Context: an optimization exercise on an open-source flow, tuned for small area. The choices shown serve that exercise and are no tape-out recipe.
RTL that was checked went through simulation tests only; none was proved equivalent to the original.
The series may have gaps, and a smaller design here may also do less where the tests do not look.
The RTL of runs 2 to 6 was laid out without a check of its function.
Power figures rest on the tool's default switching activity, not on a simulated workload.

===== design/flow/run.sh =====
#!/bin/bash
# synth_recipe.tcl (not shown) runs the flow's synth.tcl, then flattens the netlist and writes it again
# the make line also repeats each setting of config.mk as NAME=value (left out here)
make -C /OpenROAD-flow-scripts/flow DESIGN_CONFIG=/design/flow/config.mk WORK_HOME=/design/flow/orfs CLKGATE_MAP_FILE= SYNTH_SCRIPT=/design/flow/synth_recipe.tcl finish

===== design/flow/config.mk =====
export PLATFORM = sky130hd
export DESIGN_NAME = SR_full_top
export DESIGN_NICKNAME = SR_full_top
export VERILOG_FILES = /design/flow/design.v
export SDC_FILE = /design/flow/constraint.sdc
export NUM_CORES = 8
export LEC_CHECK = 0
export CAP_MARGIN = 20
export CORE_MARGIN = 2
export CORE_UTILIZATION = 40
export CTS_BUF_LIST = sky130_fd_sc_hd__clkbuf_8
export CTS_CLUSTER_DIAMETER = 100
export CTS_CLUSTER_SIZE = 12
export PLACE_DENSITY = 0.5
export SLEW_MARGIN = 20

===== design/flow/constraint.sdc =====
create_clock -name core_clock -period 10.0 [get_ports {clk}]
set_input_delay 2.0000 -clock core_clock [delete_from_list [all_inputs] [get_ports {clk}]]
set_output_delay 2.0000 -clock core_clock [all_outputs]
set_load 0.01 [all_outputs]

===== design/flow/design.v =====
`timescale 1ns / 1ps
module SR_chain #(parameter PH = 0) (
    input  wire       clk,
    input  wire       clr,
    input  wire [9:0] code,
    output wire       inc
);
    function automatic reachable(input integer v);
        begin
            if (PH == 0) reachable = 1'b1;
            else reachable = (v <= 721) || v == 725 || v == 739 || v == 1004 ||
                             v == 1018 || v == 1022 || v == 1023;
        end
    endfunction
    wire [31:0] row = 32'd1 << code[9:5];
    wire [31:0] col = 32'd1 << code[4:0];
    wire [1023:0] t;
    genvar r, c;
    generate for (r = 0; r < 32; r = r + 1) begin : rw
        for (c = 0; c < 32; c = c + 1) begin : cl
            if (reachable(r*32+c)) begin : e
                reg s1, s2;
                wire hit = row[r] & col[c];
                always @(posedge clk) begin
                    s1 <= hit | (s1 & ~clr);
                    s2 <= (s2 | (hit & s1)) & ~clr;
                end
                assign t[r*32+c] = hit & s1 & ~s2;
            end else begin : n
                assign t[r*32+c] = 1'b0;
            end
        end
    end endgenerate
    assign inc = |t;
endmodule
`timescale 1ns / 1ps
module SR_chain_control (
    input  wire       clk,
    input  wire       reset,
    input  wire       start,
    output reg  [7:0] q,
    output reg        run,
    output reg        frame_end,
    output reg        done
);
    wire last = (q == 8'd249);
    always @(posedge clk) begin
        if (reset) begin
            q <= 8'd235;
            run <= 1'b0;
            frame_end <= 1'b0;
            done <= 1'b0;
        end else begin
            if (run | start) begin
                q <= last ? 8'd0 : q + 8'd1;
                if (last) run <= 1'b1;
            end
            frame_end <= run & last;
            done <= run & (q >= 8'd22) & (q <= 8'd29);
        end
    end
endmodule
`timescale 1ns / 1ps
module cordic_rtop (
    input  wire        i_clk,
    input  wire [13:0] i_xval,
    input  wire [13:0] i_yval,
    output wire [9:0]  o_mag,
    output wire [9:0]  o_phase
);
    localparam NST = 12;
    wire sx = i_xval[13], sy = i_yval[13];
    wire [14:0] ex = {sx, i_xval};
    wire [14:0] ey = {sy, i_yval};
    wire [14:0] x0 = (ex ^ {15{sx}}) + (ey ^ {15{sy}}) + {13'd0, sx & sy, sx ^ sy};
    wire [14:0] y0 = (ex ^ {15{~sy}}) + (ey ^ {15{sx}}) + {13'd0, ~sy & sx, ~sy ^ sx};
    reg [14:0] xv [0:NST];
    reg [13:0] uv [0:NST-1];
    reg [NST+1:0] dq [0:NST];
    always @(posedge i_clk) begin
        xv[0] <= x0;
        uv[0] <= y0[13:0] ^ {14{y0[14]}};
        dq[0] <= {sx, sy, y0[14], {(NST-1){1'b0}}};
    end
    genvar i, j;
    generate for (i = 0; i < NST; i = i + 1) begin : it
        localparam S = i + 1;
        wire [14:0] x = xv[i];
        wire [13:0] u = uv[i];
        wire neg = dq[i][NST-1-i];
        wire [14:0] ua = {{(S+1){1'b0}}, u[13:S]};
        wire [15:0] cx;
        wire [14:0] xn;
        assign cx[0] = neg;
        for (j = 0; j < 15; j = j + 1) begin : ax
            assign xn[j] = x[j] ^ ua[j] ^ cx[j];
            assign cx[j+1] = (x[j] & ua[j]) | (cx[j] & (x[j] ^ ua[j]));
        end
        always @(posedge i_clk) xv[i+1] <= xn;
        if (i < NST-1) begin : yy
            wire [14:0] ua2 = {1'b0, u};
            wire [14:0] xs = ~({{S{x[14]}}, x[14:S]});
            wire [15:0] cy;
            wire [14:0] d;
            assign cy[0] = 1'b1;
            for (j = 0; j < 15; j = j + 1) begin : ay
                assign d[j] = ua2[j] ^ xs[j] ^ cy[j];
                assign cy[j+1] = (ua2[j] & xs[j]) | (cy[j] & (ua2[j] ^ xs[j]));
            end
            always @(posedge i_clk) begin
                uv[i+1] <= d[13:0] ^ {14{d[14]}};
                dq[i+1] <= dq[i] | ({{(NST+1){1'b0}}, neg ^ d[14]} << (NST-2-i));
            end
        end else begin : yl
            always @(posedge i_clk) dq[i+1] <= dq[i];
        end
    end endgenerate
    cordic_mag mg(.x(xv[NST]), .o_mag(o_mag));
    cordic_phase pg(.f(dq[NST]), .o_phase(o_phase));
endmodule
module cordic_mag (
    input  wire [14:0] x,
    output wire [9:0]  o_mag
);
    wire mg1 = x[0] ^ x[2];
    wire mg2 = x[0] & x[2];
    wire mg3 = x[1] ^ x[3];
    wire mg4 = x[1] & x[3];
    wire mg5 = ~x[0] ^ ~x[3];
    wire mg6 = ~x[0] & ~x[3];
    wire mg7 = ~x[1] ^ ~x[4];
    wire mg8 = ~x[1] & ~x[4];
    wire mg9 = ~x[2] ^ ~x[5];
    wire mg10 = ~x[2] & ~x[5];
    wire mg11 = x[0] ^ ~x[3] ^ ~x[6];
    wire mg12 = (x[0] & ~x[3]) | (~x[6] & (x[0] ^ ~x[3]));
    wire mg13 = x[1] ^ ~x[4] ^ ~x[7];
    wire mg14 = (x[1] & ~x[4]) | (~x[7] & (x[1] ^ ~x[4]));
    wire mg15 = ~x[5] ^ ~x[8] ^ ~x[12];
    wire mg16 = (~x[5] & ~x[8]) | (~x[12] & (~x[5] ^ ~x[8]));
    wire mg17 = x[14] ^ 1'b1;
    wire mg18 = x[14] & 1'b1;
    wire mg19 = ~x[6] ^ ~x[9] ^ ~x[13];
    wire mg20 = (~x[6] & ~x[9]) | (~x[13] & (~x[6] ^ ~x[9]));
    wire mg21 = 1'b1 ^ mg2 ^ mg3;
    wire mg22 = (1'b1 & mg2) | (mg3 & (1'b1 ^ mg2));
    wire mg23 = x[2] ^ x[4] ^ ~x[7];
    wire mg24 = (x[2] & x[4]) | (~x[7] & (x[2] ^ x[4]));
    wire mg25 = ~x[10] ^ x[14] ^ mg4;
    wire mg26 = (~x[10] & x[14]) | (mg4 & (~x[10] ^ x[14]));
    wire mg27 = x[3] ^ x[5] ^ ~x[8];
    wire mg28 = (x[3] & x[5]) | (~x[8] & (x[3] ^ x[5]));
    wire mg29 = ~x[11] ^ 1'b1;
    wire mg30 = ~x[11] & 1'b1;
    wire mg31 = x[4] ^ x[6] ^ ~x[9];
    wire mg32 = (x[4] & x[6]) | (~x[9] & (x[4] ^ x[6]));
    wire mg33 = ~x[12] ^ 1'b1;
    wire mg34 = ~x[12] & 1'b1;
    wire mg35 = x[5] ^ x[7] ^ ~x[10];
    wire mg36 = (x[5] & x[7]) | (~x[10] & (x[5] ^ x[7]));
    wire mg37 = ~x[13] ^ 1'b1;
    wire mg38 = ~x[13] & 1'b1;
    wire mg39 = x[6] ^ x[8] ^ ~x[11];
    wire mg40 = (x[6] & x[8]) | (~x[11] & (x[6] ^ x[8]));
    wire mg41 = x[7] ^ x[9];
    wire mg42 = x[7] & x[9];
    wire mg43 = x[8] ^ x[10];
    wire mg44 = x[8] & x[10];
    wire mg45 = ~x[0] ^ ~x[4];
    wire mg46 = ~x[0] & ~x[4];
    wire mg47 = ~x[1] ^ ~x[5];
    wire mg48 = ~x[1] & ~x[5];
    wire mg49 = ~x[2] ^ ~x[6];
    wire mg50 = ~x[2] & ~x[6];
    wire mg51 = ~x[7] ^ ~x[9] ^ 1'b1;
    wire mg52 = (~x[7] & ~x[9]) | (1'b1 & (~x[7] ^ ~x[9]));
    wire mg53 = ~x[8] ^ ~x[10] ^ mg6;
    wire mg54 = (~x[8] & ~x[10]) | (mg6 & (~x[8] ^ ~x[10]));
    wire mg55 = ~x[9] ^ ~x[11] ^ mg8;
    wire mg56 = (~x[9] & ~x[11]) | (mg8 & (~x[9] ^ ~x[11]));
    wire mg57 = ~x[10] ^ ~x[12] ^ mg10;
    wire mg58 = (~x[10] & ~x[12]) | (mg10 & (~x[10] ^ ~x[12]));
    wire mg59 = ~x[11] ^ ~x[13] ^ mg12;
    wire mg60 = (~x[11] & ~x[13]) | (mg12 & (~x[11] ^ ~x[13]));
    wire mg61 = mg1 ^ mg14 ^ mg15;
    wire mg62 = (mg1 & mg14) | (mg15 & (mg1 ^ mg14));
    wire mg63 = mg16 ^ mg18 ^ mg19;
    wire mg64 = (mg16 & mg18) | (mg19 & (mg16 ^ mg18));
    wire mg65 = mg20 ^ mg22 ^ mg23;
    wire mg66 = (mg20 & mg22) | (mg23 & (mg20 ^ mg22));
    wire mg67 = mg24 ^ mg26 ^ mg27;
    wire mg68 = (mg24 & mg26) | (mg27 & (mg24 ^ mg26));
    wire mg69 = mg28 ^ mg30 ^ mg31;
    wire mg70 = (mg28 & mg30) | (mg31 & (mg28 ^ mg30));
    wire mg71 = mg32 ^ mg34 ^ mg35;
    wire mg72 = (mg32 & mg34) | (mg35 & (mg32 ^ mg34));
    wire mg73 = x[14] ^ mg36 ^ mg38;
    wire mg74 = (x[14] & mg36) | (mg38 & (x[14] ^ mg36));
    wire mg75 = ~x[12] ^ 1'b1 ^ mg40;
    wire mg76 = (~x[12] & 1'b1) | (mg40 & (~x[12] ^ 1'b1));
    wire mg77 = ~x[13] ^ 1'b1 ^ mg42;
    wire mg78 = (~x[13] & 1'b1) | (mg42 & (~x[13] ^ 1'b1));
    wire mg79 = x[9] ^ x[11] ^ x[14];
    wire mg80 = (x[9] & x[11]) | (x[14] & (x[9] ^ x[11]));
    wire mg81 = x[10] ^ x[12];
    wire mg82 = x[10] & x[12];
    wire mg83 = x[11] ^ x[13];
    wire mg84 = x[11] & x[13];
    wire mg85 = ~x[0] ^ ~x[2];
    wire mg86 = ~x[0] & ~x[2];
    wire mg87 = ~x[1] ^ ~x[3];
    wire mg88 = ~x[1] & ~x[3];
    wire mg89 = ~x[2] ^ ~x[4];
    wire mg90 = ~x[2] & ~x[4];
    wire mg91 = ~x[3] ^ ~x[5];
    wire mg92 = ~x[3] & ~x[5];
    wire mg93 = ~x[6] ^ 1'b1 ^ mg45;
    wire mg94 = (~x[6] & 1'b1) | (mg45 & (~x[6] ^ 1'b1));
    wire mg95 = ~x[7] ^ mg46 ^ mg47;
    wire mg96 = (~x[7] & mg46) | (mg47 & (~x[7] ^ mg46));
    wire mg97 = ~x[8] ^ mg48 ^ mg49;
    wire mg98 = (~x[8] & mg48) | (mg49 & (~x[8] ^ mg48));
    wire mg99 = mg5 ^ mg50 ^ mg51;
    wire mg100 = (mg5 & mg50) | (mg51 & (mg5 ^ mg50));
    wire mg101 = mg7 ^ mg52 ^ mg53;
    wire mg102 = (mg7 & mg52) | (mg53 & (mg7 ^ mg52));
    wire mg103 = mg9 ^ mg54 ^ mg55;
    wire mg104 = (mg9 & mg54) | (mg55 & (mg9 ^ mg54));
    wire mg105 = mg11 ^ mg56 ^ mg57;
    wire mg106 = (mg11 & mg56) | (mg57 & (mg11 ^ mg56));
    wire mg107 = mg13 ^ mg58 ^ mg59;
    wire mg108 = (mg13 & mg58) | (mg59 & (mg13 ^ mg58));
    wire mg109 = mg17 ^ mg60 ^ mg61;
    wire mg110 = (mg17 & mg60) | (mg61 & (mg17 ^ mg60));
    wire mg111 = mg21 ^ mg62 ^ mg63;
    wire mg112 = (mg21 & mg62) | (mg63 & (mg21 ^ mg62));
    wire mg113 = mg25 ^ mg64 ^ mg65;
    wire mg114 = (mg25 & mg64) | (mg65 & (mg25 ^ mg64));
    wire mg115 = mg29 ^ mg66 ^ mg67;
    wire mg116 = (mg29 & mg66) | (mg67 & (mg29 ^ mg66));
    wire mg117 = mg33 ^ mg68 ^ mg69;
    wire mg118 = (mg33 & mg68) | (mg69 & (mg33 ^ mg68));
    wire mg119 = mg37 ^ mg70 ^ mg71;
    wire mg120 = (mg37 & mg70) | (mg71 & (mg37 ^ mg70));
    wire mg121 = mg39 ^ mg72 ^ mg73;
    wire mg122 = (mg39 & mg72) | (mg73 & (mg39 ^ mg72));
    wire mg123 = mg41 ^ mg74 ^ mg75;
    wire mg124 = (mg41 & mg74) | (mg75 & (mg41 ^ mg74));
    wire mg125 = mg43 ^ mg76 ^ mg77;
    wire mg126 = (mg43 & mg76) | (mg77 & (mg43 ^ mg76));
    wire mg127 = mg44 ^ mg78 ^ mg79;
    wire mg128 = (mg44 & mg78) | (mg79 & (mg44 ^ mg78));
    wire mg129 = 1'b1 ^ mg80 ^ mg81;
    wire mg130 = (1'b1 & mg80) | (mg81 & (1'b1 ^ mg80));
    wire mg131 = 1'b1 ^ mg82 ^ mg83;
    wire mg132 = (1'b1 & mg82) | (mg83 & (1'b1 ^ mg82));
    wire mg133 = x[12] ^ ~x[14] ^ mg84;
    wire mg134 = (x[12] & ~x[14]) | (mg84 & (x[12] ^ ~x[14]));
    wire mg135 = ~x[0] & 1'b1;
    wire mg136 = ~x[1] & mg135;
    wire mg137 = (1'b1 & mg85) | (mg136 & (1'b1 | mg85));
    wire mg138 = (mg86 & mg87) | (mg137 & (mg86 | mg87));
    wire mg139 = (mg88 & mg89) | (mg138 & (mg88 | mg89));
    wire mg140 = (mg90 & mg91) | (mg139 & (mg90 | mg91));
    wire mg141 = (mg92 & mg93) | (mg140 & (mg92 | mg93));
    wire mg142 = (mg94 & mg95) | (mg141 & (mg94 | mg95));
    wire mg143 = (mg96 & mg97) | (mg142 & (mg96 | mg97));
    wire mg144 = (mg98 & mg99) | (mg143 & (mg98 | mg99));
    wire mg145 = (mg100 & mg101) | (mg144 & (mg100 | mg101));
    wire mg146 = (mg102 & mg103) | (mg145 & (mg102 | mg103));
    wire mg147 = (mg104 & mg105) | (mg146 & (mg104 | mg105));
    wire mg148 = (mg106 & mg107) | (mg147 & (mg106 | mg107));
    wire mg149 = (mg108 & mg109) | (mg148 & (mg108 | mg109));
    wire mg150 = (mg110 & mg111) | (mg149 & (mg110 | mg111));
    wire mg151 = (mg112 & mg113) | (mg150 & (mg112 | mg113));
    wire mg152 = mg114 ^ mg115 ^ mg151;
    wire mg153 = (mg114 & mg115) | (mg151 & (mg114 ^ mg115));
    wire mg154 = mg116 ^ mg117 ^ mg153;
    wire mg155 = (mg116 & mg117) | (mg153 & (mg116 ^ mg117));
    wire mg156 = mg118 ^ mg119 ^ mg155;
    wire mg157 = (mg118 & mg119) | (mg155 & (mg118 ^ mg119));
    wire mg158 = mg120 ^ mg121 ^ mg157;
    wire mg159 = (mg120 & mg121) | (mg157 & (mg120 ^ mg121));
    wire mg160 = mg122 ^ mg123 ^ mg159;
    wire mg161 = (mg122 & mg123) | (mg159 & (mg122 ^ mg123));
    wire mg162 = mg124 ^ mg125 ^ mg161;
    wire mg163 = (mg124 & mg125) | (mg161 & (mg124 ^ mg125));
    wire mg164 = mg126 ^ mg127 ^ mg163;
    wire mg165 = (mg126 & mg127) | (mg163 & (mg126 ^ mg127));
    wire mg166 = mg128 ^ mg129 ^ mg165;
    wire mg167 = (mg128 & mg129) | (mg165 & (mg128 ^ mg129));
    wire mg168 = mg130 ^ mg131 ^ mg167;
    wire mg169 = (mg130 & mg131) | (mg167 & (mg130 ^ mg131));
    wire mg170 = mg132 ^ mg133 ^ mg169;
    wire mg171 = (mg132 & mg133) | (mg169 & (mg132 ^ mg133));
    assign o_mag = {mg170, mg168, mg166, mg164, mg162, mg160, mg158, mg156, mg154, mg152};
endmodule
module cordic_phase (
    input  wire [13:0] f,
    output wire [9:0]  o_phase
);
    wire pg1 = ~f[10] ^ ~f[8];
    wire pg2 = ~f[10] & ~f[8];
    wire pg3 = ~f[8] ^ ~f[7];
    wire pg4 = ~f[8] & ~f[7];
    wire pg5 = ~f[11] ^ ~f[10] ^ ~f[4];
    wire pg6 = (~f[11] & ~f[10]) | (~f[4] & (~f[11] ^ ~f[10]));
    wire pg7 = ~f[11] ^ ~f[8] ^ ~f[5];
    wire pg8 = (~f[11] & ~f[8]) | (~f[5] & (~f[11] ^ ~f[8]));
    wire pg9 = ~f[6] ^ ~f[4] ^ ~f[1];
    wire pg10 = (~f[6] & ~f[4]) | (~f[1] & (~f[6] ^ ~f[4]));
    wire pg11 = ~f[0] ^ 1'b1;
    wire pg12 = ~f[0] & 1'b1;
    wire pg13 = ~f[5] ^ ~f[2] ^ ~f[1];
    wire pg14 = (~f[5] & ~f[2]) | (~f[1] & (~f[5] ^ ~f[2]));
    wire pg15 = ~f[0] ^ pg2 ^ pg3;
    wire pg16 = (~f[0] & pg2) | (pg3 & (~f[0] ^ pg2));
    wire pg17 = ~f[6] ^ ~f[3] ^ ~f[2];
    wire pg18 = (~f[6] & ~f[3]) | (~f[2] & (~f[6] ^ ~f[3]));
    wire pg19 = ~f[1] ^ pg4;
    wire pg20 = ~f[1] & pg4;
    wire pg21 = ~f[10] ^ ~f[7] ^ ~f[4];
    wire pg22 = (~f[10] & ~f[7]) | (~f[4] & (~f[10] ^ ~f[7]));
    wire pg23 = ~f[3] ^ ~f[2];
    wire pg24 = ~f[3] & ~f[2];
    wire pg25 = ~f[11] ^ ~f[8] ^ ~f[5];
    wire pg26 = (~f[11] & ~f[8]) | (~f[5] & (~f[11] ^ ~f[8]));
    wire pg27 = ~f[4] ^ ~f[3] ^ 1'b1;
    wire pg28 = (~f[4] & ~f[3]) | (1'b1 & (~f[4] ^ ~f[3]));
    wire pg29 = ~f[9] ^ ~f[6] ^ ~f[5];
    wire pg30 = (~f[9] & ~f[6]) | (~f[5] & (~f[9] ^ ~f[6]));
    wire pg31 = ~f[11] ^ ~f[10];
    wire pg32 = ~f[11] & ~f[10];
    wire pg33 = ~f[3] ^ ~f[2];
    wire pg34 = ~f[3] & ~f[2];
    wire pg35 = ~f[3] ^ ~f[0] ^ pg6;
    wire pg36 = (~f[3] & ~f[0]) | (pg6 & (~f[3] ^ ~f[0]));
    wire pg37 = pg1 ^ pg8 ^ pg9;
    wire pg38 = (pg1 & pg8) | (pg9 & (pg1 ^ pg8));
    wire pg39 = pg10 ^ pg12 ^ pg13;
    wire pg40 = (pg10 & pg12) | (pg13 & (pg10 ^ pg12));
    wire pg41 = pg14 ^ pg16 ^ pg17;
    wire pg42 = (pg14 & pg16) | (pg17 & (pg14 ^ pg16));
    wire pg43 = pg18 ^ pg20 ^ pg21;
    wire pg44 = (pg18 & pg20) | (pg21 & (pg18 ^ pg20));
    wire pg45 = pg22 ^ pg24 ^ pg25;
    wire pg46 = (pg22 & pg24) | (pg25 & (pg22 ^ pg24));
    wire pg47 = ~f[4] ^ pg26 ^ pg28;
    wire pg48 = (~f[4] & pg26) | (pg28 & (~f[4] ^ pg26));
    wire pg49 = ~f[7] ^ ~f[6] ^ ~f[5];
    wire pg50 = (~f[7] & ~f[6]) | (~f[5] & (~f[7] ^ ~f[6]));
    wire pg51 = ~f[11] ^ ~f[8] ^ ~f[7];
    wire pg52 = (~f[11] & ~f[8]) | (~f[7] & (~f[11] ^ ~f[8]));
    wire pg53 = ~f[9] ^ ~f[8] ^ ~f[7];
    wire pg54 = (~f[9] & ~f[8]) | (~f[7] & (~f[9] ^ ~f[8]));
    wire pg55 = ~f[9] ^ ~f[8] ^ ((~f[13] & ~f[12]) | (~f[13] & f[12]));
    wire pg56 = (~f[9] & ~f[8]) | (((~f[13] & ~f[12]) | (~f[13] & f[12])) & (~f[9] ^ ~f[8]));
    wire pg57 = ~f[10] ^ ~f[9] ^ ((f[13] & f[12]));
    wire pg58 = (~f[10] & ~f[9]) | (((f[13] & f[12])) & (~f[10] ^ ~f[9]));
    wire pg59 = ~f[11] ^ ~f[10];
    wire pg60 = ~f[11] & ~f[10];
    wire pg61 = ~f[1] ^ pg5;
    wire pg62 = ~f[1] & pg5;
    wire pg63 = pg7 ^ pg34 ^ pg35;
    wire pg64 = (pg7 & pg34) | (pg35 & (pg7 ^ pg34));
    wire pg65 = pg11 ^ pg36 ^ pg37;
    wire pg66 = (pg11 & pg36) | (pg37 & (pg11 ^ pg36));
    wire pg67 = pg15 ^ pg38 ^ pg39;
    wire pg68 = (pg15 & pg38) | (pg39 & (pg15 ^ pg38));
    wire pg69 = pg19 ^ pg40 ^ pg41;
    wire pg70 = (pg19 & pg40) | (pg41 & (pg19 ^ pg40));
    wire pg71 = pg23 ^ pg42 ^ pg43;
    wire pg72 = (pg23 & pg42) | (pg43 & (pg23 ^ pg42));
    wire pg73 = pg27 ^ pg44 ^ pg45;
    wire pg74 = (pg27 & pg44) | (pg45 & (pg27 ^ pg44));
    wire pg75 = pg29 ^ pg46 ^ pg47;
    wire pg76 = (pg29 & pg46) | (pg47 & (pg29 ^ pg46));
    wire pg77 = pg30 ^ pg48 ^ pg49;
    wire pg78 = (pg30 & pg48) | (pg49 & (pg30 ^ pg48));
    wire pg79 = ~f[6] ^ pg50 ^ pg51;
    wire pg80 = (~f[6] & pg50) | (pg51 & (~f[6] ^ pg50));
    wire pg81 = ((~f[13] & ~f[12]) | (f[13] & f[12])) ^ pg52 ^ pg53;
    wire pg82 = (((~f[13] & ~f[12]) | (f[13] & f[12])) & pg52) | (pg53 & (((~f[13] & ~f[12]) | (f[13] & f[12])) ^ pg52));
    wire pg83 = pg31 ^ pg54 ^ pg55;
    wire pg84 = (pg31 & pg54) | (pg55 & (pg31 ^ pg54));
    wire pg85 = pg32 ^ pg56 ^ pg57;
    wire pg86 = (pg32 & pg56) | (pg57 & (pg32 ^ pg56));
    wire pg87 = ((~f[13] & ~f[12]) | (f[13] & ~f[12])) ^ pg58 ^ pg59;
    wire pg88 = (((~f[13] & ~f[12]) | (f[13] & ~f[12])) & pg58) | (pg59 & (((~f[13] & ~f[12]) | (f[13] & ~f[12])) ^ pg58));
    wire pg89 = ~f[11] ^ ((~f[13] & ~f[12]) | (f[13] & f[12])) ^ pg60;
    wire pg90 = (~f[11] & ((~f[13] & ~f[12]) | (f[13] & f[12]))) | (pg60 & (~f[11] ^ ((~f[13] & ~f[12]) | (f[13] & f[12]))));
    wire pg91 = pg33 & pg61;
    wire pg92 = (pg62 & pg63) | (pg91 & (pg62 | pg63));
    wire pg93 = (pg64 & pg65) | (pg92 & (pg64 | pg65));
    wire pg94 = (pg66 & pg67) | (pg93 & (pg66 | pg67));
    wire pg95 = (pg68 & pg69) | (pg94 & (pg68 | pg69));
    wire pg96 = (pg70 & pg71) | (pg95 & (pg70 | pg71));
    wire pg97 = (pg72 & pg73) | (pg96 & (pg72 | pg73));
    wire pg98 = (pg74 & pg75) | (pg97 & (pg74 | pg75));
    wire pg99 = pg76 ^ pg77 ^ pg98;
    wire pg100 = (pg76 & pg77) | (pg98 & (pg76 ^ pg77));
    wire pg101 = pg78 ^ pg79 ^ pg100;
    wire pg102 = (pg78 & pg79) | (pg100 & (pg78 ^ pg79));
    wire pg103 = pg80 ^ pg81 ^ pg102;
    wire pg104 = (pg80 & pg81) | (pg102 & (pg80 ^ pg81));
    wire pg105 = pg82 ^ pg83 ^ pg104;
    wire pg106 = (pg82 & pg83) | (pg104 & (pg82 ^ pg83));
    wire pg107 = pg84 ^ pg85 ^ pg106;
    wire pg108 = (pg84 & pg85) | (pg106 & (pg84 ^ pg85));
    wire pg109 = pg86 ^ pg87 ^ pg108;
    wire pg110 = (pg86 & pg87) | (pg108 & (pg86 ^ pg87));
    wire pg111 = pg88 ^ pg89 ^ pg110;
    wire pg112 = (pg88 & pg89) | (pg110 & (pg88 ^ pg89));
    wire pg113 = ((~f[13] & ~f[12]) | (f[13] & ~f[12])) ^ pg90 ^ pg112;
    wire pg114 = (((~f[13] & ~f[12]) | (f[13] & ~f[12])) & pg90) | (pg112 & (((~f[13] & ~f[12]) | (f[13] & ~f[12])) ^ pg90));
    wire pg115 = ((~f[13] & ~f[12]) | (f[13] & f[12])) ^ pg114;
    wire pg116 = ((~f[13] & ~f[12]) | (f[13] & f[12])) & pg114;
    wire pg117 = ((~f[13] & ~f[12]) | (~f[13] & f[12])) ^ pg116;
    wire pg118 = ((~f[13] & ~f[12]) | (~f[13] & f[12])) & pg116;
    assign o_phase = {pg117, pg115, pg113, pg111, pg109, pg107, pg105, pg103, pg101, pg99};
endmodule
`timescale 1ns / 1ps
module DBSCAN_ARG (
    input  wire       clk,
    input  wire       clr,
    input  wire       inc,
    input  wire       load,
    output reg  [6:0] count,
    output wire [9:0] out
);
    reg [6:0] run_cnt, prev, out_r;
    always @(posedge clk) begin
        if (clr) begin
            run_cnt <= 7'd0;
            count <= run_cnt;
            prev <= count;
        end else begin
            run_cnt <= run_cnt + {6'd0, inc};
        end
        if (load) out_r <= prev;
    end
    assign out = {3'b000, out_r};
endmodule
`timescale 1ns / 1ps
module mlp_24bit_scalable (
    input  wire        clk,
    input  wire [7:0]  q,
    input  wire [6:0]  c0,
    input  wire [6:0]  c1,
    output wire [3:0]  classification_result,
    output wire [23:0] regression_result
);
    localparam W0 = 12, W1 = 11, W2 = 15;    
    wire hid  = (q >= 8'd31) & (q <= 8'd37);
    wire hid0 = (q == 8'd31);
    wire xfer = (q == 8'd38);
    reg [3:0] b;       
    reg [3:0] k;       
    wire bl = (b == 4'd13);
    always @(posedge clk) begin
        b <= (xfer | bl) ? 4'd0 : b + 4'd1;
        k <= xfer ? 4'd0 : k + {3'd0, bl};
    end
    wire have = (b == 4'd0) & (q >= 8'd53);     
    wire [2:0] cs = q[2:0] + 3'd1;
    wire cb0 = c0[cs];
    wire cb1 = c1[cs];
    reg [13:0] h0, h1, h2;
    localparam [38*16-1:0] VROM = 608'b11111100011101011111011110000010011100111111000111010111110111100000100111001111111011011011111001000100000111000011100001000001111110111101000000111101101100000110101111101000001111111100101110110010011101110010000100000001111111000110101000111010110100111111001110111111111010011111000111011111110100111111111110011010000110011011111001111000000000010100100000010100000001011010111010100101100000000000000000001101001101010111011100000001000111111101110011111111010101000001101100111101110101111111110110001000100000101110101100011111110110000010100000100110001001101100000001100111011111100011000001000000;
    wire [37:0] vk = VROM[k*38 +: 38];
    wire [W0-1:0] v0 = vk[11:0];
    wire [W1-1:0] v1 = vk[22:12];
    wire [W2-1:0] v2 = vk[37:23];
    reg [W0-1:0] d0; reg [W1-1:0] d1; reg [W2-1:0] d2;
    always @* begin
        if (hid) begin
            case ({cb1, cb0})
            2'b00: begin d0 = 0;   d1 = 0;   d2 = 0;   end
            2'b01: begin d0 = 50;  d1 = -10; d2 = -72; end
            2'b10: begin d0 = -22; d1 = 95;  d2 = 98;  end
            default: begin d0 = 28; d1 = 85; d2 = 26; end
            endcase
        end else begin
            d0 = h0[0] ? v0 : {W0{1'b0}};
            d1 = h1[0] ? v1 : {W1{1'b0}};
            d2 = h2[0] ? v2 : {W2{1'b0}};
        end
    end
    wire first = hid ? hid0 : (b == 4'd0);
    wire [W0-1:0] i0 = hid ? -12'sd1110 : 12'd0;
    wire [W1-1:0] i1 = hid ? -11'sd380 : 11'd0;
    wire [W2-1:0] i2 = hid ? 15'sd2010 : 15'd0;
    reg [W0-1:0] A0; reg [6:0] L0;
    reg [W1-1:0] A1; reg [6:0] L1;
    reg [W2-1:0] A2; reg [6:0] L2;
    wire [W0:0] s0; wire [W1:0] s1; wire [W2:0] s2;
    mlp_radd #(W0) ad0(.a(first ? i0 : A0), .b(d0), .s(s0));
    mlp_radd #(W1) ad1(.a(first ? i1 : A1), .b(d1), .s(s1));
    mlp_radd #(W2) ad2(.a(first ? i2 : A2), .b(d2), .s(s2));
    always @(posedge clk) begin
        A0 <= s0[W0:1]; L0 <= {s0[0], L0[6:1]};
        A1 <= s1[W1:1]; L1 <= {s1[0], L1[6:1]};
        A2 <= s2[W2:1]; L2 <= {s2[0], L2[6:1]};
    end
    wire [W0+6:0] f0 = {A0, L0};
    wire [W1+6:0] f1 = {A1, L1};
    wire [W2+6:0] f2 = {A2, L2};
    always @(posedge clk) begin
        h0 <= xfer ? (f0[W0+6] ? 14'd0 : f0[13:0]) : {h0[0], h0[13:1]};
        h1 <= xfer ? (f1[W1+6] ? 14'd0 : f1[13:0]) : {h1[0], h1[13:1]};
        h2 <= xfer ? (f2[W2+6] ? 14'd0 : f2[13:0]) : {h2[0], h2[13:1]};
    end
    localparam [16*16-1:0] OBROM = 256'b1110011110010110111101110011000111111111011110110000100010100101000001100011111100001110101010010000101101110110111111110110011011101110110100101111101010101111000001010011101100000011101001010000100000000010000100010111010011111011010010001110011110010110;
    wire [15:0] obk = OBROM[k*16 +: 16];
    wire [22:0] e0 = {{(23-W0-7){f0[W0+6]}}, f0};
    wire [22:0] e1 = {{(23-W1-7){f1[W1+6]}}, f1};
    wire [22:0] e2 = {{(23-W2-7){f2[W2+6]}}, f2};
    wire [22:0] e3 = {{7{obk[15]}}, obk};
    wire [22:0] p1 = e0 ^ e1 ^ e2;
    wire [22:0] g1 = {(e0[21:0] & e1[21:0]) | (e2[21:0] & (e0[21:0] ^ e1[21:0])), 1'b0};
    wire [22:0] p2 = p1 ^ g1 ^ e3;
    wire [22:0] g2 = {(p1[21:0] & g1[21:0]) | (e3[21:0] & (p1[21:0] ^ g1[21:0])), 1'b0};
    wire [23:0] ok;
    mlp_radd #(23) ads(.a(p2), .b(g2), .s(ok));
    reg [15:0] okr;
    reg        fits;
    reg        cmpv;      
    always @(posedge clk) begin
        okr <= ok[15:0];
        fits <= (ok[22:15] == 8'h00) | (ok[22:15] == 8'hff);
        cmpv <= have;
    end
    reg [15:0] maxv;
    reg [3:0] maxi;
    reg [15:0] reg0;
    wire [15:0] ma = {~maxv[15], maxv[14:0]};
    wire [15:0] ob = {okr[15], ~okr[14:0]};
    wire [16:0] cc;
    assign cc[0] = 1'b1;
    genvar j;
    generate for (j = 0; j < 16; j = j + 1) begin : cmp
        assign cc[j+1] = (ma[j] & ob[j]) | (cc[j] & (ma[j] | ob[j]));
    end endgenerate
    wire gt = fits & ~cc[16];
    always @(posedge clk) begin
        if (cmpv) begin
            if (k == 4'd1) begin
                maxv <= okr; maxi <= 4'd0; reg0 <= okr;
            end else if (gt) begin
                maxv <= okr; maxi <= k - 4'd1;
            end
        end
    end
    assign classification_result = maxi;
    assign regression_result = {{8{reg0[15]}}, reg0};
endmodule
module mlp_radd #(parameter W = 8) (
    input  wire [W-1:0] a,
    input  wire [W-1:0] b,
    output wire [W:0]   s
);
    wire [W:0] c;
    assign c[0] = 1'b0;
    genvar j;
    generate for (j = 0; j < W; j = j + 1) begin : fa
        assign s[j] = a[j] ^ b[j] ^ c[j];
        assign c[j+1] = (a[j] & b[j]) | (c[j] & (a[j] ^ b[j]));
    end endgenerate
    assign s[W] = a[W-1] ^ b[W-1] ^ c[W];
endmodule
`timescale 1ns / 1ps
module SR_full_top(input [13:0] ini,
                   input [13:0] inq,
                   input clk,
                   input reset,
                   input start,
                   output [9:0] out0,
                   output [9:0] out1,
                   output [3:0] classification_result,
                   output [23:0] regression_result,
                   output done,
                   output frame_end
    );
    wire [7:0] q;
    wire run;
    SR_chain_control ctl(.clk(clk), .reset(reset), .start(start), .q(q), .run(run),
                         .frame_end(frame_end), .done(done));
    wire [9:0] mag_c, arg_c;
    cordic_rtop cordic(.i_clk(clk), .i_xval(ini), .i_yval(inq), .o_mag(mag_c), .o_phase(arg_c));
    reg [9:0] mag, arg;
    always @(posedge clk) begin
        mag <= mag_c;
        arg <= arg_c;
    end
    wire clr = (q == 8'd248);
    wire inc_abs, inc_arg;
    SR_chain #(.PH(0)) hist_abs(.clk(clk), .clr(clr), .code(mag), .inc(inc_abs));
    SR_chain #(.PH(1)) hist_arg(.clk(clk), .clr(clr), .code(arg), .inc(inc_arg));
    wire [6:0] c_arg, c_abs;
    DBSCAN_ARG cnt_arg(.clk(clk), .clr(clr), .inc(inc_arg), .load(q == 8'd1), .count(c_arg), .out(out0));
    DBSCAN_ARG cnt_abs(.clk(clk), .clr(clr), .inc(inc_abs), .load(q == 8'd1), .count(c_abs), .out(out1));
    mlp_24bit_scalable mlp(.clk(clk), .q(q), .c0(c_arg), .c1(c_abs),
                           .classification_result(classification_result),
                           .regression_result(regression_result));
endmodule

Fig. 1: run 1, floorplan with the power grid
The bar under the picture is 200 µm long. Pins as bars on the die edge.
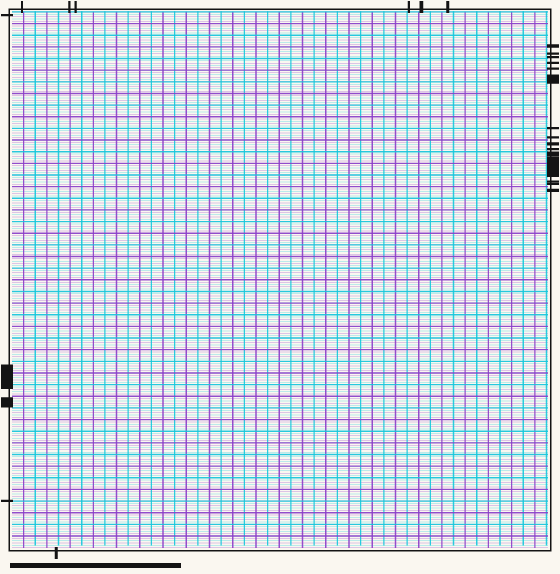
legend:
  VSS:
    color: purple
  VDD:
    color: cyan
met5 straps: 46
met4 straps: 46
signal pins: 81
Peak VDD IR: 0.263 mV
Core ar.: 392,000 µm²
die height: 631 µm
Die X: 631 µm

Fig. 2: run 1, clock wiring as the flow saved it
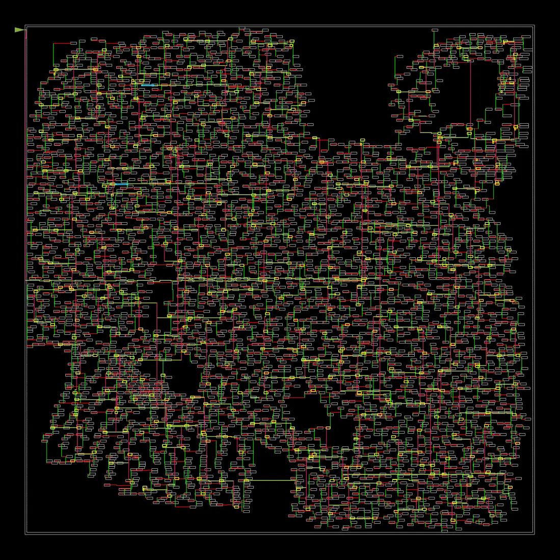
clock sink count: 4,221
cts bufs inserted: 390
clk pwr: 9.31 mW
clock latency (worst-skew pair): 1.15 ns
clkbuf count: 397

==> flow_metrics.env, run 1 <==
export IMPL_grt_setup_unrepaired="no"
export IMPL_drc_errors=0
export IMPL_placed_area_um2=163000
export IMPL_crit_buf_inv=4
export IMPL_hold_worst_slack_ns=0.304
export IMPL_synth_cell_type_count=70
export IMPL_maxCapViolations=0
export IMPL_critPathArrivalTime_ns=10.03
export IMPL_grt_pass1_vias=105000
export IMPL_wl_met2_um=208000
export IMPL_p_switching_mw=17.1
export IMPL_power_total_mw=49.9
export IMPL_final_area_um2=169000
export IMPL_internal_power_mw=32.8
export IMPL_vias_per_cell=5.32
export IMPL_wire_per_inst_um=21.5
export IMPL_crit_path_end="mlp.fits"
export IMPL_dp_slack_ns=1.06
export IMPL_critical_path_class="reg2reg"
export IMPL_maxSlewHeadroom_pct=21.8
export IMPL_synthFlopType="dfxtp_1"
export IMPL_p_comb_mw=15.6
export IMPL_cts_resized_gates=0
export IMPL_yosysWarnings=13
export IMPL_route_met3_wl_um=16300
export IMPL_cts_root_buf="clkbuf_8"
export IMPL_ctsHoldBuffers=0
export IMPL_r2r_end="mlp.fits"
export IMPL_hold_violations=0
export IMPL_end_kind="flop"
export IMPL_critPathSlowestCell="fa_1"
export IMPL_grt_pass1_wl_um=672000
export IMPL_synth_top_area_share_pct=52.8
export IMPL_rows=230
export IMPL_startpoint="mlp.k[1]"
export IMPL_final_cell_mix="dfxtp_1, inv_1, nand3_1"
export IMPL_leakage_nw=74.6
export IMPL_met2_usage_pct=36.6
export IMPL_met3_usage_pct=2.05
export IMPL_grt_overflow_total=0
export IMPL_p_clk_share_pct=18.7
export IMPL_min_period_ns=9.00
export IMPL_status="finished clean"
export IMPL_placed_cells=20400
export IMPL_async_flop_share_pct=0
export IMPL_nNetsFinal=16200
export IMPL_area_delta_synth_final_pct=7.66
export IMPL_drtPass1Iterations=6
export IMPL_r2r_cells=33
export IMPL_cp_start_kind="flop"
export IMPL_power_leader="registers"
export IMPL_antenna_found_initial=3
export IMPL_final_core_util_pct=43.2
export IMPL_synth_ff_latch_count=4221
export IMPL_grt_usage_pct=21.9
export IMPL_max_stage_delay_ns=0.47
export IMPL_antenna_left=0
export IMPL_synth_edf_count=78
export IMPL_clk_path_buf_depth=4
export IMPL_synth_area_leaders="dfxtp_1, a22o_1, nand3_1"
export IMPL_period_share_pct=90.0
export IMPL_reg2reg_from="mlp.k[1]"
export IMPL_dp_hpwl_um=268000
export IMPL_p_per_area_nw_per_um2=295
export IMPL_cp_top_family="adder cells"
export IMPL_drt_iter0_drc=7568
export IMPL_cp_required_ns=11.03
export IMPL_busiest_layer="met2"
export IMPL_rrSetupSlack_ns=1.00
export IMPL_m1WireLength_um=213000
export IMPL_htreeDepth=5
export IMPL_crit_cells=33
export IMPL_die_area_um2=398000
export IMPL_finalClockSkew_ns=0.0990
export IMPL_critPathMaxFanout=9
export IMPL_post_cts_repair_setup_buffers=0
export IMPL_syn_area_um2=157000
export IMPL_yosysMostFrequentCell="dfxtp_1"
export IMPL_highest_layer="met5"
export IMPL_gp_congestion=0.821
export IMPL_p_sw_share_pct=34.3
export IMPL_io_pins=81
export IMPL_grt_util_met1_pct=30.6
export IMPL_worstMarginPinSlew_ns=1.16
export IMPL_seqPwrFrac_pct=50.0
export IMPL_clk_pin_slew_ns=0.10
export IMPL_setup_viol=0
export IMPL_tritoncts="done"
export IMPL_setup_tns_final_ns=0
export IMPL_power_frac_comb_pct=31.3
export IMPL_reg_largest_list="hist_abs.rw.cl.e.s1: 1024 flops, hist_abs.rw.cl.e.s2: 1024 flops"
export IMPL_start_util_pct=40.1
export IMPL_yosysSeqAreaShare_pct=54.3
export IMPL_cp_common_cell="fa_1"
export IMPL_slew_viol_final=0
export IMPL_powerSeq_mw=24.9
export IMPL_fmax_ghz=0.111
export IMPL_grt_max_degree=182
export IMPL_yosysTopAreaCell="dfxtp_1"
export IMPL_stdcell_count=20800
export IMPL_fin_ws_ns=1.00
export IMPL_synthTopCellsByCount="dfxtp_1, inv_1, nand3_1"
export IMPL_syn_area_per_cell_um2=9.84
export IMPL_io_buffer_count=74
export IMPL_syn_instance_count=16000
export IMPL_drive_gt1_share_pct=5.36
export IMPL_layout_commonest_cell="dfxtp_1"
export IMPL_hold_class="reg2reg"
Fig. 3: run 1, signal wires by layer
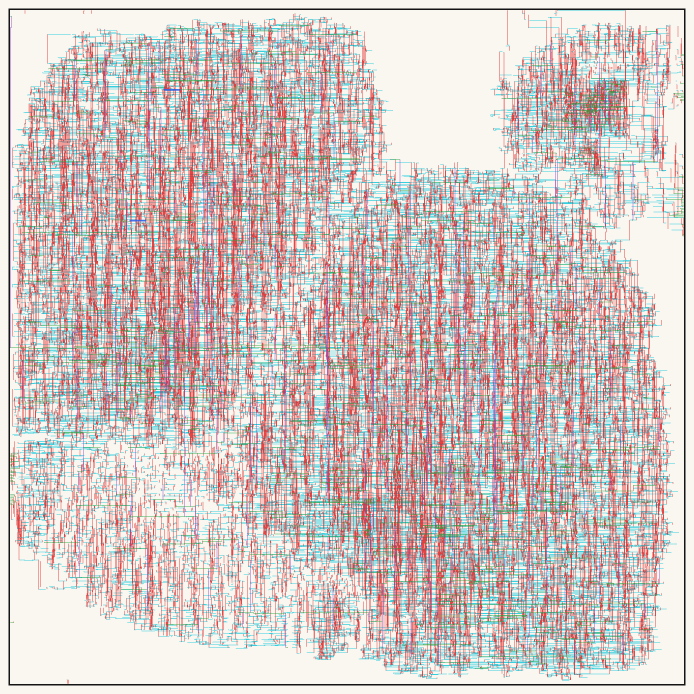
legend:
  M3:
    color: green
    wire_length: 16,300 µm
  M4:
    color: purple
    wire_length: 9,420 µm
  M2:
    color: red
    wire_length: 208 mm
  M5:
    color: blue
    wire_length: 27.6 µm
  M1:
    color: cyan
    wire_length: 213 mm
drt total wl: 446,000 µm
via count: 111,000

Fig. 4: run 1, a small window of the routed layout
Window x 300 to 330, y 426 to 456 µm. Cells in gray, sequential cells in the stronger gray; small squares are vias.
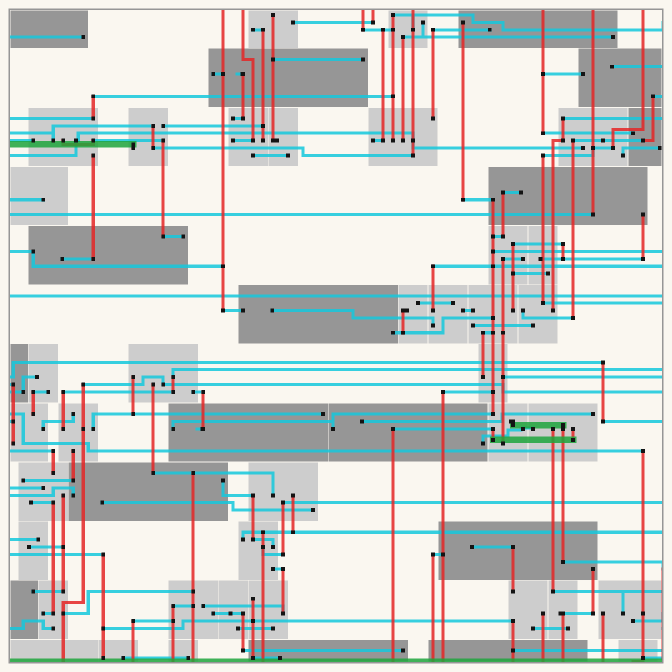
legend:
  M3:
    color: green
  M2:
    color: red
  M1:
    color: cyan
most frequent: dfxtp_1 (10), inv_1 (7), a22o_1 (7)
cells with their middle in the window: 43
sequential cells in the window: 10
netlist names of flops here include: hist_abs.rw.cl.e.s2 (4), hist_abs.rw.cl.e.s1 (3), hist_arg.rw.cl.e.s1 (2)

==> run 1: cell families after synthesis <==
family | synth area share (%)
AO/OA/AOI/OAI | 20.0
XOR/XNOR | 1.57
adder cells (fa/ha/maj) | 7.29
buffers and inverters | 8.07
flip-flops | 54.3
multiplexers | 0.0868
other | 0.00239
AND/OR/NAND/NOR | 8.69
==> run 1: area by class of cell <==
class	instances	area [µm²]
flip-flops and latches	4221	85300
inverters	2181	8190
fillers	37700	223000
clock inverters	31	245
clock buffers	397	5460
multi-input cells	8394	60000
well taps	5220	6530
diodes	2	5.00
repair buffers	342	3320
==> run 1: worst min path at each step <==
stage,startpoint,end,slack [ns],cells after the start
6_report,cordic.dq[4][10],cordic.dq[5][10],0.30,0
4_1_cts,cordic.dq[4][10],cordic.dq[5][10],0.30,0
3_5_place_dp,cordic.dq[10][13],cordic.dq[11][13],0.31,0
5_1_grt,cordic.dq[8][9],cordic.dq[9][9],0.31,0
3_3_place_gp,cordic.dq[9][8],cordic.dq[10][8],0.31,0
2_1_floorplan,cordic.dq[9][10],cordic.dq[10][10],0.31,0
==> run 2: changes to the inputs <==
--- a/design/flow/design.v
+++ b/design/flow/design.v
@@ -74,6 +74,135 @@
     wire [14:0] ey = {sy, i_yval};
-    wire [14:0] x0 = (ex ^ {15{sx}}) + (ey ^ {15{sy}}) + {13'd0, sx & sy, sx ^ sy};
-    wire [14:0] y0 = (ex ^ {15{~sy}}) + (ey ^ {15{sx}}) + {13'd0, ~sy & sx, ~sy ^ sx};
+    wire [14:0] x0, y0;
+    wire [14:0] pa = ex ^ {15{sx}};
+    wire [14:0] pb = ey ^ {15{sy}};
+    wire [14:0] pc = ex ^ {15{~sy}};
+    wire [14:0] pd = ey ^ {15{sx}};
+    wire px1 = pa[0] ^ pb[0];
+    wire px2 = pa[0] & pb[0];
+    wire px3 = sx ^ sy;
+    wire px4 = sx & sy;
+    wire px5 = pa[1] ^ pb[1] ^ px2;
+    wire px6 = (pa[1] & pb[1]) | (px2 & (pa[1] ^ pb[1]));
+    wire px7 = pa[2] ^ pb[2];
+    wire px8 = pa[2] & pb[2];
+    wire px9 = pa[3] ^ pb[3];
+    wire px10 = pa[3] & pb[3];
+    wire px11 = pa[4] ^ pb[4];
+    wire px12 = pa[4] & pb[4];
+    wire px13 = pa[5] ^ pb[5];
+    wire px14 = pa[5] & pb[5];
+    wire px15 = pa[6] ^ pb[6];
+    wire px16 = pa[6] & pb[6];
+    wire px17 = pa[7] ^ pb[7];
+    wire px18 = pa[7] & pb[7];
+    wire px19 = pa[8] ^ pb[8];
+    wire px20 = pa[8] & pb[8];
+    wire px21 = pa[9] ^ pb[9];
+    wire px22 = pa[9] & pb[9];
+    wire px23 = pa[10] ^ pb[10];
+    wire px24 = pa[10] & pb[10];
+    wire px25 = pa[11] ^ pb[11];
+    wire px26 = pa[11] & pb[11];
+    wire px27 = pa[12] ^ pb[12];
+    wire px28 = pa[12] & pb[12];
+    wire px29 = pa[13] ^ pb[13];
+    wire px30 = pa[13] & pb[13];
+    wire px31 = pa[14] ^ pb[14];
+    wire px32 = pa[14] & pb[14];
+    wire px33 = px1 ^ px3;
+    wire px34 = px1 & px3;
+    wire px35 = px4 ^ px5 ^ px34;
+    wire px36 = (px4 & px5) | (px34 & (px4 ^ px5));
+    wire px37 = px6 ^ px7 ^ px36;
+    wire px38 = (px6 & px7) | (px36 & (px6 ^ px7));
+    wire px39 = px8 ^ px9 ^ px38;
+    wire px40 = (px8 & px9) | (px38 & (px8 ^ px9));
+    wire px41 = px10 ^ px11 ^ px40;
+    wire px42 = (px10 & px11) | (px40 & (px10 ^ px11));
+    wire px43 = px12 ^ px13 ^ px42;
+    wire px44 = (px12 & px13) | (px42 & (px12 ^ px13));
+    wire px45 = px14 ^ px15 ^ px44;
+    wire px46 = (px14 & px15) | (px44 & (px14 ^ px15));
+    wire px47 = px16 ^ px17 ^ px46;
+    wire px48 = (px16 & px17) | (px46 & (px16 ^ px17));
+    wire px49 = px18 ^ px19 ^ px48;
+    wire px50 = (px18 & px19) | (px48 & (px18 ^ px19));
+    wire px51 = px20 ^ px21 ^ px50;
+    wire px52 = (px20 & px21) | (px50 & (px20 ^ px21));
+    wire px53 = px22 ^ px23 ^ px52;
+    wire px54 = (px22 & px23) | (px52 & (px22 ^ px23));
+    wire px55 = px24 ^ px25 ^ px54;
+    wire px56 = (px24 & px25) | (px54 & (px24 ^ px25));
+    wire px57 = px26 ^ px27 ^ px56;
+    wire px58 = (px26 & px27) | (px56 & (px26 ^ px27));
+    wire px59 = px28 ^ px29 ^ px58;
+    wire px60 = (px28 & px29) | (px58 & (px28 ^ px29));
+    wire px61 = px30 ^ px31 ^ px60;
+    wire px62 = (px30 & px31) | (px60 & (px30 ^ px31));
+    assign x0 = {px61, px59, px57, px55, px53, px51, px49, px47, px45, px43, px41, px39, px37, px35, px33};
+    wire py1 = pc[0] ^ pd[0];
+    wire py2 = pc[0] & pd[0];
+    wire py3 = ~sy ^ sx;
+    wire py4 = ~sy & sx;
+    wire py5 = pc[1] ^ pd[1] ^ py2;
+    wire py6 = (pc[1] & pd[1]) | (py2 & (pc[1] ^ pd[1]));
+    wire py7 = pc[2] ^ pd[2];
+    wire py8 = pc[2] & pd[2];
+    wire py9 = pc[3] ^ pd[3];
+    wire py10 = pc[3] & pd[3];
+    wire py11 = pc[4] ^ pd[4];
+    wire py12 = pc[4] & pd[4];
+    wire py13 = pc[5] ^ pd[5];
+    wire py14 = pc[5] & pd[5];
+    wire py15 = pc[6] ^ pd[6];
+    wire py16 = pc[6] & pd[6];
+    wire py17 = pc[7] ^ pd[7];
+    wire py18 = pc[7] & pd[7];
+    wire py19 = pc[8] ^ pd[8];
+    wire py20 = pc[8] & pd[8];
+    wire py21 = pc[9] ^ pd[9];
+    wire py22 = pc[9] & pd[9];
+    wire py23 = pc[10] ^ pd[10];
+    wire py24 = pc[10] & pd[10];
+    wire py25 = pc[11] ^ pd[11];
+    wire py26 = pc[11] & pd[11];
+    wire py27 = pc[12] ^ pd[12];
+    wire py28 = pc[12] & pd[12];
+    wire py29 = pc[13] ^ pd[13];
+    wire py30 = pc[13] & pd[13];
+    wire py31 = pc[14] ^ pd[14];
+    wire py32 = pc[14] & pd[14];
+    wire py33 = py1 ^ py3;
+    wire py34 = py1 & py3;
+    wire py35 = py4 ^ py5 ^ py34;
+    wire py36 = (py4 & py5) | (py34 & (py4 ^ py5));
+    wire py37 = py6 ^ py7 ^ py36;
+    wire py38 = (py6 & py7) | (py36 & (py6 ^ py7));
+    wire py39 = py8 ^ py9 ^ py38;
+    wire py40 = (py8 & py9) | (py38 & (py8 ^ py9));
+    wire py41 = py10 ^ py11 ^ py40;
+    wire py42 = (py10 & py11) | (py40 & (py10 ^ py11));
+    wire py43 = py12 ^ py13 ^ py42;
+    wire py44 = (py12 & py13) | (py42 & (py12 ^ py13));
+    wire py45 = py14 ^ py15 ^ py44;
+    wire py46 = (py14 & py15) | (py44 & (py14 ^ py15));
+    wire py47 = py16 ^ py17 ^ py46;
+    wire py48 = (py16 & py17) | (py46 & (py16 ^ py17));
+    wire py49 = py18 ^ py19 ^ py48;
+    wire py50 = (py18 & py19) | (py48 & (py18 ^ py19));
+    wire py51 = py20 ^ py21 ^ py50;
+    wire py52 = (py20 & py21) | (py50 & (py20 ^ py21));
+    wire py53 = py22 ^ py23 ^ py52;
+    wire py54 = (py22 & py23) | (py52 & (py22 ^ py23));
+    wire py55 = py24 ^ py25 ^ py54;
+    wire py56 = (py24 & py25) | (py54 & (py24 ^ py25));
+    wire py57 = py26 ^ py27 ^ py56;
+    wire py58 = (py26 & py27) | (py56 & (py26 ^ py27));
+    wire py59 = py28 ^ py29 ^ py58;
+    wire py60 = (py28 & py29) | (py58 & (py28 ^ py29));
+    wire py61 = py30 ^ py31 ^ py60;
+    wire py62 = (py30 & py31) | (py60 & (py30 ^ py31));
+    assign y0 = {py61, py59, py57, py55, py53, py51, py49, py47, py45, py43, py41, py39, py37, py35, py33};
     reg [14:0] xv [0:NST];
-    reg [13:0] uv [0:NST-1];
+    reg [13:0] nv [0:NST-1];
     reg [NST+1:0] dq [0:NST];
@@ -81,3 +210,3 @@
         xv[0] <= x0;
-        uv[0] <= y0[13:0] ^ {14{y0[14]}};
+        nv[0] <= ~(y0[13:0] ^ {14{y0[14]}});
         dq[0] <= {sx, sy, y0[14], {(NST-1){1'b0}}};
@@ -88,5 +217,5 @@
         wire [14:0] x = xv[i];
-        wire [13:0] u = uv[i];
+        wire [13:0] un = nv[i];
         wire neg = dq[i][NST-1-i];
-        wire [14:0] ua = {{(S+1){1'b0}}, u[13:S]};
+        wire [14:0] ua = {{(S+1){1'b0}}, ~un[13:S]};
         wire [15:0] cx;
@@ -100,14 +229,14 @@
         if (i < NST-1) begin : yy
-            wire [14:0] ua2 = {1'b0, u};
-            wire [14:0] xs = ~({{S{x[14]}}, x[14:S]});
+            wire [14:0] ub = {1'b1, un};
+            wire [14:0] xs = {{S{x[14]}}, x[14:S]};
             wire [15:0] cy;
             wire [14:0] d;
-            assign cy[0] = 1'b1;
+            assign cy[0] = 1'b0;
             for (j = 0; j < 15; j = j + 1) begin : ay
-                assign d[j] = ua2[j] ^ xs[j] ^ cy[j];
-                assign cy[j+1] = (ua2[j] & xs[j]) | (cy[j] & (ua2[j] ^ xs[j]));
+                assign d[j] = ub[j] ^ xs[j] ^ cy[j];
+                assign cy[j+1] = (ub[j] & xs[j]) | (cy[j] & (ub[j] ^ xs[j]));
             end
             always @(posedge i_clk) begin
-                uv[i+1] <= d[13:0] ^ {14{d[14]}};
-                dq[i+1] <= dq[i] | ({{(NST+1){1'b0}}, neg ^ d[14]} << (NST-2-i));
+                nv[i+1] <= ~(d[13:0] ^ {14{d[14]}});
+                dq[i+1] <= dq[i] | ({{(NST+1){1'b0}}, neg ^ ~d[14]} << (NST-2-i));
             end
==> run 2 against run 1 <==
- still clean
- wire length up 1.4%
- area after synthesis about the same
- fmax is 0.12% higher
- via count decreased by 0.34%
- worst hold slack better by 0.017 ns
- die area is essentially flat
- sequential share of layout area is 0.054 points lower
- clock power barely moved
- clock-buffer cell count stayed put
- critical endpoint unchanged
- largest power group unchanged
==> flow_metrics.env, run 2 <==
export IMPL_status="finished clean"
export IMPL_final_cell_mix="dfxtp_1, inv_1, nand3_1"
export IMPL_route_met3_wl_um=20700
export IMPL_syn_area_um2=157000
export IMPL_crit_cells=34
export IMPL_io_buffer_count=74
export IMPL_yosysSeqAreaShare_pct=54.4
export IMPL_post_cts_repair_setup_buffers=0
export IMPL_htreeDepth=5
export IMPL_synth_top_family_by_area="compound AO/OA/AOI/OAI gates"
export IMPL_nonClkBufAreaFrac_pct=2.14
export IMPL_multi_input_gates=8288
export IMPL_cts_root_buf="clkbuf_8"
export IMPL_finalClockSkew_ns=0.0992
export IMPL_grt_pass1_wl_um=672000
export IMPL_buffers_excl_clock=358
export IMPL_min_period_ns=8.99
export IMPL_seqCellArea_um2=85300
export IMPL_synthSimpleGateAreaFrac_pct=8.62
export IMPL_vias_per_cell=5.30
export IMPL_grt_setup_unrepaired="no"
export IMPL_clk_pin_slew_ns=0.08
export IMPL_nNetsFinal=16200
export IMPL_critPathMaxFanout=9
export IMPL_yosysWarnings=13
export IMPL_nClkBuffers=397
export IMPL_crit_path_end="mlp.fits"
export IMPL_synth_ff_latch_count=4221
export IMPL_max_stage_delay_ns=0.45
export IMPL_placed_cells=20300
export IMPL_rows=229
export IMPL_hold_violations=0
export IMPL_busiest_layer="met2"
export IMPL_min_to="cordic.dq[7][11]"
export IMPL_synthFlopType="dfxtp_1"
export IMPL_start_util_pct=40.3
export IMPL_dominant_cells="registers"
export IMPL_diodes=10
export IMPL_yosysTopAreaCell="dfxtp_1"
export IMPL_wl_met2_um=208000
export IMPL_cts_resized_gates=0
export IMPL_multiInputGateArea_um2=59500
export IMPL_worstMarginPinSlew_ns=1.16
export IMPL_r2r_end="mlp.fits"
export IMPL_layout_commonest_cell="dfxtp_1"
export IMPL_yosys_area_share_adder_pct=7.41
export IMPL_reg2reg_from="mlp.k[1]"
export IMPL_maxCapViolations=0
export IMPL_yosysMostFrequentCell="dfxtp_1"
export IMPL_io_pins=81
export IMPL_synth_area_leaders="dfxtp_1, a22o_1, nand3_1"
export IMPL_synth_top_area_share_pct=52.9
export IMPL_drtPass1Iterations=5
export IMPL_syn_instance_count=15900
export IMPL_seq_cells=4221
export IMPL_antenna_found_initial=12
export IMPL_worstSkewPairLatency_ns=1.15
export IMPL_inverters=2277
export IMPL_grt_overflow_total=0
export IMPL_min_path_cells=0
export IMPL_multi_input_area_share_pct=35.2
export IMPL_drive_gt1_share_pct=5.53
export IMPL_synthTopCellsByCount="dfxtp_1, inv_1, nand3_1"
export IMPL_numCtsBuffers=390
export IMPL_met3_usage_pct=2.77
export IMPL_area_delta_synth_final_pct=7.88
export IMPL_hold_class="reg2reg"
export IMPL_tritoncts="done"
export IMPL_leakage_nw=75.2
export IMPL_critPathArrivalTime_ns=9.98
export IMPL_setup_viol=0
export IMPL_fmax_ghz=0.111
export IMPL_slew_viol_final=0
export IMPL_startpoint="mlp.k[1]"
export IMPL_synth_area_mux_share_pct=0.115
export IMPL_clk_path_buf_depth=4
export IMPL_antenna_left=0
export IMPL_drc_errors=0
export IMPL_drt_iter0_drc=7868
export IMPL_highest_layer="met5"
export IMPL_syn_area_per_cell_um2=9.85
export IMPL_synth_xor_area_share_pct=1.47
export IMPL_grt_pass1_vias=105000
export IMPL_p_per_area_nw_per_um2=297
export IMPL_synth_compound_area_share_pct=19.7
export IMPL_maxSlewHeadroom_pct=22.5
export IMPL_met2_usage_pct=36.6
export IMPL_synth_edf_count=78
export IMPL_die_area_um2=397000
export IMPL_cp_required_ns=11.00
export IMPL_hold_start="cordic.dq[6][11]"
export IMPL_cts_sinks=4221
export IMPL_dp_hpwl_um=275000
export IMPL_critical_path_class="reg2reg"
export IMPL_clock_cell_area_share_pct=3.40
export IMPL_gp_congestion=0.828
export IMPL_cp_common_cell="fa_1"
export IMPL_seq_area_share_pct=50.4
## run 2: cell types whose count changed after synthesis, sizes merged, moves of 14 or more
| cell | before | now |
|---|---|---|
| clkbuf | 916 | 864 |
| ha | 220 | 204 |
| o21ai | 103 | 82 |
| fa | 427 | 448 |
| nor2 | 497 | 483 |
| inv | 2181 | 2277 |
| buf | 257 | 285 |
| o22ai | 858 | 880 |
| a31oi | 38 | 15 |
## run 2: per-stage QoR
| stage | power, mW | area, µm² | utilization (%) | hold WS, ns | setup slack (ns) |
|---|---|---|---|---|---|
| 3_5_place_dp | 41.6 | 163000 | 42.0 | 0.312 | 0.798 |
| 2_1_floorplan | 36.4 | 157000 | - | 0.310 | 0.439 |
| 4_1_cts | 51.0 | 169000 | 43.4 | 0.326 | 0.970 |
| 3_3_place_gp | 41.3 | 163000 | 42.0 | 0.310 | 0.828 |
| 5_1_grt | 54.1 | 169000 | 43.4 | 0.318 | 0.501 |
| 6_report | 50.3 | 169000 | 43.4 | 0.321 | 1.01 |
## run 2: report_power, final
part	internal (mW)	total [mW]	switching (mW)
Sequential	22.3	25.2	2.86
Clock	3.60	9.32	5.72
Combinational	7.19	15.8	8.61
Total	33.1	50.3	17.2
Fig. 5: run 2, floorplan with the power grid
The bar under the picture is 200 µm long. Pins as bars on the die edge.
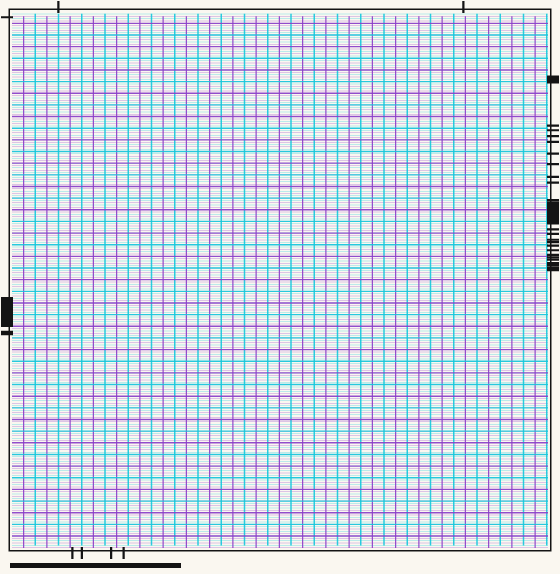
legend:
  VSS:
    color: purple
  VDD:
    color: cyan
met5 straps: 45
signal pins: 81
met1 rails: 230
Core ar.: 390,000 µm²
Die X: 630 µm
Peak VDD IR: 0.251 mV

Fig. 6: run 2, signal wires by layer
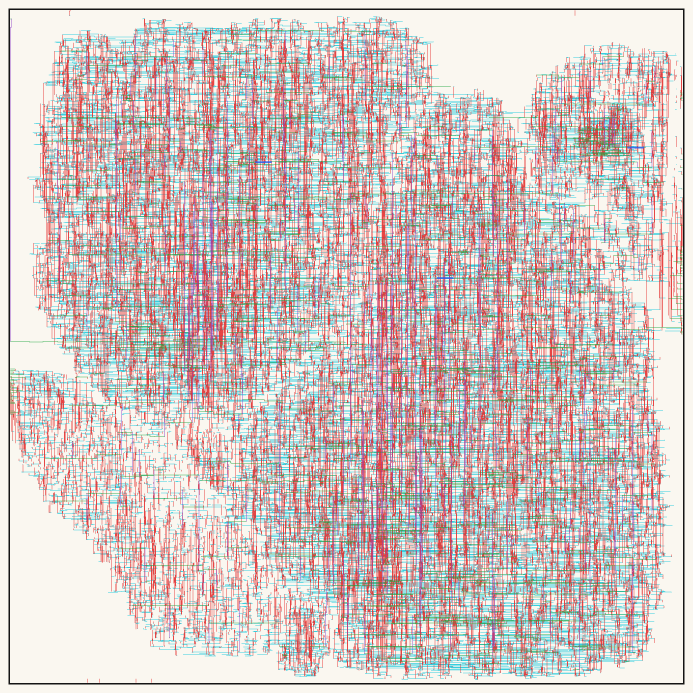
legend:
  M5:
    color: blue
    wire_length: 41.4 µm
  M3:
    color: green
    wire_length: 20.7 mm
  M4:
    color: purple
    wire_length: 14,600 µm
  M2:
    color: red
    wire_length: 208 mm
  M1:
    color: cyan
    wire_length: 209 mm
via count: 110,000
GRT Overall Usage: 22.2%
drt total wl: 453,000 µm
per-cell routed wire length: 21.8 µm

Fig. 7: run 2, clock wiring as the flow saved it
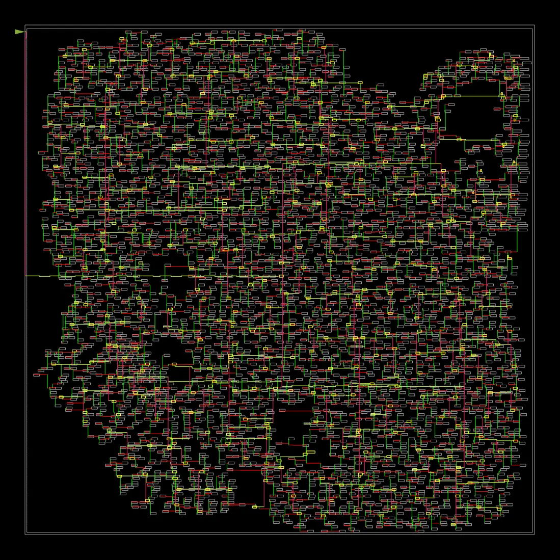

==> run 3: changes to the inputs <==
--- a/design/flow/design.v
+++ b/design/flow/design.v
@@ -582,19 +582,21 @@
     localparam W0 = 12, W1 = 11, W2 = 15;    
-    wire hid  = (q >= 8'd31) & (q <= 8'd37);
+    wire hid  = (q >= 8'd31) & (q <= 8'd44);    
+    wire hidc = (q >= 8'd31) & (q <= 8'd37);    
     wire hid0 = (q == 8'd31);
-    wire xfer = (q == 8'd38);
+    wire hidl = (q == 8'd44);
     reg [3:0] b;       
-    reg [3:0] k;       
+    reg [4:0] k;       
     wire bl = (b == 4'd13);
     always @(posedge clk) begin
-        b <= (xfer | bl) ? 4'd0 : b + 4'd1;
-        k <= xfer ? 4'd0 : k + {3'd0, bl};
+        b <= (hidl | bl) ? 4'd0 : b + 4'd1;
+        k <= hidl ? 5'd0 : k + {4'd0, bl};
     end
-    wire have = (b == 4'd0) & (q >= 8'd53);     
+    wire have = (b == 4'd0) & (k != 5'd0) & (k <= 5'd15);
     wire [2:0] cs = q[2:0] + 3'd1;
-    wire cb0 = c0[cs];
-    wire cb1 = c1[cs];
-    reg [13:0] h0, h1, h2;
+    wire cb0 = c0[cs] & hidc;
+    wire cb1 = c1[cs] & hidc;
+    reg [13:0] h0, h1, h2;      
+    reg        z0, z1, z2;      
     localparam [38*16-1:0] VROM = 608'b11111100011101011111011110000010011100111111000111010111110111100000100111001111111011011011111001000100000111000011100001000001111110111101000000111101101100000110101111101000001111111100101110110010011101110010000100000001111111000110101000111010110100111111001110111111111010011111000111011111110100111111111110011010000110011011111001111000000000010100100000010100000001011010111010100101100000000000000000001101001101010111011100000001000111111101110011111111010101000001101100111101110101111111110110001000100000101110101100011111110110000010100000100110001001101100000001100111011111100011000001000000;
-    wire [37:0] vk = VROM[k*38 +: 38];
+    wire [37:0] vk = VROM[k[3:0]*38 +: 38];
     wire [W0-1:0] v0 = vk[11:0];
@@ -612,5 +614,5 @@
         end else begin
-            d0 = h0[0] ? v0 : {W0{1'b0}};
-            d1 = h1[0] ? v1 : {W1{1'b0}};
-            d2 = h2[0] ? v2 : {W2{1'b0}};
+            d0 = (h0[0] & ~z0) ? v0 : {W0{1'b0}};
+            d1 = (h1[0] & ~z1) ? v1 : {W1{1'b0}};
+            d2 = (h2[0] & ~z2) ? v2 : {W2{1'b0}};
         end
@@ -632,2 +634,8 @@
         A2 <= s2[W2:1]; L2 <= {s2[0], L2[6:1]};
+        h0 <= hid ? {s0[0], h0[13:1]} : {h0[0], h0[13:1]};
+        h1 <= hid ? {s1[0], h1[13:1]} : {h1[0], h1[13:1]};
+        h2 <= hid ? {s2[0], h2[13:1]} : {h2[0], h2[13:1]};
+        if (hidl) begin
+            z0 <= s0[W0]; z1 <= s1[W1]; z2 <= s2[W2];
+        end
     end
@@ -636,9 +644,4 @@
     wire [W2+6:0] f2 = {A2, L2};
-    always @(posedge clk) begin
-        h0 <= xfer ? (f0[W0+6] ? 14'd0 : f0[13:0]) : {h0[0], h0[13:1]};
-        h1 <= xfer ? (f1[W1+6] ? 14'd0 : f1[13:0]) : {h1[0], h1[13:1]};
-        h2 <= xfer ? (f2[W2+6] ? 14'd0 : f2[13:0]) : {h2[0], h2[13:1]};
-    end
     localparam [16*16-1:0] OBROM = 256'b1110011110010110111101110011000111111111011110110000100010100101000001100011111100001110101010010000101101110110111111110110011011101110110100101111101010101111000001010011101100000011101001010000100000000010000100010111010011111011010010001110011110010110;
-    wire [15:0] obk = OBROM[k*16 +: 16];
+    wire [15:0] obk = OBROM[k[3:0]*16 +: 16];
     wire [22:0] e0 = {{(23-W0-7){f0[W0+6]}}, f0};
@@ -675,6 +678,6 @@
         if (cmpv) begin
-            if (k == 4'd1) begin
+            if (k == 5'd1) begin
                 maxv <= okr; maxi <= 4'd0; reg0 <= okr;
             end else if (gt) begin
-                maxv <= okr; maxi <= k - 4'd1;
+                maxv <= okr; maxi <= k[3:0] - 4'd1;
             end
--- a/design/flow/config.mk
+++ b/design/flow/config.mk
@@ -12,3 +12,3 @@
 export CTS_CLUSTER_DIAMETER = 100
-export CTS_CLUSTER_SIZE = 12
+export CTS_CLUSTER_SIZE = 15
 export PLACE_DENSITY = 0.5
Fig. 8: run 3, clock wiring as the flow saved it
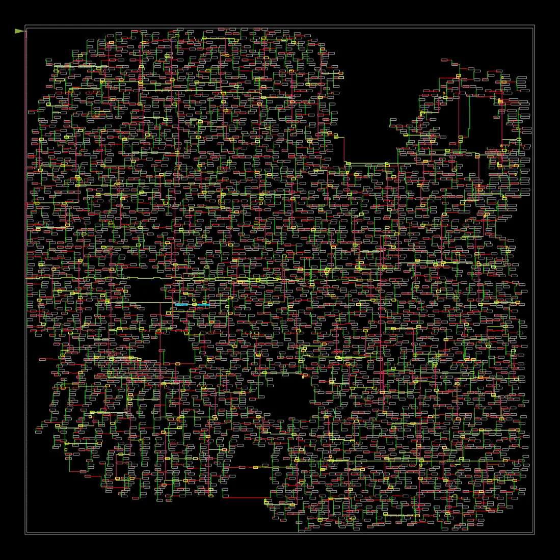
cts bufs inserted: 322
clkbuf count: 331
Worst Skew: 0.0928 ns
clk pwr: 8.62 mW

==> run 3 against run 2 <==
- still clean
- register-to-register slack better by 0.10 ns
- cell count is 0.58% lower
- sequential cell count up 4
- fmax increased by 1.2%
- synthesized cell count fell by 0.47%
- utilization shrank 0.38 points
- sequential power about the same
- global-route usage down 0.35 points
- clock skew fell by 0.0064 ns
- power is 0.80% lower
- critical path type unchanged
==> flow_metrics.env, run 3 <==
export IMPL_status="finished clean"
export IMPL_syn_area_per_cell_um2=9.87
export IMPL_rows=229
export IMPL_max_stage_delay_ns=0.48
export IMPL_io_buffer_count=74
export IMPL_min_to="mlp.h2[9]"
export IMPL_final_core_util_pct=43.1
export IMPL_seq_cells=4225
export IMPL_dominant_cells="registers"
export IMPL_yosysWarnings=13
export IMPL_syn_area_um2=156000
export IMPL_grt_util_met1_pct=30.8
export IMPL_final_area_um2=168000
export IMPL_rrSetupSlack_ns=1.12
export IMPL_seq_area_share_pct=50.9
export IMPL_maxSlewHeadroom_pct=26.8
export IMPL_synth_cell_type_count=67
export IMPL_yosysTopAreaCell="dfxtp_1"
export IMPL_peakVddDrop_mv=0.238
export IMPL_dp_slack_ns=0.701
export IMPL_p_switching_mw=17.3
export IMPL_multi_input_gates=8209
export IMPL_cp_top_family="adder cells"
export IMPL_m1WireLength_um=212000
export IMPL_clock_cell_area_share_pct=2.91
export IMPL_cp_common_cell="fa_1"
export IMPL_yosys_area_share_adder_pct=7.38
export IMPL_grt_usage_pct=21.8
export IMPL_tritoncts="done"
export IMPL_yosysMostFrequentCell="dfxtp_1"
export IMPL_cts_resized_gates=0
export IMPL_synth_top_area_share_pct=53.0
export IMPL_busiest_layer="met2"
export IMPL_io_pins=81
export IMPL_cts_sinks=4225
export IMPL_seqPwrFrac_pct=50.5
export IMPL_nonClkBufAreaFrac_pct=1.98
export IMPL_yosysSeqAreaShare_pct=54.6
export IMPL_grt_setup_unrepaired="no"
export IMPL_multiInputGateArea_um2=59000
export IMPL_fill_cells=37400
export IMPL_drc_errors=0
export IMPL_dp_hpwl_um=270000
export IMPL_stdcell_count=20700
export IMPL_end_kind="flop"
export IMPL_synthFlopType="dfxtp_1"
export IMPL_final_cell_mix="dfxtp_1, inv_1, nand3_1"
export IMPL_drtPass1Iterations=5
export IMPL_period_share_pct=88.8
export IMPL_power_total_mw=49.9
export IMPL_critPathArrivalTime_ns=9.87
export IMPL_synthSimpleGateAreaFrac_pct=8.49
export IMPL_diodes=2
export IMPL_post_cts_repair_setup_buffers=0
export IMPL_grt_overflow_total=0
export IMPL_buffers_excl_clock=370
export IMPL_p_clk_share_pct=17.3
export IMPL_drt_iter0_drc=7703
export IMPL_setup_tns_final_ns=0
export IMPL_vias=109000
export IMPL_wire_per_inst_um=21.5
export IMPL_synth_xor_area_share_pct=1.49
export IMPL_reg2reg_from="mlp.k[0]"
export IMPL_cp_start_kind="flop"
export IMPL_wl_met2_um=206000
export IMPL_cts_root_buf="clkbuf_8"
export IMPL_antenna_found_initial=11
export IMPL_maxCapViolations=0
export IMPL_placed_cells=20300
export IMPL_internal_power_mw=32.6
export IMPL_critPathMaxFanout=6
export IMPL_synth_compound_area_share_pct=19.7
export IMPL_antenna_left=0
export IMPL_met2_usage_pct=36.5
export IMPL_highest_layer="met5"
export IMPL_start_util_pct=40.2
export IMPL_p_sw_share_pct=34.7
export IMPL_synth_top_family_by_area="compound AO/OA/AOI/OAI gates"
export IMPL_hold_violations=0
export IMPL_area_delta_synth_final_pct=7.15
export IMPL_syn_instance_count=15900
export IMPL_worstMarginPinSlew_ns=1.09
export IMPL_met3_usage_pct=1.86
export IMPL_reg_largest_list="hist_abs.rw.cl.e.s1: 1024 flops, hist_abs.rw.cl.e.s2: 1024 flops"
export IMPL_layout_commonest_cell="dfxtp_1"
export IMPL_hold_class="reg2reg"
export IMPL_gp_congestion=0.796
export IMPL_min_path_cells=0
export IMPL_power_frac_comb_pct=32.2
export IMPL_inverters=2289
export IMPL_cp_required_ns=10.99
export IMPL_grt_pass1_vias=105000
export IMPL_crit_buf_inv=4
export IMPL_nNetsFinal=16100
export IMPL_synth_area_mux_share_pct=0.0696
export IMPL_critical_path_class="reg2reg"
export IMPL_synth_edf_count=81
export IMPL_critPathSlowestCell="fa_1"
export IMPL_synth_area_leaders="dfxtp_1, a22o_1, nand3_1"
export IMPL_r2r_end="mlp.fits"
export IMPL_slew_viol_final=0
export IMPL_fmax_ghz=0.113
export IMPL_worstSkewPairLatency_ns=1.12
export IMPL_die_area_um2=396000
export IMPL_p_per_area_nw_per_um2=298
export IMPL_seqCellArea_um2=85400
export IMPL_hold_start="mlp.h2[10]"
export IMPL_grt_max_degree=179
export IMPL_hold_worst_slack_ns=0.294
export IMPL_leakage_nw=74.7
export IMPL_async_flop_share_pct=0
export IMPL_drive_gt1_share_pct=5.19
export IMPL_vias_per_cell=5.28
export IMPL_min_period_ns=8.88
Fig. 9: run 3, floorplan with the power grid
The bar under the picture is 200 µm long. Pins as bars on the die edge.
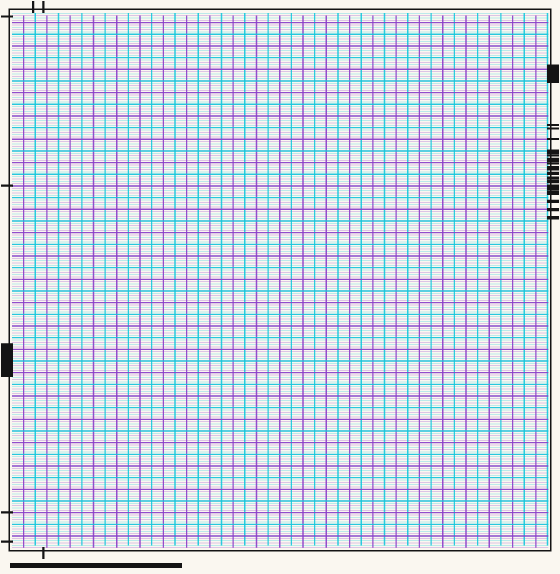
legend:
  VSS:
    color: purple
  VDD:
    color: cyan
met5 straps: 45
rows: 229
signal pins: 81
die height: 629 µm
Die X: 629 µm
Core ar.: 389,000 µm²

run 3: cell types whose count changed after synthesis, sizes merged, moves of 11 or more:
cell	before	now
buf	285	345
inv	2277	2289
a21oi	1784	1798
o21ai	82	51
o31ai	17	6
clkbuf	864	792
nor2	483	517
nand2b	59	21
nand2	108	71
run 3: worst max-delay path by stage:
| stage | from | endpoint | slack (ns) | depth (start not counted) |
|---|---|---|---|---|
| final | mlp.k[0] | mlp.fits | 1.12 | 34 |
| after global routing | mlp.k[0] | mlp.fits | 0.60 | 34 |
| after CTS | mlp.k[0] | mlp.fits | 1.05 | 34 |
| after detailed placement | ini[13] | cordic.nv[0][1] | 0.70 | 21 |
| after global placement | ini[13] | cordic.nv[0][13] | 0.70 | 21 |
| after floorplan | inq[13] | cordic.nv[0][10] | 0.44 | 22 |
run 3: power groups by stage:
stage | sequential, mW | combinational (mW) | clock (mW)
6_report | 25.2 | 16.1 | 8.62
4_1_cts | 25.2 | 16.4 | 8.97
5_1_grt | 25.8 | 18.3 | 9.57
3_3_place_gp | 25.5 | 16.1 | 0
2_1_floorplan | 24.8 | 11.7 | 0
3_5_place_dp | 25.5 | 16.4 | 0
Fig. 10: run 3, a small window of the routed layout
Window x 300 to 330, y 426 to 456 µm. Cells in gray, sequential cells in the stronger gray; small squares are vias.
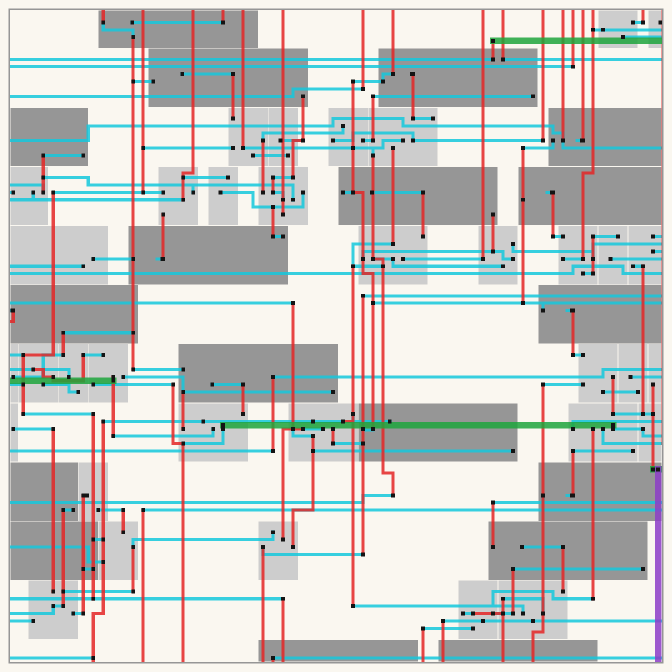

==> run 4: changes to the inputs <==
--- a/design/flow/design.v
+++ b/design/flow/design.v
@@ -205,45 +205,43 @@
     assign y0 = {py61, py59, py57, py55, py53, py51, py49, py47, py45, py43, py41, py39, py37, py35, py33};
-    reg [14:0] xv [0:NST];
-    reg [13:0] nv [0:NST-1];
-    reg [NST+1:0] dq [0:NST];
+    reg [14:0] xr [0:10];
+    reg [13:0] nr [0:10];
+    reg [NST+1:0] dr [0:10];
     always @(posedge i_clk) begin
-        xv[0] <= x0;
-        nv[0] <= ~(y0[13:0] ^ {14{y0[14]}});
-        dq[0] <= {sx, sy, y0[14], {(NST-1){1'b0}}};
+        xr[0] <= x0;
+        nr[0] <= ~(y0[13:0] ^ {14{y0[14]}});
+        dr[0] <= {sx, sy, y0[14], {(NST-1){1'b0}}};
     end
-    genvar i, j;
+    wire [14:0] xa [0:NST-1], xb [0:NST-1];
+    wire [13:0] na [0:NST-1], nb [0:NST-1];
+    wire        ga [0:NST-1], gb [0:NST-1];
+    genvar i;
     generate for (i = 0; i < NST; i = i + 1) begin : it
-        localparam S = i + 1;
-        wire [14:0] x = xv[i];
-        wire [13:0] un = nv[i];
-        wire neg = dq[i][NST-1-i];
-        wire [14:0] ua = {{(S+1){1'b0}}, ~un[13:S]};
-        wire [15:0] cx;
-        wire [14:0] xn;
-        assign cx[0] = neg;
-        for (j = 0; j < 15; j = j + 1) begin : ax
-            assign xn[j] = x[j] ^ ua[j] ^ cx[j];
-            assign cx[j+1] = (x[j] & ua[j]) | (cx[j] & (x[j] ^ ua[j]));
-        end
-        always @(posedge i_clk) xv[i+1] <= xn;
-        if (i < NST-1) begin : yy
-            wire [14:0] ub = {1'b1, un};
-            wire [14:0] xs = {{S{x[14]}}, x[14:S]};
-            wire [15:0] cy;
-            wire [14:0] d;
-            assign cy[0] = 1'b0;
-            for (j = 0; j < 15; j = j + 1) begin : ay
-                assign d[j] = ub[j] ^ xs[j] ^ cy[j];
-                assign cy[j+1] = (ub[j] & xs[j]) | (cy[j] & (ub[j] ^ xs[j]));
-            end
-            always @(posedge i_clk) begin
-                nv[i+1] <= ~(d[13:0] ^ {14{d[14]}});
-                dq[i+1] <= dq[i] | ({{(NST+1){1'b0}}, neg ^ ~d[14]} << (NST-2-i));
-            end
-        end else begin : yl
-            always @(posedge i_clk) dq[i+1] <= dq[i];
+        cordic_iter #(.S(i+1)) u_it(.x(xa[i]), .un(na[i]), .neg(ga[i]),
+                                    .xo(xb[i]), .uno(nb[i]), .nego(gb[i]));
+    end endgenerate
+    generate for (i = 0; i <= 7; i = i + 1) begin : s1
+        assign xa[i] = xr[i]; assign na[i] = nr[i]; assign ga[i] = dr[i][NST-1-i];
+        always @(posedge i_clk) begin
+            xr[i+1] <= xb[i];
+            nr[i+1] <= nb[i];
+            dr[i+1] <= dr[i] | ({{(NST+1){1'b0}}, gb[i]} << (NST-2-i));
         end
     end endgenerate
-    cordic_mag mg(.x(xv[NST]), .o_mag(o_mag));
-    cordic_phase pg(.f(dq[NST]), .o_phase(o_phase));
+    assign xa[8] = xr[8]; assign na[8] = nr[8]; assign ga[8] = dr[8][NST-1-8];
+    assign xa[9] = xb[8]; assign na[9] = nb[8]; assign ga[9] = gb[8];
+    always @(posedge i_clk) begin
+        xr[9] <= xb[9];
+        nr[9] <= nb[9];
+        dr[9] <= dr[8] | ({{(NST+1){1'b0}}, gb[8]} << (NST-1-9))
+                       | ({{(NST+1){1'b0}}, gb[9]} << (NST-1-10));
+    end
+    assign xa[10] = xr[9]; assign na[10] = nr[9]; assign ga[10] = dr[9][NST-1-10];
+    always @(posedge i_clk) begin
+        xr[10] <= xb[10];
+        nr[10] <= nb[10];
+        dr[10] <= dr[9] | ({{(NST+1){1'b0}}, gb[10]} << (NST-1-11));
+    end
+    assign xa[11] = xr[10]; assign na[11] = nr[10]; assign ga[11] = dr[10][0];
+    cordic_mag mg(.x(xb[NST-1]), .o_mag(o_mag));
+    cordic_phase pg(.f(dr[10]), .o_phase(o_phase));
 endmodule
@@ -550,2 +548,30 @@
 endmodule
+module cordic_iter #(parameter S = 1) (
+    input  wire [14:0] x,
+    input  wire [13:0] un,
+    input  wire        neg,
+    output wire [14:0] xo,
+    output wire [13:0] uno,
+    output wire        nego
+);
+    genvar j;
+    wire [14:0] ua = {{(S+1){1'b0}}, ~un[13:S]};
+    wire [15:0] cx;
+    assign cx[0] = neg;
+    generate for (j = 0; j < 15; j = j + 1) begin : ax
+        assign xo[j] = x[j] ^ ua[j] ^ cx[j];
+        assign cx[j+1] = (x[j] & ua[j]) | (cx[j] & (x[j] ^ ua[j]));
+    end endgenerate
+    wire [14:0] ub = {1'b1, un};
+    wire [14:0] xs = {{S{x[14]}}, x[14:S]};
+    wire [15:0] cy;
+    wire [14:0] d;
+    assign cy[0] = 1'b0;
+    generate for (j = 0; j < 15; j = j + 1) begin : ay
+        assign d[j] = ub[j] ^ xs[j] ^ cy[j];
+        assign cy[j+1] = (ub[j] & xs[j]) | (cy[j] & (ub[j] ^ xs[j]));
+    end endgenerate
+    assign uno = ~(d[13:0] ^ {14{d[14]}});
+    assign nego = neg ^ ~d[14];
+endmodule
 `timescale 1ns / 1ps
@@ -726,3 +752,3 @@
     end
-    wire clr = (q == 8'd248);
+    wire clr = (q == 8'd246);
     wire inc_abs, inc_arg;
Fig. 11: run 4, a small window of the routed layout
Window x 298 to 328, y 424 to 454 µm. Cells in gray, sequential cells in the stronger gray; small squares are vias.
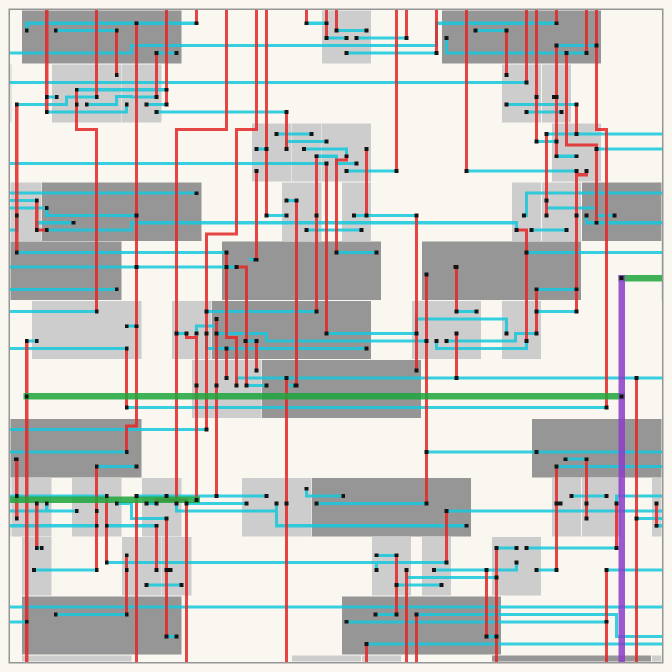
legend:
  M4:
    color: purple
  M2:
    color: red
  M3:
    color: green
  M1:
    color: cyan
netlist names of flops here include: hist_arg.rw.cl.e.s2 (6), hist_arg.rw.cl.e.s1 (6), hist_abs.rw.cl.e.s2 (2)
sequential cells in the window: 14
cells with their middle in the window: 44
most frequent: dfxtp_1 (14), inv_1 (8), a21oi_1 (8)

Fig. 12: run 4, floorplan with the power grid
The bar under the picture is 200 µm long. Pins as bars on the die edge.
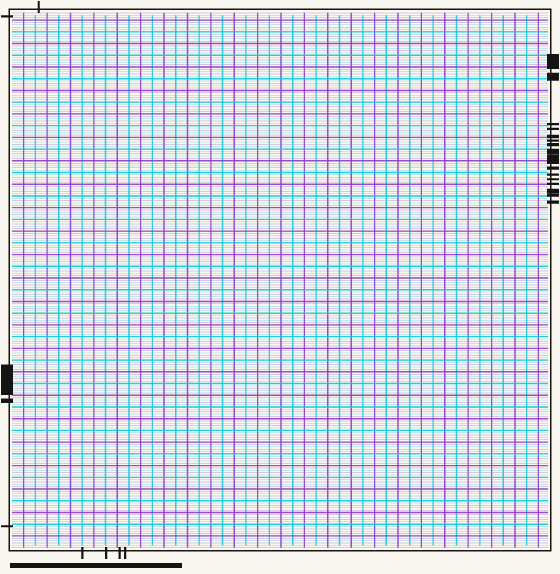
legend:
  VDD:
    color: cyan
  VSS:
    color: purple
rows: 228
signal pins: 81
met4 straps: 45
met5 straps: 45
Core ar.: 386,000 µm²
die height: 626 µm

==> run 4 against run 3 <==
- the layout now fails its checks (negative setup slack)
- cell count fell by 0.59%
- utilization increased by 0.14 points
- via count is 0.33% lower
- cell area shrank 0.64%
- fmax is 13% lower
- synthesized cell count fell by 0.67%
- non-clock buffer count is 20 higher
- worst setup slack got worse by 1.4 ns
- critical path type unchanged
- largest cell class unchanged
- largest power group unchanged
==> flow_metrics.env, run 4 <==
export IMPL_status="failed layout checks"
export IMPL_violations="negative setup slack"
export IMPL_leakage_nw=75.0
export IMPL_p_per_area_nw_per_um2=292
export IMPL_worstMarginPinSlew_ns=1.16
export IMPL_dominant_cells="registers"
export IMPL_worstSkewPairLatency_ns=1.10
export IMPL_seq_area_share_pct=50.4
export IMPL_buffers_excl_clock=390
export IMPL_rows=228
export IMPL_hold_class="reg2reg"
export IMPL_antenna_left=0
export IMPL_power_total_mw=48.7
export IMPL_maxCapViolations=0
export IMPL_synth_edf_count=81
export IMPL_synth_area_leaders="dfxtp_1, a22o_1, nand3_1"
export IMPL_io_buffer_count=74
export IMPL_die_area_um2=392000
export IMPL_r2r_end="cordic.nr[9][13]"
export IMPL_layout_commonest_cell="dfxtp_1"
export IMPL_syn_area_um2=155000
export IMPL_drt_iter0_drc=7652
export IMPL_cp_common_cell="fa_2"
export IMPL_setup_viol=15
export IMPL_vias=109000
export IMPL_nonClkBufAreaFrac_pct=2.20
export IMPL_ctsHoldBuffers=0
export IMPL_cp_required_ns=10.95
export IMPL_seqCellArea_um2=84000
export IMPL_synthSimpleGateAreaFrac_pct=8.60
export IMPL_yosys_area_share_adder_pct=7.44
export IMPL_highest_layer="met5"
export IMPL_n_tap_cell=5175
export IMPL_dp_hpwl_um=268000
export IMPL_grt_util_met1_pct=30.7
export IMPL_busiest_layer="met2"
export IMPL_critPathMaxFanout=2
export IMPL_final_core_util_pct=43.2
export IMPL_grt_usage_pct=21.9
export IMPL_htreeDepth=5
export IMPL_synthFlopType="dfxtp_1"
export IMPL_stdcell_count=20500
export IMPL_clk_path_buf_depth=4
export IMPL_maxSlewHeadroom_pct=22.9
export IMPL_vias_per_cell=5.29
export IMPL_seq_cells=4155
export IMPL_reg_largest_list="hist_abs.rw.cl.e.s1: 1024 flops, hist_abs.rw.cl.e.s2: 1024 flops"
export IMPL_cts_sinks=4155
export IMPL_yosysMostFrequentCell="dfxtp_1"
export IMPL_syn_instance_count=15700
export IMPL_cp_start_kind="flop"
export IMPL_hold_worst_slack_ns=0.320
export IMPL_synthTopCellsByCount="dfxtp_1, inv_1, nand3_1"
export IMPL_finalClockSkew_ns=0.0836
export IMPL_max_stage_delay_ns=0.39
export IMPL_fin_ws_ns=-0.235
export IMPL_min_period_ns=10.24
export IMPL_hold_violations=0
export IMPL_drive_gt1_share_pct=5.65
export IMPL_synth_top_family_by_area="compound AO/OA/AOI/OAI gates"
export IMPL_dp_slack_ns=-0.723
export IMPL_synth_area_mux_share_pct=0.0492
export IMPL_critPathArrivalTime_ns=11.18
export IMPL_diodes=2
export IMPL_reg2reg_from="cordic.xr[8][9]"
export IMPL_rrSetupSlack_ns=-0.24
export IMPL_synth_ff_latch_count=4155
export IMPL_wire_per_inst_um=21.4
export IMPL_fill_cells=37200
export IMPL_slew_viol_final=0
export IMPL_synth_compound_area_share_pct=19.9
export IMPL_met3_usage_pct=1.98
export IMPL_tritoncts="done"
export IMPL_crit_path_end="cordic.nr[9][13]"
export IMPL_grt_pass1_vias=104000
export IMPL_grt_max_degree=203
export IMPL_clk_pin_slew_ns=0.10
export IMPL_synth_cell_type_count=76
export IMPL_yosysWarnings=13
export IMPL_synth_xor_area_share_pct=1.49
export IMPL_synth_top_area_share_pct=52.6
export IMPL_start_util_pct=40.2
export IMPL_async_flop_share_pct=0
export IMPL_period_share_pct=102
export IMPL_totalWireLength_um=440000
export IMPL_cts_root_buf="clkbuf_8"
export IMPL_peakVddDrop_mv=0.383
export IMPL_multi_input_gates=8201
export IMPL_area_delta_synth_final_pct=7.49
export IMPL_m1WireLength_um=209000
export IMPL_antenna_found_initial=7
export IMPL_placed_area_um2=162000
export IMPL_startpoint="cordic.xr[8][9]"
export IMPL_route_met3_wl_um=17300
export IMPL_critPathSlowestCell="fa_2"
export IMPL_syn_area_per_cell_um2=9.84
export IMPL_grt_overflow_total=0
==> run 4: power by group <==
group / total [mW] / internal [mW] / switching [mW]
sequential: 22.9 / 20.7 / 2.12
combinational: 17.3 / 7.96 / 9.39
clock: 8.48 / 2.96 / 5.52
total: 48.7 / 31.7 / 17.0
==> run 4: how the worst min path moves through the flow <==
stage | start | end | slack, ns | cells after the start
6_report | cordic.dr[8][13] | cordic.dr[9][13] | 0.32 | 0
3_5_place_dp | cordic.dr[1][12] | cordic.dr[2][12] | 0.31 | 0
2_1_floorplan | cordic.dr[9][10] | cordic.dr[10][10] | 0.31 | 0
3_3_place_gp | mlp.h1[1] | mlp.h1[0] | 0.31 | 0
5_1_grt | mlp.h2[4] | mlp.h2[3] | 0.33 | 0
4_1_cts | mlp.h2[6] | mlp.h2[5] | 0.32 | 0
==> run 4: what timing repair did <==
item                       CTS  global route
setup buffers                3             0
gates resized for setup     16            12
gates cloned                 1             0
pin swaps                   15             9
setup endpoints to repair   16            17
==> run 4: worst max-delay path: cells and delay by family, from the launching register on <==
kind	cells	cell delay [ns]
xor+xnor	2	0.26
fa+ha+maj	28	8.84
buf+inv	8	0.67
flops	1	0.34
Fig. 13: run 4, signal wires by layer
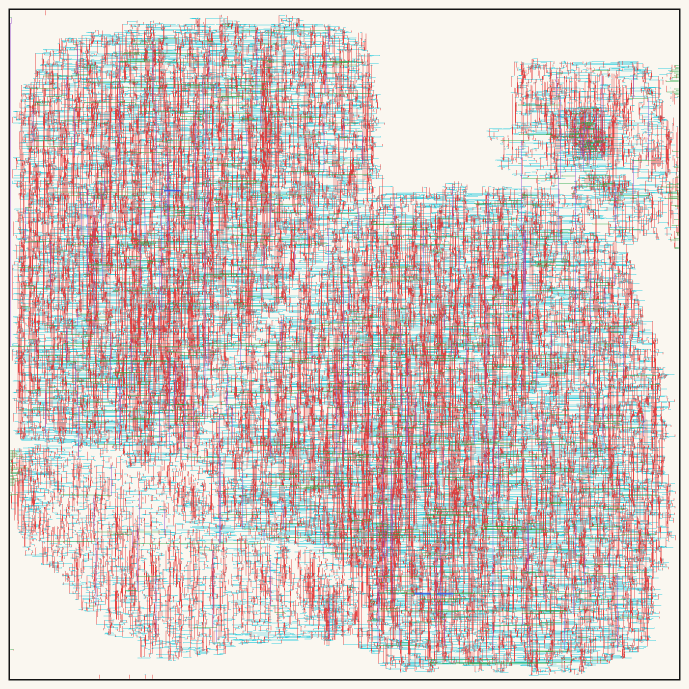

==> run 5: changes to the inputs <==
--- a/design/flow/design.v
+++ b/design/flow/design.v
@@ -205,43 +205,49 @@
     assign y0 = {py61, py59, py57, py55, py53, py51, py49, py47, py45, py43, py41, py39, py37, py35, py33};
-    reg [14:0] xr [0:10];
-    reg [13:0] nr [0:10];
-    reg [NST+1:0] dr [0:10];
+    localparam [NST-2:0] REGB = 11'b11111111111;
+    reg [14:0] xr0;
+    reg [13:0] rr0;
+    reg [NST+1:0] dr0;    
     always @(posedge i_clk) begin
-        xr[0] <= x0;
-        nr[0] <= ~(y0[13:0] ^ {14{y0[14]}});
-        dr[0] <= {sx, sy, y0[14], {(NST-1){1'b0}}};
+        xr0 <= x0;
+        rr0 <= y0[13:0];      
+        dr0 <= {sx, sy, y0[14], {(NST-1){1'b0}}};
     end
     wire [14:0] xa [0:NST-1], xb [0:NST-1];
-    wire [13:0] na [0:NST-1], nb [0:NST-1];
-    wire        ga [0:NST-1], gb [0:NST-1];
+    wire [13:0] ra [0:NST-1], rb [0:NST-1];
+    wire        ma [0:NST-1];
+    wire [NST+1:0] da [0:NST-1], db [0:NST-1];
+    wire        gb [0:NST-1];
+    reg  [14:0] xq [0:NST-2];
+    reg  [13:0] rq [0:NST-2];
+    reg  [NST+1:0] dq [0:NST-2];
     genvar i;
     generate for (i = 0; i < NST; i = i + 1) begin : it
-        cordic_iter #(.S(i+1)) u_it(.x(xa[i]), .un(na[i]), .neg(ga[i]),
-                                    .xo(xb[i]), .uno(nb[i]), .nego(gb[i]));
-    end endgenerate
-    generate for (i = 0; i <= 7; i = i + 1) begin : s1
-        assign xa[i] = xr[i]; assign na[i] = nr[i]; assign ga[i] = dr[i][NST-1-i];
-        always @(posedge i_clk) begin
-            xr[i+1] <= xb[i];
-            nr[i+1] <= nb[i];
-            dr[i+1] <= dr[i] | ({{(NST+1){1'b0}}, gb[i]} << (NST-2-i));
+        if (i == 0) begin : s0
+            assign xa[0] = xr0; assign ra[0] = rr0; assign da[0] = dr0;
+            assign ma[0] = dr0[NST-1];
+        end else begin : sn
+            if (REGB[i-1]) begin : sr
+                assign xa[i] = xq[i-1]; assign ra[i] = rq[i-1]; assign da[i] = dq[i-1];
+            end else begin : sc
+                assign xa[i] = xb[i-1]; assign ra[i] = rb[i-1]; assign da[i] = db[i-1];
+            end
+            assign ma[i] = ~(da[i][NST-1-i] ^ da[i][NST-i]);
+        end
+        cordic_iter #(.S(i+1)) u_it(.x(xa[i]), .r(ra[i]), .m(ma[i]), .neg(da[i][NST-1-i]),
+                                    .xo(xb[i]), .ro(rb[i]), .nego(gb[i]));
+        if (i < NST-1) begin : dn
+            assign db[i] = da[i] | ({{(NST+1){1'b0}}, gb[i]} << (NST-2-i));
+            if (REGB[i]) begin : rg
+                always @(posedge i_clk) begin
+                    xq[i] <= xb[i];
+                    rq[i] <= rb[i];
+                    dq[i] <= db[i];
+                end
+            end
+        end else begin : dl
+            assign db[i] = da[i];
         end
     end endgenerate
-    assign xa[8] = xr[8]; assign na[8] = nr[8]; assign ga[8] = dr[8][NST-1-8];
-    assign xa[9] = xb[8]; assign na[9] = nb[8]; assign ga[9] = gb[8];
-    always @(posedge i_clk) begin
-        xr[9] <= xb[9];
-        nr[9] <= nb[9];
-        dr[9] <= dr[8] | ({{(NST+1){1'b0}}, gb[8]} << (NST-1-9))
-                       | ({{(NST+1){1'b0}}, gb[9]} << (NST-1-10));
-    end
-    assign xa[10] = xr[9]; assign na[10] = nr[9]; assign ga[10] = dr[9][NST-1-10];
-    always @(posedge i_clk) begin
-        xr[10] <= xb[10];
-        nr[10] <= nb[10];
-        dr[10] <= dr[9] | ({{(NST+1){1'b0}}, gb[10]} << (NST-1-11));
-    end
-    assign xa[11] = xr[10]; assign na[11] = nr[10]; assign ga[11] = dr[10][0];
     cordic_mag mg(.x(xb[NST-1]), .o_mag(o_mag));
-    cordic_phase pg(.f(dr[10]), .o_phase(o_phase));
+    cordic_phase pg(.f(da[NST-1]), .o_phase(o_phase));
 endmodule
@@ -550,6 +556,7 @@
     input  wire [14:0] x,
-    input  wire [13:0] un,
+    input  wire [13:0] r,
+    input  wire        m,
     input  wire        neg,
     output wire [14:0] xo,
-    output wire [13:0] uno,
+    output wire [13:0] ro,
     output wire        nego
@@ -557,2 +564,3 @@
     genvar j;
+    wire [13:0] un = ~(r ^ {14{m}});
     wire [14:0] ua = {{(S+1){1'b0}}, ~un[13:S]};
@@ -573,3 +581,3 @@
     end endgenerate
-    assign uno = ~(d[13:0] ^ {14{d[14]}});
+    assign ro = d[13:0];
     assign nego = neg ^ ~d[14];
@@ -752,3 +760,3 @@
     end
-    wire clr = (q == 8'd246);
+    wire clr = (q == 8'd247);
     wire inc_abs, inc_arg;
--- a/design/flow/config.mk
+++ b/design/flow/config.mk
@@ -12,3 +12,3 @@
 export CTS_CLUSTER_DIAMETER = 100
-export CTS_CLUSTER_SIZE = 15
+export CTS_CLUSTER_SIZE = 14
 export PLACE_DENSITY = 0.5
Fig. 14: run 5, signal wires by layer
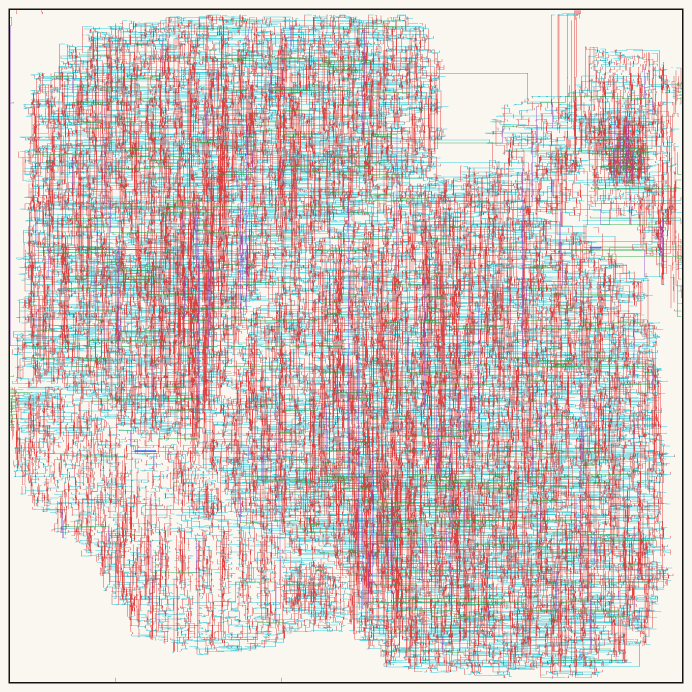
legend:
  M5:
    color: blue
    wire_length: 27.6 µm
  M3:
    color: green
    wire_length: 18,700 µm
  M4:
    color: purple
    wire_length: 8,980 µm
  M1:
    color: cyan
    wire_length: 211 mm
  M2:
    color: red
    wire_length: 208 mm
GRT Overall Usage: 22.0%
per-cell routed wire length: 21.6 µm

==> run 5 against run 4 <==
- the run now finishes clean
- worst hold slack got worse by 0.020 ns
- combinational power rose by 9%
- non-clock buffer count fell by 2
- die area rose by 0.70%
- fmax rose by 7.0%
- via count rose by 1.1%
- utilization fell by 0.087 points
- sequential cell count rose by 41
- clock-buffer cell count rose by 28
- critical endpoint is now mag[9]
- largest cell class unchanged
- largest power group unchanged
==> flow_metrics.env, run 5 <==
export IMPL_buffers_excl_clock=388
export IMPL_yosysMostFrequentCell="dfxtp_1"
export IMPL_maxCapViolations=0
export IMPL_maxSlewHeadroom_pct=21.3
export IMPL_final_core_util_pct=43.1
export IMPL_seqPwrFrac_pct=45.7
export IMPL_n_tap_cell=5197
export IMPL_slew_viol_final=0
export IMPL_synthTopCellsByCount="dfxtp_1, inv_1, nand3_1"
export IMPL_stdcell_count=20600
export IMPL_synth_xor_area_share_pct=1.61
export IMPL_min_period_ns=9.57
export IMPL_synth_area_mux_share_pct=0.0681
export IMPL_status="finished clean"
export IMPL_synth_top_area_share_pct=52.8
export IMPL_r2r_cells=40
export IMPL_synth_area_leaders="dfxtp_1, a22o_1, nand3_1"
export IMPL_yosysWarnings=13
export IMPL_synthSimpleGateAreaFrac_pct=8.63
export IMPL_cp_start_kind="flop"
export IMPL_placed_area_um2=163000
export IMPL_power_leader="registers"
export IMPL_dp_slack_ns=0.152
export IMPL_final_cell_mix="dfxtp_1, inv_1, nand3_1"
export IMPL_worstMarginPinSlew_ns=1.18
export IMPL_hold_violations=0
export IMPL_cp_top_family="adder cells"
export IMPL_dp_hpwl_um=274000
export IMPL_reg_largest_list="hist_abs.rw.cl.e.s1: 1024 flops, hist_abs.rw.cl.e.s2: 1024 flops"
export IMPL_antenna_left=0
export IMPL_area_delta_synth_final_pct=7.38
export IMPL_die_area_um2=395000
export IMPL_critPathSlowestCell="fa_1"
export IMPL_grt_overflow_total=0
export IMPL_p_sw_share_pct=36.2
export IMPL_io_pins=81
export IMPL_syn_instance_count=15800
export IMPL_fill_cells=37800
export IMPL_worstSkewPairLatency_ns=1.13
export IMPL_powerSeq_mw=23.3
export IMPL_tritoncts="done"
export IMPL_vias_per_cell=5.32
export IMPL_finalClockSkew_ns=0.102
export IMPL_setup_viol=0
export IMPL_multi_input_area_share_pct=35.3
export IMPL_critPathArrivalTime_ns=10.58
export IMPL_pg_clk_mw=8.75
export IMPL_period_share_pct=95.7
export IMPL_layout_commonest_cell="dfxtp_1"
export IMPL_hold_start="cordic.dq[8][8]"
export IMPL_dominant_cells="registers"
export IMPL_drtPass1Iterations=22
export IMPL_critPathMaxFanout=3
export IMPL_final_area_um2=168000
export IMPL_min_path_cells=0
export IMPL_reg2reg_from="cordic.dq[10][0]"
export IMPL_power_frac_comb_pct=37.1
export IMPL_end_kind="flop"
export IMPL_rrSetupSlack_ns=0.43
export IMPL_cts_root_buf="clkbuf_8"
export IMPL_leakage_nw=75.3
export IMPL_core_um2=389000
export IMPL_htreeDepth=5
export IMPL_r2r_end="mag[9]"
export IMPL_cts_sinks=4196
export IMPL_async_flop_share_pct=0
export IMPL_start_util_pct=40.1
export IMPL_grt_pass1_wl_um=671000
export IMPL_synth_top_family_by_area="compound AO/OA/AOI/OAI gates"
export IMPL_totalWireLength_um=446000
export IMPL_synth_ff_latch_count=4196
export IMPL_nClkBuffers=347
export IMPL_yosysSeqAreaShare_pct=54.3
export IMPL_rows=229
Fig. 15: run 5, floorplan with the power grid
The bar under the picture is 200 µm long. Pins as bars on the die edge.
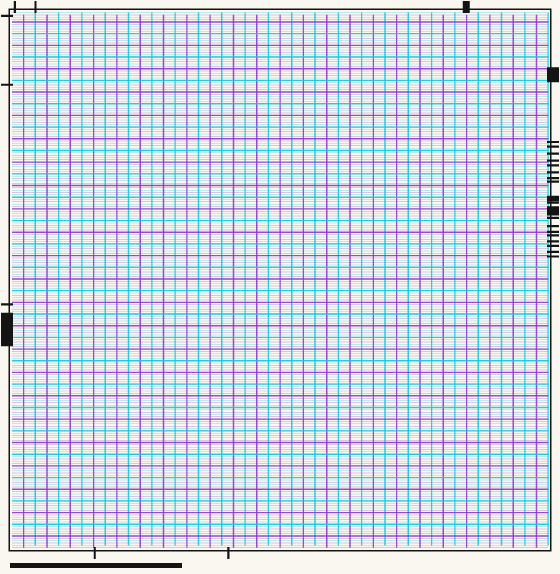
legend:
  VDD:
    color: cyan
  VSS:
    color: purple
rows: 229
signal pins: 81
met5 straps: 45
met4 straps: 46
Peak VDD IR: 0.531 mV
Die X: 629 µm

## run 5: metrics by stage
step | hold slack, ns | total power [mW]
after floorplan | 0.310 | 36.6
after global placement | 0.310 | 42.6
after detailed placement | 0.312 | 42.8
after CTS | 0.295 | 51.6
after global routing | 0.310 | 55.3
final | 0.300 | 50.9
## run 5: worst max-delay path by stage
| stage | startpoint | endpoint | cells after the start |
|---|---|---|---|
| after floorplan | cordic.dq[10][0] | mag[9] | 40 |
| after global placement | cordic.dq[10][0] | mag[9] | 40 |
| after detailed placement | cordic.dq[10][0] | mag[9] | 40 |
| after CTS | cordic.dq[10][0] | mag[9] | 40 |
| after global routing | cordic.dq[10][0] | mag[9] | 40 |
| final | cordic.dq[10][0] | mag[9] | 40 |
## run 5: per-layer routing
metal / global-route usage [%] / share of wire [%] / up-vias / wire [µm]
met5: 0 / 0.0061 / - / 27
met4: 4.39 / 2.0 / 4 / 8980
met3: 2.61 / 4.2 / 509 / 18700
met2: 36.9 / 47 / 2048 / 208000
met1: 30.4 / 47 / 53900 / 211000
li1: - / - / 53400 / -
Fig. 16: run 5, a small window of the routed layout
Window x 299 to 329, y 425 to 455 µm. Cells in gray, sequential cells in the stronger gray; small squares are vias.
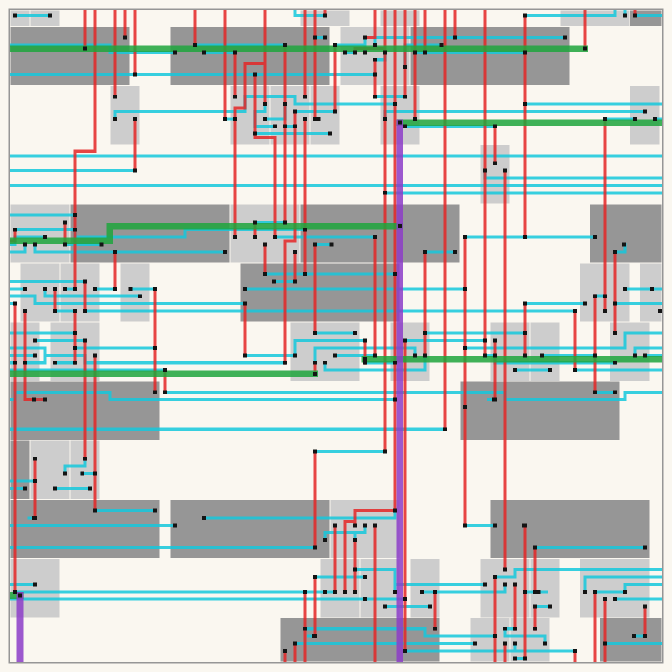

==> run 6: changes to the inputs <==
--- a/design/flow/config.mk
+++ b/design/flow/config.mk
@@ -9,3 +9,3 @@
 export CORE_MARGIN = 2
-export CORE_UTILIZATION = 40
+export CORE_UTILIZATION = 55
 export CTS_BUF_LIST = sky130_fd_sc_hd__clkbuf_8
@@ -13,3 +13,3 @@
 export CTS_CLUSTER_SIZE = 14
-export PLACE_DENSITY = 0.5
+export PLACE_DENSITY = 0.65
 export SLEW_MARGIN = 20
Fig. 17: run 6, a small window of the routed layout
Window x 253 to 283, y 361 to 391 µm. Cells in gray, sequential cells in the stronger gray; small squares are vias.
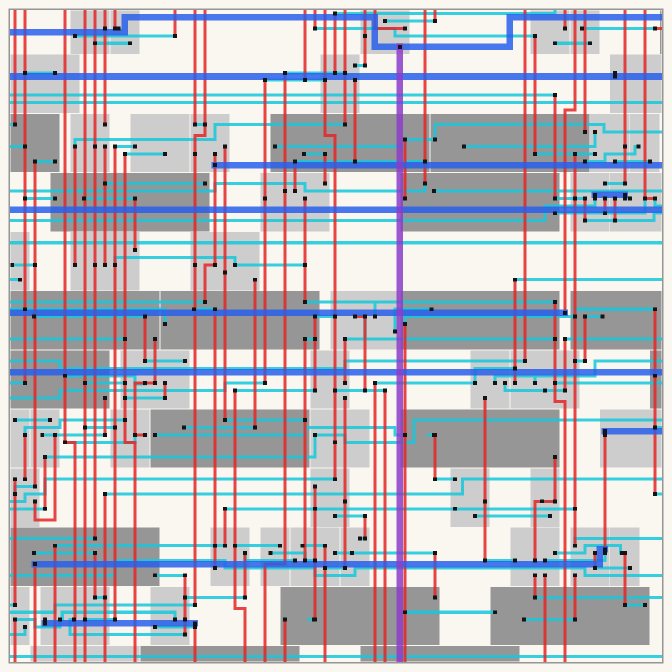
legend:
  M3:
    color: blue
  M2:
    color: red
  M1:
    color: cyan
  M4:
    color: purple
most frequent: dfxtp_1 (14), inv_1 (9)
netlist names of flops here include: hist_arg.rw.cl.e.s1 (5), hist_abs.rw.cl.e.s2 (4), hist_abs.rw.cl.e.s1 (3)
cells with their middle in the window: 56
sequential cells in the window: 14

Fig. 18: run 6, signal wires by layer
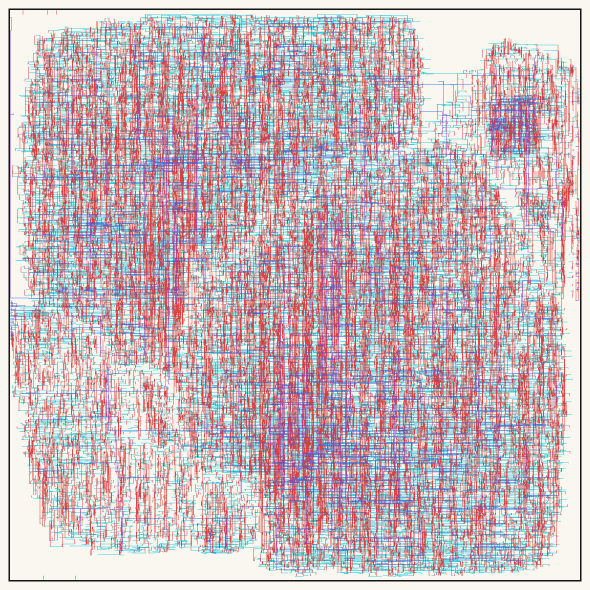
legend:
  M1:
    color: cyan
    wire_length: 187 mm
  M3:
    color: blue
    wire_length: 25.1 mm
  M4:
    color: purple
    wire_length: 11,300 µm
  M2:
    color: red
    wire_length: 187 mm
drt total wl: 411,000 µm
via count: 112,000
GRT Overall Usage: 28.0%
per-cell routed wire length: 21.4 µm

==> run 6 against run 5 <==
- non-clock buffer count decreased by 26
- first-iteration DRC count grew 18%
- synthesized cell count is the same
- sequential cell count stayed put
- critical path depth unchanged
- critical path type unchanged
==> flow_metrics.env, run 6 <==
export IMPL_synth_xor_area_share_pct=1.61
export IMPL_synth_compound_area_share_pct=19.8
export IMPL_startpoint="cordic.dq[10][1]"
export IMPL_antenna_found_initial=5
export IMPL_synthTopCellsByCount="dfxtp_1, inv_1, nand3_1"
export IMPL_htreeDepth=5
export IMPL_yosysSeqAreaShare_pct=54.3
export IMPL_die_area_um2=288000
export IMPL_status="finished clean"
export IMPL_max_stage_delay_ns=0.51
export IMPL_die_w_um=537
export IMPL_seqPwrFrac_pct=46.1
export IMPL_rrSetupSlack_ns=0.48
export IMPL_final_area_um2=166000
export IMPL_async_flop_share_pct=0
export IMPL_syn_area_per_cell_um2=9.87
export IMPL_r2r_cells=40
export IMPL_tritoncts="done"
export IMPL_synth_top_area_share_pct=52.8
export IMPL_rows=195
export IMPL_synth_edf_count=81
export IMPL_synth_area_mux_share_pct=0.0681
export IMPL_layout_commonest_cell="dfxtp_1"
export IMPL_cp_required_ns=10.96
export IMPL_p_clk_share_pct=17.0
export IMPL_leakage_nw=75.1
export IMPL_hold_violations=0
export IMPL_cp_common_cell="ha_1"
export IMPL_p_switching_mw=18.0
export IMPL_dp_slack_ns=0.182
export IMPL_critPathSlowestCell="fa_1"
export IMPL_grt_max_degree=225
export IMPL_worstSkewPairLatency_ns=1.13
export IMPL_area_delta_synth_final_pct=6.08
export IMPL_powerSeq_mw=23.3
export IMPL_vias_per_cell=5.82
export IMPL_r2r_end="mag[9]"
export IMPL_power_leader="registers"
export IMPL_p_per_area_nw_per_um2=305
export IMPL_placed_cells=18800
export IMPL_power_total_mw=50.4
export IMPL_power_frac_comb_pct=36.9
export IMPL_grt_pass1_wl_um=629000
export IMPL_min_path_cells=0
export IMPL_critical_path_class="reg2reg"
export IMPL_fin_ws_ns=0.480
export IMPL_yosys_area_share_adder_pct=7.23
export IMPL_reg_largest_list="hist_abs.rw.cl.e.s1: 1024 flops, hist_abs.rw.cl.e.s2: 1024 flops"
export IMPL_reg2reg_from="cordic.dq[10][1]"
export IMPL_dp_hpwl_um=251000
export IMPL_antenna_left=0
export IMPL_period_share_pct=95.2
export IMPL_p_sw_share_pct=35.8
export IMPL_peakVddDrop_mv=0.488
export IMPL_finalClockSkew_ns=0.0958
export IMPL_synth_ff_latch_count=4196
export IMPL_worstMarginPinSlew_ns=1.16
export IMPL_stdcell_count=19200
export IMPL_drtPass1Iterations=6
export IMPL_yosysWarnings=13
export IMPL_clk_path_buf_depth=4
export IMPL_p_comb_mw=18.6
export IMPL_final_core_util_pct=58.7
export IMPL_die_y_um=537
export IMPL_grt_pass1_vias=104000
export IMPL_hold_start="cordic.dq[2][12]"
export IMPL_start_util_pct=55.3
export IMPL_end_kind="flop"
export IMPL_drt_iter0_drc=9723
export IMPL_slew_viol_final=0
export IMPL_internal_power_mw=32.4
export IMPL_drive_gt1_share_pct=5.46
export IMPL_drc_errors=0
[run 6: final cells by class]
type                       count  area, µm²
clock buffer                 343       4720
multi-input combinational   8212      59200
inverter                    2259       8490
sequential                  4196      84800
timing repair buffer         362       3370
antenna                        5       12.5
tap                         3743       4680
clock inverter                39        319
fill                       24400     117000
[run 6: critical path: cells and delay by family (launching register included)]
| kind | cells | cell delay, ns |
|---|---|---|
| AOI/OAI and AO/OA | 3 | 0.36 |
| adders and majority gates | 26 | 7.58 |
| buffers and inverters | 4 | 0.27 |
| DFF | 1 | 0.34 |
| xor gates and xnor gates | 5 | 0.78 |
| and+or+nand+nor | 2 | 0.11 |
[run 6: cells by family after synthesis]
logic type	count (synthesis)
xor gates and xnor gates	286
buffers and inverters	3406
muxes	8
other	1
adders and majority gates	643
DFF	4196
and+or+nand+nor	2697
AOI/OAI and AO/OA	4572
[run 6: metal layers]
layer	track usage (%)	vias to the layer above	wire, µm
li1	-	53300	-
met1	39.9	54500	187000
met2	45.2	3139	187000
met3	3.08	570	25100
met4	7.37	0	11300
met5	0	-	0
[run 6: repair_timing]
item | CTS | global route
resized for setup | 0 | 6
hold endpoints to repair | 0 | 0
endpoints found under the setup margin | 0 | 2
==> run 7: changes to the inputs <==
--- a/design/flow/design.v
+++ b/design/flow/design.v
@@ -205,3 +205,3 @@
     assign y0 = {py61, py59, py57, py55, py53, py51, py49, py47, py45, py43, py41, py39, py37, py35, py33};
-    localparam [NST-2:0] REGB = 11'b11111111111;
+    localparam [NST-2:0] REGB = 11'b10010101111;
     reg [14:0] xr0;
@@ -235,3 +235,3 @@
         end
-        cordic_iter #(.S(i+1)) u_it(.x(xa[i]), .r(ra[i]), .m(ma[i]), .neg(da[i][NST-1-i]),
+        cordic_iter #(.S(i+1), .FAST(i >= 4)) u_it(.x(xa[i]), .r(ra[i]), .m(ma[i]), .neg(da[i][NST-1-i]),
                                     .xo(xb[i]), .ro(rb[i]), .nego(gb[i]));
@@ -554,3 +554,3 @@
 endmodule
-module cordic_iter #(parameter S = 1) (
+module cordic_iter #(parameter S = 1, parameter FAST = 0) (
     input  wire [14:0] x,
@@ -563,5 +563,6 @@
 );
+    localparam LB = 14 - S;           
     genvar j;
     wire [13:0] un = ~(r ^ {14{m}});
-    wire [14:0] ua = {{(S+1){1'b0}}, ~un[13:S]};
+    wire [13:0] u = ~un;
     wire [15:0] cx;
@@ -569,7 +570,12 @@
     generate for (j = 0; j < 15; j = j + 1) begin : ax
-        assign xo[j] = x[j] ^ ua[j] ^ cx[j];
-        assign cx[j+1] = (x[j] & ua[j]) | (cx[j] & (x[j] ^ ua[j]));
+        if (j < LB) begin : f
+            assign xo[j] = x[j] ^ u[j+S] ^ cx[j];
+            assign cx[j+1] = (x[j] & u[j+S]) | (cx[j] & (x[j] ^ u[j+S]));
+        end else begin : h
+            assign xo[j] = x[j] ^ cx[j];
+            assign cx[j+1] = x[j] & cx[j];
+        end
     end endgenerate
     wire [14:0] ub = {1'b1, un};
-    wire [14:0] xs = {{S{x[14]}}, x[14:S]};
+    wire k = x[14];
     wire [15:0] cy;
@@ -577,6 +583,22 @@
     assign cy[0] = 1'b0;
-    generate for (j = 0; j < 15; j = j + 1) begin : ay
-        assign d[j] = ub[j] ^ xs[j] ^ cy[j];
-        assign cy[j+1] = (ub[j] & xs[j]) | (cy[j] & (ub[j] ^ xs[j]));
+    generate for (j = 0; j < LB; j = j + 1) begin : dl
+        assign d[j] = ub[j] ^ x[j+S] ^ cy[j];
+        assign cy[j+1] = (ub[j] & x[j+S]) | (cy[j] & (ub[j] ^ x[j+S]));
     end endgenerate
+    if (FAST) begin : fu
+        wire [15:0] po, pa;
+        assign po[LB] = 1'b0;
+        assign pa[LB] = 1'b1;
+        for (j = LB; j < 15; j = j + 1) begin : du
+            assign po[j+1] = po[j] | ub[j];
+            assign pa[j+1] = pa[j] & ub[j];
+            assign cy[j+1] = k ? (cy[LB] | po[j+1]) : (cy[LB] & pa[j+1]);
+            assign d[j] = ub[j] ^ k ^ cy[j];
+        end
+    end else begin : su
+        for (j = LB; j < 15; j = j + 1) begin : du
+            assign d[j] = ub[j] ^ k ^ cy[j];
+            assign cy[j+1] = (ub[j] & k) | (cy[j] & (ub[j] ^ k));
+        end
+    end
     assign ro = d[13:0];
@@ -760,3 +782,3 @@
     end
-    wire clr = (q == 8'd247);
+    wire clr = (q == 8'd243);
     wire inc_abs, inc_arg;
--- a/design/flow/config.mk
+++ b/design/flow/config.mk
@@ -9,3 +9,3 @@
 export CORE_MARGIN = 2
-export CORE_UTILIZATION = 55
+export CORE_UTILIZATION = 40
 export CTS_BUF_LIST = sky130_fd_sc_hd__clkbuf_8
@@ -13,3 +13,3 @@
 export CTS_CLUSTER_SIZE = 14
-export PLACE_DENSITY = 0.65
+export PLACE_DENSITY = 0.5
 export SLEW_MARGIN = 20
Fig. 19: run 7, floorplan with the power grid
The bar under the picture is 200 µm long. Pins as bars on the die edge.
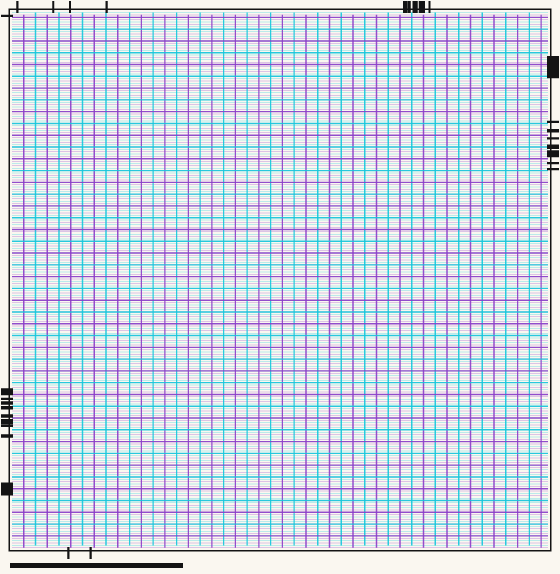
legend:
  VDD:
    color: cyan
  VSS:
    color: purple
met1 rails: 228
rows: 227
met4 straps: 45
met5 straps: 45
signal pins: 81
Peak VDD IR: 0.508 mV
die height: 623 µm
Core ar.: 382,000 µm²
Die X: 623 µm

Fig. 20: run 7, signal wires by layer
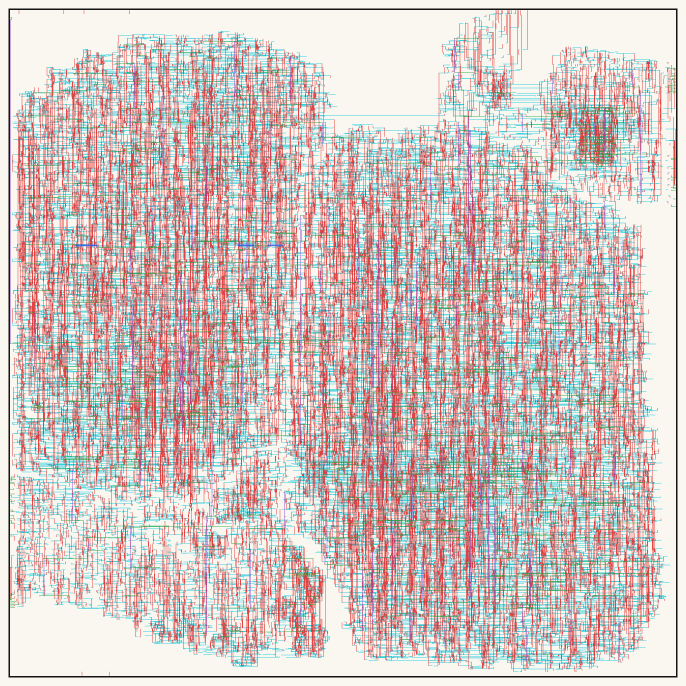
legend:
  M2:
    color: red
    wire_length: 212 mm
  M1:
    color: cyan
    wire_length: 210 mm
  M5:
    color: blue
    wire_length: 46.0 µm
  M3:
    color: green
    wire_length: 16,100 µm
  M4:
    color: purple
    wire_length: 8,480 µm
GRT Overall Usage: 22.4%
via count: 111,000

==> run 7 against run 6 <==
- cell count rose by 7.5%
- critical path depth decreased by 1
- clock power fell by 1%
- fmax shrank 1.3%
- clock skew shrank 0.0099 ns
- die area is 35% higher
- non-clock buffer count up 55
- sequential share of layout area down 1.8 points
- wire length increased by 8.7%
- cell area down 0.32%
- first-iteration DRC count decreased by 21%
- via count decreased by 0.73%
==> flow_metrics.env, run 7 <==
export IMPL_status="finished clean"
export IMPL_grt_util_met1_pct=30.9
export IMPL_worstMarginPinSlew_ns=1.14
export IMPL_diodes=4
export IMPL_clock_cell_area_share_pct=2.99
export IMPL_r2r_cells=39
export IMPL_reg2reg_from="cordic.dq[10][0]"
export IMPL_fill_cells=37000
export IMPL_dp_hpwl_um=276000
export IMPL_layout_commonest_cell="dfxtp_1"
export IMPL_hold_class="reg2reg"
export IMPL_antenna_found_initial=2
export IMPL_syn_area_um2=153000
export IMPL_power_total_mw=56.5
export IMPL_period_share_pct=96.5
export IMPL_hold_start="mlp.h2[2]"
export IMPL_synth_edf_count=81
export IMPL_crit_buf_inv=4
export IMPL_wire_per_inst_um=21.7
export IMPL_die_area_um2=388000
export IMPL_cp_required_ns=10.96
export IMPL_drtPass1Iterations=5
export IMPL_n_tap_cell=5038
export IMPL_cp_top_family="adder cells"
export IMPL_critPathSlowestCell="fa_1"
export IMPL_met2_usage_pct=38.3
export IMPL_vias_per_cell=5.38
export IMPL_cts_sinks=4037
export IMPL_totalWireLength_um=446000
export IMPL_antenna_left=0
export IMPL_fmax_ghz=0.104
export IMPL_grt_pass1_wl_um=675000
export IMPL_buffers_excl_clock=417
export IMPL_placed_area_um2=160000
export IMPL_crit_cells=39
export IMPL_numCtsBuffers=329
export IMPL_end_kind="flop"
export IMPL_maxSlewHeadroom_pct=23.2
export IMPL_min_to="mlp.h2[1]"
export IMPL_multiInputGateArea_um2=60100
export IMPL_r2r_end="mag[9]"
export IMPL_grt_max_degree=178
export IMPL_maxCapViolations=0
export IMPL_htreeDepth=5
export IMPL_synth_area_leaders="dfxtp_1, a22o_1, a21oi_1"
export IMPL_multi_input_area_share_pct=36.4
export IMPL_startpoint="cordic.dq[10][0]"
export IMPL_critical_path_class="reg2reg"
export IMPL_yosysMostFrequentCell="dfxtp_1"
export IMPL_yosysSeqAreaShare_pct=53.2
export IMPL_rows=227
export IMPL_seq_area_share_pct=49.5
export IMPL_final_area_um2=165000
export IMPL_worstSkewPairLatency_ns=1.13
export IMPL_stdcell_count=20600
export IMPL_synth_top_area_share_pct=51.6
export IMPL_nClkBuffers=333
export IMPL_seq_cells=4037
export IMPL_cp_start_kind="flop"
export IMPL_grt_overflow_total=0
export IMPL_crit_path_end="mag[9]"
export IMPL_slew_viol_final=0
export IMPL_synthTopCellsByCount="dfxtp_1, inv_1, a21oi_1"
export IMPL_final_cell_mix="dfxtp_1, inv_1, a21oi_1"
export IMPL_async_flop_share_pct=0
[run 7: repair_timing]
action / CTS / global route
gates resized for setup: 2 / 55
buffers inserted: 0 / 5
pin swaps: 2 / 26
endpoints found under the setup margin: 1 / 6
[run 7: power breakdown]
group	switching (mW)	internal (mW)	leakage [nW]
logic	13.7	10.8	38.3
registers	2.47	21.0	33.0
clock network	5.42	3.05	2.60
[run 7: kinds of logic (layout without fill, tap and decap cells)]
family	Yosys count	in the layout	synth area share [%]
DFF	4037	4037	53.2
xor gates and xnor gates	278	278	1.63
buffers and inverters	3396	3036	8.38
other	1	10	0.00244
and+or+nand+nor	2889	2889	9.28
adders and majority gates	586	586	6.66
AOI/OAI and AO/OA	4699	4699	20.7
muxes	24	24	0.176
[run 7: layer usage]
metal	up-vias	wire length [µm]
met5	-	46
met3	467	16100
met1	54300	210000
met4	6	8480
met2	1940	212000
li1	54000	-
[run 7: metrics by stage]
stage	hold WS (ns)	setup WS (ns)
after global placement	0.310	-0.0843
after floorplan	0.310	0.184
after detailed placement	0.312	-0.0514
after CTS	0.317	0.0352
final	0.315	0.352
after global routing	0.322	-0.0264
==> run 8: changes to the inputs <==
--- a/design/flow/config.mk
+++ b/design/flow/config.mk
@@ -9,3 +9,3 @@
 export CORE_MARGIN = 2
-export CORE_UTILIZATION = 40
+export CORE_UTILIZATION = 62
 export CTS_BUF_LIST = sky130_fd_sc_hd__clkbuf_8
@@ -13,3 +13,3 @@
 export CTS_CLUSTER_SIZE = 14
-export PLACE_DENSITY = 0.5
+export PLACE_DENSITY = 0.72
 export SLEW_MARGIN = 20
==> run 8 against run 7 <==
- worst hold slack worse by 0.0088 ns
- sequential share of layout area is 0.73 points higher
- clock skew is 0.032 ns higher
- combinational power is 2% higher
- clock-buffer cell count is 8 higher
- non-clock buffer count is 5 higher
- fmax is 0.19% lower
- area after synthesis stayed put
- global-route usage is 11 points higher
- critical path type unchanged
- critical endpoint unchanged
- largest cell class unchanged
==> flow_metrics.env, run 8 <==
export IMPL_status="finished clean"
export IMPL_die_y_um=501
export IMPL_yosysWarnings=13
export IMPL_async_flop_share_pct=0
export IMPL_highest_layer="met5"
export IMPL_cp_common_cell="ha_1"
export IMPL_min_path_cells=0
export IMPL_synth_edf_count=81
export IMPL_final_core_util_pct=66.1
export IMPL_gp_congestion=0.837
export IMPL_fill_cells=19300
export IMPL_grt_util_met1_pct=43.9
export IMPL_syn_area_per_cell_um2=9.64
export IMPL_power_total_mw=57.0
export IMPL_maxSlewHeadroom_pct=21.0
export IMPL_synthTopCellsByCount="dfxtp_1, inv_1, a21oi_1"
export IMPL_nNetsFinal=16100
export IMPL_powerSeq_mw=23.6
export IMPL_core_um2=246000
export IMPL_seqPwrFrac_pct=41.5
export IMPL_start_util_pct=62.4
export IMPL_crit_path_end="mag[9]"
export IMPL_rows=182
export IMPL_hold_violations=0
export IMPL_fmax_ghz=0.103
export IMPL_antenna_left=0
export IMPL_synth_ff_latch_count=4037
export IMPL_hold_class="reg2reg"
export IMPL_power_leader="combinational cells"
export IMPL_power_frac_comb_pct=44.0
export IMPL_drt_iter0_drc=11300
export IMPL_r2r_end="mag[9]"
export IMPL_yosysSeqAreaShare_pct=53.2
export IMPL_worstMarginPinSlew_ns=1.17
export IMPL_clk_pin_slew_ns=0.09
export IMPL_tritoncts="done"
export IMPL_crit_buf_inv=4
export IMPL_wl_met2_um=201000
export IMPL_peakVddDrop_mv=0.457
export IMPL_p_clk_share_pct=14.6
export IMPL_leakage_nw=73.9
export IMPL_r2r_cells=39
export IMPL_critPathSlowestCell="fa_1"
export IMPL_synth_area_leaders="dfxtp_1, a22o_1, a21oi_1"
export IMPL_startpoint="cordic.dq[10][0]"
export IMPL_end_kind="flop"
export IMPL_die_w_um=501
export IMPL_drc_errors=0
export IMPL_antenna_found_initial=3
export IMPL_htreeDepth=5
export IMPL_drive_gt1_share_pct=5.88
export IMPL_period_share_pct=96.7
export IMPL_yosysMostFrequentCell="dfxtp_1"
export IMPL_placed_area_um2=158000
export IMPL_grt_pass1_wl_um=660000
export IMPL_grt_max_degree=212
export IMPL_m1WireLength_um=175000
export IMPL_hold_worst_slack_ns=0.306
export IMPL_p_sw_share_pct=38.3
export IMPL_cp_top_family="adder cells"
export IMPL_layout_commonest_cell="dfxtp_1"
export IMPL_reg_largest_list="hist_abs.rw.cl.e.s1: 1024 flops, hist_abs.rw.cl.e.s2: 1024 flops"
export IMPL_rrSetupSlack_ns=0.33
export IMPL_final_cell_mix="dfxtp_1, inv_1, a21oi_1"
export IMPL_internal_power_mw=35.1
export IMPL_synthFlopType="dfxtp_1"
export IMPL_critPathArrivalTime_ns=10.61
export IMPL_min_period_ns=9.67
export IMPL_dp_slack_ns=-0.162
export IMPL_fin_ws_ns=0.334
export IMPL_setup_viol=0
export IMPL_placed_cells=18400
export IMPL_cts_root_buf="clkbuf_8"
export IMPL_grt_overflow_total=0
export IMPL_p_comb_mw=25.1
export IMPL_min_to="cordic.dq[3][10]"
export IMPL_setup_tns_final_ns=0
export IMPL_max_stage_delay_ns=0.50
export IMPL_yosysTopAreaCell="dfxtp_1"
export IMPL_busiest_layer="met2"
export IMPL_vias_per_cell=6.25
export IMPL_stdcell_count=18800
export IMPL_met2_usage_pct=55.5
export IMPL_critical_path_class="reg2reg"
export IMPL_drtPass1Iterations=6
export IMPL_area_delta_synth_final_pct=6.03
export IMPL_dp_hpwl_um=266000
export IMPL_synth_cell_type_count=99
export IMPL_cp_required_ns=10.94
export IMPL_critPathMaxFanout=2
export IMPL_io_buffer_count=74
export IMPL_die_area_um2=251000
export IMPL_ctsHoldBuffers=0
run 8: repair_timing:
| item | 4_1_cts | 5_1_grt |
|---|---|---|
| setup buffers | 0 | 3 |
| gates cloned | 0 | 1 |
| pin swaps | 2 | 7 |
| endpoints found under the setup margin | 1 | 8 |
| resized for setup | 4 | 27 |
run 8: worst reg2reg max path: cells and delay by family, from the launching register on:
family,cells,cell delay (ns)
flops,1,0.35
buf+inv,4,0.23
simple gates,1,0.30
fa+ha+maj,26,7.63
xor+xnor,5,0.80
compound gates,3,0.31
run 8: cells by family (layout without fill, tap and decap cells):
family,after synthesis,count (layout),share of synthesized area [%]
simple gates,2889,2889,9.28
other cells,1,9,0.00244
mux,24,24,0.176
xor+xnor,278,278,1.63
flops,4037,4037,53.2
fa+ha+maj,586,586,6.66
buf+inv,3396,3034,8.38
compound gates,4699,4699,20.7
run 8: final cells by class:
cell class / instances / area, µm² / share of cell area [%]
timing repair buffer: 422 / 3680 / 2.26
antenna: 3 / 7.51 / 0.00462
tap: 3220 / 4030 / 2.48
sequential: 4037 / 81600 / 50.2
inverter: 2240 / 8420 / 5.18
clock buffer: 341 / 4690 / 2.89
clock inverter: 31 / 245 / 0.151
multi-input combinational: 8482 / 59900 / 36.8
Fig. 21: run 8, signal wires by layer
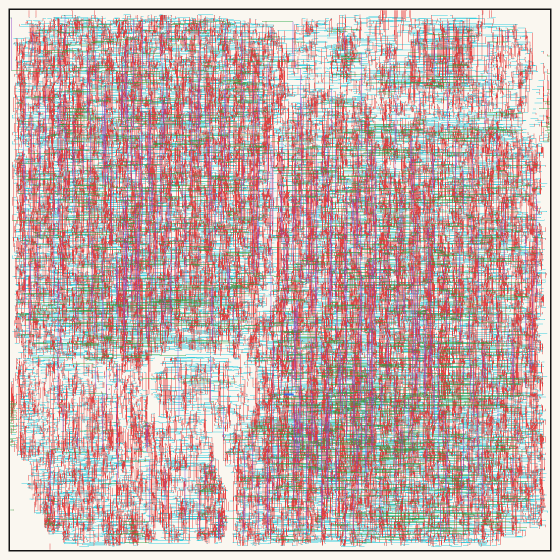
legend:
  M4:
    color: purple
    wire_length: 19,200 µm
  M2:
    color: red
    wire_length: 201 mm
  M5:
    color: blue
    wire_length: 7.40 µm
  M1:
    color: cyan
    wire_length: 175 mm
  M3:
    color: green
    wire_length: 33.8 mm
per-cell routed wire length: 22.9 µm
drt total wl: 430,000 µm
via count: 117,000
GRT Overall Usage: 33.4%

Fig. 22: run 8, clock wiring as the flow saved it
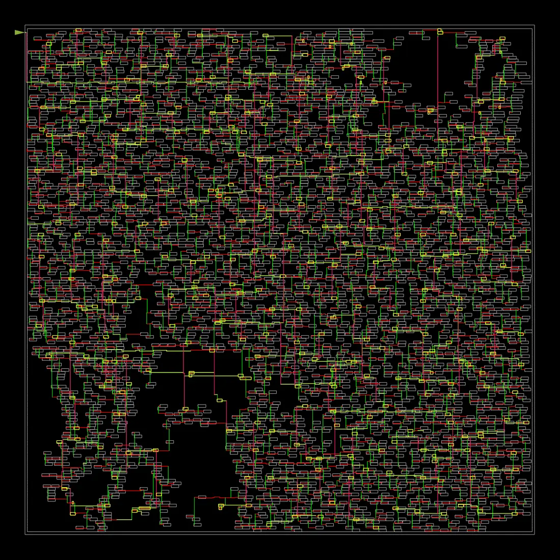
cts bufs inserted: 339
clk pwr: 8.29 mW
clkbuf count: 341
clock latency (worst-skew pair): 1.11 ns
clock sink count: 4,037

Fig. 23: run 8, a small window of the routed layout
Window x 236 to 266, y 336 to 366 µm. Cells in gray, sequential cells in the stronger gray; small squares are vias.
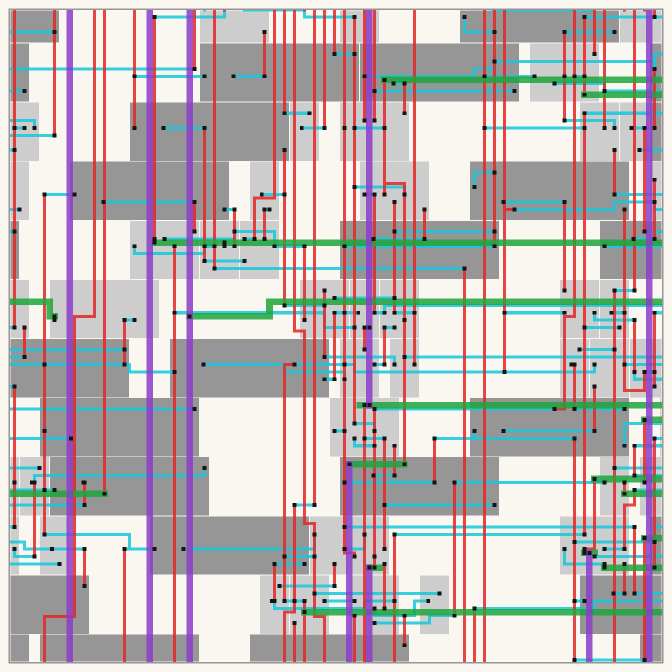

==> run 9: changes to the inputs <==
--- a/design/flow/config.mk
+++ b/design/flow/config.mk
@@ -9,3 +9,3 @@
 export CORE_MARGIN = 2
-export CORE_UTILIZATION = 62
+export CORE_UTILIZATION = 55
 export CTS_BUF_LIST = sky130_fd_sc_hd__clkbuf_8
@@ -13,3 +13,3 @@
 export CTS_CLUSTER_SIZE = 14
-export PLACE_DENSITY = 0.72
+export PLACE_DENSITY = 0.65
 export SLEW_MARGIN = 20
Fig. 24: run 9, a small window of the routed layout
Window x 251 to 281, y 357 to 387 µm. Cells in gray, sequential cells in the stronger gray; small squares are vias.
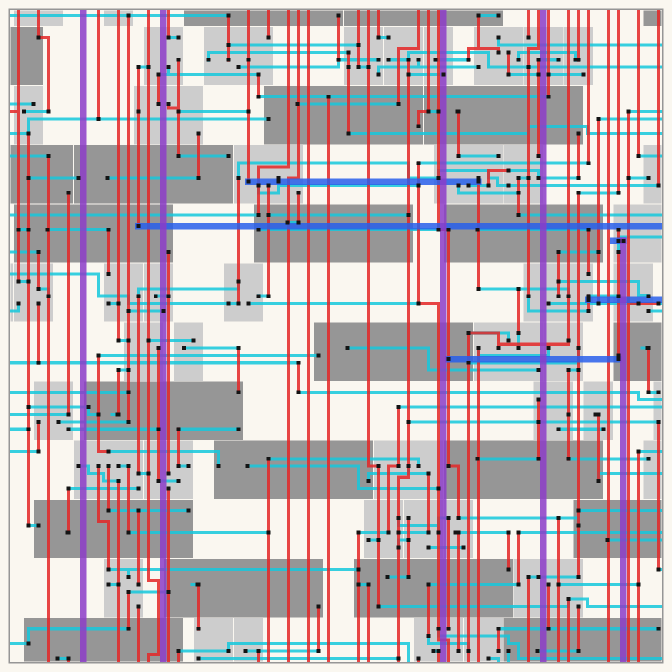
legend:
  M1:
    color: cyan
  M2:
    color: red
  M3:
    color: blue
  M4:
    color: purple
cells with their middle in the window: 54
netlist names of flops here include: hist_abs.rw.cl.e.s1 (9), hist_abs.rw.cl.e.s2 (7)
most frequent: dfxtp_1 (16), nand3_1 (11), a22o_1 (9)
sequential cells in the window: 16

==> run 9 against run 8 <==
- sequential share of layout area is 0.11 points lower
- worst hold slack got worse by 0.0060 ns
- highest routed layer is now met4
- still clean
- area after synthesis unchanged
==> flow_metrics.env, run 9 <==
export IMPL_reg_largest_list="hist_abs.rw.cl.e.s1: 1024 flops, hist_abs.rw.cl.e.s2: 1024 flops"
export IMPL_nNetsFinal=16100
export IMPL_yosysSeqAreaShare_pct=53.2
export IMPL_totalWireLength_um=409000
export IMPL_fmax_ghz=0.103
export IMPL_power_leader="combinational cells"
export IMPL_pg_clk_mw=8.27
export IMPL_cts_sinks=4037
export IMPL_synthSimpleGateAreaFrac_pct=9.28
export IMPL_syn_instance_count=15900
export IMPL_syn_area_per_cell_um2=9.64
export IMPL_n_tap_cell=3705
export IMPL_synth_top_family_by_area="compound AO/OA/AOI/OAI gates"
export IMPL_synthTopCellsByCount="dfxtp_1, inv_1, a21oi_1"
export IMPL_peakVddDrop_mv=0.657
export IMPL_die_y_um=532
export IMPL_drc_errors=0
export IMPL_fin_ws_ns=0.336
export IMPL_dp_slack_ns=-0.265
export IMPL_die_w_um=532
export IMPL_syn_area_um2=153000
export IMPL_cp_start_kind="flop"
export IMPL_synth_ff_latch_count=4037
export IMPL_drtPass1Iterations=6
export IMPL_inverters=2240
export IMPL_synth_cell_type_count=99
export IMPL_worstMarginPinSlew_ns=1.32
export IMPL_io_pins=81
export IMPL_p_sw_share_pct=37.9
export IMPL_synth_area_leaders="dfxtp_1, a22o_1, a21oi_1"
export IMPL_yosysMostFrequentCell="dfxtp_1"
export IMPL_grt_max_degree=227
export IMPL_multiInputGateArea_um2=59900
export IMPL_layout_commonest_cell="dfxtp_1"
export IMPL_synth_edf_count=81
export IMPL_tritoncts="done"
export IMPL_maxSlewHeadroom_pct=11.8
export IMPL_multi_input_gates=8482
export IMPL_seq_cells=4037
export IMPL_end_kind="flop"
export IMPL_critPathArrivalTime_ns=10.66
export IMPL_reg2reg_from="cordic.dq[10][0]"
export IMPL_htreeDepth=5
export IMPL_period_share_pct=96.6
export IMPL_hold_start="mlp.h2[2]"
export IMPL_grt_pass1_wl_um=624000
export IMPL_wire_per_inst_um=21.3
export IMPL_async_flop_share_pct=0
export IMPL_cts_root_buf="clkbuf_8"
export IMPL_crit_cells=39
export IMPL_seqCellArea_um2=81600
export IMPL_final_area_um2=163000
export IMPL_crit_path_end="mag[9]"
export IMPL_io_buffer_count=74
export IMPL_drt_iter0_drc=9212
export IMPL_p_per_area_nw_per_um2=343
export IMPL_yosysWarnings=13
export IMPL_internal_power_mw=34.7
export IMPL_core_um2=277000
export IMPL_synth_top_area_share_pct=51.6
export IMPL_min_path_cells=0
export IMPL_yosysTopAreaCell="dfxtp_1"
export IMPL_seq_area_share_pct=50.1
export IMPL_max_stage_delay_ns=0.54
export IMPL_cp_common_cell="ha_1"
export IMPL_nClkBuffers=327
export IMPL_placed_area_um2=158000
export IMPL_nonClkBufAreaFrac_pct=2.15
export IMPL_ctsHoldBuffers=0
export IMPL_buffers_excl_clock=397
export IMPL_antenna_found_initial=4
export IMPL_setup_viol=0
export IMPL_r2r_cells=39
export IMPL_cp_required_ns=11.00
export IMPL_fill_cells=24200
export IMPL_clk_path_buf_depth=4
export IMPL_synth_area_mux_share_pct=0.176
export IMPL_slew_viol_final=0
export IMPL_status="finished clean"
export IMPL_powerSeq_mw=23.5
export IMPL_critPathMaxFanout=2
export IMPL_yosys_area_share_adder_pct=6.66
export IMPL_synthFlopType="dfxtp_1"
export IMPL_multi_input_area_share_pct=36.8
export IMPL_r2r_end="mag[9]"
export IMPL_p_comb_mw=24.2
export IMPL_p_switching_mw=21.2
export IMPL_vias_per_cell=5.83
export IMPL_critPathSlowestCell="fa_1"
export IMPL_worstSkewPairLatency_ns=1.11
export IMPL_leakage_nw=73.8
export IMPL_area_delta_synth_final_pct=6.27
export IMPL_clock_cell_area_share_pct=2.98
export IMPL_synth_xor_area_share_pct=1.63
export IMPL_power_frac_comb_pct=43.2
export IMPL_p_clk_share_pct=14.8
export IMPL_critical_path_class="reg2reg"
export IMPL_clk_pin_slew_ns=0.10
export IMPL_startpoint="cordic.dq[10][0]"
export IMPL_min_to="mlp.h2[1]"
export IMPL_die_area_um2=283000
export IMPL_finalClockSkew_ns=0.0581
export IMPL_dp_hpwl_um=251000
export IMPL_dominant_cells="registers"
export IMPL_grt_pass1_vias=103000
export IMPL_antenna_left=0
export IMPL_cp_top_family="adder cells"
export IMPL_synth_compound_area_share_pct=20.7
export IMPL_min_period_ns=9.66
export IMPL_gp_congestion=0.845
export IMPL_numCtsBuffers=326
export IMPL_hold_violations=0
export IMPL_diodes=2
export IMPL_setup_tns_final_ns=0
export IMPL_maxCapViolations=0
export IMPL_crit_buf_inv=4
export IMPL_rows=193
export IMPL_final_cell_mix="dfxtp_1, inv_1, a21oi_1"
export IMPL_drive_gt1_share_pct=5.75
export IMPL_hold_class="reg2reg"
export IMPL_rrSetupSlack_ns=0.34
export IMPL_grt_overflow_total=0
export IMPL_seqPwrFrac_pct=42.0
export IMPL_start_util_pct=55.4
Fig. 25: run 9, signal wires by layer
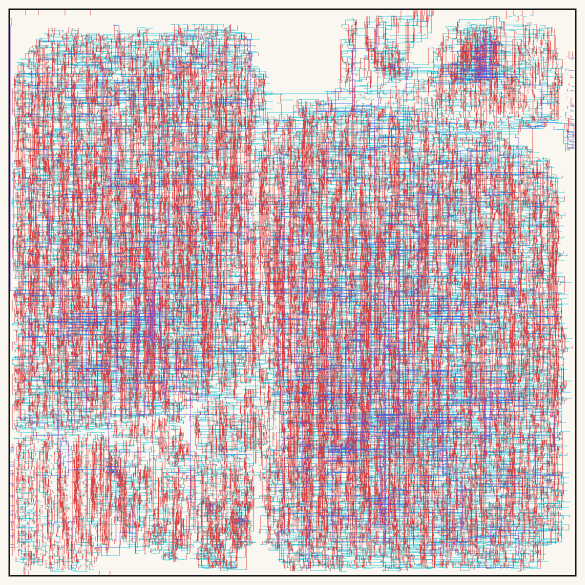
legend:
  M4:
    color: purple
    wire_length: 11,100 µm
  M3:
    color: blue
    wire_length: 23.0 mm
  M2:
    color: red
    wire_length: 193 mm
  M1:
    color: cyan
    wire_length: 181 mm
via count: 112,000
GRT Overall Usage: 28.0%

==> run 9: cell counts after synthesis <==
No cell type changed its count.
==> run 9: metrics by stage <==
step | util, % | power, mW | hold WS, ns | instances
2_1_floorplan | - | 40.6 | 0.310 | 15900
3_3_place_gp | 57.0 | 47.3 | 0.310 | 18800
3_5_place_dp | 57.0 | 47.9 | 0.312 | 18800
4_1_cts | 58.8 | 56.3 | 0.284 | 19200
5_1_grt | 58.8 | 60.8 | 0.303 | 19200
6_report | 58.8 | 55.9 | 0.300 | 19200
==> run 9: what timing repair did <==
item | 4_1_cts | 5_1_grt
setup buffers | 0 | 13
setup endpoints to repair | 3 | 11
resized for setup | 6 | 32
cloned | 0 | 1
pin swaps | 2 | 11
==> run 9: layer usage <==
metal | wire length (µm) | vias to the layer above | track usage [%]
li1 | - | 54000 | -
met1 | 181000 | 54500 | 38.4
met2 | 193000 | 3012 | 46.9
met3 | 23000 | 612 | 2.96
met4 | 11100 | 0 | 7.58
met5 | 0 | - | 0
==> run 9: kinds of logic after synthesis <==
family / count (synthesis)
compound gates: 4699
xor+xnor: 278
fa+ha+maj: 586
buf+inv: 3396
flops: 4037
mux: 24
other cells: 1
simple gates: 2889
==> run 10: changes to the inputs <==
--- a/design/flow/design.v
+++ b/design/flow/design.v
@@ -649,3 +649,3 @@
     end
-    wire have = (b == 4'd0) & (k != 5'd0) & (k <= 5'd15);
+    wire have = (b == 4'd0) & (k != 5'd0) & (k <= 5'd11);
     wire [2:0] cs = q[2:0] + 3'd1;
@@ -655,3 +655,3 @@
     reg        z0, z1, z2;      
-    localparam [38*16-1:0] VROM = 608'b11111100011101011111011110000010011100111111000111010111110111100000100111001111111011011011111001000100000111000011100001000001111110111101000000111101101100000110101111101000001111111100101110110010011101110010000100000001111111000110101000111010110100111111001110111111111010011111000111011111110100111111111110011010000110011011111001111000000000010100100000010100000001011010111010100101100000000000000000001101001101010111011100000001000111111101110011111111010101000001101100111101110101111111110110001000100000101110101100011111110110000010100000100110001001101100000001100111011111100011000001000000;
+    localparam [38*16-1:0] VROM = 608'b11100001000001111110111101000000111101111000010000011111101111010000001111011110000100000111111011110100000011110111100001000001111110111101000000111101111000010000011111101111010000001111011110000100000111111011110100000011110110110000011010111110100000111111110010111011001001110111001000010000000111111100011010100011101011010011111100111011111111101001111100011101111111010011111111111001101000011001101111100111101101010111011100000001000111111101110011111111010101000001101100111101110101111111110110001000100000101110101100011111110110000010100000100110001001101100000001100111011111100011000001000000;
     wire [37:0] vk = VROM[k[3:0]*38 +: 38];
@@ -700,4 +700,6 @@
     wire [W2+6:0] f2 = {A2, L2};
-    localparam [16*16-1:0] OBROM = 256'b1110011110010110111101110011000111111111011110110000100010100101000001100011111100001110101010010000101101110110111111110110011011101110110100101111101010101111000001010011101100000011101001010000100000000010000100010111010011111011010010001110011110010110;
-    wire [15:0] obk = OBROM[k[3:0]*16 +: 16];
+    localparam [20*16-1:0] OBROM = 320'b11111111011110111100111111110111101111001111111101111011110011111111011110111100111111110111101111000000100010100101101100000110001111111010000011101010100110010000101101110110100011111111011001100111000001010011101101000000001110100101001100001000000000100010000100010111010000011111101101001000000011111111011110111100;
+    wire [19:0] obn = OBROM[k[3:0]*20 +: 20];
+    wire [15:0] obk = obn[19:4];
+    wire [3:0] nk = obn[3:0];    
     wire [22:0] e0 = {{(23-W0-7){f0[W0+6]}}, f0};
@@ -737,3 +739,3 @@
             end else if (gt) begin
-                maxv <= okr; maxi <= k[3:0] - 4'd1;
+                maxv <= okr; maxi <= nk;
             end
--- a/design/flow/config.mk
+++ b/design/flow/config.mk
@@ -7,3 +7,3 @@
 export LEC_CHECK = 0
-export CAP_MARGIN = 20
+export CAP_MARGIN = 0
 export CORE_MARGIN = 2
@@ -14,2 +14,2 @@
 export PLACE_DENSITY = 0.65
-export SLEW_MARGIN = 20
+export SLEW_MARGIN = 0
Fig. 26: run 10, clock wiring as the flow saved it
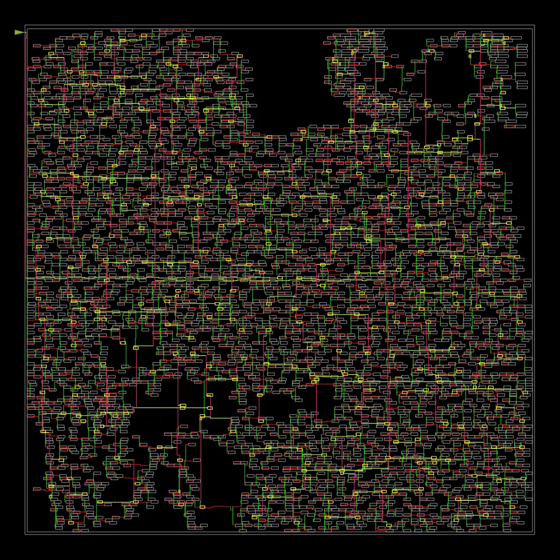
num sequential: 4,037
Worst Skew: 0.0834 ns

Fig. 27: run 10, floorplan with the power grid
The bar under the picture is 200 µm long. Pins as bars on the die edge.
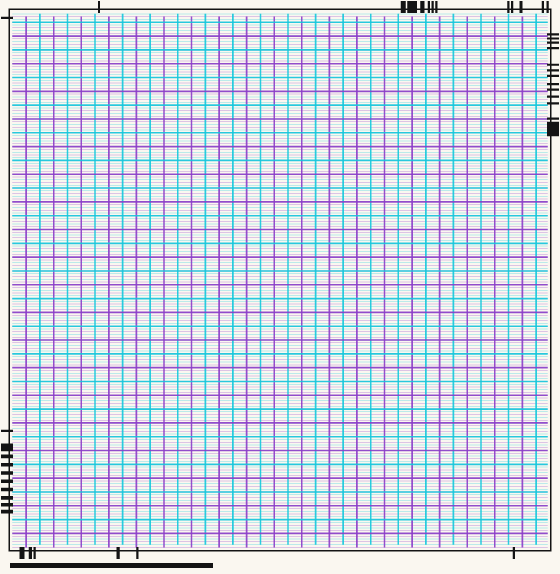
legend:
  VSS:
    color: purple
  VDD:
    color: cyan
met5 straps: 38
met1 rails: 194
rows: 193
met4 straps: 38
die height: 532 µm
Core ar.: 277,000 µm²
Die X: 532 µm
Peak VDD IR: 0.564 mV

==> run 10 against run 9 <==
- still clean on timing, DRC and antenna
- power shrank 0.76%
- clock skew rose by 0.025 ns
- clock power is essentially flat
- die area down 0.18%
- register-to-register slack got worse by 0.14 ns
- worst setup slack lost 0.14 ns
- critical path type unchanged
- largest power group is now registers
==> flow_metrics.env, run 10 <==
export IMPL_startpoint="cordic.dq[10][1]"
export IMPL_drtPass1Iterations=5
export IMPL_route_met3_wl_um=22000
export IMPL_hold_start="mlp.h0[1]"
export IMPL_slew_viol_final=0
export IMPL_wl_met2_um=190000
export IMPL_yosysTopAreaCell="dfxtp_1"
export IMPL_clk_pin_slew_ns=0.10
export IMPL_post_cts_repair_setup_buffers=0
export IMPL_io_buffer_count=74
export IMPL_tritoncts="done"
export IMPL_hold_class="reg2reg"
export IMPL_cts_resized_gates=13
export IMPL_reg2reg_from="cordic.dq[10][1]"
export IMPL_synth_cell_type_count=91
export IMPL_cp_start_kind="flop"
export IMPL_area_delta_synth_final_pct=6.40
export IMPL_synthFlopType="dfxtp_1"
export IMPL_crit_cells=40
export IMPL_stdcell_count=19200
export IMPL_clk_path_buf_depth=4
export IMPL_fmax_ghz=0.102
export IMPL_dp_hpwl_um=251000
export IMPL_vias=112000
export IMPL_yosysMostFrequentCell="dfxtp_1"
export IMPL_nNetsFinal=16000
export IMPL_yosysWarnings=13
export IMPL_cts_root_buf="clkbuf_8"
export IMPL_seqCellArea_um2=81600
export IMPL_critPathArrivalTime_ns=10.79
export IMPL_multiInputGateArea_um2=60000
export IMPL_cp_required_ns=10.98
export IMPL_numCtsBuffers=326
export IMPL_final_cell_mix="dfxtp_1, inv_1, a21oi_1"
export IMPL_io_pins=81
export IMPL_antenna_left=0
export IMPL_synthSimpleGateAreaFrac_pct=9.24
export IMPL_synth_top_family_by_area="compound AO/OA/AOI/OAI gates"
export IMPL_worstSkewPairLatency_ns=1.10
export IMPL_synth_top_area_share_pct=51.7
export IMPL_yosysSeqAreaShare_pct=53.3
export IMPL_die_area_um2=283000
export IMPL_p_per_area_nw_per_um2=341
export IMPL_cts_sinks=4037
export IMPL_hold_violations=0
export IMPL_yosys_area_share_adder_pct=6.66
export IMPL_syn_instance_count=15800
export IMPL_final_core_util_pct=58.9
export IMPL_setup_viol=0
export IMPL_grt_setup_unrepaired="yes"
export IMPL_maxCapViolations=0
export IMPL_status="finished clean"
export IMPL_hold_worst_slack_ns=0.315
export IMPL_setup_tns_final_ns=0
export IMPL_m1WireLength_um=183000
export IMPL_ctsHoldBuffers=0
export IMPL_critical_path_class="reg2reg"
export IMPL_totalWireLength_um=407000
export IMPL_synth_area_mux_share_pct=0.187
export IMPL_met3_usage_pct=2.77
export IMPL_dp_slack_ns=-0.425
export IMPL_rrSetupSlack_ns=0.20
export IMPL_placed_cells=18800
export IMPL_grt_util_met1_pct=38.5
export IMPL_fin_ws_ns=0.197
export IMPL_maxSlewHeadroom_pct=16.2
export IMPL_start_util_pct=55.3
export IMPL_synth_area_leaders="dfxtp_1, a22o_1, a21oi_1"
export IMPL_busiest_layer="met2"
export IMPL_syn_area_per_cell_um2=9.66
export IMPL_met2_usage_pct=46.3
export IMPL_grt_pass1_wl_um=623000
export IMPL_grt_overflow_total=0
export IMPL_reg_largest_list="hist_abs.rw.cl.e.s1: 1024 flops, hist_abs.rw.cl.e.s2: 1024 flops"
export IMPL_drc_errors=0
export IMPL_gp_congestion=0.835
export IMPL_fill_cells=24200
export IMPL_min_path_cells=0
export IMPL_highest_layer="met4"
export IMPL_antenna_found_initial=3
export IMPL_worstMarginPinSlew_ns=1.26
export IMPL_drt_iter0_drc=8913
export IMPL_synthTopCellsByCount="dfxtp_1, inv_1, a21oi_1"
export IMPL_rows=193
export IMPL_crit_buf_inv=3
export IMPL_grt_max_degree=224
export IMPL_synth_ff_latch_count=4037
export IMPL_htreeDepth=5
export IMPL_critPathMaxFanout=3
export IMPL_cp_top_family="adder cells"
export IMPL_period_share_pct=98.0
==> run 10: cell count changes after synthesis, moves of 9 or more <==
cell | previous run | this run
or4_1 | 3 | 19
o21ai_1 | 12 | 2
clkbuf_1 | 878 | 887
inv_1 | 2236 | 2207
nor3_1 | 66 | 53
a31oi_1 | 25 | 15
nand2_1 | 133 | 104
==> run 10: report_power, final <==
part           switching (mW)  internal, mW  leakage [nW]  total [mW]
combinational            13.0          10.5          37.6        23.5
clock                    5.24          3.04          2.59        8.28
sequential               2.57          21.2          33.0        23.8
total                    20.8          34.7          73.2        55.5
==> run 10: layout make-up <==
cell class	instances	share of cell area (%)
Antenna cell	2	0.00307
Clock buffer	333	2.81
Clock inverter	38	0.188
Inverter	2209	5.09
Multi-Input combinational cell	8443	36.9
Sequential cell	4037	50.1
Tap cell	3705	2.85
Timing Repair Buffer	384	2.09
==> run 10: final timing paths <==
check | endpoint
max | mag[9]
min | mlp.h0[0]
max reg2reg | mag[9]
min reg2reg | mlp.h0[0]
==> run 10: stage by stage <==
stage	cell area [µm²]	power [mW]
global route	163000	60.0
CTS	163000	55.6
detailed placement	158000	47.1
global placement	158000	46.6
floorplan	153000	40.1
finish	163000	55.5
==> run 11: changes to the inputs <==
--- a/design/flow/config.mk
+++ b/design/flow/config.mk
@@ -7,3 +7,3 @@
 export LEC_CHECK = 0
-export CAP_MARGIN = 0
+export CAP_MARGIN = 20
 export CORE_MARGIN = 2
@@ -14,2 +14,2 @@
 export PLACE_DENSITY = 0.65
-export SLEW_MARGIN = 0
+export SLEW_MARGIN = 20
Fig. 28: run 11, a small window of the routed layout
Window x 251 to 281, y 357 to 387 µm. Cells in gray, sequential cells in the stronger gray; small squares are vias.
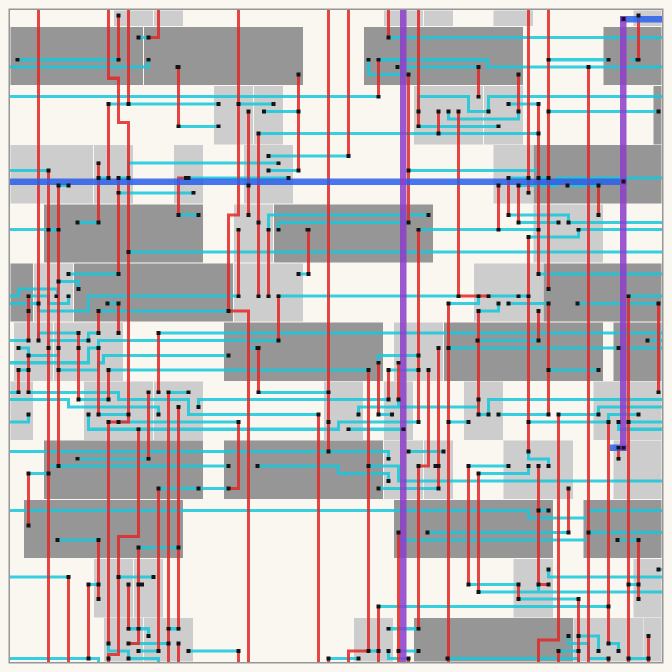
legend:
  M3:
    color: blue
  M4:
    color: purple
  M2:
    color: red
  M1:
    color: cyan
most frequent: dfxtp_1 (15), nand3_1 (9), a22o_1 (9)
netlist names of flops here include: hist_abs.rw.cl.e.s1 (9), hist_abs.rw.cl.e.s2 (6)
sequential cells in the window: 15
cells with their middle in the window: 49

Fig. 29: run 11, signal wires by layer
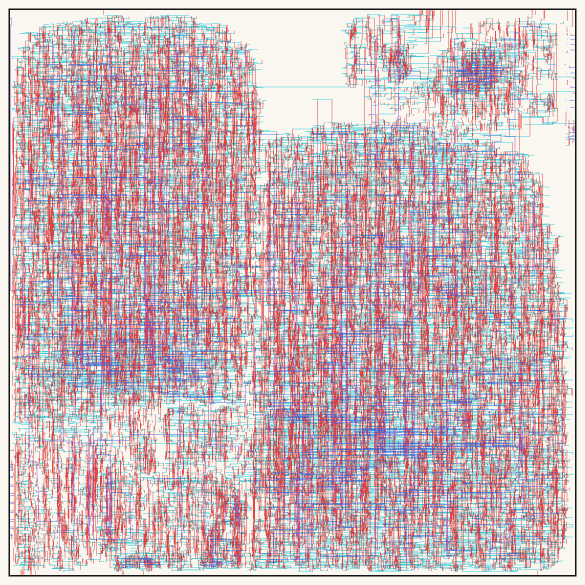
legend:
  M3:
    color: blue
    wire_length: 22.0 mm
  M2:
    color: red
    wire_length: 190 mm
  M1:
    color: cyan
    wire_length: 183 mm
  M4:
    color: purple
    wire_length: 12,000 µm
via count: 112,000
per-cell routed wire length: 21.2 µm

==> run 11 against run 10 <==
- fmax did not move
- via count did not move
- sequential share of layout area did not move
- utilization did not move
- area after synthesis did not move
- sequential power barely moved
- cell count did not move
- register-to-register slack barely moved
- critical endpoint unchanged
- clock-buffer cell count did not move
- still clean on timing, DRC and antenna
- critical path type unchanged
- clock skew did not move
- critical path depth did not move
- largest power group unchanged
==> flow_metrics.env, run 11 <==
export IMPL_nNetsFinal=16000
export IMPL_buffers_excl_clock=384
export IMPL_grt_setup_unrepaired="yes"
export IMPL_final_core_util_pct=58.9
export IMPL_min_period_ns=9.80
export IMPL_cp_start_kind="flop"
export IMPL_power_frac_comb_pct=42.3
export IMPL_grt_max_degree=224
export IMPL_leakage_nw=73.2
export IMPL_slew_viol_final=0
export IMPL_core_um2=277000
export IMPL_syn_area_um2=153000
export IMPL_synth_cell_type_count=91
export IMPL_seqPwrFrac_pct=42.8
export IMPL_ctsHoldBuffers=0
export IMPL_diodes=2
export IMPL_pg_clk_mw=8.28
export IMPL_io_buffer_count=74
export IMPL_syn_instance_count=15800
export IMPL_hold_start="mlp.h0[1]"
export IMPL_gp_congestion=0.835
export IMPL_clock_cell_area_share_pct=3.00
export IMPL_fmax_ghz=0.102
export IMPL_worstSkewPairLatency_ns=1.10
export IMPL_die_area_um2=283000
export IMPL_inverters=2209
export IMPL_cp_required_ns=10.98
export IMPL_r2r_end="mag[9]"
export IMPL_layout_commonest_cell="dfxtp_1"
export IMPL_critPathMaxFanout=3
export IMPL_p_clk_share_pct=14.9
export IMPL_final_cell_mix="dfxtp_1, inv_1, a21oi_1"
export IMPL_hold_worst_slack_ns=0.315
export IMPL_power_leader="registers"
export IMPL_fill_cells=24200
export IMPL_yosysSeqAreaShare_pct=53.3
export IMPL_dp_hpwl_um=251000
export IMPL_async_flop_share_pct=0
export IMPL_status="finished clean"
export IMPL_yosysWarnings=13
export IMPL_syn_area_per_cell_um2=9.66
export IMPL_grt_pass1_vias=104000
export IMPL_n_tap_cell=3705
export IMPL_dominant_cells="registers"
export IMPL_placed_area_um2=158000
export IMPL_numCtsBuffers=326
export IMPL_worstMarginPinSlew_ns=1.26
export IMPL_clk_path_buf_depth=4
export IMPL_crit_path_end="mag[9]"
export IMPL_drive_gt1_share_pct=5.83
export IMPL_peakVddDrop_mv=0.564
export IMPL_seqCellArea_um2=81600
export IMPL_max_stage_delay_ns=0.52
export IMPL_die_w_um=532
export IMPL_synthTopCellsByCount="dfxtp_1, inv_1, a21oi_1"
export IMPL_seq_cells=4037
export IMPL_r2r_cells=40
export IMPL_power_total_mw=55.5
export IMPL_critical_path_class="reg2reg"
export IMPL_critPathArrivalTime_ns=10.79
export IMPL_p_comb_mw=23.5
export IMPL_cts_resized_gates=13
export IMPL_antenna_found_initial=3
export IMPL_startpoint="cordic.dq[10][1]"
export IMPL_tritoncts="done"
export IMPL_drt_iter0_drc=8913
export IMPL_powerSeq_mw=23.8
export IMPL_multiInputGateArea_um2=60000
export IMPL_placed_cells=18800
export IMPL_maxSlewHeadroom_pct=16.2
export IMPL_hold_class="reg2reg"
export IMPL_finalClockSkew_ns=0.0834
export IMPL_maxCapViolations=0
==> run 11: cell counts in the layout (fill, tap and decap cells not counted) <==
Identical to the previous run, type by type.
==> run 11: how the worst min path moves through the flow <==
stage | to | slack, ns | cells past startpoint
5_1_grt | mlp.h0[0] | 0.33 | 0
3_5_place_dp | cordic.dq[2][13] | 0.31 | 0
4_1_cts | mlp.h0[0] | 0.32 | 0
3_3_place_gp | cordic.dq[5][9] | 0.31 | 0
6_report | mlp.h0[0] | 0.32 | 0
2_1_floorplan | cordic.dq[0][12] | 0.31 | 0
==> run 11: cell families (layout without fill, tap and decap cells) <==
kind of cell               count (synthesis)  after routing  synth area share, %
AOI/OAI and AO/OA                       4690           4690                 20.7
muxes                                     24             24                0.187
other                                      1              8              0.00245
adders and majority gates                584            584                 6.66
and+or+nand+nor                         2860           2860                 9.24
buffers and inverters                   3373           2964                 8.31
xor gates and xnor gates                 279            279                 1.62
DFF                                     4037           4037                 53.3
==> run 11: metal layers <==
layer	vias up	track usage, %	wire (µm)
met5	-	0	0
met4	0	7.93	12000
met3	617	2.77	22000
met2	2883	46.3	190000
met1	54600	38.5	183000
li1	53800	-	-
==> run 12: changes to the inputs <==
==> design/flow/flow/run.sh (new file) <==
#!/bin/bash
# The standard layout (standard.sh, all steps), except that the
# input and output ports are buffered with the smallest buffer cell.
export BUFFER_PORTS_ARGS="-buffer_cell sky130_fd_sc_hd__buf_1"
bash standard.sh > standard.log 2>&1
==> design/flow/standard.sh (new file) <==
#!/bin/bash
# synth_recipe.tcl (not shown) runs the flow's synth.tcl, then flattens the netlist and writes it again
# the make line also repeats each setting of config.mk as NAME=value (left out here)
make -C /OpenROAD-flow-scripts/flow DESIGN_CONFIG=/design/flow/config.mk WORK_HOME=/design/flow/orfs CLKGATE_MAP_FILE= SYNTH_SCRIPT=/design/flow/synth_recipe.tcl "${@:-finish}"
removed: design/flow/run.sh
==> run 12 against run 11 <==
- worst hold slack got worse by 0.0026 ns
- still clean
- clock power about the same
- die area unchanged
- register-to-register slack improved by 0.10 ns
- global-route usage increased by 0.29 points
- highest routed layer is now met5
- combinational power increased by 2%
- sequential share of layout area increased by 0.11 points
- synthesized cell count unchanged
- critical path type unchanged
- worst setup slack improved by 0.10 ns
==> flow_metrics.env, run 12 <==
export IMPL_cp_start_kind="flop"
export IMPL_min_to="cordic.dq[2][11]"
export IMPL_yosysMostFrequentCell="dfxtp_1"
export IMPL_antenna_left=0
export IMPL_final_area_um2=163000
export IMPL_worstSkewPairLatency_ns=1.11
export IMPL_area_delta_synth_final_pct=6.17
export IMPL_final_cell_mix="dfxtp_1, inv_1, a21oi_1"
export IMPL_layout_commonest_cell="dfxtp_1"
export IMPL_r2r_end="mag[9]"
export IMPL_grt_max_degree=203
export IMPL_wl_met2_um=192000
export IMPL_synthFlopType="dfxtp_1"
export IMPL_yosys_area_share_adder_pct=6.66
export IMPL_yosysWarnings=13
export IMPL_tritoncts="done"
export IMPL_synth_area_leaders="dfxtp_1, a22o_1, a21oi_1"
export IMPL_cp_common_cell="fa_2"
export IMPL_synth_ff_latch_count=4037
export IMPL_cp_top_family="adder cells"
export IMPL_grt_pass1_vias=105000
export IMPL_setup_tns_final_ns=0
export IMPL_slew_viol_final=0
export IMPL_hold_worst_slack_ns=0.313
export IMPL_synth_xor_area_share_pct=1.62
export IMPL_wire_per_inst_um=21.3
export IMPL_drive_gt1_share_pct=6.14
export IMPL_critPathSlowestCell="fa_1"
export IMPL_critical_path_class="reg2reg"
export IMPL_grt_usage_pct=28.1
export IMPL_fin_ws_ns=0.297
export IMPL_period_share_pct=97.0
export IMPL_cts_root_buf="clkbuf_8"
export IMPL_drc_errors=0
export IMPL_synth_top_area_share_pct=51.7
export IMPL_syn_instance_count=15800
export IMPL_fill_cells=24200
export IMPL_m1WireLength_um=181000
export IMPL_hold_class="reg2reg"
export IMPL_maxSlewHeadroom_pct=15.5
export IMPL_crit_path_end="mag[9]"
export IMPL_peakVddDrop_mv=0.518
export IMPL_synth_top_family_by_area="compound AO/OA/AOI/OAI gates"
export IMPL_syn_area_um2=153000
export IMPL_reg_largest_list="hist_abs.rw.cl.e.s1: 1024 flops, hist_abs.rw.cl.e.s2: 1024 flops"
export IMPL_setup_viol=0
export IMPL_gp_congestion=0.832
export IMPL_numCtsBuffers=328
export IMPL_placed_area_um2=157000
export IMPL_power_total_mw=55.9
export IMPL_htreeDepth=5
export IMPL_dp_slack_ns=-0.433
export IMPL_synth_edf_count=81
export IMPL_cp_required_ns=10.96
export IMPL_post_cts_repair_setup_buffers=3
export IMPL_synth_compound_area_share_pct=20.7
export IMPL_rrSetupSlack_ns=0.30
export IMPL_p_per_area_nw_per_um2=344
export IMPL_synthSimpleGateAreaFrac_pct=9.24
export IMPL_io_pins=81
export IMPL_crit_buf_inv=3
export IMPL_die_area_um2=283000
export IMPL_core_um2=277000
export IMPL_max_stage_delay_ns=0.49
export IMPL_finalClockSkew_ns=0.0618
export IMPL_vias_per_cell=5.84
export IMPL_highest_layer="met5"
export IMPL_maxCapViolations=0
export IMPL_multiInputGateArea_um2=60000
export IMPL_clk_path_buf_depth=4
export IMPL_cts_sinks=4037
export IMPL_stdcell_count=19200
export IMPL_critPathArrivalTime_ns=10.67
export IMPL_dp_hpwl_um=255000
export IMPL_critPathMaxFanout=3
export IMPL_grt_pass1_wl_um=628000
export IMPL_synth_area_mux_share_pct=0.187
export IMPL_end_kind="flop"
export IMPL_route_met3_wl_um=23800
export IMPL_r2r_cells=40
export IMPL_min_path_cells=0
export IMPL_synth_cell_type_count=91
export IMPL_synthTopCellsByCount="dfxtp_1, inv_1, a21oi_1"
export IMPL_hold_violations=0
export IMPL_rows=193
export IMPL_die_y_um=532
export IMPL_clk_pin_slew_ns=0.09
export IMPL_min_period_ns=9.70
export IMPL_grt_overflow_total=0
export IMPL_reg2reg_from="cordic.dq[10][1]"
export IMPL_seqCellArea_um2=81600
export IMPL_hold_start="cordic.dq[1][11]"
export IMPL_drt_iter0_drc=9424
export IMPL_io_buffer_count=74
export IMPL_placed_cells=18800
export IMPL_fmax_ghz=0.103
export IMPL_syn_area_per_cell_um2=9.66
export IMPL_die_w_um=532
export IMPL_worstMarginPinSlew_ns=1.27
export IMPL_final_core_util_pct=58.7
export IMPL_startpoint="cordic.dq[10][1]"
export IMPL_nNetsFinal=16000
export IMPL_ctsHoldBuffers=0
export IMPL_antenna_found_initial=6
export IMPL_crit_cells=40
export IMPL_yosysSeqAreaShare_pct=53.3
export IMPL_async_flop_share_pct=0
export IMPL_status="finished clean"
export IMPL_start_util_pct=55.3
export IMPL_drtPass1Iterations=6
export IMPL_cts_resized_gates=29
export IMPL_yosysTopAreaCell="dfxtp_1"
export IMPL_leakage_nw=73.0
## run 12: changes by cell type in the layout (fill, tap and decap cells not counted), sizes merged
cell | previous run | this run
clkinvlp | 4 | 8
a21o | 14 | 15
inv | 2239 | 2236
clkinv | 4 | 5
buf | 310 | 409
clkbuf | 333 | 336
diode | 2 | 1
clkdlybuf4s50 | 74 | 0
## run 12: metal layers
metal  track usage (%)  vias up
met5                 0        -
met2              46.8     3053
met1              38.8    54500
met3              2.96      636
met4              7.96        4
li1                  -    53800
## run 12: where the power goes
group / switching (mW) / internal, mW / total [mW]
sequential: 2.55 / 21.2 / 23.7
clock: 5.26 / 3.05 / 8.31
combinational: 13.1 / 10.8 / 23.9
total: 20.9 / 35.0 / 55.9
## run 12: cell type report
cell class                 instances  share of cell area [%]
tap                             3705                    2.85
inverter                        2209                    5.11
multi-input combinational       8444                    36.9
timing repair buffer             411                    1.87
clock inverter                    40                   0.194
antenna                            1                 0.00154
clock buffer                     334                    2.83
sequential                      4037                    50.2
Fig. 30: run 12, a small window of the routed layout
Window x 251 to 281, y 357 to 387 µm. Cells in gray, sequential cells in the stronger gray; small squares are vias.
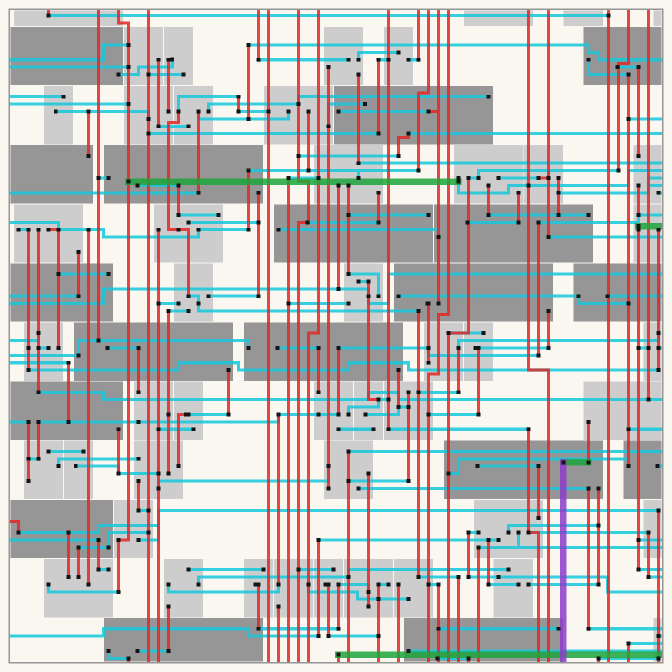
legend:
  M2:
    color: red
  M3:
    color: green
  M1:
    color: cyan
  M4:
    color: purple
cells with their middle in the window: 55
sequential cells in the window: 16
most frequent: dfxtp_1 (16), nand3_1 (9)
netlist names of flops here include: hist_abs.rw.cl.e.s1 (9), hist_abs.rw.cl.e.s2 (7)

Fig. 31: run 12, signal wires by layer
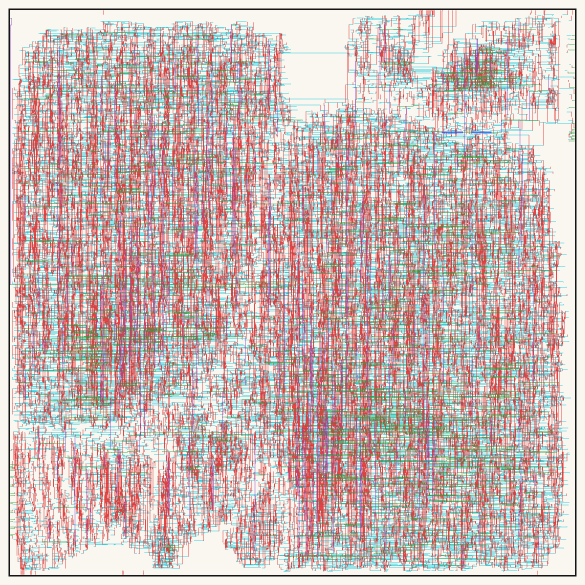
legend:
  M1:
    color: cyan
    wire_length: 181 mm
  M2:
    color: red
    wire_length: 192 mm
  M3:
    color: green
    wire_length: 23.8 mm
  M4:
    color: purple
    wire_length: 11,400 µm
  M5:
    color: blue
    wire_length: 35.9 µm
drt total wl: 408,000 µm
via count: 112,000

==> run 13: changes to the inputs <==
==> design/flow/flow/run.sh (replaced) <==
#!/bin/bash
# The standard layout (standard.sh, all steps), except that the
# input and output ports are buffered with the smallest buffer cell and
# gates off the critical paths are downsized after global routing.
export BUFFER_PORTS_ARGS="-buffer_cell sky130_fd_sc_hd__buf_1"
bash standard.sh finish RECOVER_POWER=100 > standard.log 2>&1
Fig. 32: run 13, clock wiring as the flow saved it
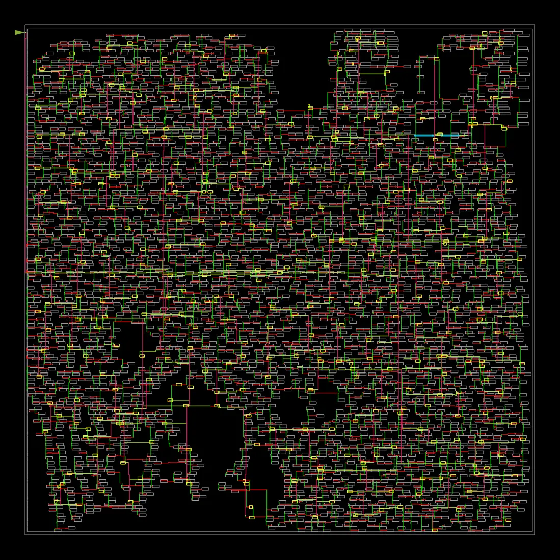
clk pwr: 8.30 mW
Worst Skew: 0.0679 ns
clkbuf count: 334
cts bufs inserted: 328

==> run 13 against run 12 <==
- now fails the layout checks on max-capacitance violations, max-slew violations
- via count hardly changed
- non-clock buffer count stayed put
- sequential power hardly changed
- die area stayed put
==> flow_metrics.env, run 13 <==
export IMPL_yosysTopAreaCell="dfxtp_1"
export IMPL_yosysWarnings=13
export IMPL_fill_cells=24200
export IMPL_p_clk_share_pct=14.8
export IMPL_syn_area_per_cell_um2=9.66
export IMPL_final_core_util_pct=58.7
export IMPL_grt_pass1_wl_um=628000
export IMPL_hold_worst_slack_ns=0.317
export IMPL_dp_slack_ns=-0.433
export IMPL_critPathArrivalTime_ns=10.67
export IMPL_area_delta_synth_final_pct=6.05
export IMPL_critical_path_class="reg2reg"
export IMPL_critPathMaxFanout=3
export IMPL_yosysSeqAreaShare_pct=53.3
export IMPL_grt_max_degree=203
export IMPL_violations="max-capacitance violations, max-slew violations"
export IMPL_power_frac_comb_pct=42.7
export IMPL_multiInputGateArea_um2=60000
export IMPL_stdcell_count=19200
export IMPL_reg2reg_from="cordic.dq[10][1]"
export IMPL_synthFlopType="dfxtp_1"
export IMPL_cts_sinks=4037
export IMPL_vias=112000
export IMPL_nNetsFinal=16000
export IMPL_setup_tns_final_ns=0
export IMPL_setup_viol=0
export IMPL_power_total_mw=55.9
export IMPL_synthSimpleGateAreaFrac_pct=9.24
export IMPL_wire_per_inst_um=21.3
export IMPL_m1WireLength_um=182000
export IMPL_vias_per_cell=5.84
export IMPL_grt_overflow_total=0
export IMPL_start_util_pct=55.3
export IMPL_final_area_um2=162000
export IMPL_async_flop_share_pct=0
export IMPL_fin_ws_ns=0.296
export IMPL_min_period_ns=9.70
export IMPL_period_share_pct=97.0
export IMPL_reg_largest_list="hist_abs.rw.cl.e.s1: 1024 flops, hist_abs.rw.cl.e.s2: 1024 flops"
export IMPL_end_kind="flop"
export IMPL_placed_area_um2=157000
export IMPL_r2r_end="mag[9]"
export IMPL_synth_area_leaders="dfxtp_1, a22o_1, a21oi_1"
export IMPL_syn_instance_count=15800
export IMPL_worstMarginPinSlew_ns=4.83
export IMPL_ctsHoldBuffers=0
export IMPL_die_area_um2=283000
export IMPL_cp_start_kind="flop"
export IMPL_slew_viol_final=2319
export IMPL_htreeDepth=5
export IMPL_p_switching_mw=20.9
export IMPL_synth_top_area_share_pct=51.7
export IMPL_r2r_cells=40
export IMPL_grt_pass1_vias=105000
export IMPL_cts_root_buf="clkbuf_8"
export IMPL_seqPwrFrac_pct=42.5
export IMPL_rrSetupSlack_ns=0.30
export IMPL_power_leader="combinational cells"
export IMPL_cts_resized_gates=29
export IMPL_status="failed layout checks"
export IMPL_powerSeq_mw=23.7
export IMPL_yosysMostFrequentCell="dfxtp_1"
export IMPL_synth_compound_area_share_pct=20.7
export IMPL_placed_cells=18800
export IMPL_final_cell_mix="dfxtp_1, inv_1, a21oi_1"
export IMPL_antenna_found_initial=6
export IMPL_synthTopCellsByCount="dfxtp_1, inv_1, a21oi_1"
export IMPL_drc_errors=0
export IMPL_io_pins=81
export IMPL_route_met3_wl_um=23200
export IMPL_tritoncts="done"
export IMPL_totalWireLength_um=408000
export IMPL_worstSkewPairLatency_ns=1.11
export IMPL_min_to="cordic.dq[2][11]"
export IMPL_p_per_area_nw_per_um2=344
export IMPL_drive_gt1_share_pct=5.98
export IMPL_peakVddDrop_mv=0.517
export IMPL_synth_area_mux_share_pct=0.187
export IMPL_dp_hpwl_um=255000
export IMPL_seqCellArea_um2=81600
export IMPL_post_cts_repair_setup_buffers=3
export IMPL_leakage_nw=72.9
export IMPL_antenna_left=0
export IMPL_drt_iter0_drc=9089
export IMPL_wl_met2_um=191000
export IMPL_syn_area_um2=153000
export IMPL_hold_class="reg2reg"
export IMPL_layout_commonest_cell="dfxtp_1"
export IMPL_p_sw_share_pct=37.4
export IMPL_synth_ff_latch_count=4037
export IMPL_max_stage_delay_ns=0.49
export IMPL_hold_violations=0
export IMPL_rows=193
export IMPL_io_buffer_count=74
export IMPL_maxSlewHeadroom_pct=-222
export IMPL_synth_top_family_by_area="compound AO/OA/AOI/OAI gates"
export IMPL_drtPass1Iterations=7
export IMPL_internal_power_mw=35.0
export IMPL_clk_path_buf_depth=4
export IMPL_yosys_area_share_adder_pct=6.66
export IMPL_synth_edf_count=81
export IMPL_cp_required_ns=10.96
export IMPL_crit_path_end="mag[9]"
export IMPL_fmax_ghz=0.103
export IMPL_highest_layer="met5"
export IMPL_cp_common_cell="fa_2"
export IMPL_synth_cell_type_count=91
export IMPL_maxCapViolations=26
export IMPL_die_y_um=532
export IMPL_critPathSlowestCell="fa_1"
export IMPL_p_comb_mw=23.9
export IMPL_die_w_um=532
export IMPL_core_um2=277000
export IMPL_grt_usage_pct=28.1
export IMPL_synth_xor_area_share_pct=1.62
export IMPL_clk_pin_slew_ns=0.09
export IMPL_hold_start="cordic.dq[1][11]"
export IMPL_startpoint="cordic.dq[10][1]"
export IMPL_gp_congestion=0.832
export IMPL_min_path_cells=0
Fig. 33: run 13, a small window of the routed layout
Window x 251 to 281, y 357 to 387 µm. Cells in gray, sequential cells in the stronger gray; small squares are vias.
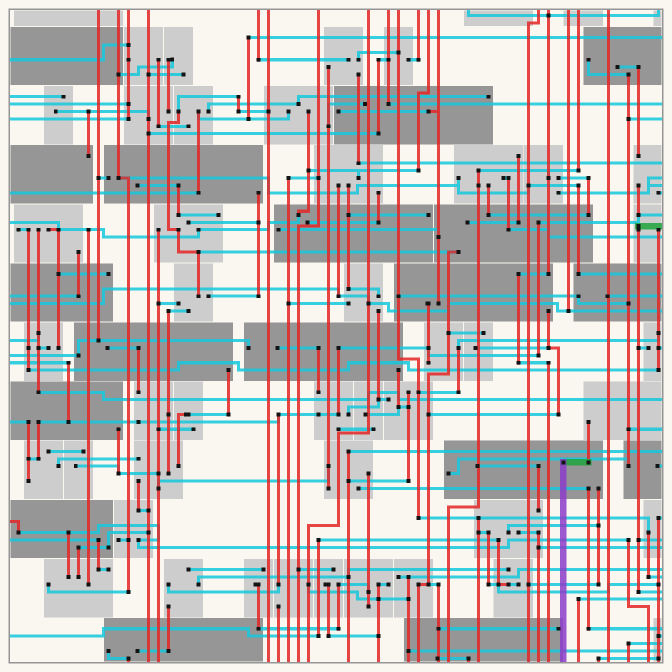
legend:
  M1:
    color: cyan
  M2:
    color: red
  M4:
    color: purple
  M3:
    color: green
sequential cells in the window: 16
netlist names of flops here include: hist_abs.rw.cl.e.s1 (9), hist_abs.rw.cl.e.s2 (7)
cells with their middle in the window: 55
most frequent: dfxtp_1 (16), nand3_1 (9)

run 13: cell counts after synthesis:
No cell type changed its count.
run 13: area by class of cell:
type | count | share of cell area [%]
Antenna cell | 2 | 0.00308
Clock buffer | 334 | 2.83
Clock inverter | 40 | 0.194
Inverter | 2209 | 5.11
Multi-Input combinational cell | 8444 | 37.0
Sequential cell | 4037 | 50.3
Tap cell | 3705 | 2.85
Timing Repair Buffer | 411 | 1.77
run 13: critical path, delay by kind of cell, from the launching register on:
kind                       cells  cell delay (ns)
AOI/OAI and AO/OA              3             0.39
and+or+nand+nor                1             0.10
xor gates and xnor gates       5             0.73
adders and majority gates     28             7.85
buffers and inverters          3             0.15
DFF                            1             0.34
run 13: cell families (layout without fill, tap and decap cells):
family	count (synthesis)	after routing
AO/OA/AOI/OAI	4690	4691
XOR/XNOR	279	279
adder cells (fa/ha/maj)	584	584
buffers and inverters	3373	2994
flip-flops	4037	4037
multiplexers	24	24
other	1	8
AND/OR/NAND/NOR	2860	2860
run 13: routing by layer:
layer  vias up  global-route usage, %
met5         -                      0
met4         6                   7.96
met3       641                   2.96
met2      3057                   46.8
met1     54500                   38.8
li1      53800                      -
==> run 14: changes to the inputs <==
--- a/design/flow/design.v
+++ b/design/flow/design.v
@@ -205,3 +205,3 @@
     assign y0 = {py61, py59, py57, py55, py53, py51, py49, py47, py45, py43, py41, py39, py37, py35, py33};
-    localparam [NST-2:0] REGB = 11'b10010101111;
+    localparam [NST-2:0] REGB = 11'b10010101011;
     reg [14:0] xr0;
@@ -235,3 +235,3 @@
         end
-        cordic_iter #(.S(i+1), .FAST(i >= 4)) u_it(.x(xa[i]), .r(ra[i]), .m(ma[i]), .neg(da[i][NST-1-i]),
+        cordic_iter #(.S(i+1), .FAST(i >= 2), .CSEL(i == 2)) u_it(.x(xa[i]), .r(ra[i]), .m(ma[i]), .neg(da[i][NST-1-i]),
                                     .xo(xb[i]), .ro(rb[i]), .nego(gb[i]));
@@ -554,3 +554,3 @@
 endmodule
-module cordic_iter #(parameter S = 1, parameter FAST = 0) (
+module cordic_iter #(parameter S = 1, parameter FAST = 0, parameter CSEL = 0) (
     input  wire [14:0] x,
@@ -583,6 +583,26 @@
     assign cy[0] = 1'b0;
-    generate for (j = 0; j < LB; j = j + 1) begin : dl
-        assign d[j] = ub[j] ^ x[j+S] ^ cy[j];
-        assign cy[j+1] = (ub[j] & x[j+S]) | (cy[j] & (ub[j] ^ x[j+S]));
-    end endgenerate
+    if (CSEL) begin : cs
+        localparam LH = LB / 2;
+        wire [15:0] c0, c1;
+        wire [14:0] d0, d1;
+        for (j = 0; j < LH; j = j + 1) begin : dl
+            assign d[j] = ub[j] ^ x[j+S] ^ cy[j];
+            assign cy[j+1] = (ub[j] & x[j+S]) | (cy[j] & (ub[j] ^ x[j+S]));
+        end
+        assign c0[LH] = 1'b0;
+        assign c1[LH] = 1'b1;
+        for (j = LH; j < LB; j = j + 1) begin : dh
+            assign d0[j] = ub[j] ^ x[j+S] ^ c0[j];
+            assign c0[j+1] = (ub[j] & x[j+S]) | (c0[j] & (ub[j] ^ x[j+S]));
+            assign d1[j] = ub[j] ^ x[j+S] ^ c1[j];
+            assign c1[j+1] = (ub[j] & x[j+S]) | (c1[j] & (ub[j] ^ x[j+S]));
+            assign d[j] = cy[LH] ? d1[j] : d0[j];
+        end
+        assign cy[LB] = cy[LH] ? c1[LB] : c0[LB];
+    end else begin : rc
+        for (j = 0; j < LB; j = j + 1) begin : dl
+            assign d[j] = ub[j] ^ x[j+S] ^ cy[j];
+            assign cy[j+1] = (ub[j] & x[j+S]) | (cy[j] & (ub[j] ^ x[j+S]));
+        end
+    end
     if (FAST) begin : fu
@@ -784,3 +804,3 @@
     end
-    wire clr = (q == 8'd243);
+    wire clr = (q == 8'd242);
     wire inc_abs, inc_arg;
==> design/flow/flow/run.sh (replaced) <==
#!/bin/bash
# The standard layout (standard.sh, all steps), except that the
# input and output ports are buffered with the smallest buffer cell.
export BUFFER_PORTS_ARGS="-buffer_cell sky130_fd_sc_hd__buf_1"
bash standard.sh > standard.log 2>&1
==> run 14 against run 13 <==
- the run now finishes clean
- cell area down 0.46%
- worst setup slack better by 0.066 ns
- critical endpoint unchanged
- global-route usage up 0.24 points
- non-clock buffer count down 13
- die area down 0.54%
- wire length up 0.20%
- worst hold slack worse by 0.016 ns
- utilization down 0.12 points
- fmax up 0.68%
- sequential cell count down 35
- clock-buffer cell count down 3
- power up 0.90%
==> flow_metrics.env, run 14 <==
export IMPL_inverters=2204
export IMPL_async_flop_share_pct=0
export IMPL_power_frac_comb_pct=45.3
export IMPL_leakage_nw=73.1
export IMPL_synthFlopType="dfxtp_1"
export IMPL_maxSlewHeadroom_pct=21.4
export IMPL_cts_root_buf="clkbuf_8"
export IMPL_fin_ws_ns=0.362
export IMPL_startpoint="cordic.dq[10][1]"
export IMPL_synthTopCellsByCount="dfxtp_1, inv_1, nand3_1"
export IMPL_multiInputGateArea_um2=59900
export IMPL_p_sw_share_pct=38.5
export IMPL_yosysMostFrequentCell="dfxtp_1"
export IMPL_cp_start_kind="flop"
export IMPL_min_to="mlp.h0[2]"
export IMPL_grt_pass1_vias=104000
export IMPL_antenna_found_initial=7
export IMPL_antenna_left=0
export IMPL_pg_clk_mw=8.22
export IMPL_critPathSlowestCell="fa_1"
export IMPL_grt_overflow_total=0
export IMPL_maxCapViolations=0
export IMPL_diodes=1
export IMPL_dp_slack_ns=-0.0897
export IMPL_nonClkBufAreaFrac_pct=1.85
export IMPL_start_util_pct=55.2
export IMPL_yosysSeqAreaShare_pct=53.1
export IMPL_p_switching_mw=21.7
export IMPL_p_per_area_nw_per_um2=349
export IMPL_dominant_cells="registers"
export IMPL_critical_path_class="reg2reg"
export IMPL_hold_start="mlp.h0[3]"
export IMPL_placed_cells=18800
export IMPL_grt_max_degree=205
export IMPL_drtPass1Iterations=8
export IMPL_n_tap_cell=3705
export IMPL_dp_hpwl_um=252000
export IMPL_multi_input_area_share_pct=37.1
export IMPL_critPathArrivalTime_ns=10.55
export IMPL_placed_area_um2=157000
export IMPL_cp_top_family="adder cells"
export IMPL_final_area_um2=162000
export IMPL_yosysTopAreaCell="dfxtp_1"
export IMPL_seq_area_share_pct=50.1
export IMPL_cp_required_ns=10.91
export IMPL_crit_buf_inv=4
export IMPL_reg2reg_from="cordic.dq[10][1]"
export IMPL_syn_area_um2=152000
export IMPL_hold_class="reg2reg"
export IMPL_cts_resized_gates=4
export IMPL_clk_pin_slew_ns=0.10
export IMPL_reg_largest_list="hist_abs.rw.cl.e.s1: 1024 flops, hist_abs.rw.cl.e.s2: 1024 flops"
export IMPL_worstSkewPairLatency_ns=1.10
export IMPL_worstMarginPinSlew_ns=1.18
export IMPL_drive_gt1_share_pct=5.84
export IMPL_min_path_cells=0
export IMPL_hold_violations=0
export IMPL_grt_pass1_wl_um=624000
export IMPL_seq_cells=4002
export IMPL_fmax_ghz=0.104
export IMPL_numCtsBuffers=324
export IMPL_crit_cells=40
export IMPL_max_stage_delay_ns=0.51
export IMPL_period_share_pct=96.4
export IMPL_synth_ff_latch_count=4002
export IMPL_power_leader="combinational cells"
export IMPL_io_buffer_count=74
export IMPL_slew_viol_final=0
export IMPL_ctsHoldBuffers=0
export IMPL_drc_errors=0
export IMPL_r2r_end="mag[9]"
export IMPL_crit_path_end="mag[9]"
export IMPL_status="finished clean"
export IMPL_drt_iter0_drc=9475
export IMPL_io_pins=81
export IMPL_r2r_cells=40
export IMPL_p_clk_share_pct=14.6
==> run 14: cell types whose count changed in the layout (fill, tap and decap cells not counted), moves of 12 or more <==
cell      change
clkbuf_1     -20
xnor2_1      -12
ha_1         +20
nand3_1      +12
nand2_1      +29
dfxtp_1      -39
nor2_1       +14
or4_1        -14
buf_4        +16
==> run 14: per-layer routing <==
| metal | part of all wire (%) | vias to the layer above | GRT usage [%] |
|---|---|---|---|
| met5 | 0.0032 | - | 0 |
| met4 | 2.5 | 2 | 7.02 |
| met3 | 5.8 | 578 | 2.85 |
| met2 | 46 | 3025 | 46.1 |
| met1 | 46 | 54600 | 40.6 |
| li1 | - | 53800 | - |
==> run 14: cell families (layout without fill, tap and decap cells) <==
| kind of cell | count (synthesis) | count (layout) | share of synthesized area [%] |
|---|---|---|---|
| XOR/XNOR | 275 | 275 | 1.60 |
| AND/OR/NAND/NOR | 2907 | 2907 | 9.38 |
| AO/OA/AOI/OAI | 4686 | 4686 | 20.7 |
| buffers and inverters | 3354 | 2973 | 8.32 |
| multiplexers | 28 | 28 | 0.214 |
| other | 1 | 7 | 0.00246 |
| adder cells (fa/ha/maj) | 580 | 580 | 6.62 |
| flip-flops | 4002 | 4002 | 53.1 |
Fig. 34: run 14, floorplan with the power grid
The bar under the picture is 200 µm long. Pins as bars on the die edge.
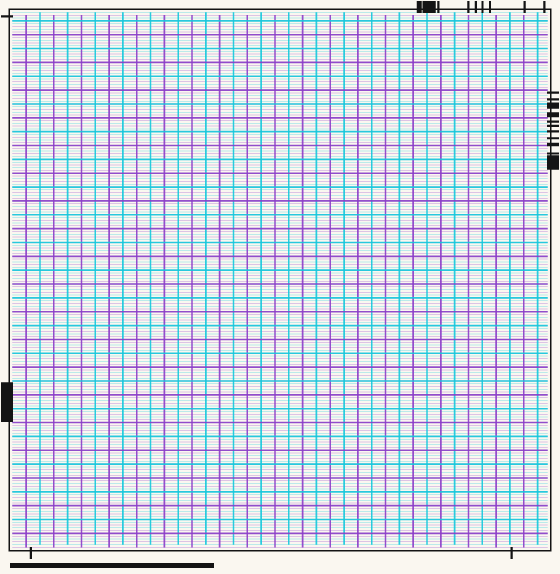
legend:
  VSS:
    color: purple
  VDD:
    color: cyan
signal pins: 81
rows: 193
met5 straps: 38
met1 rails: 194
Peak VDD IR: 0.547 mV
Die X: 530 µm
Core ar.: 276,000 µm²
die height: 530 µm

Fig. 35: run 14, signal wires by layer
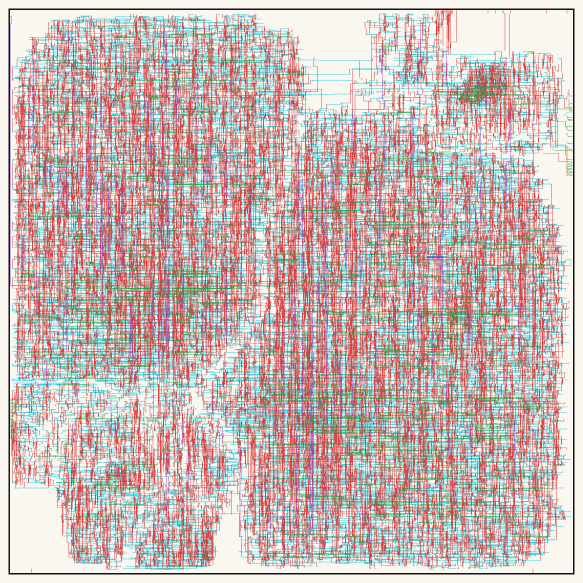
legend:
  M4:
    color: purple
    wire_length: 10,100 µm
  M5:
    color: blue
    wire_length: 13.8 µm
  M1:
    color: cyan
    wire_length: 187 mm
  M2:
    color: red
    wire_length: 188 mm
  M3:
    color: green
    wire_length: 23.7 mm
drt total wl: 409,000 µm
GRT Overall Usage: 28.4%
via count: 112,000
per-cell routed wire length: 21.3 µm

==> run 15: changes to the inputs <==
--- a/design/flow/config.mk
+++ b/design/flow/config.mk
@@ -12,3 +12,3 @@
 export CTS_CLUSTER_DIAMETER = 100
-export CTS_CLUSTER_SIZE = 14
+export CTS_CLUSTER_SIZE = 15
 export PLACE_DENSITY = 0.65
Fig. 36: run 15, a small window of the routed layout
Window x 250 to 280, y 356 to 386 µm. Cells in gray, sequential cells in the stronger gray; small squares are vias.
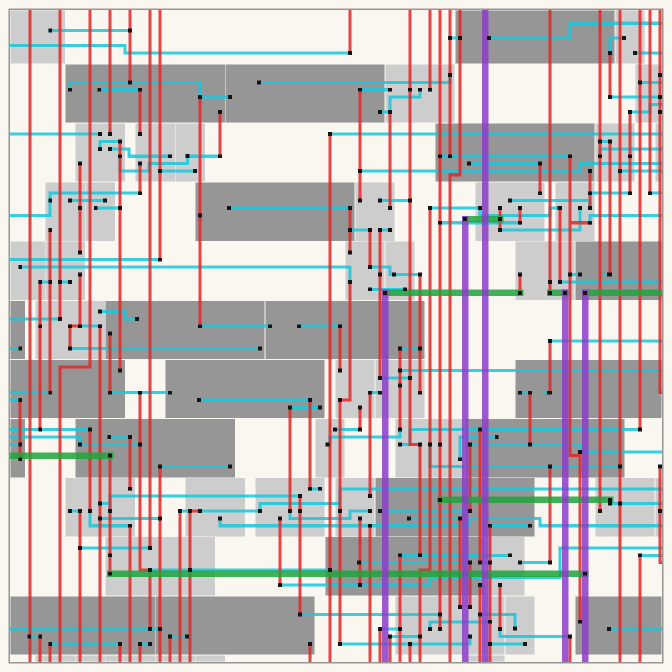
legend:
  M2:
    color: red
  M3:
    color: green
  M1:
    color: cyan
  M4:
    color: purple
sequential cells in the window: 18
cells with their middle in the window: 51
most frequent: dfxtp_1 (18), a22o_1 (7)
netlist names of flops here include: hist_abs.rw.cl.e.s1 (6), hist_abs.rw.cl.e.s2 (6), hist_arg.rw.cl.e.s2 (4)

==> run 15 against run 14 <==
- wire length hardly changed
- cell count decreased by 0.10%
- non-clock buffer count did not move
- first-iteration DRC count grew 0.22%
- die area did not move
- sequential power is essentially flat
- via count is essentially flat
- sequential share of layout area is 0.072 points higher
- worst setup slack got worse by 0.0078 ns
- power is 0.30% lower
- largest cell class unchanged
- highest routed layer unchanged
==> flow_metrics.env, run 15 <==
export IMPL_status="finished clean"
export IMPL_clk_path_buf_depth=4
export IMPL_drt_iter0_drc=9496
export IMPL_fill_cells=24200
export IMPL_synthTopCellsByCount="dfxtp_1, inv_1, nand3_1"
export IMPL_slew_viol_final=0
export IMPL_drc_errors=0
export IMPL_hold_violations=0
export IMPL_area_delta_synth_final_pct=5.98
export IMPL_placed_area_um2=157000
export IMPL_maxCapViolations=0
export IMPL_synth_ff_latch_count=4002
export IMPL_fin_ws_ns=0.354
export IMPL_min_path_cells=0
export IMPL_maxSlewHeadroom_pct=22.0
export IMPL_r2r_end="cordic.xq[10][14]"
export IMPL_grt_pass1_wl_um=623000
export IMPL_htreeDepth=5
export IMPL_hold_worst_slack_ns=0.304
export IMPL_reg_largest_list="hist_abs.rw.cl.e.s1: 1024 flops, hist_abs.rw.cl.e.s2: 1024 flops"
export IMPL_peakVddDrop_mv=0.538
export IMPL_hold_class="reg2reg"
export IMPL_min_to="mlp.h0[7]"
export IMPL_crit_buf_inv=3
export IMPL_drtPass1Iterations=6
export IMPL_yosysTopAreaCell="dfxtp_1"
export IMPL_vias=112000
export IMPL_nNetsFinal=16000
export IMPL_critPathMaxFanout=3
export IMPL_layout_commonest_cell="dfxtp_1"
export IMPL_antenna_found_initial=6
export IMPL_wl_met2_um=187000
export IMPL_max_stage_delay_ns=0.52
export IMPL_fmax_ghz=0.104
export IMPL_io_pins=81
export IMPL_yosysSeqAreaShare_pct=53.1
export IMPL_synth_compound_area_share_pct=20.7
export IMPL_cp_required_ns=10.92
export IMPL_worstMarginPinSlew_ns=1.17
export IMPL_synth_top_area_share_pct=51.5
export IMPL_final_core_util_pct=58.5
export IMPL_grt_overflow_total=0
export IMPL_yosysMostFrequentCell="dfxtp_1"
export IMPL_ctsHoldBuffers=0
export IMPL_cts_root_buf="clkbuf_8"
export IMPL_syn_instance_count=15800
export IMPL_cp_common_cell="ha_1"
export IMPL_start_util_pct=55.2
export IMPL_totalWireLength_um=408000
export IMPL_grt_pass1_vias=103000
export IMPL_cp_start_kind="flop"
export IMPL_end_kind="flop"
export IMPL_startpoint="cordic.dq[7][3]"
export IMPL_placed_cells=18800
export IMPL_synth_area_leaders="dfxtp_1, a22o_1, nand3_1"
export IMPL_reg2reg_from="cordic.dq[7][3]"
export IMPL_r2r_cells=42
export IMPL_io_buffer_count=74
export IMPL_synthSimpleGateAreaFrac_pct=9.38
export IMPL_vias_per_cell=5.85
export IMPL_yosys_area_share_adder_pct=6.62
export IMPL_yosysWarnings=13
export IMPL_crit_cells=42
export IMPL_synth_cell_type_count=86
export IMPL_leakage_nw=73.0
export IMPL_synthFlopType="dfxtp_1"
export IMPL_route_met3_wl_um=23700
export IMPL_grt_max_degree=205
export IMPL_cts_sinks=4002
export IMPL_async_flop_share_pct=0
export IMPL_stdcell_count=19100
export IMPL_die_area_um2=281000
export IMPL_synth_edf_count=81
export IMPL_die_y_um=530
export IMPL_critical_path_class="reg2reg"
export IMPL_synth_area_mux_share_pct=0.214
export IMPL_hold_start="mlp.h0[8]"
export IMPL_clk_pin_slew_ns=0.11
export IMPL_final_cell_mix="dfxtp_1, inv_1, nand3_1"
export IMPL_crit_path_end="cordic.xq[10][14]"
export IMPL_gp_congestion=0.837
export IMPL_setup_viol=0
export IMPL_cp_top_family="adder cells"
export IMPL_power_total_mw=56.3
export IMPL_grt_usage_pct=28.4
export IMPL_core_um2=276000
export IMPL_highest_layer="met5"
export IMPL_dp_slack_ns=-0.0897
export IMPL_syn_area_um2=152000
export IMPL_p_per_area_nw_per_um2=349
export IMPL_critPathSlowestCell="or4b_4"
export IMPL_synth_xor_area_share_pct=1.60
export IMPL_synth_top_family_by_area="compound AO/OA/AOI/OAI gates"
export IMPL_die_w_um=530
export IMPL_rrSetupSlack_ns=0.35
export IMPL_dp_hpwl_um=252000
export IMPL_m1WireLength_um=187000
export IMPL_critPathArrivalTime_ns=10.57
export IMPL_setup_tns_final_ns=0
export IMPL_wire_per_inst_um=21.3
export IMPL_tritoncts="done"
export IMPL_worstSkewPairLatency_ns=1.11
export IMPL_grt_setup_unrepaired="yes"
export IMPL_drive_gt1_share_pct=5.70
export IMPL_syn_area_per_cell_um2=9.62
export IMPL_antenna_left=0
export IMPL_min_period_ns=9.65
export IMPL_period_share_pct=96.5
export IMPL_rows=193
export IMPL_final_area_um2=161000
Fig. 37: run 15, clock wiring as the flow saved it
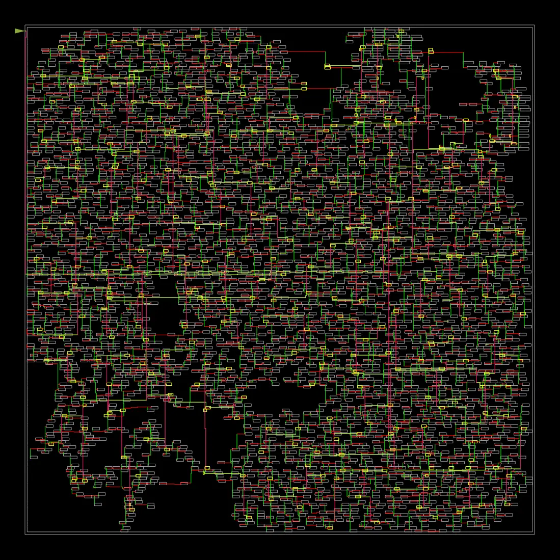
Worst Skew: 0.0820 ns
num sequential: 4,002
cts bufs inserted: 306
clkbuf count: 310

-- run 15: layer usage --
| layer | GRT usage, % | up-vias |
|---|---|---|
| met3 | 2.73 | 549 |
| met4 | 6.98 | 2 |
| li1 | - | 53700 |
| met5 | 0 | - |
| met1 | 40.6 | 54600 |
| met2 | 46.1 | 3005 |
-- run 15: final cells by class --
class,instances,area (µm²),area share [%]
Clock buffer,310,4270,2.64
Antenna cell,1,2.50,0.00155
Sequential cell,4002,80900,50.2
Tap cell,3705,4640,2.87
Multi-Input combinational cell,8482,59900,37.1
Inverter,2204,8280,5.13
Timing Repair Buffer,398,2980,1.85
Clock inverter,41,365,0.226
-- run 15: report_power, final --
group	internal (mW)	switching (mW)	leakage, nW	total [mW]
Sequential	20.4	2.22	32.6	22.6
Combinational	11.3	14.3	38.0	25.6
Clock	2.86	5.20	2.43	8.05
Total	34.5	21.7	73.0	56.3
-- run 15: what timing repair did --
| action | CTS | global route |
|---|---|---|
| pin swaps | 3 | 10 |
| setup buffers | 1 | 0 |
| resized for setup | 8 | 44 |
| setup endpoints to repair | 3 | 12 |
Fig. 38: run 15, signal wires by layer
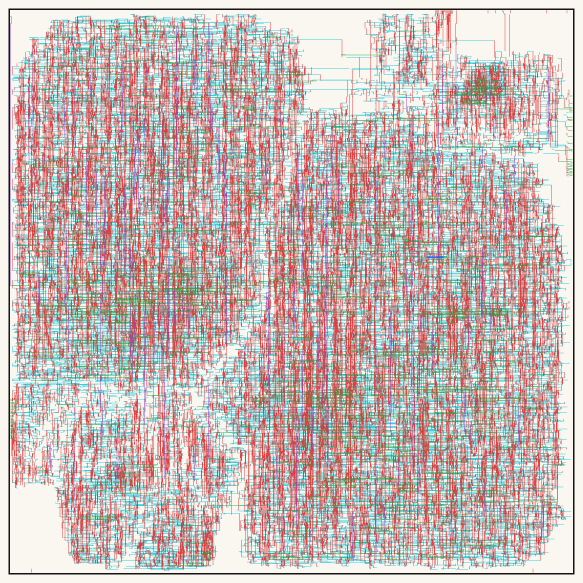

==> run 16: changes to the inputs <==
--- a/design/flow/design.v
+++ b/design/flow/design.v
@@ -205,3 +205,3 @@
     assign y0 = {py61, py59, py57, py55, py53, py51, py49, py47, py45, py43, py41, py39, py37, py35, py33};
-    localparam [NST-2:0] REGB = 11'b10010101011;
+    localparam [NST-2:0] REGB = 11'b10010101010;
     reg [14:0] xr0;
@@ -235,3 +235,3 @@
         end
-        cordic_iter #(.S(i+1), .FAST(i >= 2), .CSEL(i == 2)) u_it(.x(xa[i]), .r(ra[i]), .m(ma[i]), .neg(da[i][NST-1-i]),
+        cordic_iter #(.S(i+1), .FAST(1), .CSEL(i <= 2)) u_it(.x(xa[i]), .r(ra[i]), .m(ma[i]), .neg(da[i][NST-1-i]),
                                     .xo(xb[i]), .ro(rb[i]), .nego(gb[i]));
@@ -804,3 +804,3 @@
     end
-    wire clr = (q == 8'd242);
+    wire clr = (q == 8'd241);
     wire inc_abs, inc_arg;
Fig. 39: run 16, signal wires by layer
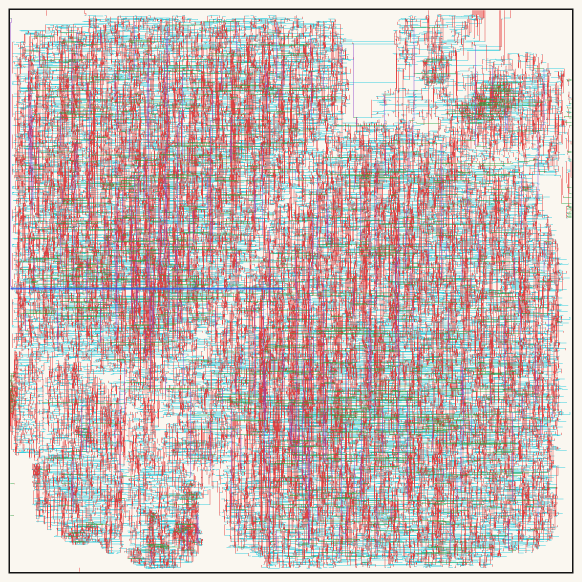
legend:
  M5:
    color: blue
    wire_length: 255 µm
  M2:
    color: red
    wire_length: 185 mm
  M1:
    color: cyan
    wire_length: 187 mm
  M3:
    color: green
    wire_length: 22.4 mm
  M4:
    color: purple
    wire_length: 10,700 µm
via count: 111,000
per-cell routed wire length: 21.2 µm

==> run 16 against run 15 <==
- largest cell class unchanged
- combinational power grew 11%
- sequential power hardly changed
- worst setup slack worse by 0.18 ns
- highest routed layer unchanged
- fmax shrank 1.8%
- critical endpoint is now cordic.xq[1][14]
- power rose by 4.9%
==> flow_metrics.env, run 16 <==
export IMPL_startpoint="cordic.dr0[11]"
export IMPL_dp_hpwl_um=252000
export IMPL_antenna_found_initial=3
export IMPL_grt_usage_pct=28.3
export IMPL_core_um2=274000
export IMPL_antenna_left=0
export IMPL_seq_area_share_pct=49.9
export IMPL_multiInputGateArea_um2=60200
export IMPL_synth_top_area_share_pct=51.3
export IMPL_drc_errors=0
export IMPL_rows=192
export IMPL_peakVddDrop_mv=0.508
export IMPL_htreeDepth=5
export IMPL_route_met3_wl_um=22400
export IMPL_multi_input_area_share_pct=37.4
export IMPL_start_util_pct=55.3
export IMPL_clk_path_buf_depth=4
export IMPL_grt_pass1_vias=104000
export IMPL_final_cell_mix="dfxtp_1, inv_1, nand3_1"
export IMPL_critPathSlowestCell="fa_2"
export IMPL_fmax_ghz=0.102
export IMPL_p_per_area_nw_per_um2=366
export IMPL_vias_per_cell=5.83
export IMPL_fill_cells=23800
export IMPL_placed_area_um2=156000
export IMPL_power_leader="combinational cells"
export IMPL_drtPass1Iterations=6
export IMPL_r2r_end="cordic.xq[1][14]"
export IMPL_dp_slack_ns=-0.341
export IMPL_syn_instance_count=15800
export IMPL_seqPwrFrac_pct=38.5
export IMPL_critical_path_class="reg2reg"
export IMPL_die_area_um2=280000
export IMPL_met2_usage_pct=45.9
export IMPL_fin_ws_ns=0.177
export IMPL_yosysMostFrequentCell="dfxtp_1"
export IMPL_busiest_layer="met2"
export IMPL_numCtsBuffers=302
export IMPL_maxCapViolations=0
export IMPL_cts_sinks=3969
export IMPL_p_switching_mw=23.1
export IMPL_layout_commonest_cell="dfxtp_1"
export IMPL_r2r_cells=37
export IMPL_maxSlewHeadroom_pct=19.3
export IMPL_setup_viol=0
export IMPL_hold_class="reg2reg"
export IMPL_cp_common_cell="fa_2"
export IMPL_die_y_um=529
export IMPL_async_flop_share_pct=0
export IMPL_io_pins=81
export IMPL_cp_required_ns=10.92
export IMPL_internal_power_mw=35.9
export IMPL_m1WireLength_um=187000
export IMPL_power_frac_comb_pct=48.0
export IMPL_grt_setup_unrepaired="yes"
export IMPL_crit_buf_inv=4
export IMPL_yosysSeqAreaShare_pct=52.9
export IMPL_nonClkBufAreaFrac_pct=1.93
export IMPL_drive_gt1_share_pct=6.14
export IMPL_die_w_um=529
export IMPL_min_period_ns=9.82
export IMPL_final_core_util_pct=58.7
export IMPL_synth_ff_latch_count=3969
export IMPL_reg_largest_list="hist_abs.rw.cl.e.s1: 1024 flops, hist_abs.rw.cl.e.s2: 1024 flops"
export IMPL_clock_cell_area_share_pct=2.81
export IMPL_grt_max_degree=217
export IMPL_nNetsFinal=16000
export IMPL_power_total_mw=59.0
export IMPL_leakage_nw=72.9
export IMPL_syn_area_per_cell_um2=9.58
export IMPL_multi_input_gates=8511
export IMPL_synth_edf_count=81
export IMPL_p_clk_share_pct=13.5
export IMPL_totalWireLength_um=405000
export IMPL_hold_worst_slack_ns=0.326
export IMPL_yosysTopAreaCell="dfxtp_1"
export IMPL_dominant_cells="registers"
export IMPL_clk_pin_slew_ns=0.10
export IMPL_cp_top_family="adder cells"
export IMPL_grt_util_met1_pct=40.5
export IMPL_synthFlopType="dfxtp_1"
export IMPL_hold_start="mlp.h1[3]"
export IMPL_inverters=2207
export IMPL_min_to="mlp.h1[2]"
export IMPL_worstMarginPinSlew_ns=1.21
export IMPL_status="finished clean"
export IMPL_end_kind="flop"
export IMPL_slew_viol_final=0
export IMPL_gp_congestion=0.850
export IMPL_p_comb_mw=28.3
export IMPL_setup_tns_final_ns=0
export IMPL_synth_cell_type_count=89
export IMPL_tritoncts="done"
export IMPL_met3_usage_pct=2.75
export IMPL_seqCellArea_um2=80300
export IMPL_powerSeq_mw=22.7
export IMPL_yosysWarnings=13
export IMPL_p_sw_share_pct=39.2
export IMPL_final_area_um2=161000
export IMPL_diodes=3
export IMPL_wl_met2_um=185000
export IMPL_critPathArrivalTime_ns=10.74
export IMPL_stdcell_count=19100
export IMPL_area_delta_synth_final_pct=6.15
export IMPL_buffers_excl_clock=403
export IMPL_min_path_cells=0
export IMPL_period_share_pct=98.2
export IMPL_synthTopCellsByCount="dfxtp_1, inv_1, nand3_1"
export IMPL_grt_overflow_total=0
export IMPL_placed_cells=18800
export IMPL_drt_iter0_drc=8925
export IMPL_critPathMaxFanout=3
export IMPL_hold_violations=0
export IMPL_reg2reg_from="cordic.dr0[11]"
export IMPL_cp_start_kind="flop"
export IMPL_highest_layer="met5"
export IMPL_grt_pass1_wl_um=623000
export IMPL_max_stage_delay_ns=0.38
export IMPL_cts_root_buf="clkbuf_8"
export IMPL_synth_area_leaders="dfxtp_1, a22o_1, nand3_1"
export IMPL_ctsHoldBuffers=0
export IMPL_rrSetupSlack_ns=0.18
export IMPL_n_tap_cell=3686
export IMPL_io_buffer_count=74
export IMPL_syn_area_um2=152000
Fig. 40: run 16, clock wiring as the flow saved it
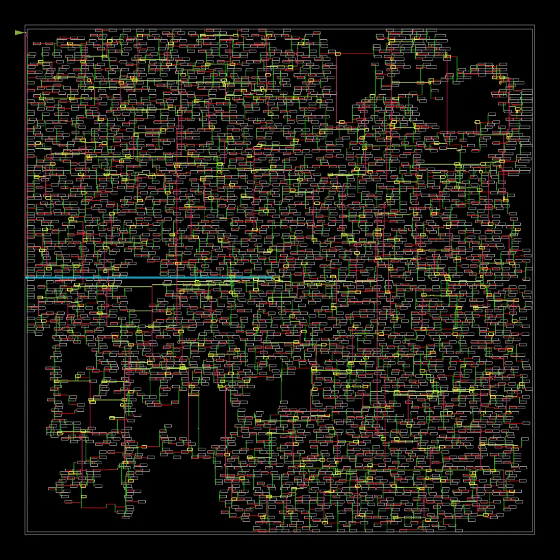
clock latency (worst-skew pair): 1.09 ns
clk pwr: 7.96 mW
num sequential: 3,969
Worst Skew: 0.0640 ns
clkbuf count: 306

[run 16: cell count changes after synthesis, sizes merged, moves of 6 or more]
cell and delta:
xnor2 -12, nand3 -8, or3 -7, clkbuf -30
xor2 +11, nor2 +20, buf +26, or4 +13
o21ai +6, dfxtp -33, nor4 -9
[run 16: worst max path at each step]
stage	cells past startpoint	endpoint
2_1_floorplan	38	cordic.xq[1][14]
3_3_place_gp	39	mag[9]
3_5_place_dp	39	mag[9]
6_report	37	cordic.xq[1][14]
4_1_cts	38	cordic.xq[1][14]
5_1_grt	37	cordic.xq[1][14]
[run 16: kinds of logic (layout without fill, tap and decap cells)]
kind of cell,count (synthesis),after routing,synth area share (%)
AO/OA/AOI/OAI,4695,4695,20.8
flip-flops,3969,3969,52.9
buffers and inverters,3353,2954,8.35
AND/OR/NAND/NOR,2932,2932,9.50
adder cells (fa/ha/maj),582,582,6.63
XOR/XNOR,274,274,1.61
multiplexers,22,22,0.164
other,1,9,0.00247
[run 16: what timing repair did]
action,in CTS,in global routing
setup endpoints to repair,4,18
buffers inserted,1,4
resized for setup,16,84
pin swaps,5,36
Fig. 41: run 16, floorplan with the power grid
The bar under the picture is 200 µm long. Pins as bars on the die edge.
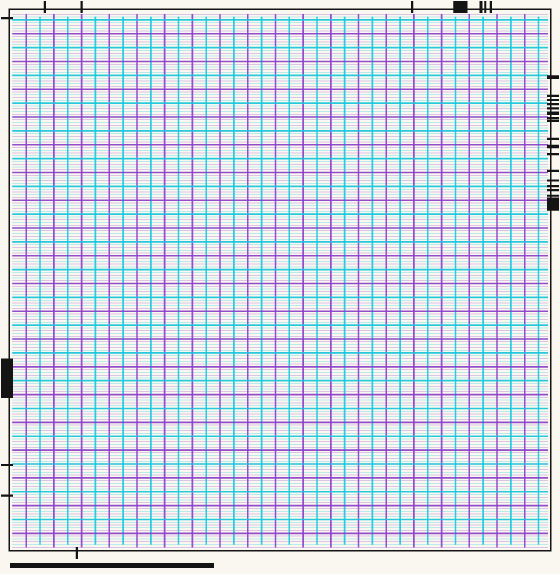

==> run 17: changes to the inputs <==
--- a/design/flow/design.v
+++ b/design/flow/design.v
@@ -235,3 +235,3 @@
         end
-        cordic_iter #(.S(i+1), .FAST(1), .CSEL(i <= 2)) u_it(.x(xa[i]), .r(ra[i]), .m(ma[i]), .neg(da[i][NST-1-i]),
+        cordic_iter #(.S(i+1), .FAST(1), .CSEL(i <= 2), .CSX(i == 1)) u_it(.x(xa[i]), .r(ra[i]), .m(ma[i]), .neg(da[i][NST-1-i]),
                                     .xo(xb[i]), .ro(rb[i]), .nego(gb[i]));
@@ -554,3 +554,3 @@
 endmodule
-module cordic_iter #(parameter S = 1, parameter FAST = 0, parameter CSEL = 0) (
+module cordic_iter #(parameter S = 1, parameter FAST = 0, parameter CSEL = 0, parameter CSX = 0) (
     input  wire [14:0] x,
@@ -569,7 +569,21 @@
     assign cx[0] = neg;
-    generate for (j = 0; j < 15; j = j + 1) begin : ax
-        if (j < LB) begin : f
+    if (CSX) begin : xs
+        localparam LH = LB / 2;
+        wire [15:0] e0, e1;
+        wire [14:0] y0, y1;
+        for (j = 0; j < LH; j = j + 1) begin : f
             assign xo[j] = x[j] ^ u[j+S] ^ cx[j];
             assign cx[j+1] = (x[j] & u[j+S]) | (cx[j] & (x[j] ^ u[j+S]));
-        end else begin : h
+        end
+        assign e0[LH] = 1'b0;
+        assign e1[LH] = 1'b1;
+        for (j = LH; j < LB; j = j + 1) begin : g
+            assign y0[j] = x[j] ^ u[j+S] ^ e0[j];
+            assign e0[j+1] = (x[j] & u[j+S]) | (e0[j] & (x[j] ^ u[j+S]));
+            assign y1[j] = x[j] ^ u[j+S] ^ e1[j];
+            assign e1[j+1] = (x[j] & u[j+S]) | (e1[j] & (x[j] ^ u[j+S]));
+            assign xo[j] = cx[LH] ? y1[j] : y0[j];
+        end
+        assign cx[LB] = cx[LH] ? e1[LB] : e0[LB];
+        for (j = LB; j < 15; j = j + 1) begin : h
             assign xo[j] = x[j] ^ cx[j];
@@ -577,3 +591,13 @@
         end
-    end endgenerate
+    end else begin : xr
+        for (j = 0; j < 15; j = j + 1) begin : ax
+            if (j < LB) begin : f
+                assign xo[j] = x[j] ^ u[j+S] ^ cx[j];
+                assign cx[j+1] = (x[j] & u[j+S]) | (cx[j] & (x[j] ^ u[j+S]));
+            end else begin : h
+                assign xo[j] = x[j] ^ cx[j];
+                assign cx[j+1] = x[j] & cx[j];
+            end
+        end
+    end
     wire [14:0] ub = {1'b1, un};
Fig. 42: run 17, floorplan with the power grid
The bar under the picture is 200 µm long. Pins as bars on the die edge.
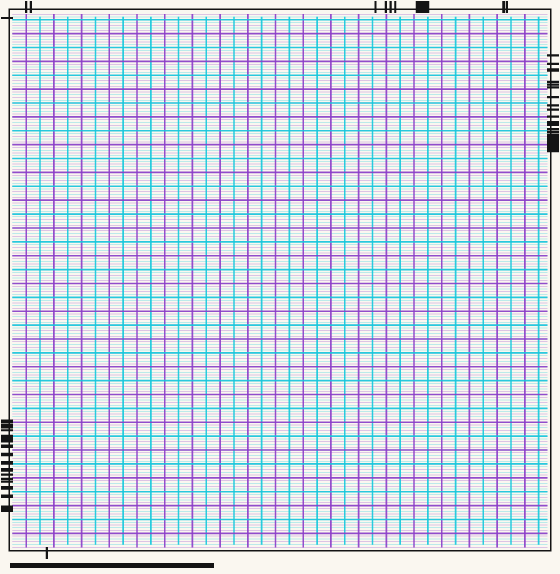
legend:
  VDD:
    color: cyan
  VSS:
    color: purple
signal pins: 81
met4 straps: 38
met1 rails: 193
rows: 192
Peak VDD IR: 0.611 mV
Die X: 529 µm
die height: 529 µm

Fig. 43: run 17, a small window of the routed layout
Window x 250 to 280, y 355 to 385 µm. Cells in gray, sequential cells in the stronger gray; small squares are vias.
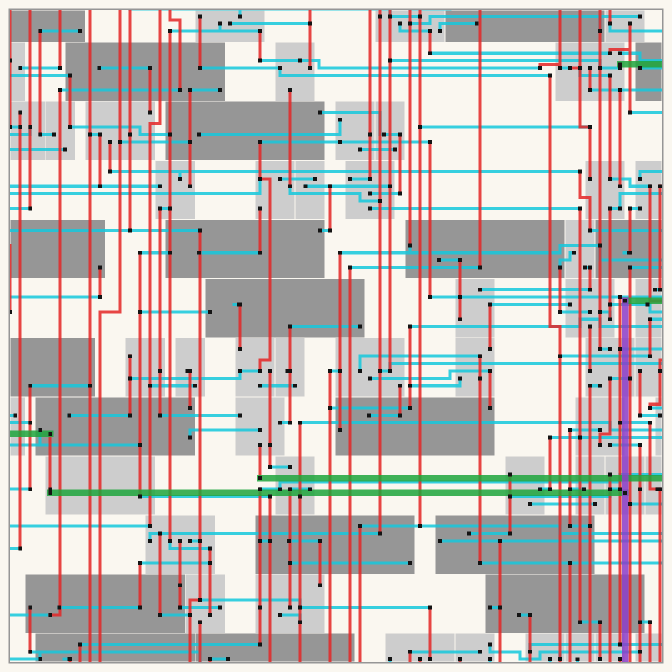
legend:
  M4:
    color: purple
  M2:
    color: red
  M1:
    color: cyan
  M3:
    color: green
cells with their middle in the window: 53
netlist names of flops here include: hist_abs.rw.cl.e.s2 (7), hist_abs.rw.cl.e.s1 (5)
sequential cells in the window: 14
most frequent: dfxtp_1 (14), inv_1 (10), a21oi_1 (8)

==> run 17 against run 16 <==
- area after synthesis hardly changed
- cell area fell by 0.14%
- critical path type unchanged
- first-iteration DRC count rose by 2.4%
- wire length increased by 0.94%
- largest cell class unchanged
- via count increased by 0.25%
- combinational power down 2%
==> flow_metrics.env, run 17 <==
export IMPL_final_cell_mix="dfxtp_1, inv_1, a21oi_1"
export IMPL_critPathArrivalTime_ns=10.64
export IMPL_synth_xor_area_share_pct=1.59
export IMPL_critPathSlowestCell="or4_4"
export IMPL_r2r_cells=43
export IMPL_gp_congestion=0.857
export IMPL_hold_worst_slack_ns=0.319
export IMPL_area_delta_synth_final_pct=6.06
export IMPL_clk_path_buf_depth=4
export IMPL_setup_tns_final_ns=0
export IMPL_critical_path_class="reg2reg"
export IMPL_die_area_um2=280000
export IMPL_powerSeq_mw=22.7
export IMPL_synth_compound_area_share_pct=20.9
export IMPL_synthFlopType="dfxtp_1"
export IMPL_cp_start_kind="flop"
export IMPL_seqPwrFrac_pct=38.8
export IMPL_synth_area_leaders="dfxtp_1, a22o_1, a21oi_1"
export IMPL_io_pins=81
export IMPL_yosys_area_share_adder_pct=6.62
export IMPL_grt_pass1_vias=103000
export IMPL_yosysSeqAreaShare_pct=52.9
export IMPL_layout_commonest_cell="dfxtp_1"
export IMPL_wire_per_inst_um=21.5
export IMPL_p_sw_share_pct=39.2
export IMPL_wl_met2_um=187000
export IMPL_cts_root_buf="clkbuf_8"
export IMPL_drtPass1Iterations=7
export IMPL_p_clk_share_pct=13.6
export IMPL_placed_area_um2=156000
export IMPL_nNetsFinal=16000
export IMPL_synth_top_family_by_area="compound AO/OA/AOI/OAI gates"
export IMPL_highest_layer="met5"
export IMPL_grt_setup_unrepaired="yes"
export IMPL_async_flop_share_pct=0
export IMPL_syn_area_um2=152000
export IMPL_min_to="cordic.dq[10][9]"
export IMPL_met3_usage_pct=2.80
export IMPL_cp_required_ns=10.96
export IMPL_syn_instance_count=15800
export IMPL_setup_viol=0
export IMPL_htreeDepth=5
export IMPL_synth_top_area_share_pct=51.3
export IMPL_hold_start="cordic.dq[7][9]"
export IMPL_dp_hpwl_um=252000
export IMPL_multiInputGateArea_um2=60000
export IMPL_rows=192
export IMPL_synth_area_mux_share_pct=0.118
export IMPL_period_share_pct=96.8
export IMPL_max_stage_delay_ns=0.54
export IMPL_yosysMostFrequentCell="dfxtp_1"
export IMPL_leakage_nw=72.9
export IMPL_cts_resized_gates=11
export IMPL_antenna_found_initial=5
export IMPL_busiest_layer="met2"
export IMPL_final_core_util_pct=58.7
export IMPL_yosysWarnings=13
export IMPL_p_per_area_nw_per_um2=363
export IMPL_r2r_end="cordic.xq[10][14]"
export IMPL_end_kind="flop"
export IMPL_core_um2=274000
export IMPL_syn_area_per_cell_um2=9.58
export IMPL_pg_clk_mw=7.93
export IMPL_placed_cells=18700
export IMPL_route_met3_wl_um=24000
export IMPL_drc_errors=0
export IMPL_clk_pin_slew_ns=0.10
export IMPL_io_buffer_count=74
export IMPL_grt_pass1_wl_um=625000
export IMPL_grt_usage_pct=28.5
export IMPL_dp_slack_ns=-0.131
export IMPL_maxCapViolations=0
export IMPL_synthTopCellsByCount="dfxtp_1, inv_1, a21oi_1"
export IMPL_grt_util_met1_pct=40.4
export IMPL_drt_iter0_drc=9139
export IMPL_synth_ff_latch_count=3969
export IMPL_p_switching_mw=22.9
export IMPL_min_period_ns=9.68
export IMPL_synthSimpleGateAreaFrac_pct=9.45
export IMPL_power_total_mw=58.4
export IMPL_slew_viol_final=0
export IMPL_yosysTopAreaCell="dfxtp_1"
export IMPL_grt_max_degree=221
export IMPL_maxSlewHeadroom_pct=19.2
export IMPL_fill_cells=23900
export IMPL_worstSkewPairLatency_ns=1.08
export IMPL_status="finished clean"
export IMPL_crit_path_end="cordic.xq[10][14]"
export IMPL_reg2reg_from="cordic.dq[7][3]"
export IMPL_power_frac_comb_pct=47.6
export IMPL_cp_common_cell="ha_1"
export IMPL_finalClockSkew_ns=0.0688
export IMPL_vias_per_cell=5.87
export IMPL_critPathMaxFanout=3
export IMPL_fmax_ghz=0.103
export IMPL_min_path_cells=0
export IMPL_p_comb_mw=27.8
export IMPL_stdcell_count=19000
export IMPL_fin_ws_ns=0.322
export IMPL_internal_power_mw=35.5
export IMPL_drive_gt1_share_pct=5.86
export IMPL_met2_usage_pct=46.3
export IMPL_hold_class="reg2reg"
export IMPL_numCtsBuffers=303
export IMPL_vias=112000
export IMPL_start_util_pct=55.4
export IMPL_hold_violations=0
export IMPL_ctsHoldBuffers=0
export IMPL_seqCellArea_um2=80300
export IMPL_final_area_um2=161000
export IMPL_m1WireLength_um=186000
export IMPL_startpoint="cordic.dq[7][3]"
export IMPL_grt_overflow_total=0
export IMPL_worstMarginPinSlew_ns=1.20
export IMPL_reg_largest_list="hist_abs.rw.cl.e.s1: 1024 flops, hist_abs.rw.cl.e.s2: 1024 flops"
export IMPL_synth_edf_count=81
export IMPL_antenna_left=0
export IMPL_synth_cell_type_count=84
export IMPL_cts_sinks=3969
export IMPL_rrSetupSlack_ns=0.32
export IMPL_totalWireLength_um=409000
export IMPL_power_leader="combinational cells"
export IMPL_tritoncts="done"
export IMPL_post_cts_repair_setup_buffers=4
## run 17: cell types whose count changed after synthesis, moves of 10 or more
cell	change
buf_1	+32
clkbuf_1	-25
nand2_1	+17
nor2_1	-17
nor4_1	+10
## run 17: logic make-up after synthesis
logic type | count (synthesis)
fa+ha+maj | 580
other cells | 1
compound gates | 4713
flops | 3969
xor+xnor | 271
buf+inv | 3359
mux | 15
simple gates | 2920
## run 17: area by class of cell
cell class | instances | share of cell area [%]
clock inverters | 34 | 0.145
multi-input cells | 8505 | 37.3
well taps | 3589 | 2.79
repair buffers | 403 | 2.01
inverters | 2211 | 5.17
diodes | 2 | 0.00311
clock buffers | 310 | 2.65
flip-flops and latches | 3969 | 49.9
## run 17: worst max-delay path: cells and delay by family (launching register included)
| family | cells | cell delay, ns |
|---|---|---|
| XOR/XNOR | 4 | 0.61 |
| adder cells (fa/ha/maj) | 29 | 6.88 |
| buffers and inverters | 4 | 0.23 |
| flip-flops | 1 | 0.36 |
| AO/OA/AOI/OAI | 2 | 0.35 |
| AND/OR/NAND/NOR | 4 | 1.11 |

## Gallery

Floorplan with the power grid.
The bar under the picture is 200 µm long. Pins as bars on the die edge.
Plate I
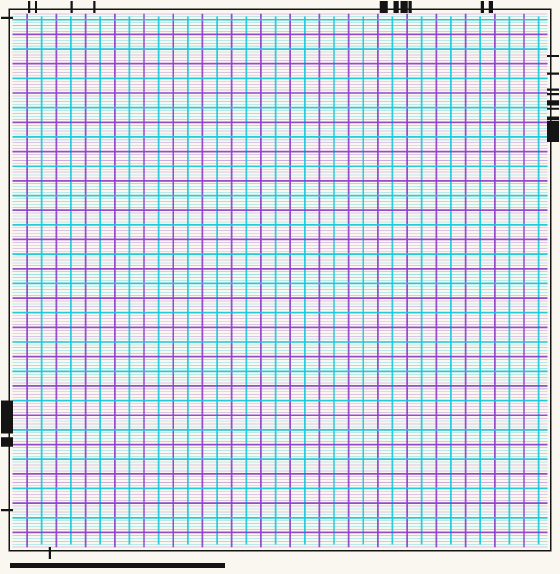
Plate II
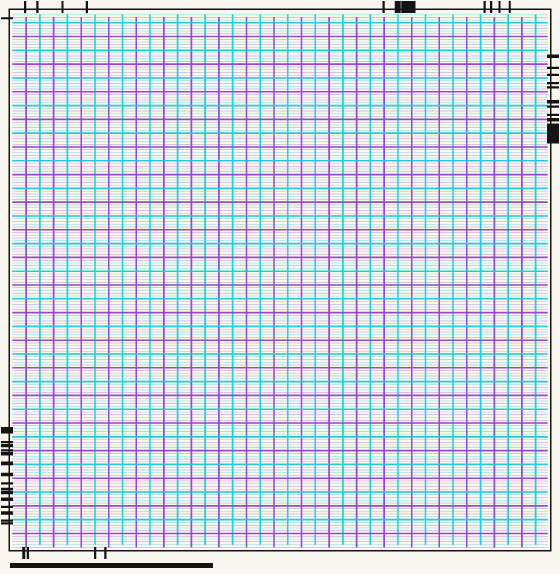
Plate III
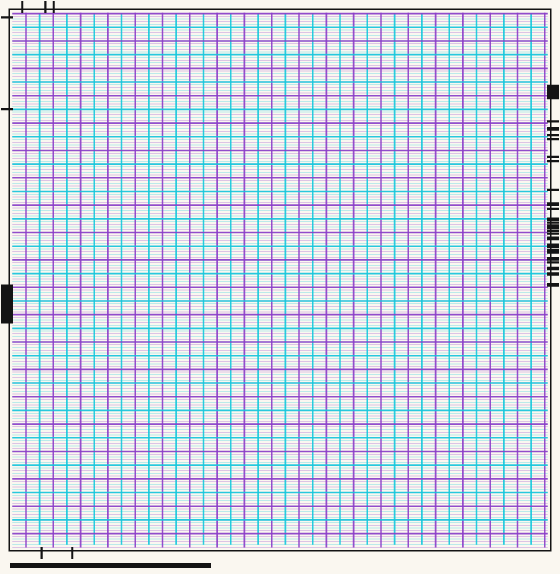
Run 6 is Plate III.
Run 9 is Plate II.
Run 8 is Plate I.

Key to Plate III:
legend:
  VDD:
    color: cyan
  VSS:
    color: purple
signal pins: 81
met1 rails: 196
met5 straps: 39

port drivers added, routing unchanged:
How much do the figures lean on ideal ports? The routed layouts below were timed once more, with nothing changed but the port constraints. Step 1 assumes that a clkbuf_16 drives the clock port and a buf_2 every other input. Step 2 also shifts input and output timing later by t, the mid clock arrival at the registers, as if the neighbouring blocks saw the same clock. Three values: no drivers, after step 1, after step 2; two values: the first two.
run | t, ns | slack for setup (ns) | worst setup path at the end | clock arrival spread, ns
run 1 | 1.212 | 1.001 / 1.001 / 1.001 | register to register | 0.099 / 0.099
run 2 | 1.204 | 1.011 / 1.011 / 0.833 | input to register | 0.110 / 0.111
run 3 | 1.163 | 1.116 / 1.116 / 0.713 | input to register | 0.128 / 0.128
run 4 | 1.173 | -0.235 / -0.235 / -0.235 | register to register | 0.114 / 0.113
run 5 | 1.184 | 0.431 / 0.431 / 0.431 | register to register | 0.118 / 0.118
run 6 | 1.169 | 0.480 / 0.480 / 0.480 | register to register | 0.097 / 0.097
run 7 | 1.190 | 0.352 / 0.352 / 0.352 | register to register | 0.090 / 0.090
run 8 | 1.166 | 0.334 / 0.334 / 0.334 | register to register | 0.119 / 0.119
run 9 | 1.177 | 0.336 / 0.336 / 0.336 | register to register | 0.060 / 0.060
run 10 | 1.151 | 0.197 / 0.197 / 0.197 | register to register | 0.086 / 0.086
run 11 | 1.151 | 0.197 / 0.197 / 0.197 | register to register | 0.086 / 0.086
run 12 | 1.167 | 0.297 / 0.297 / 0.297 | register to register | 0.069 / 0.069
run 13 | 1.170 | 0.296 / 0.296 / 0.296 | register to register | 0.074 / 0.074
run 14 | 1.151 | 0.362 / 0.362 / 0.362 | register to register | 0.089 / 0.089
run 15 | 1.161 | 0.354 / 0.354 / 0.354 | register to register | 0.087 / 0.086
run 16 | 1.151 | 0.177 / 0.177 / 0.177 | register to register | 0.078 / 0.078
run 17 | 1.144 | 0.322 / 0.322 / 0.322 | register to register | 0.071 / 0.071
The setup slack of run 3, which loses most, moves by 0.000 ns with the drivers and by -0.403 ns with both steps.
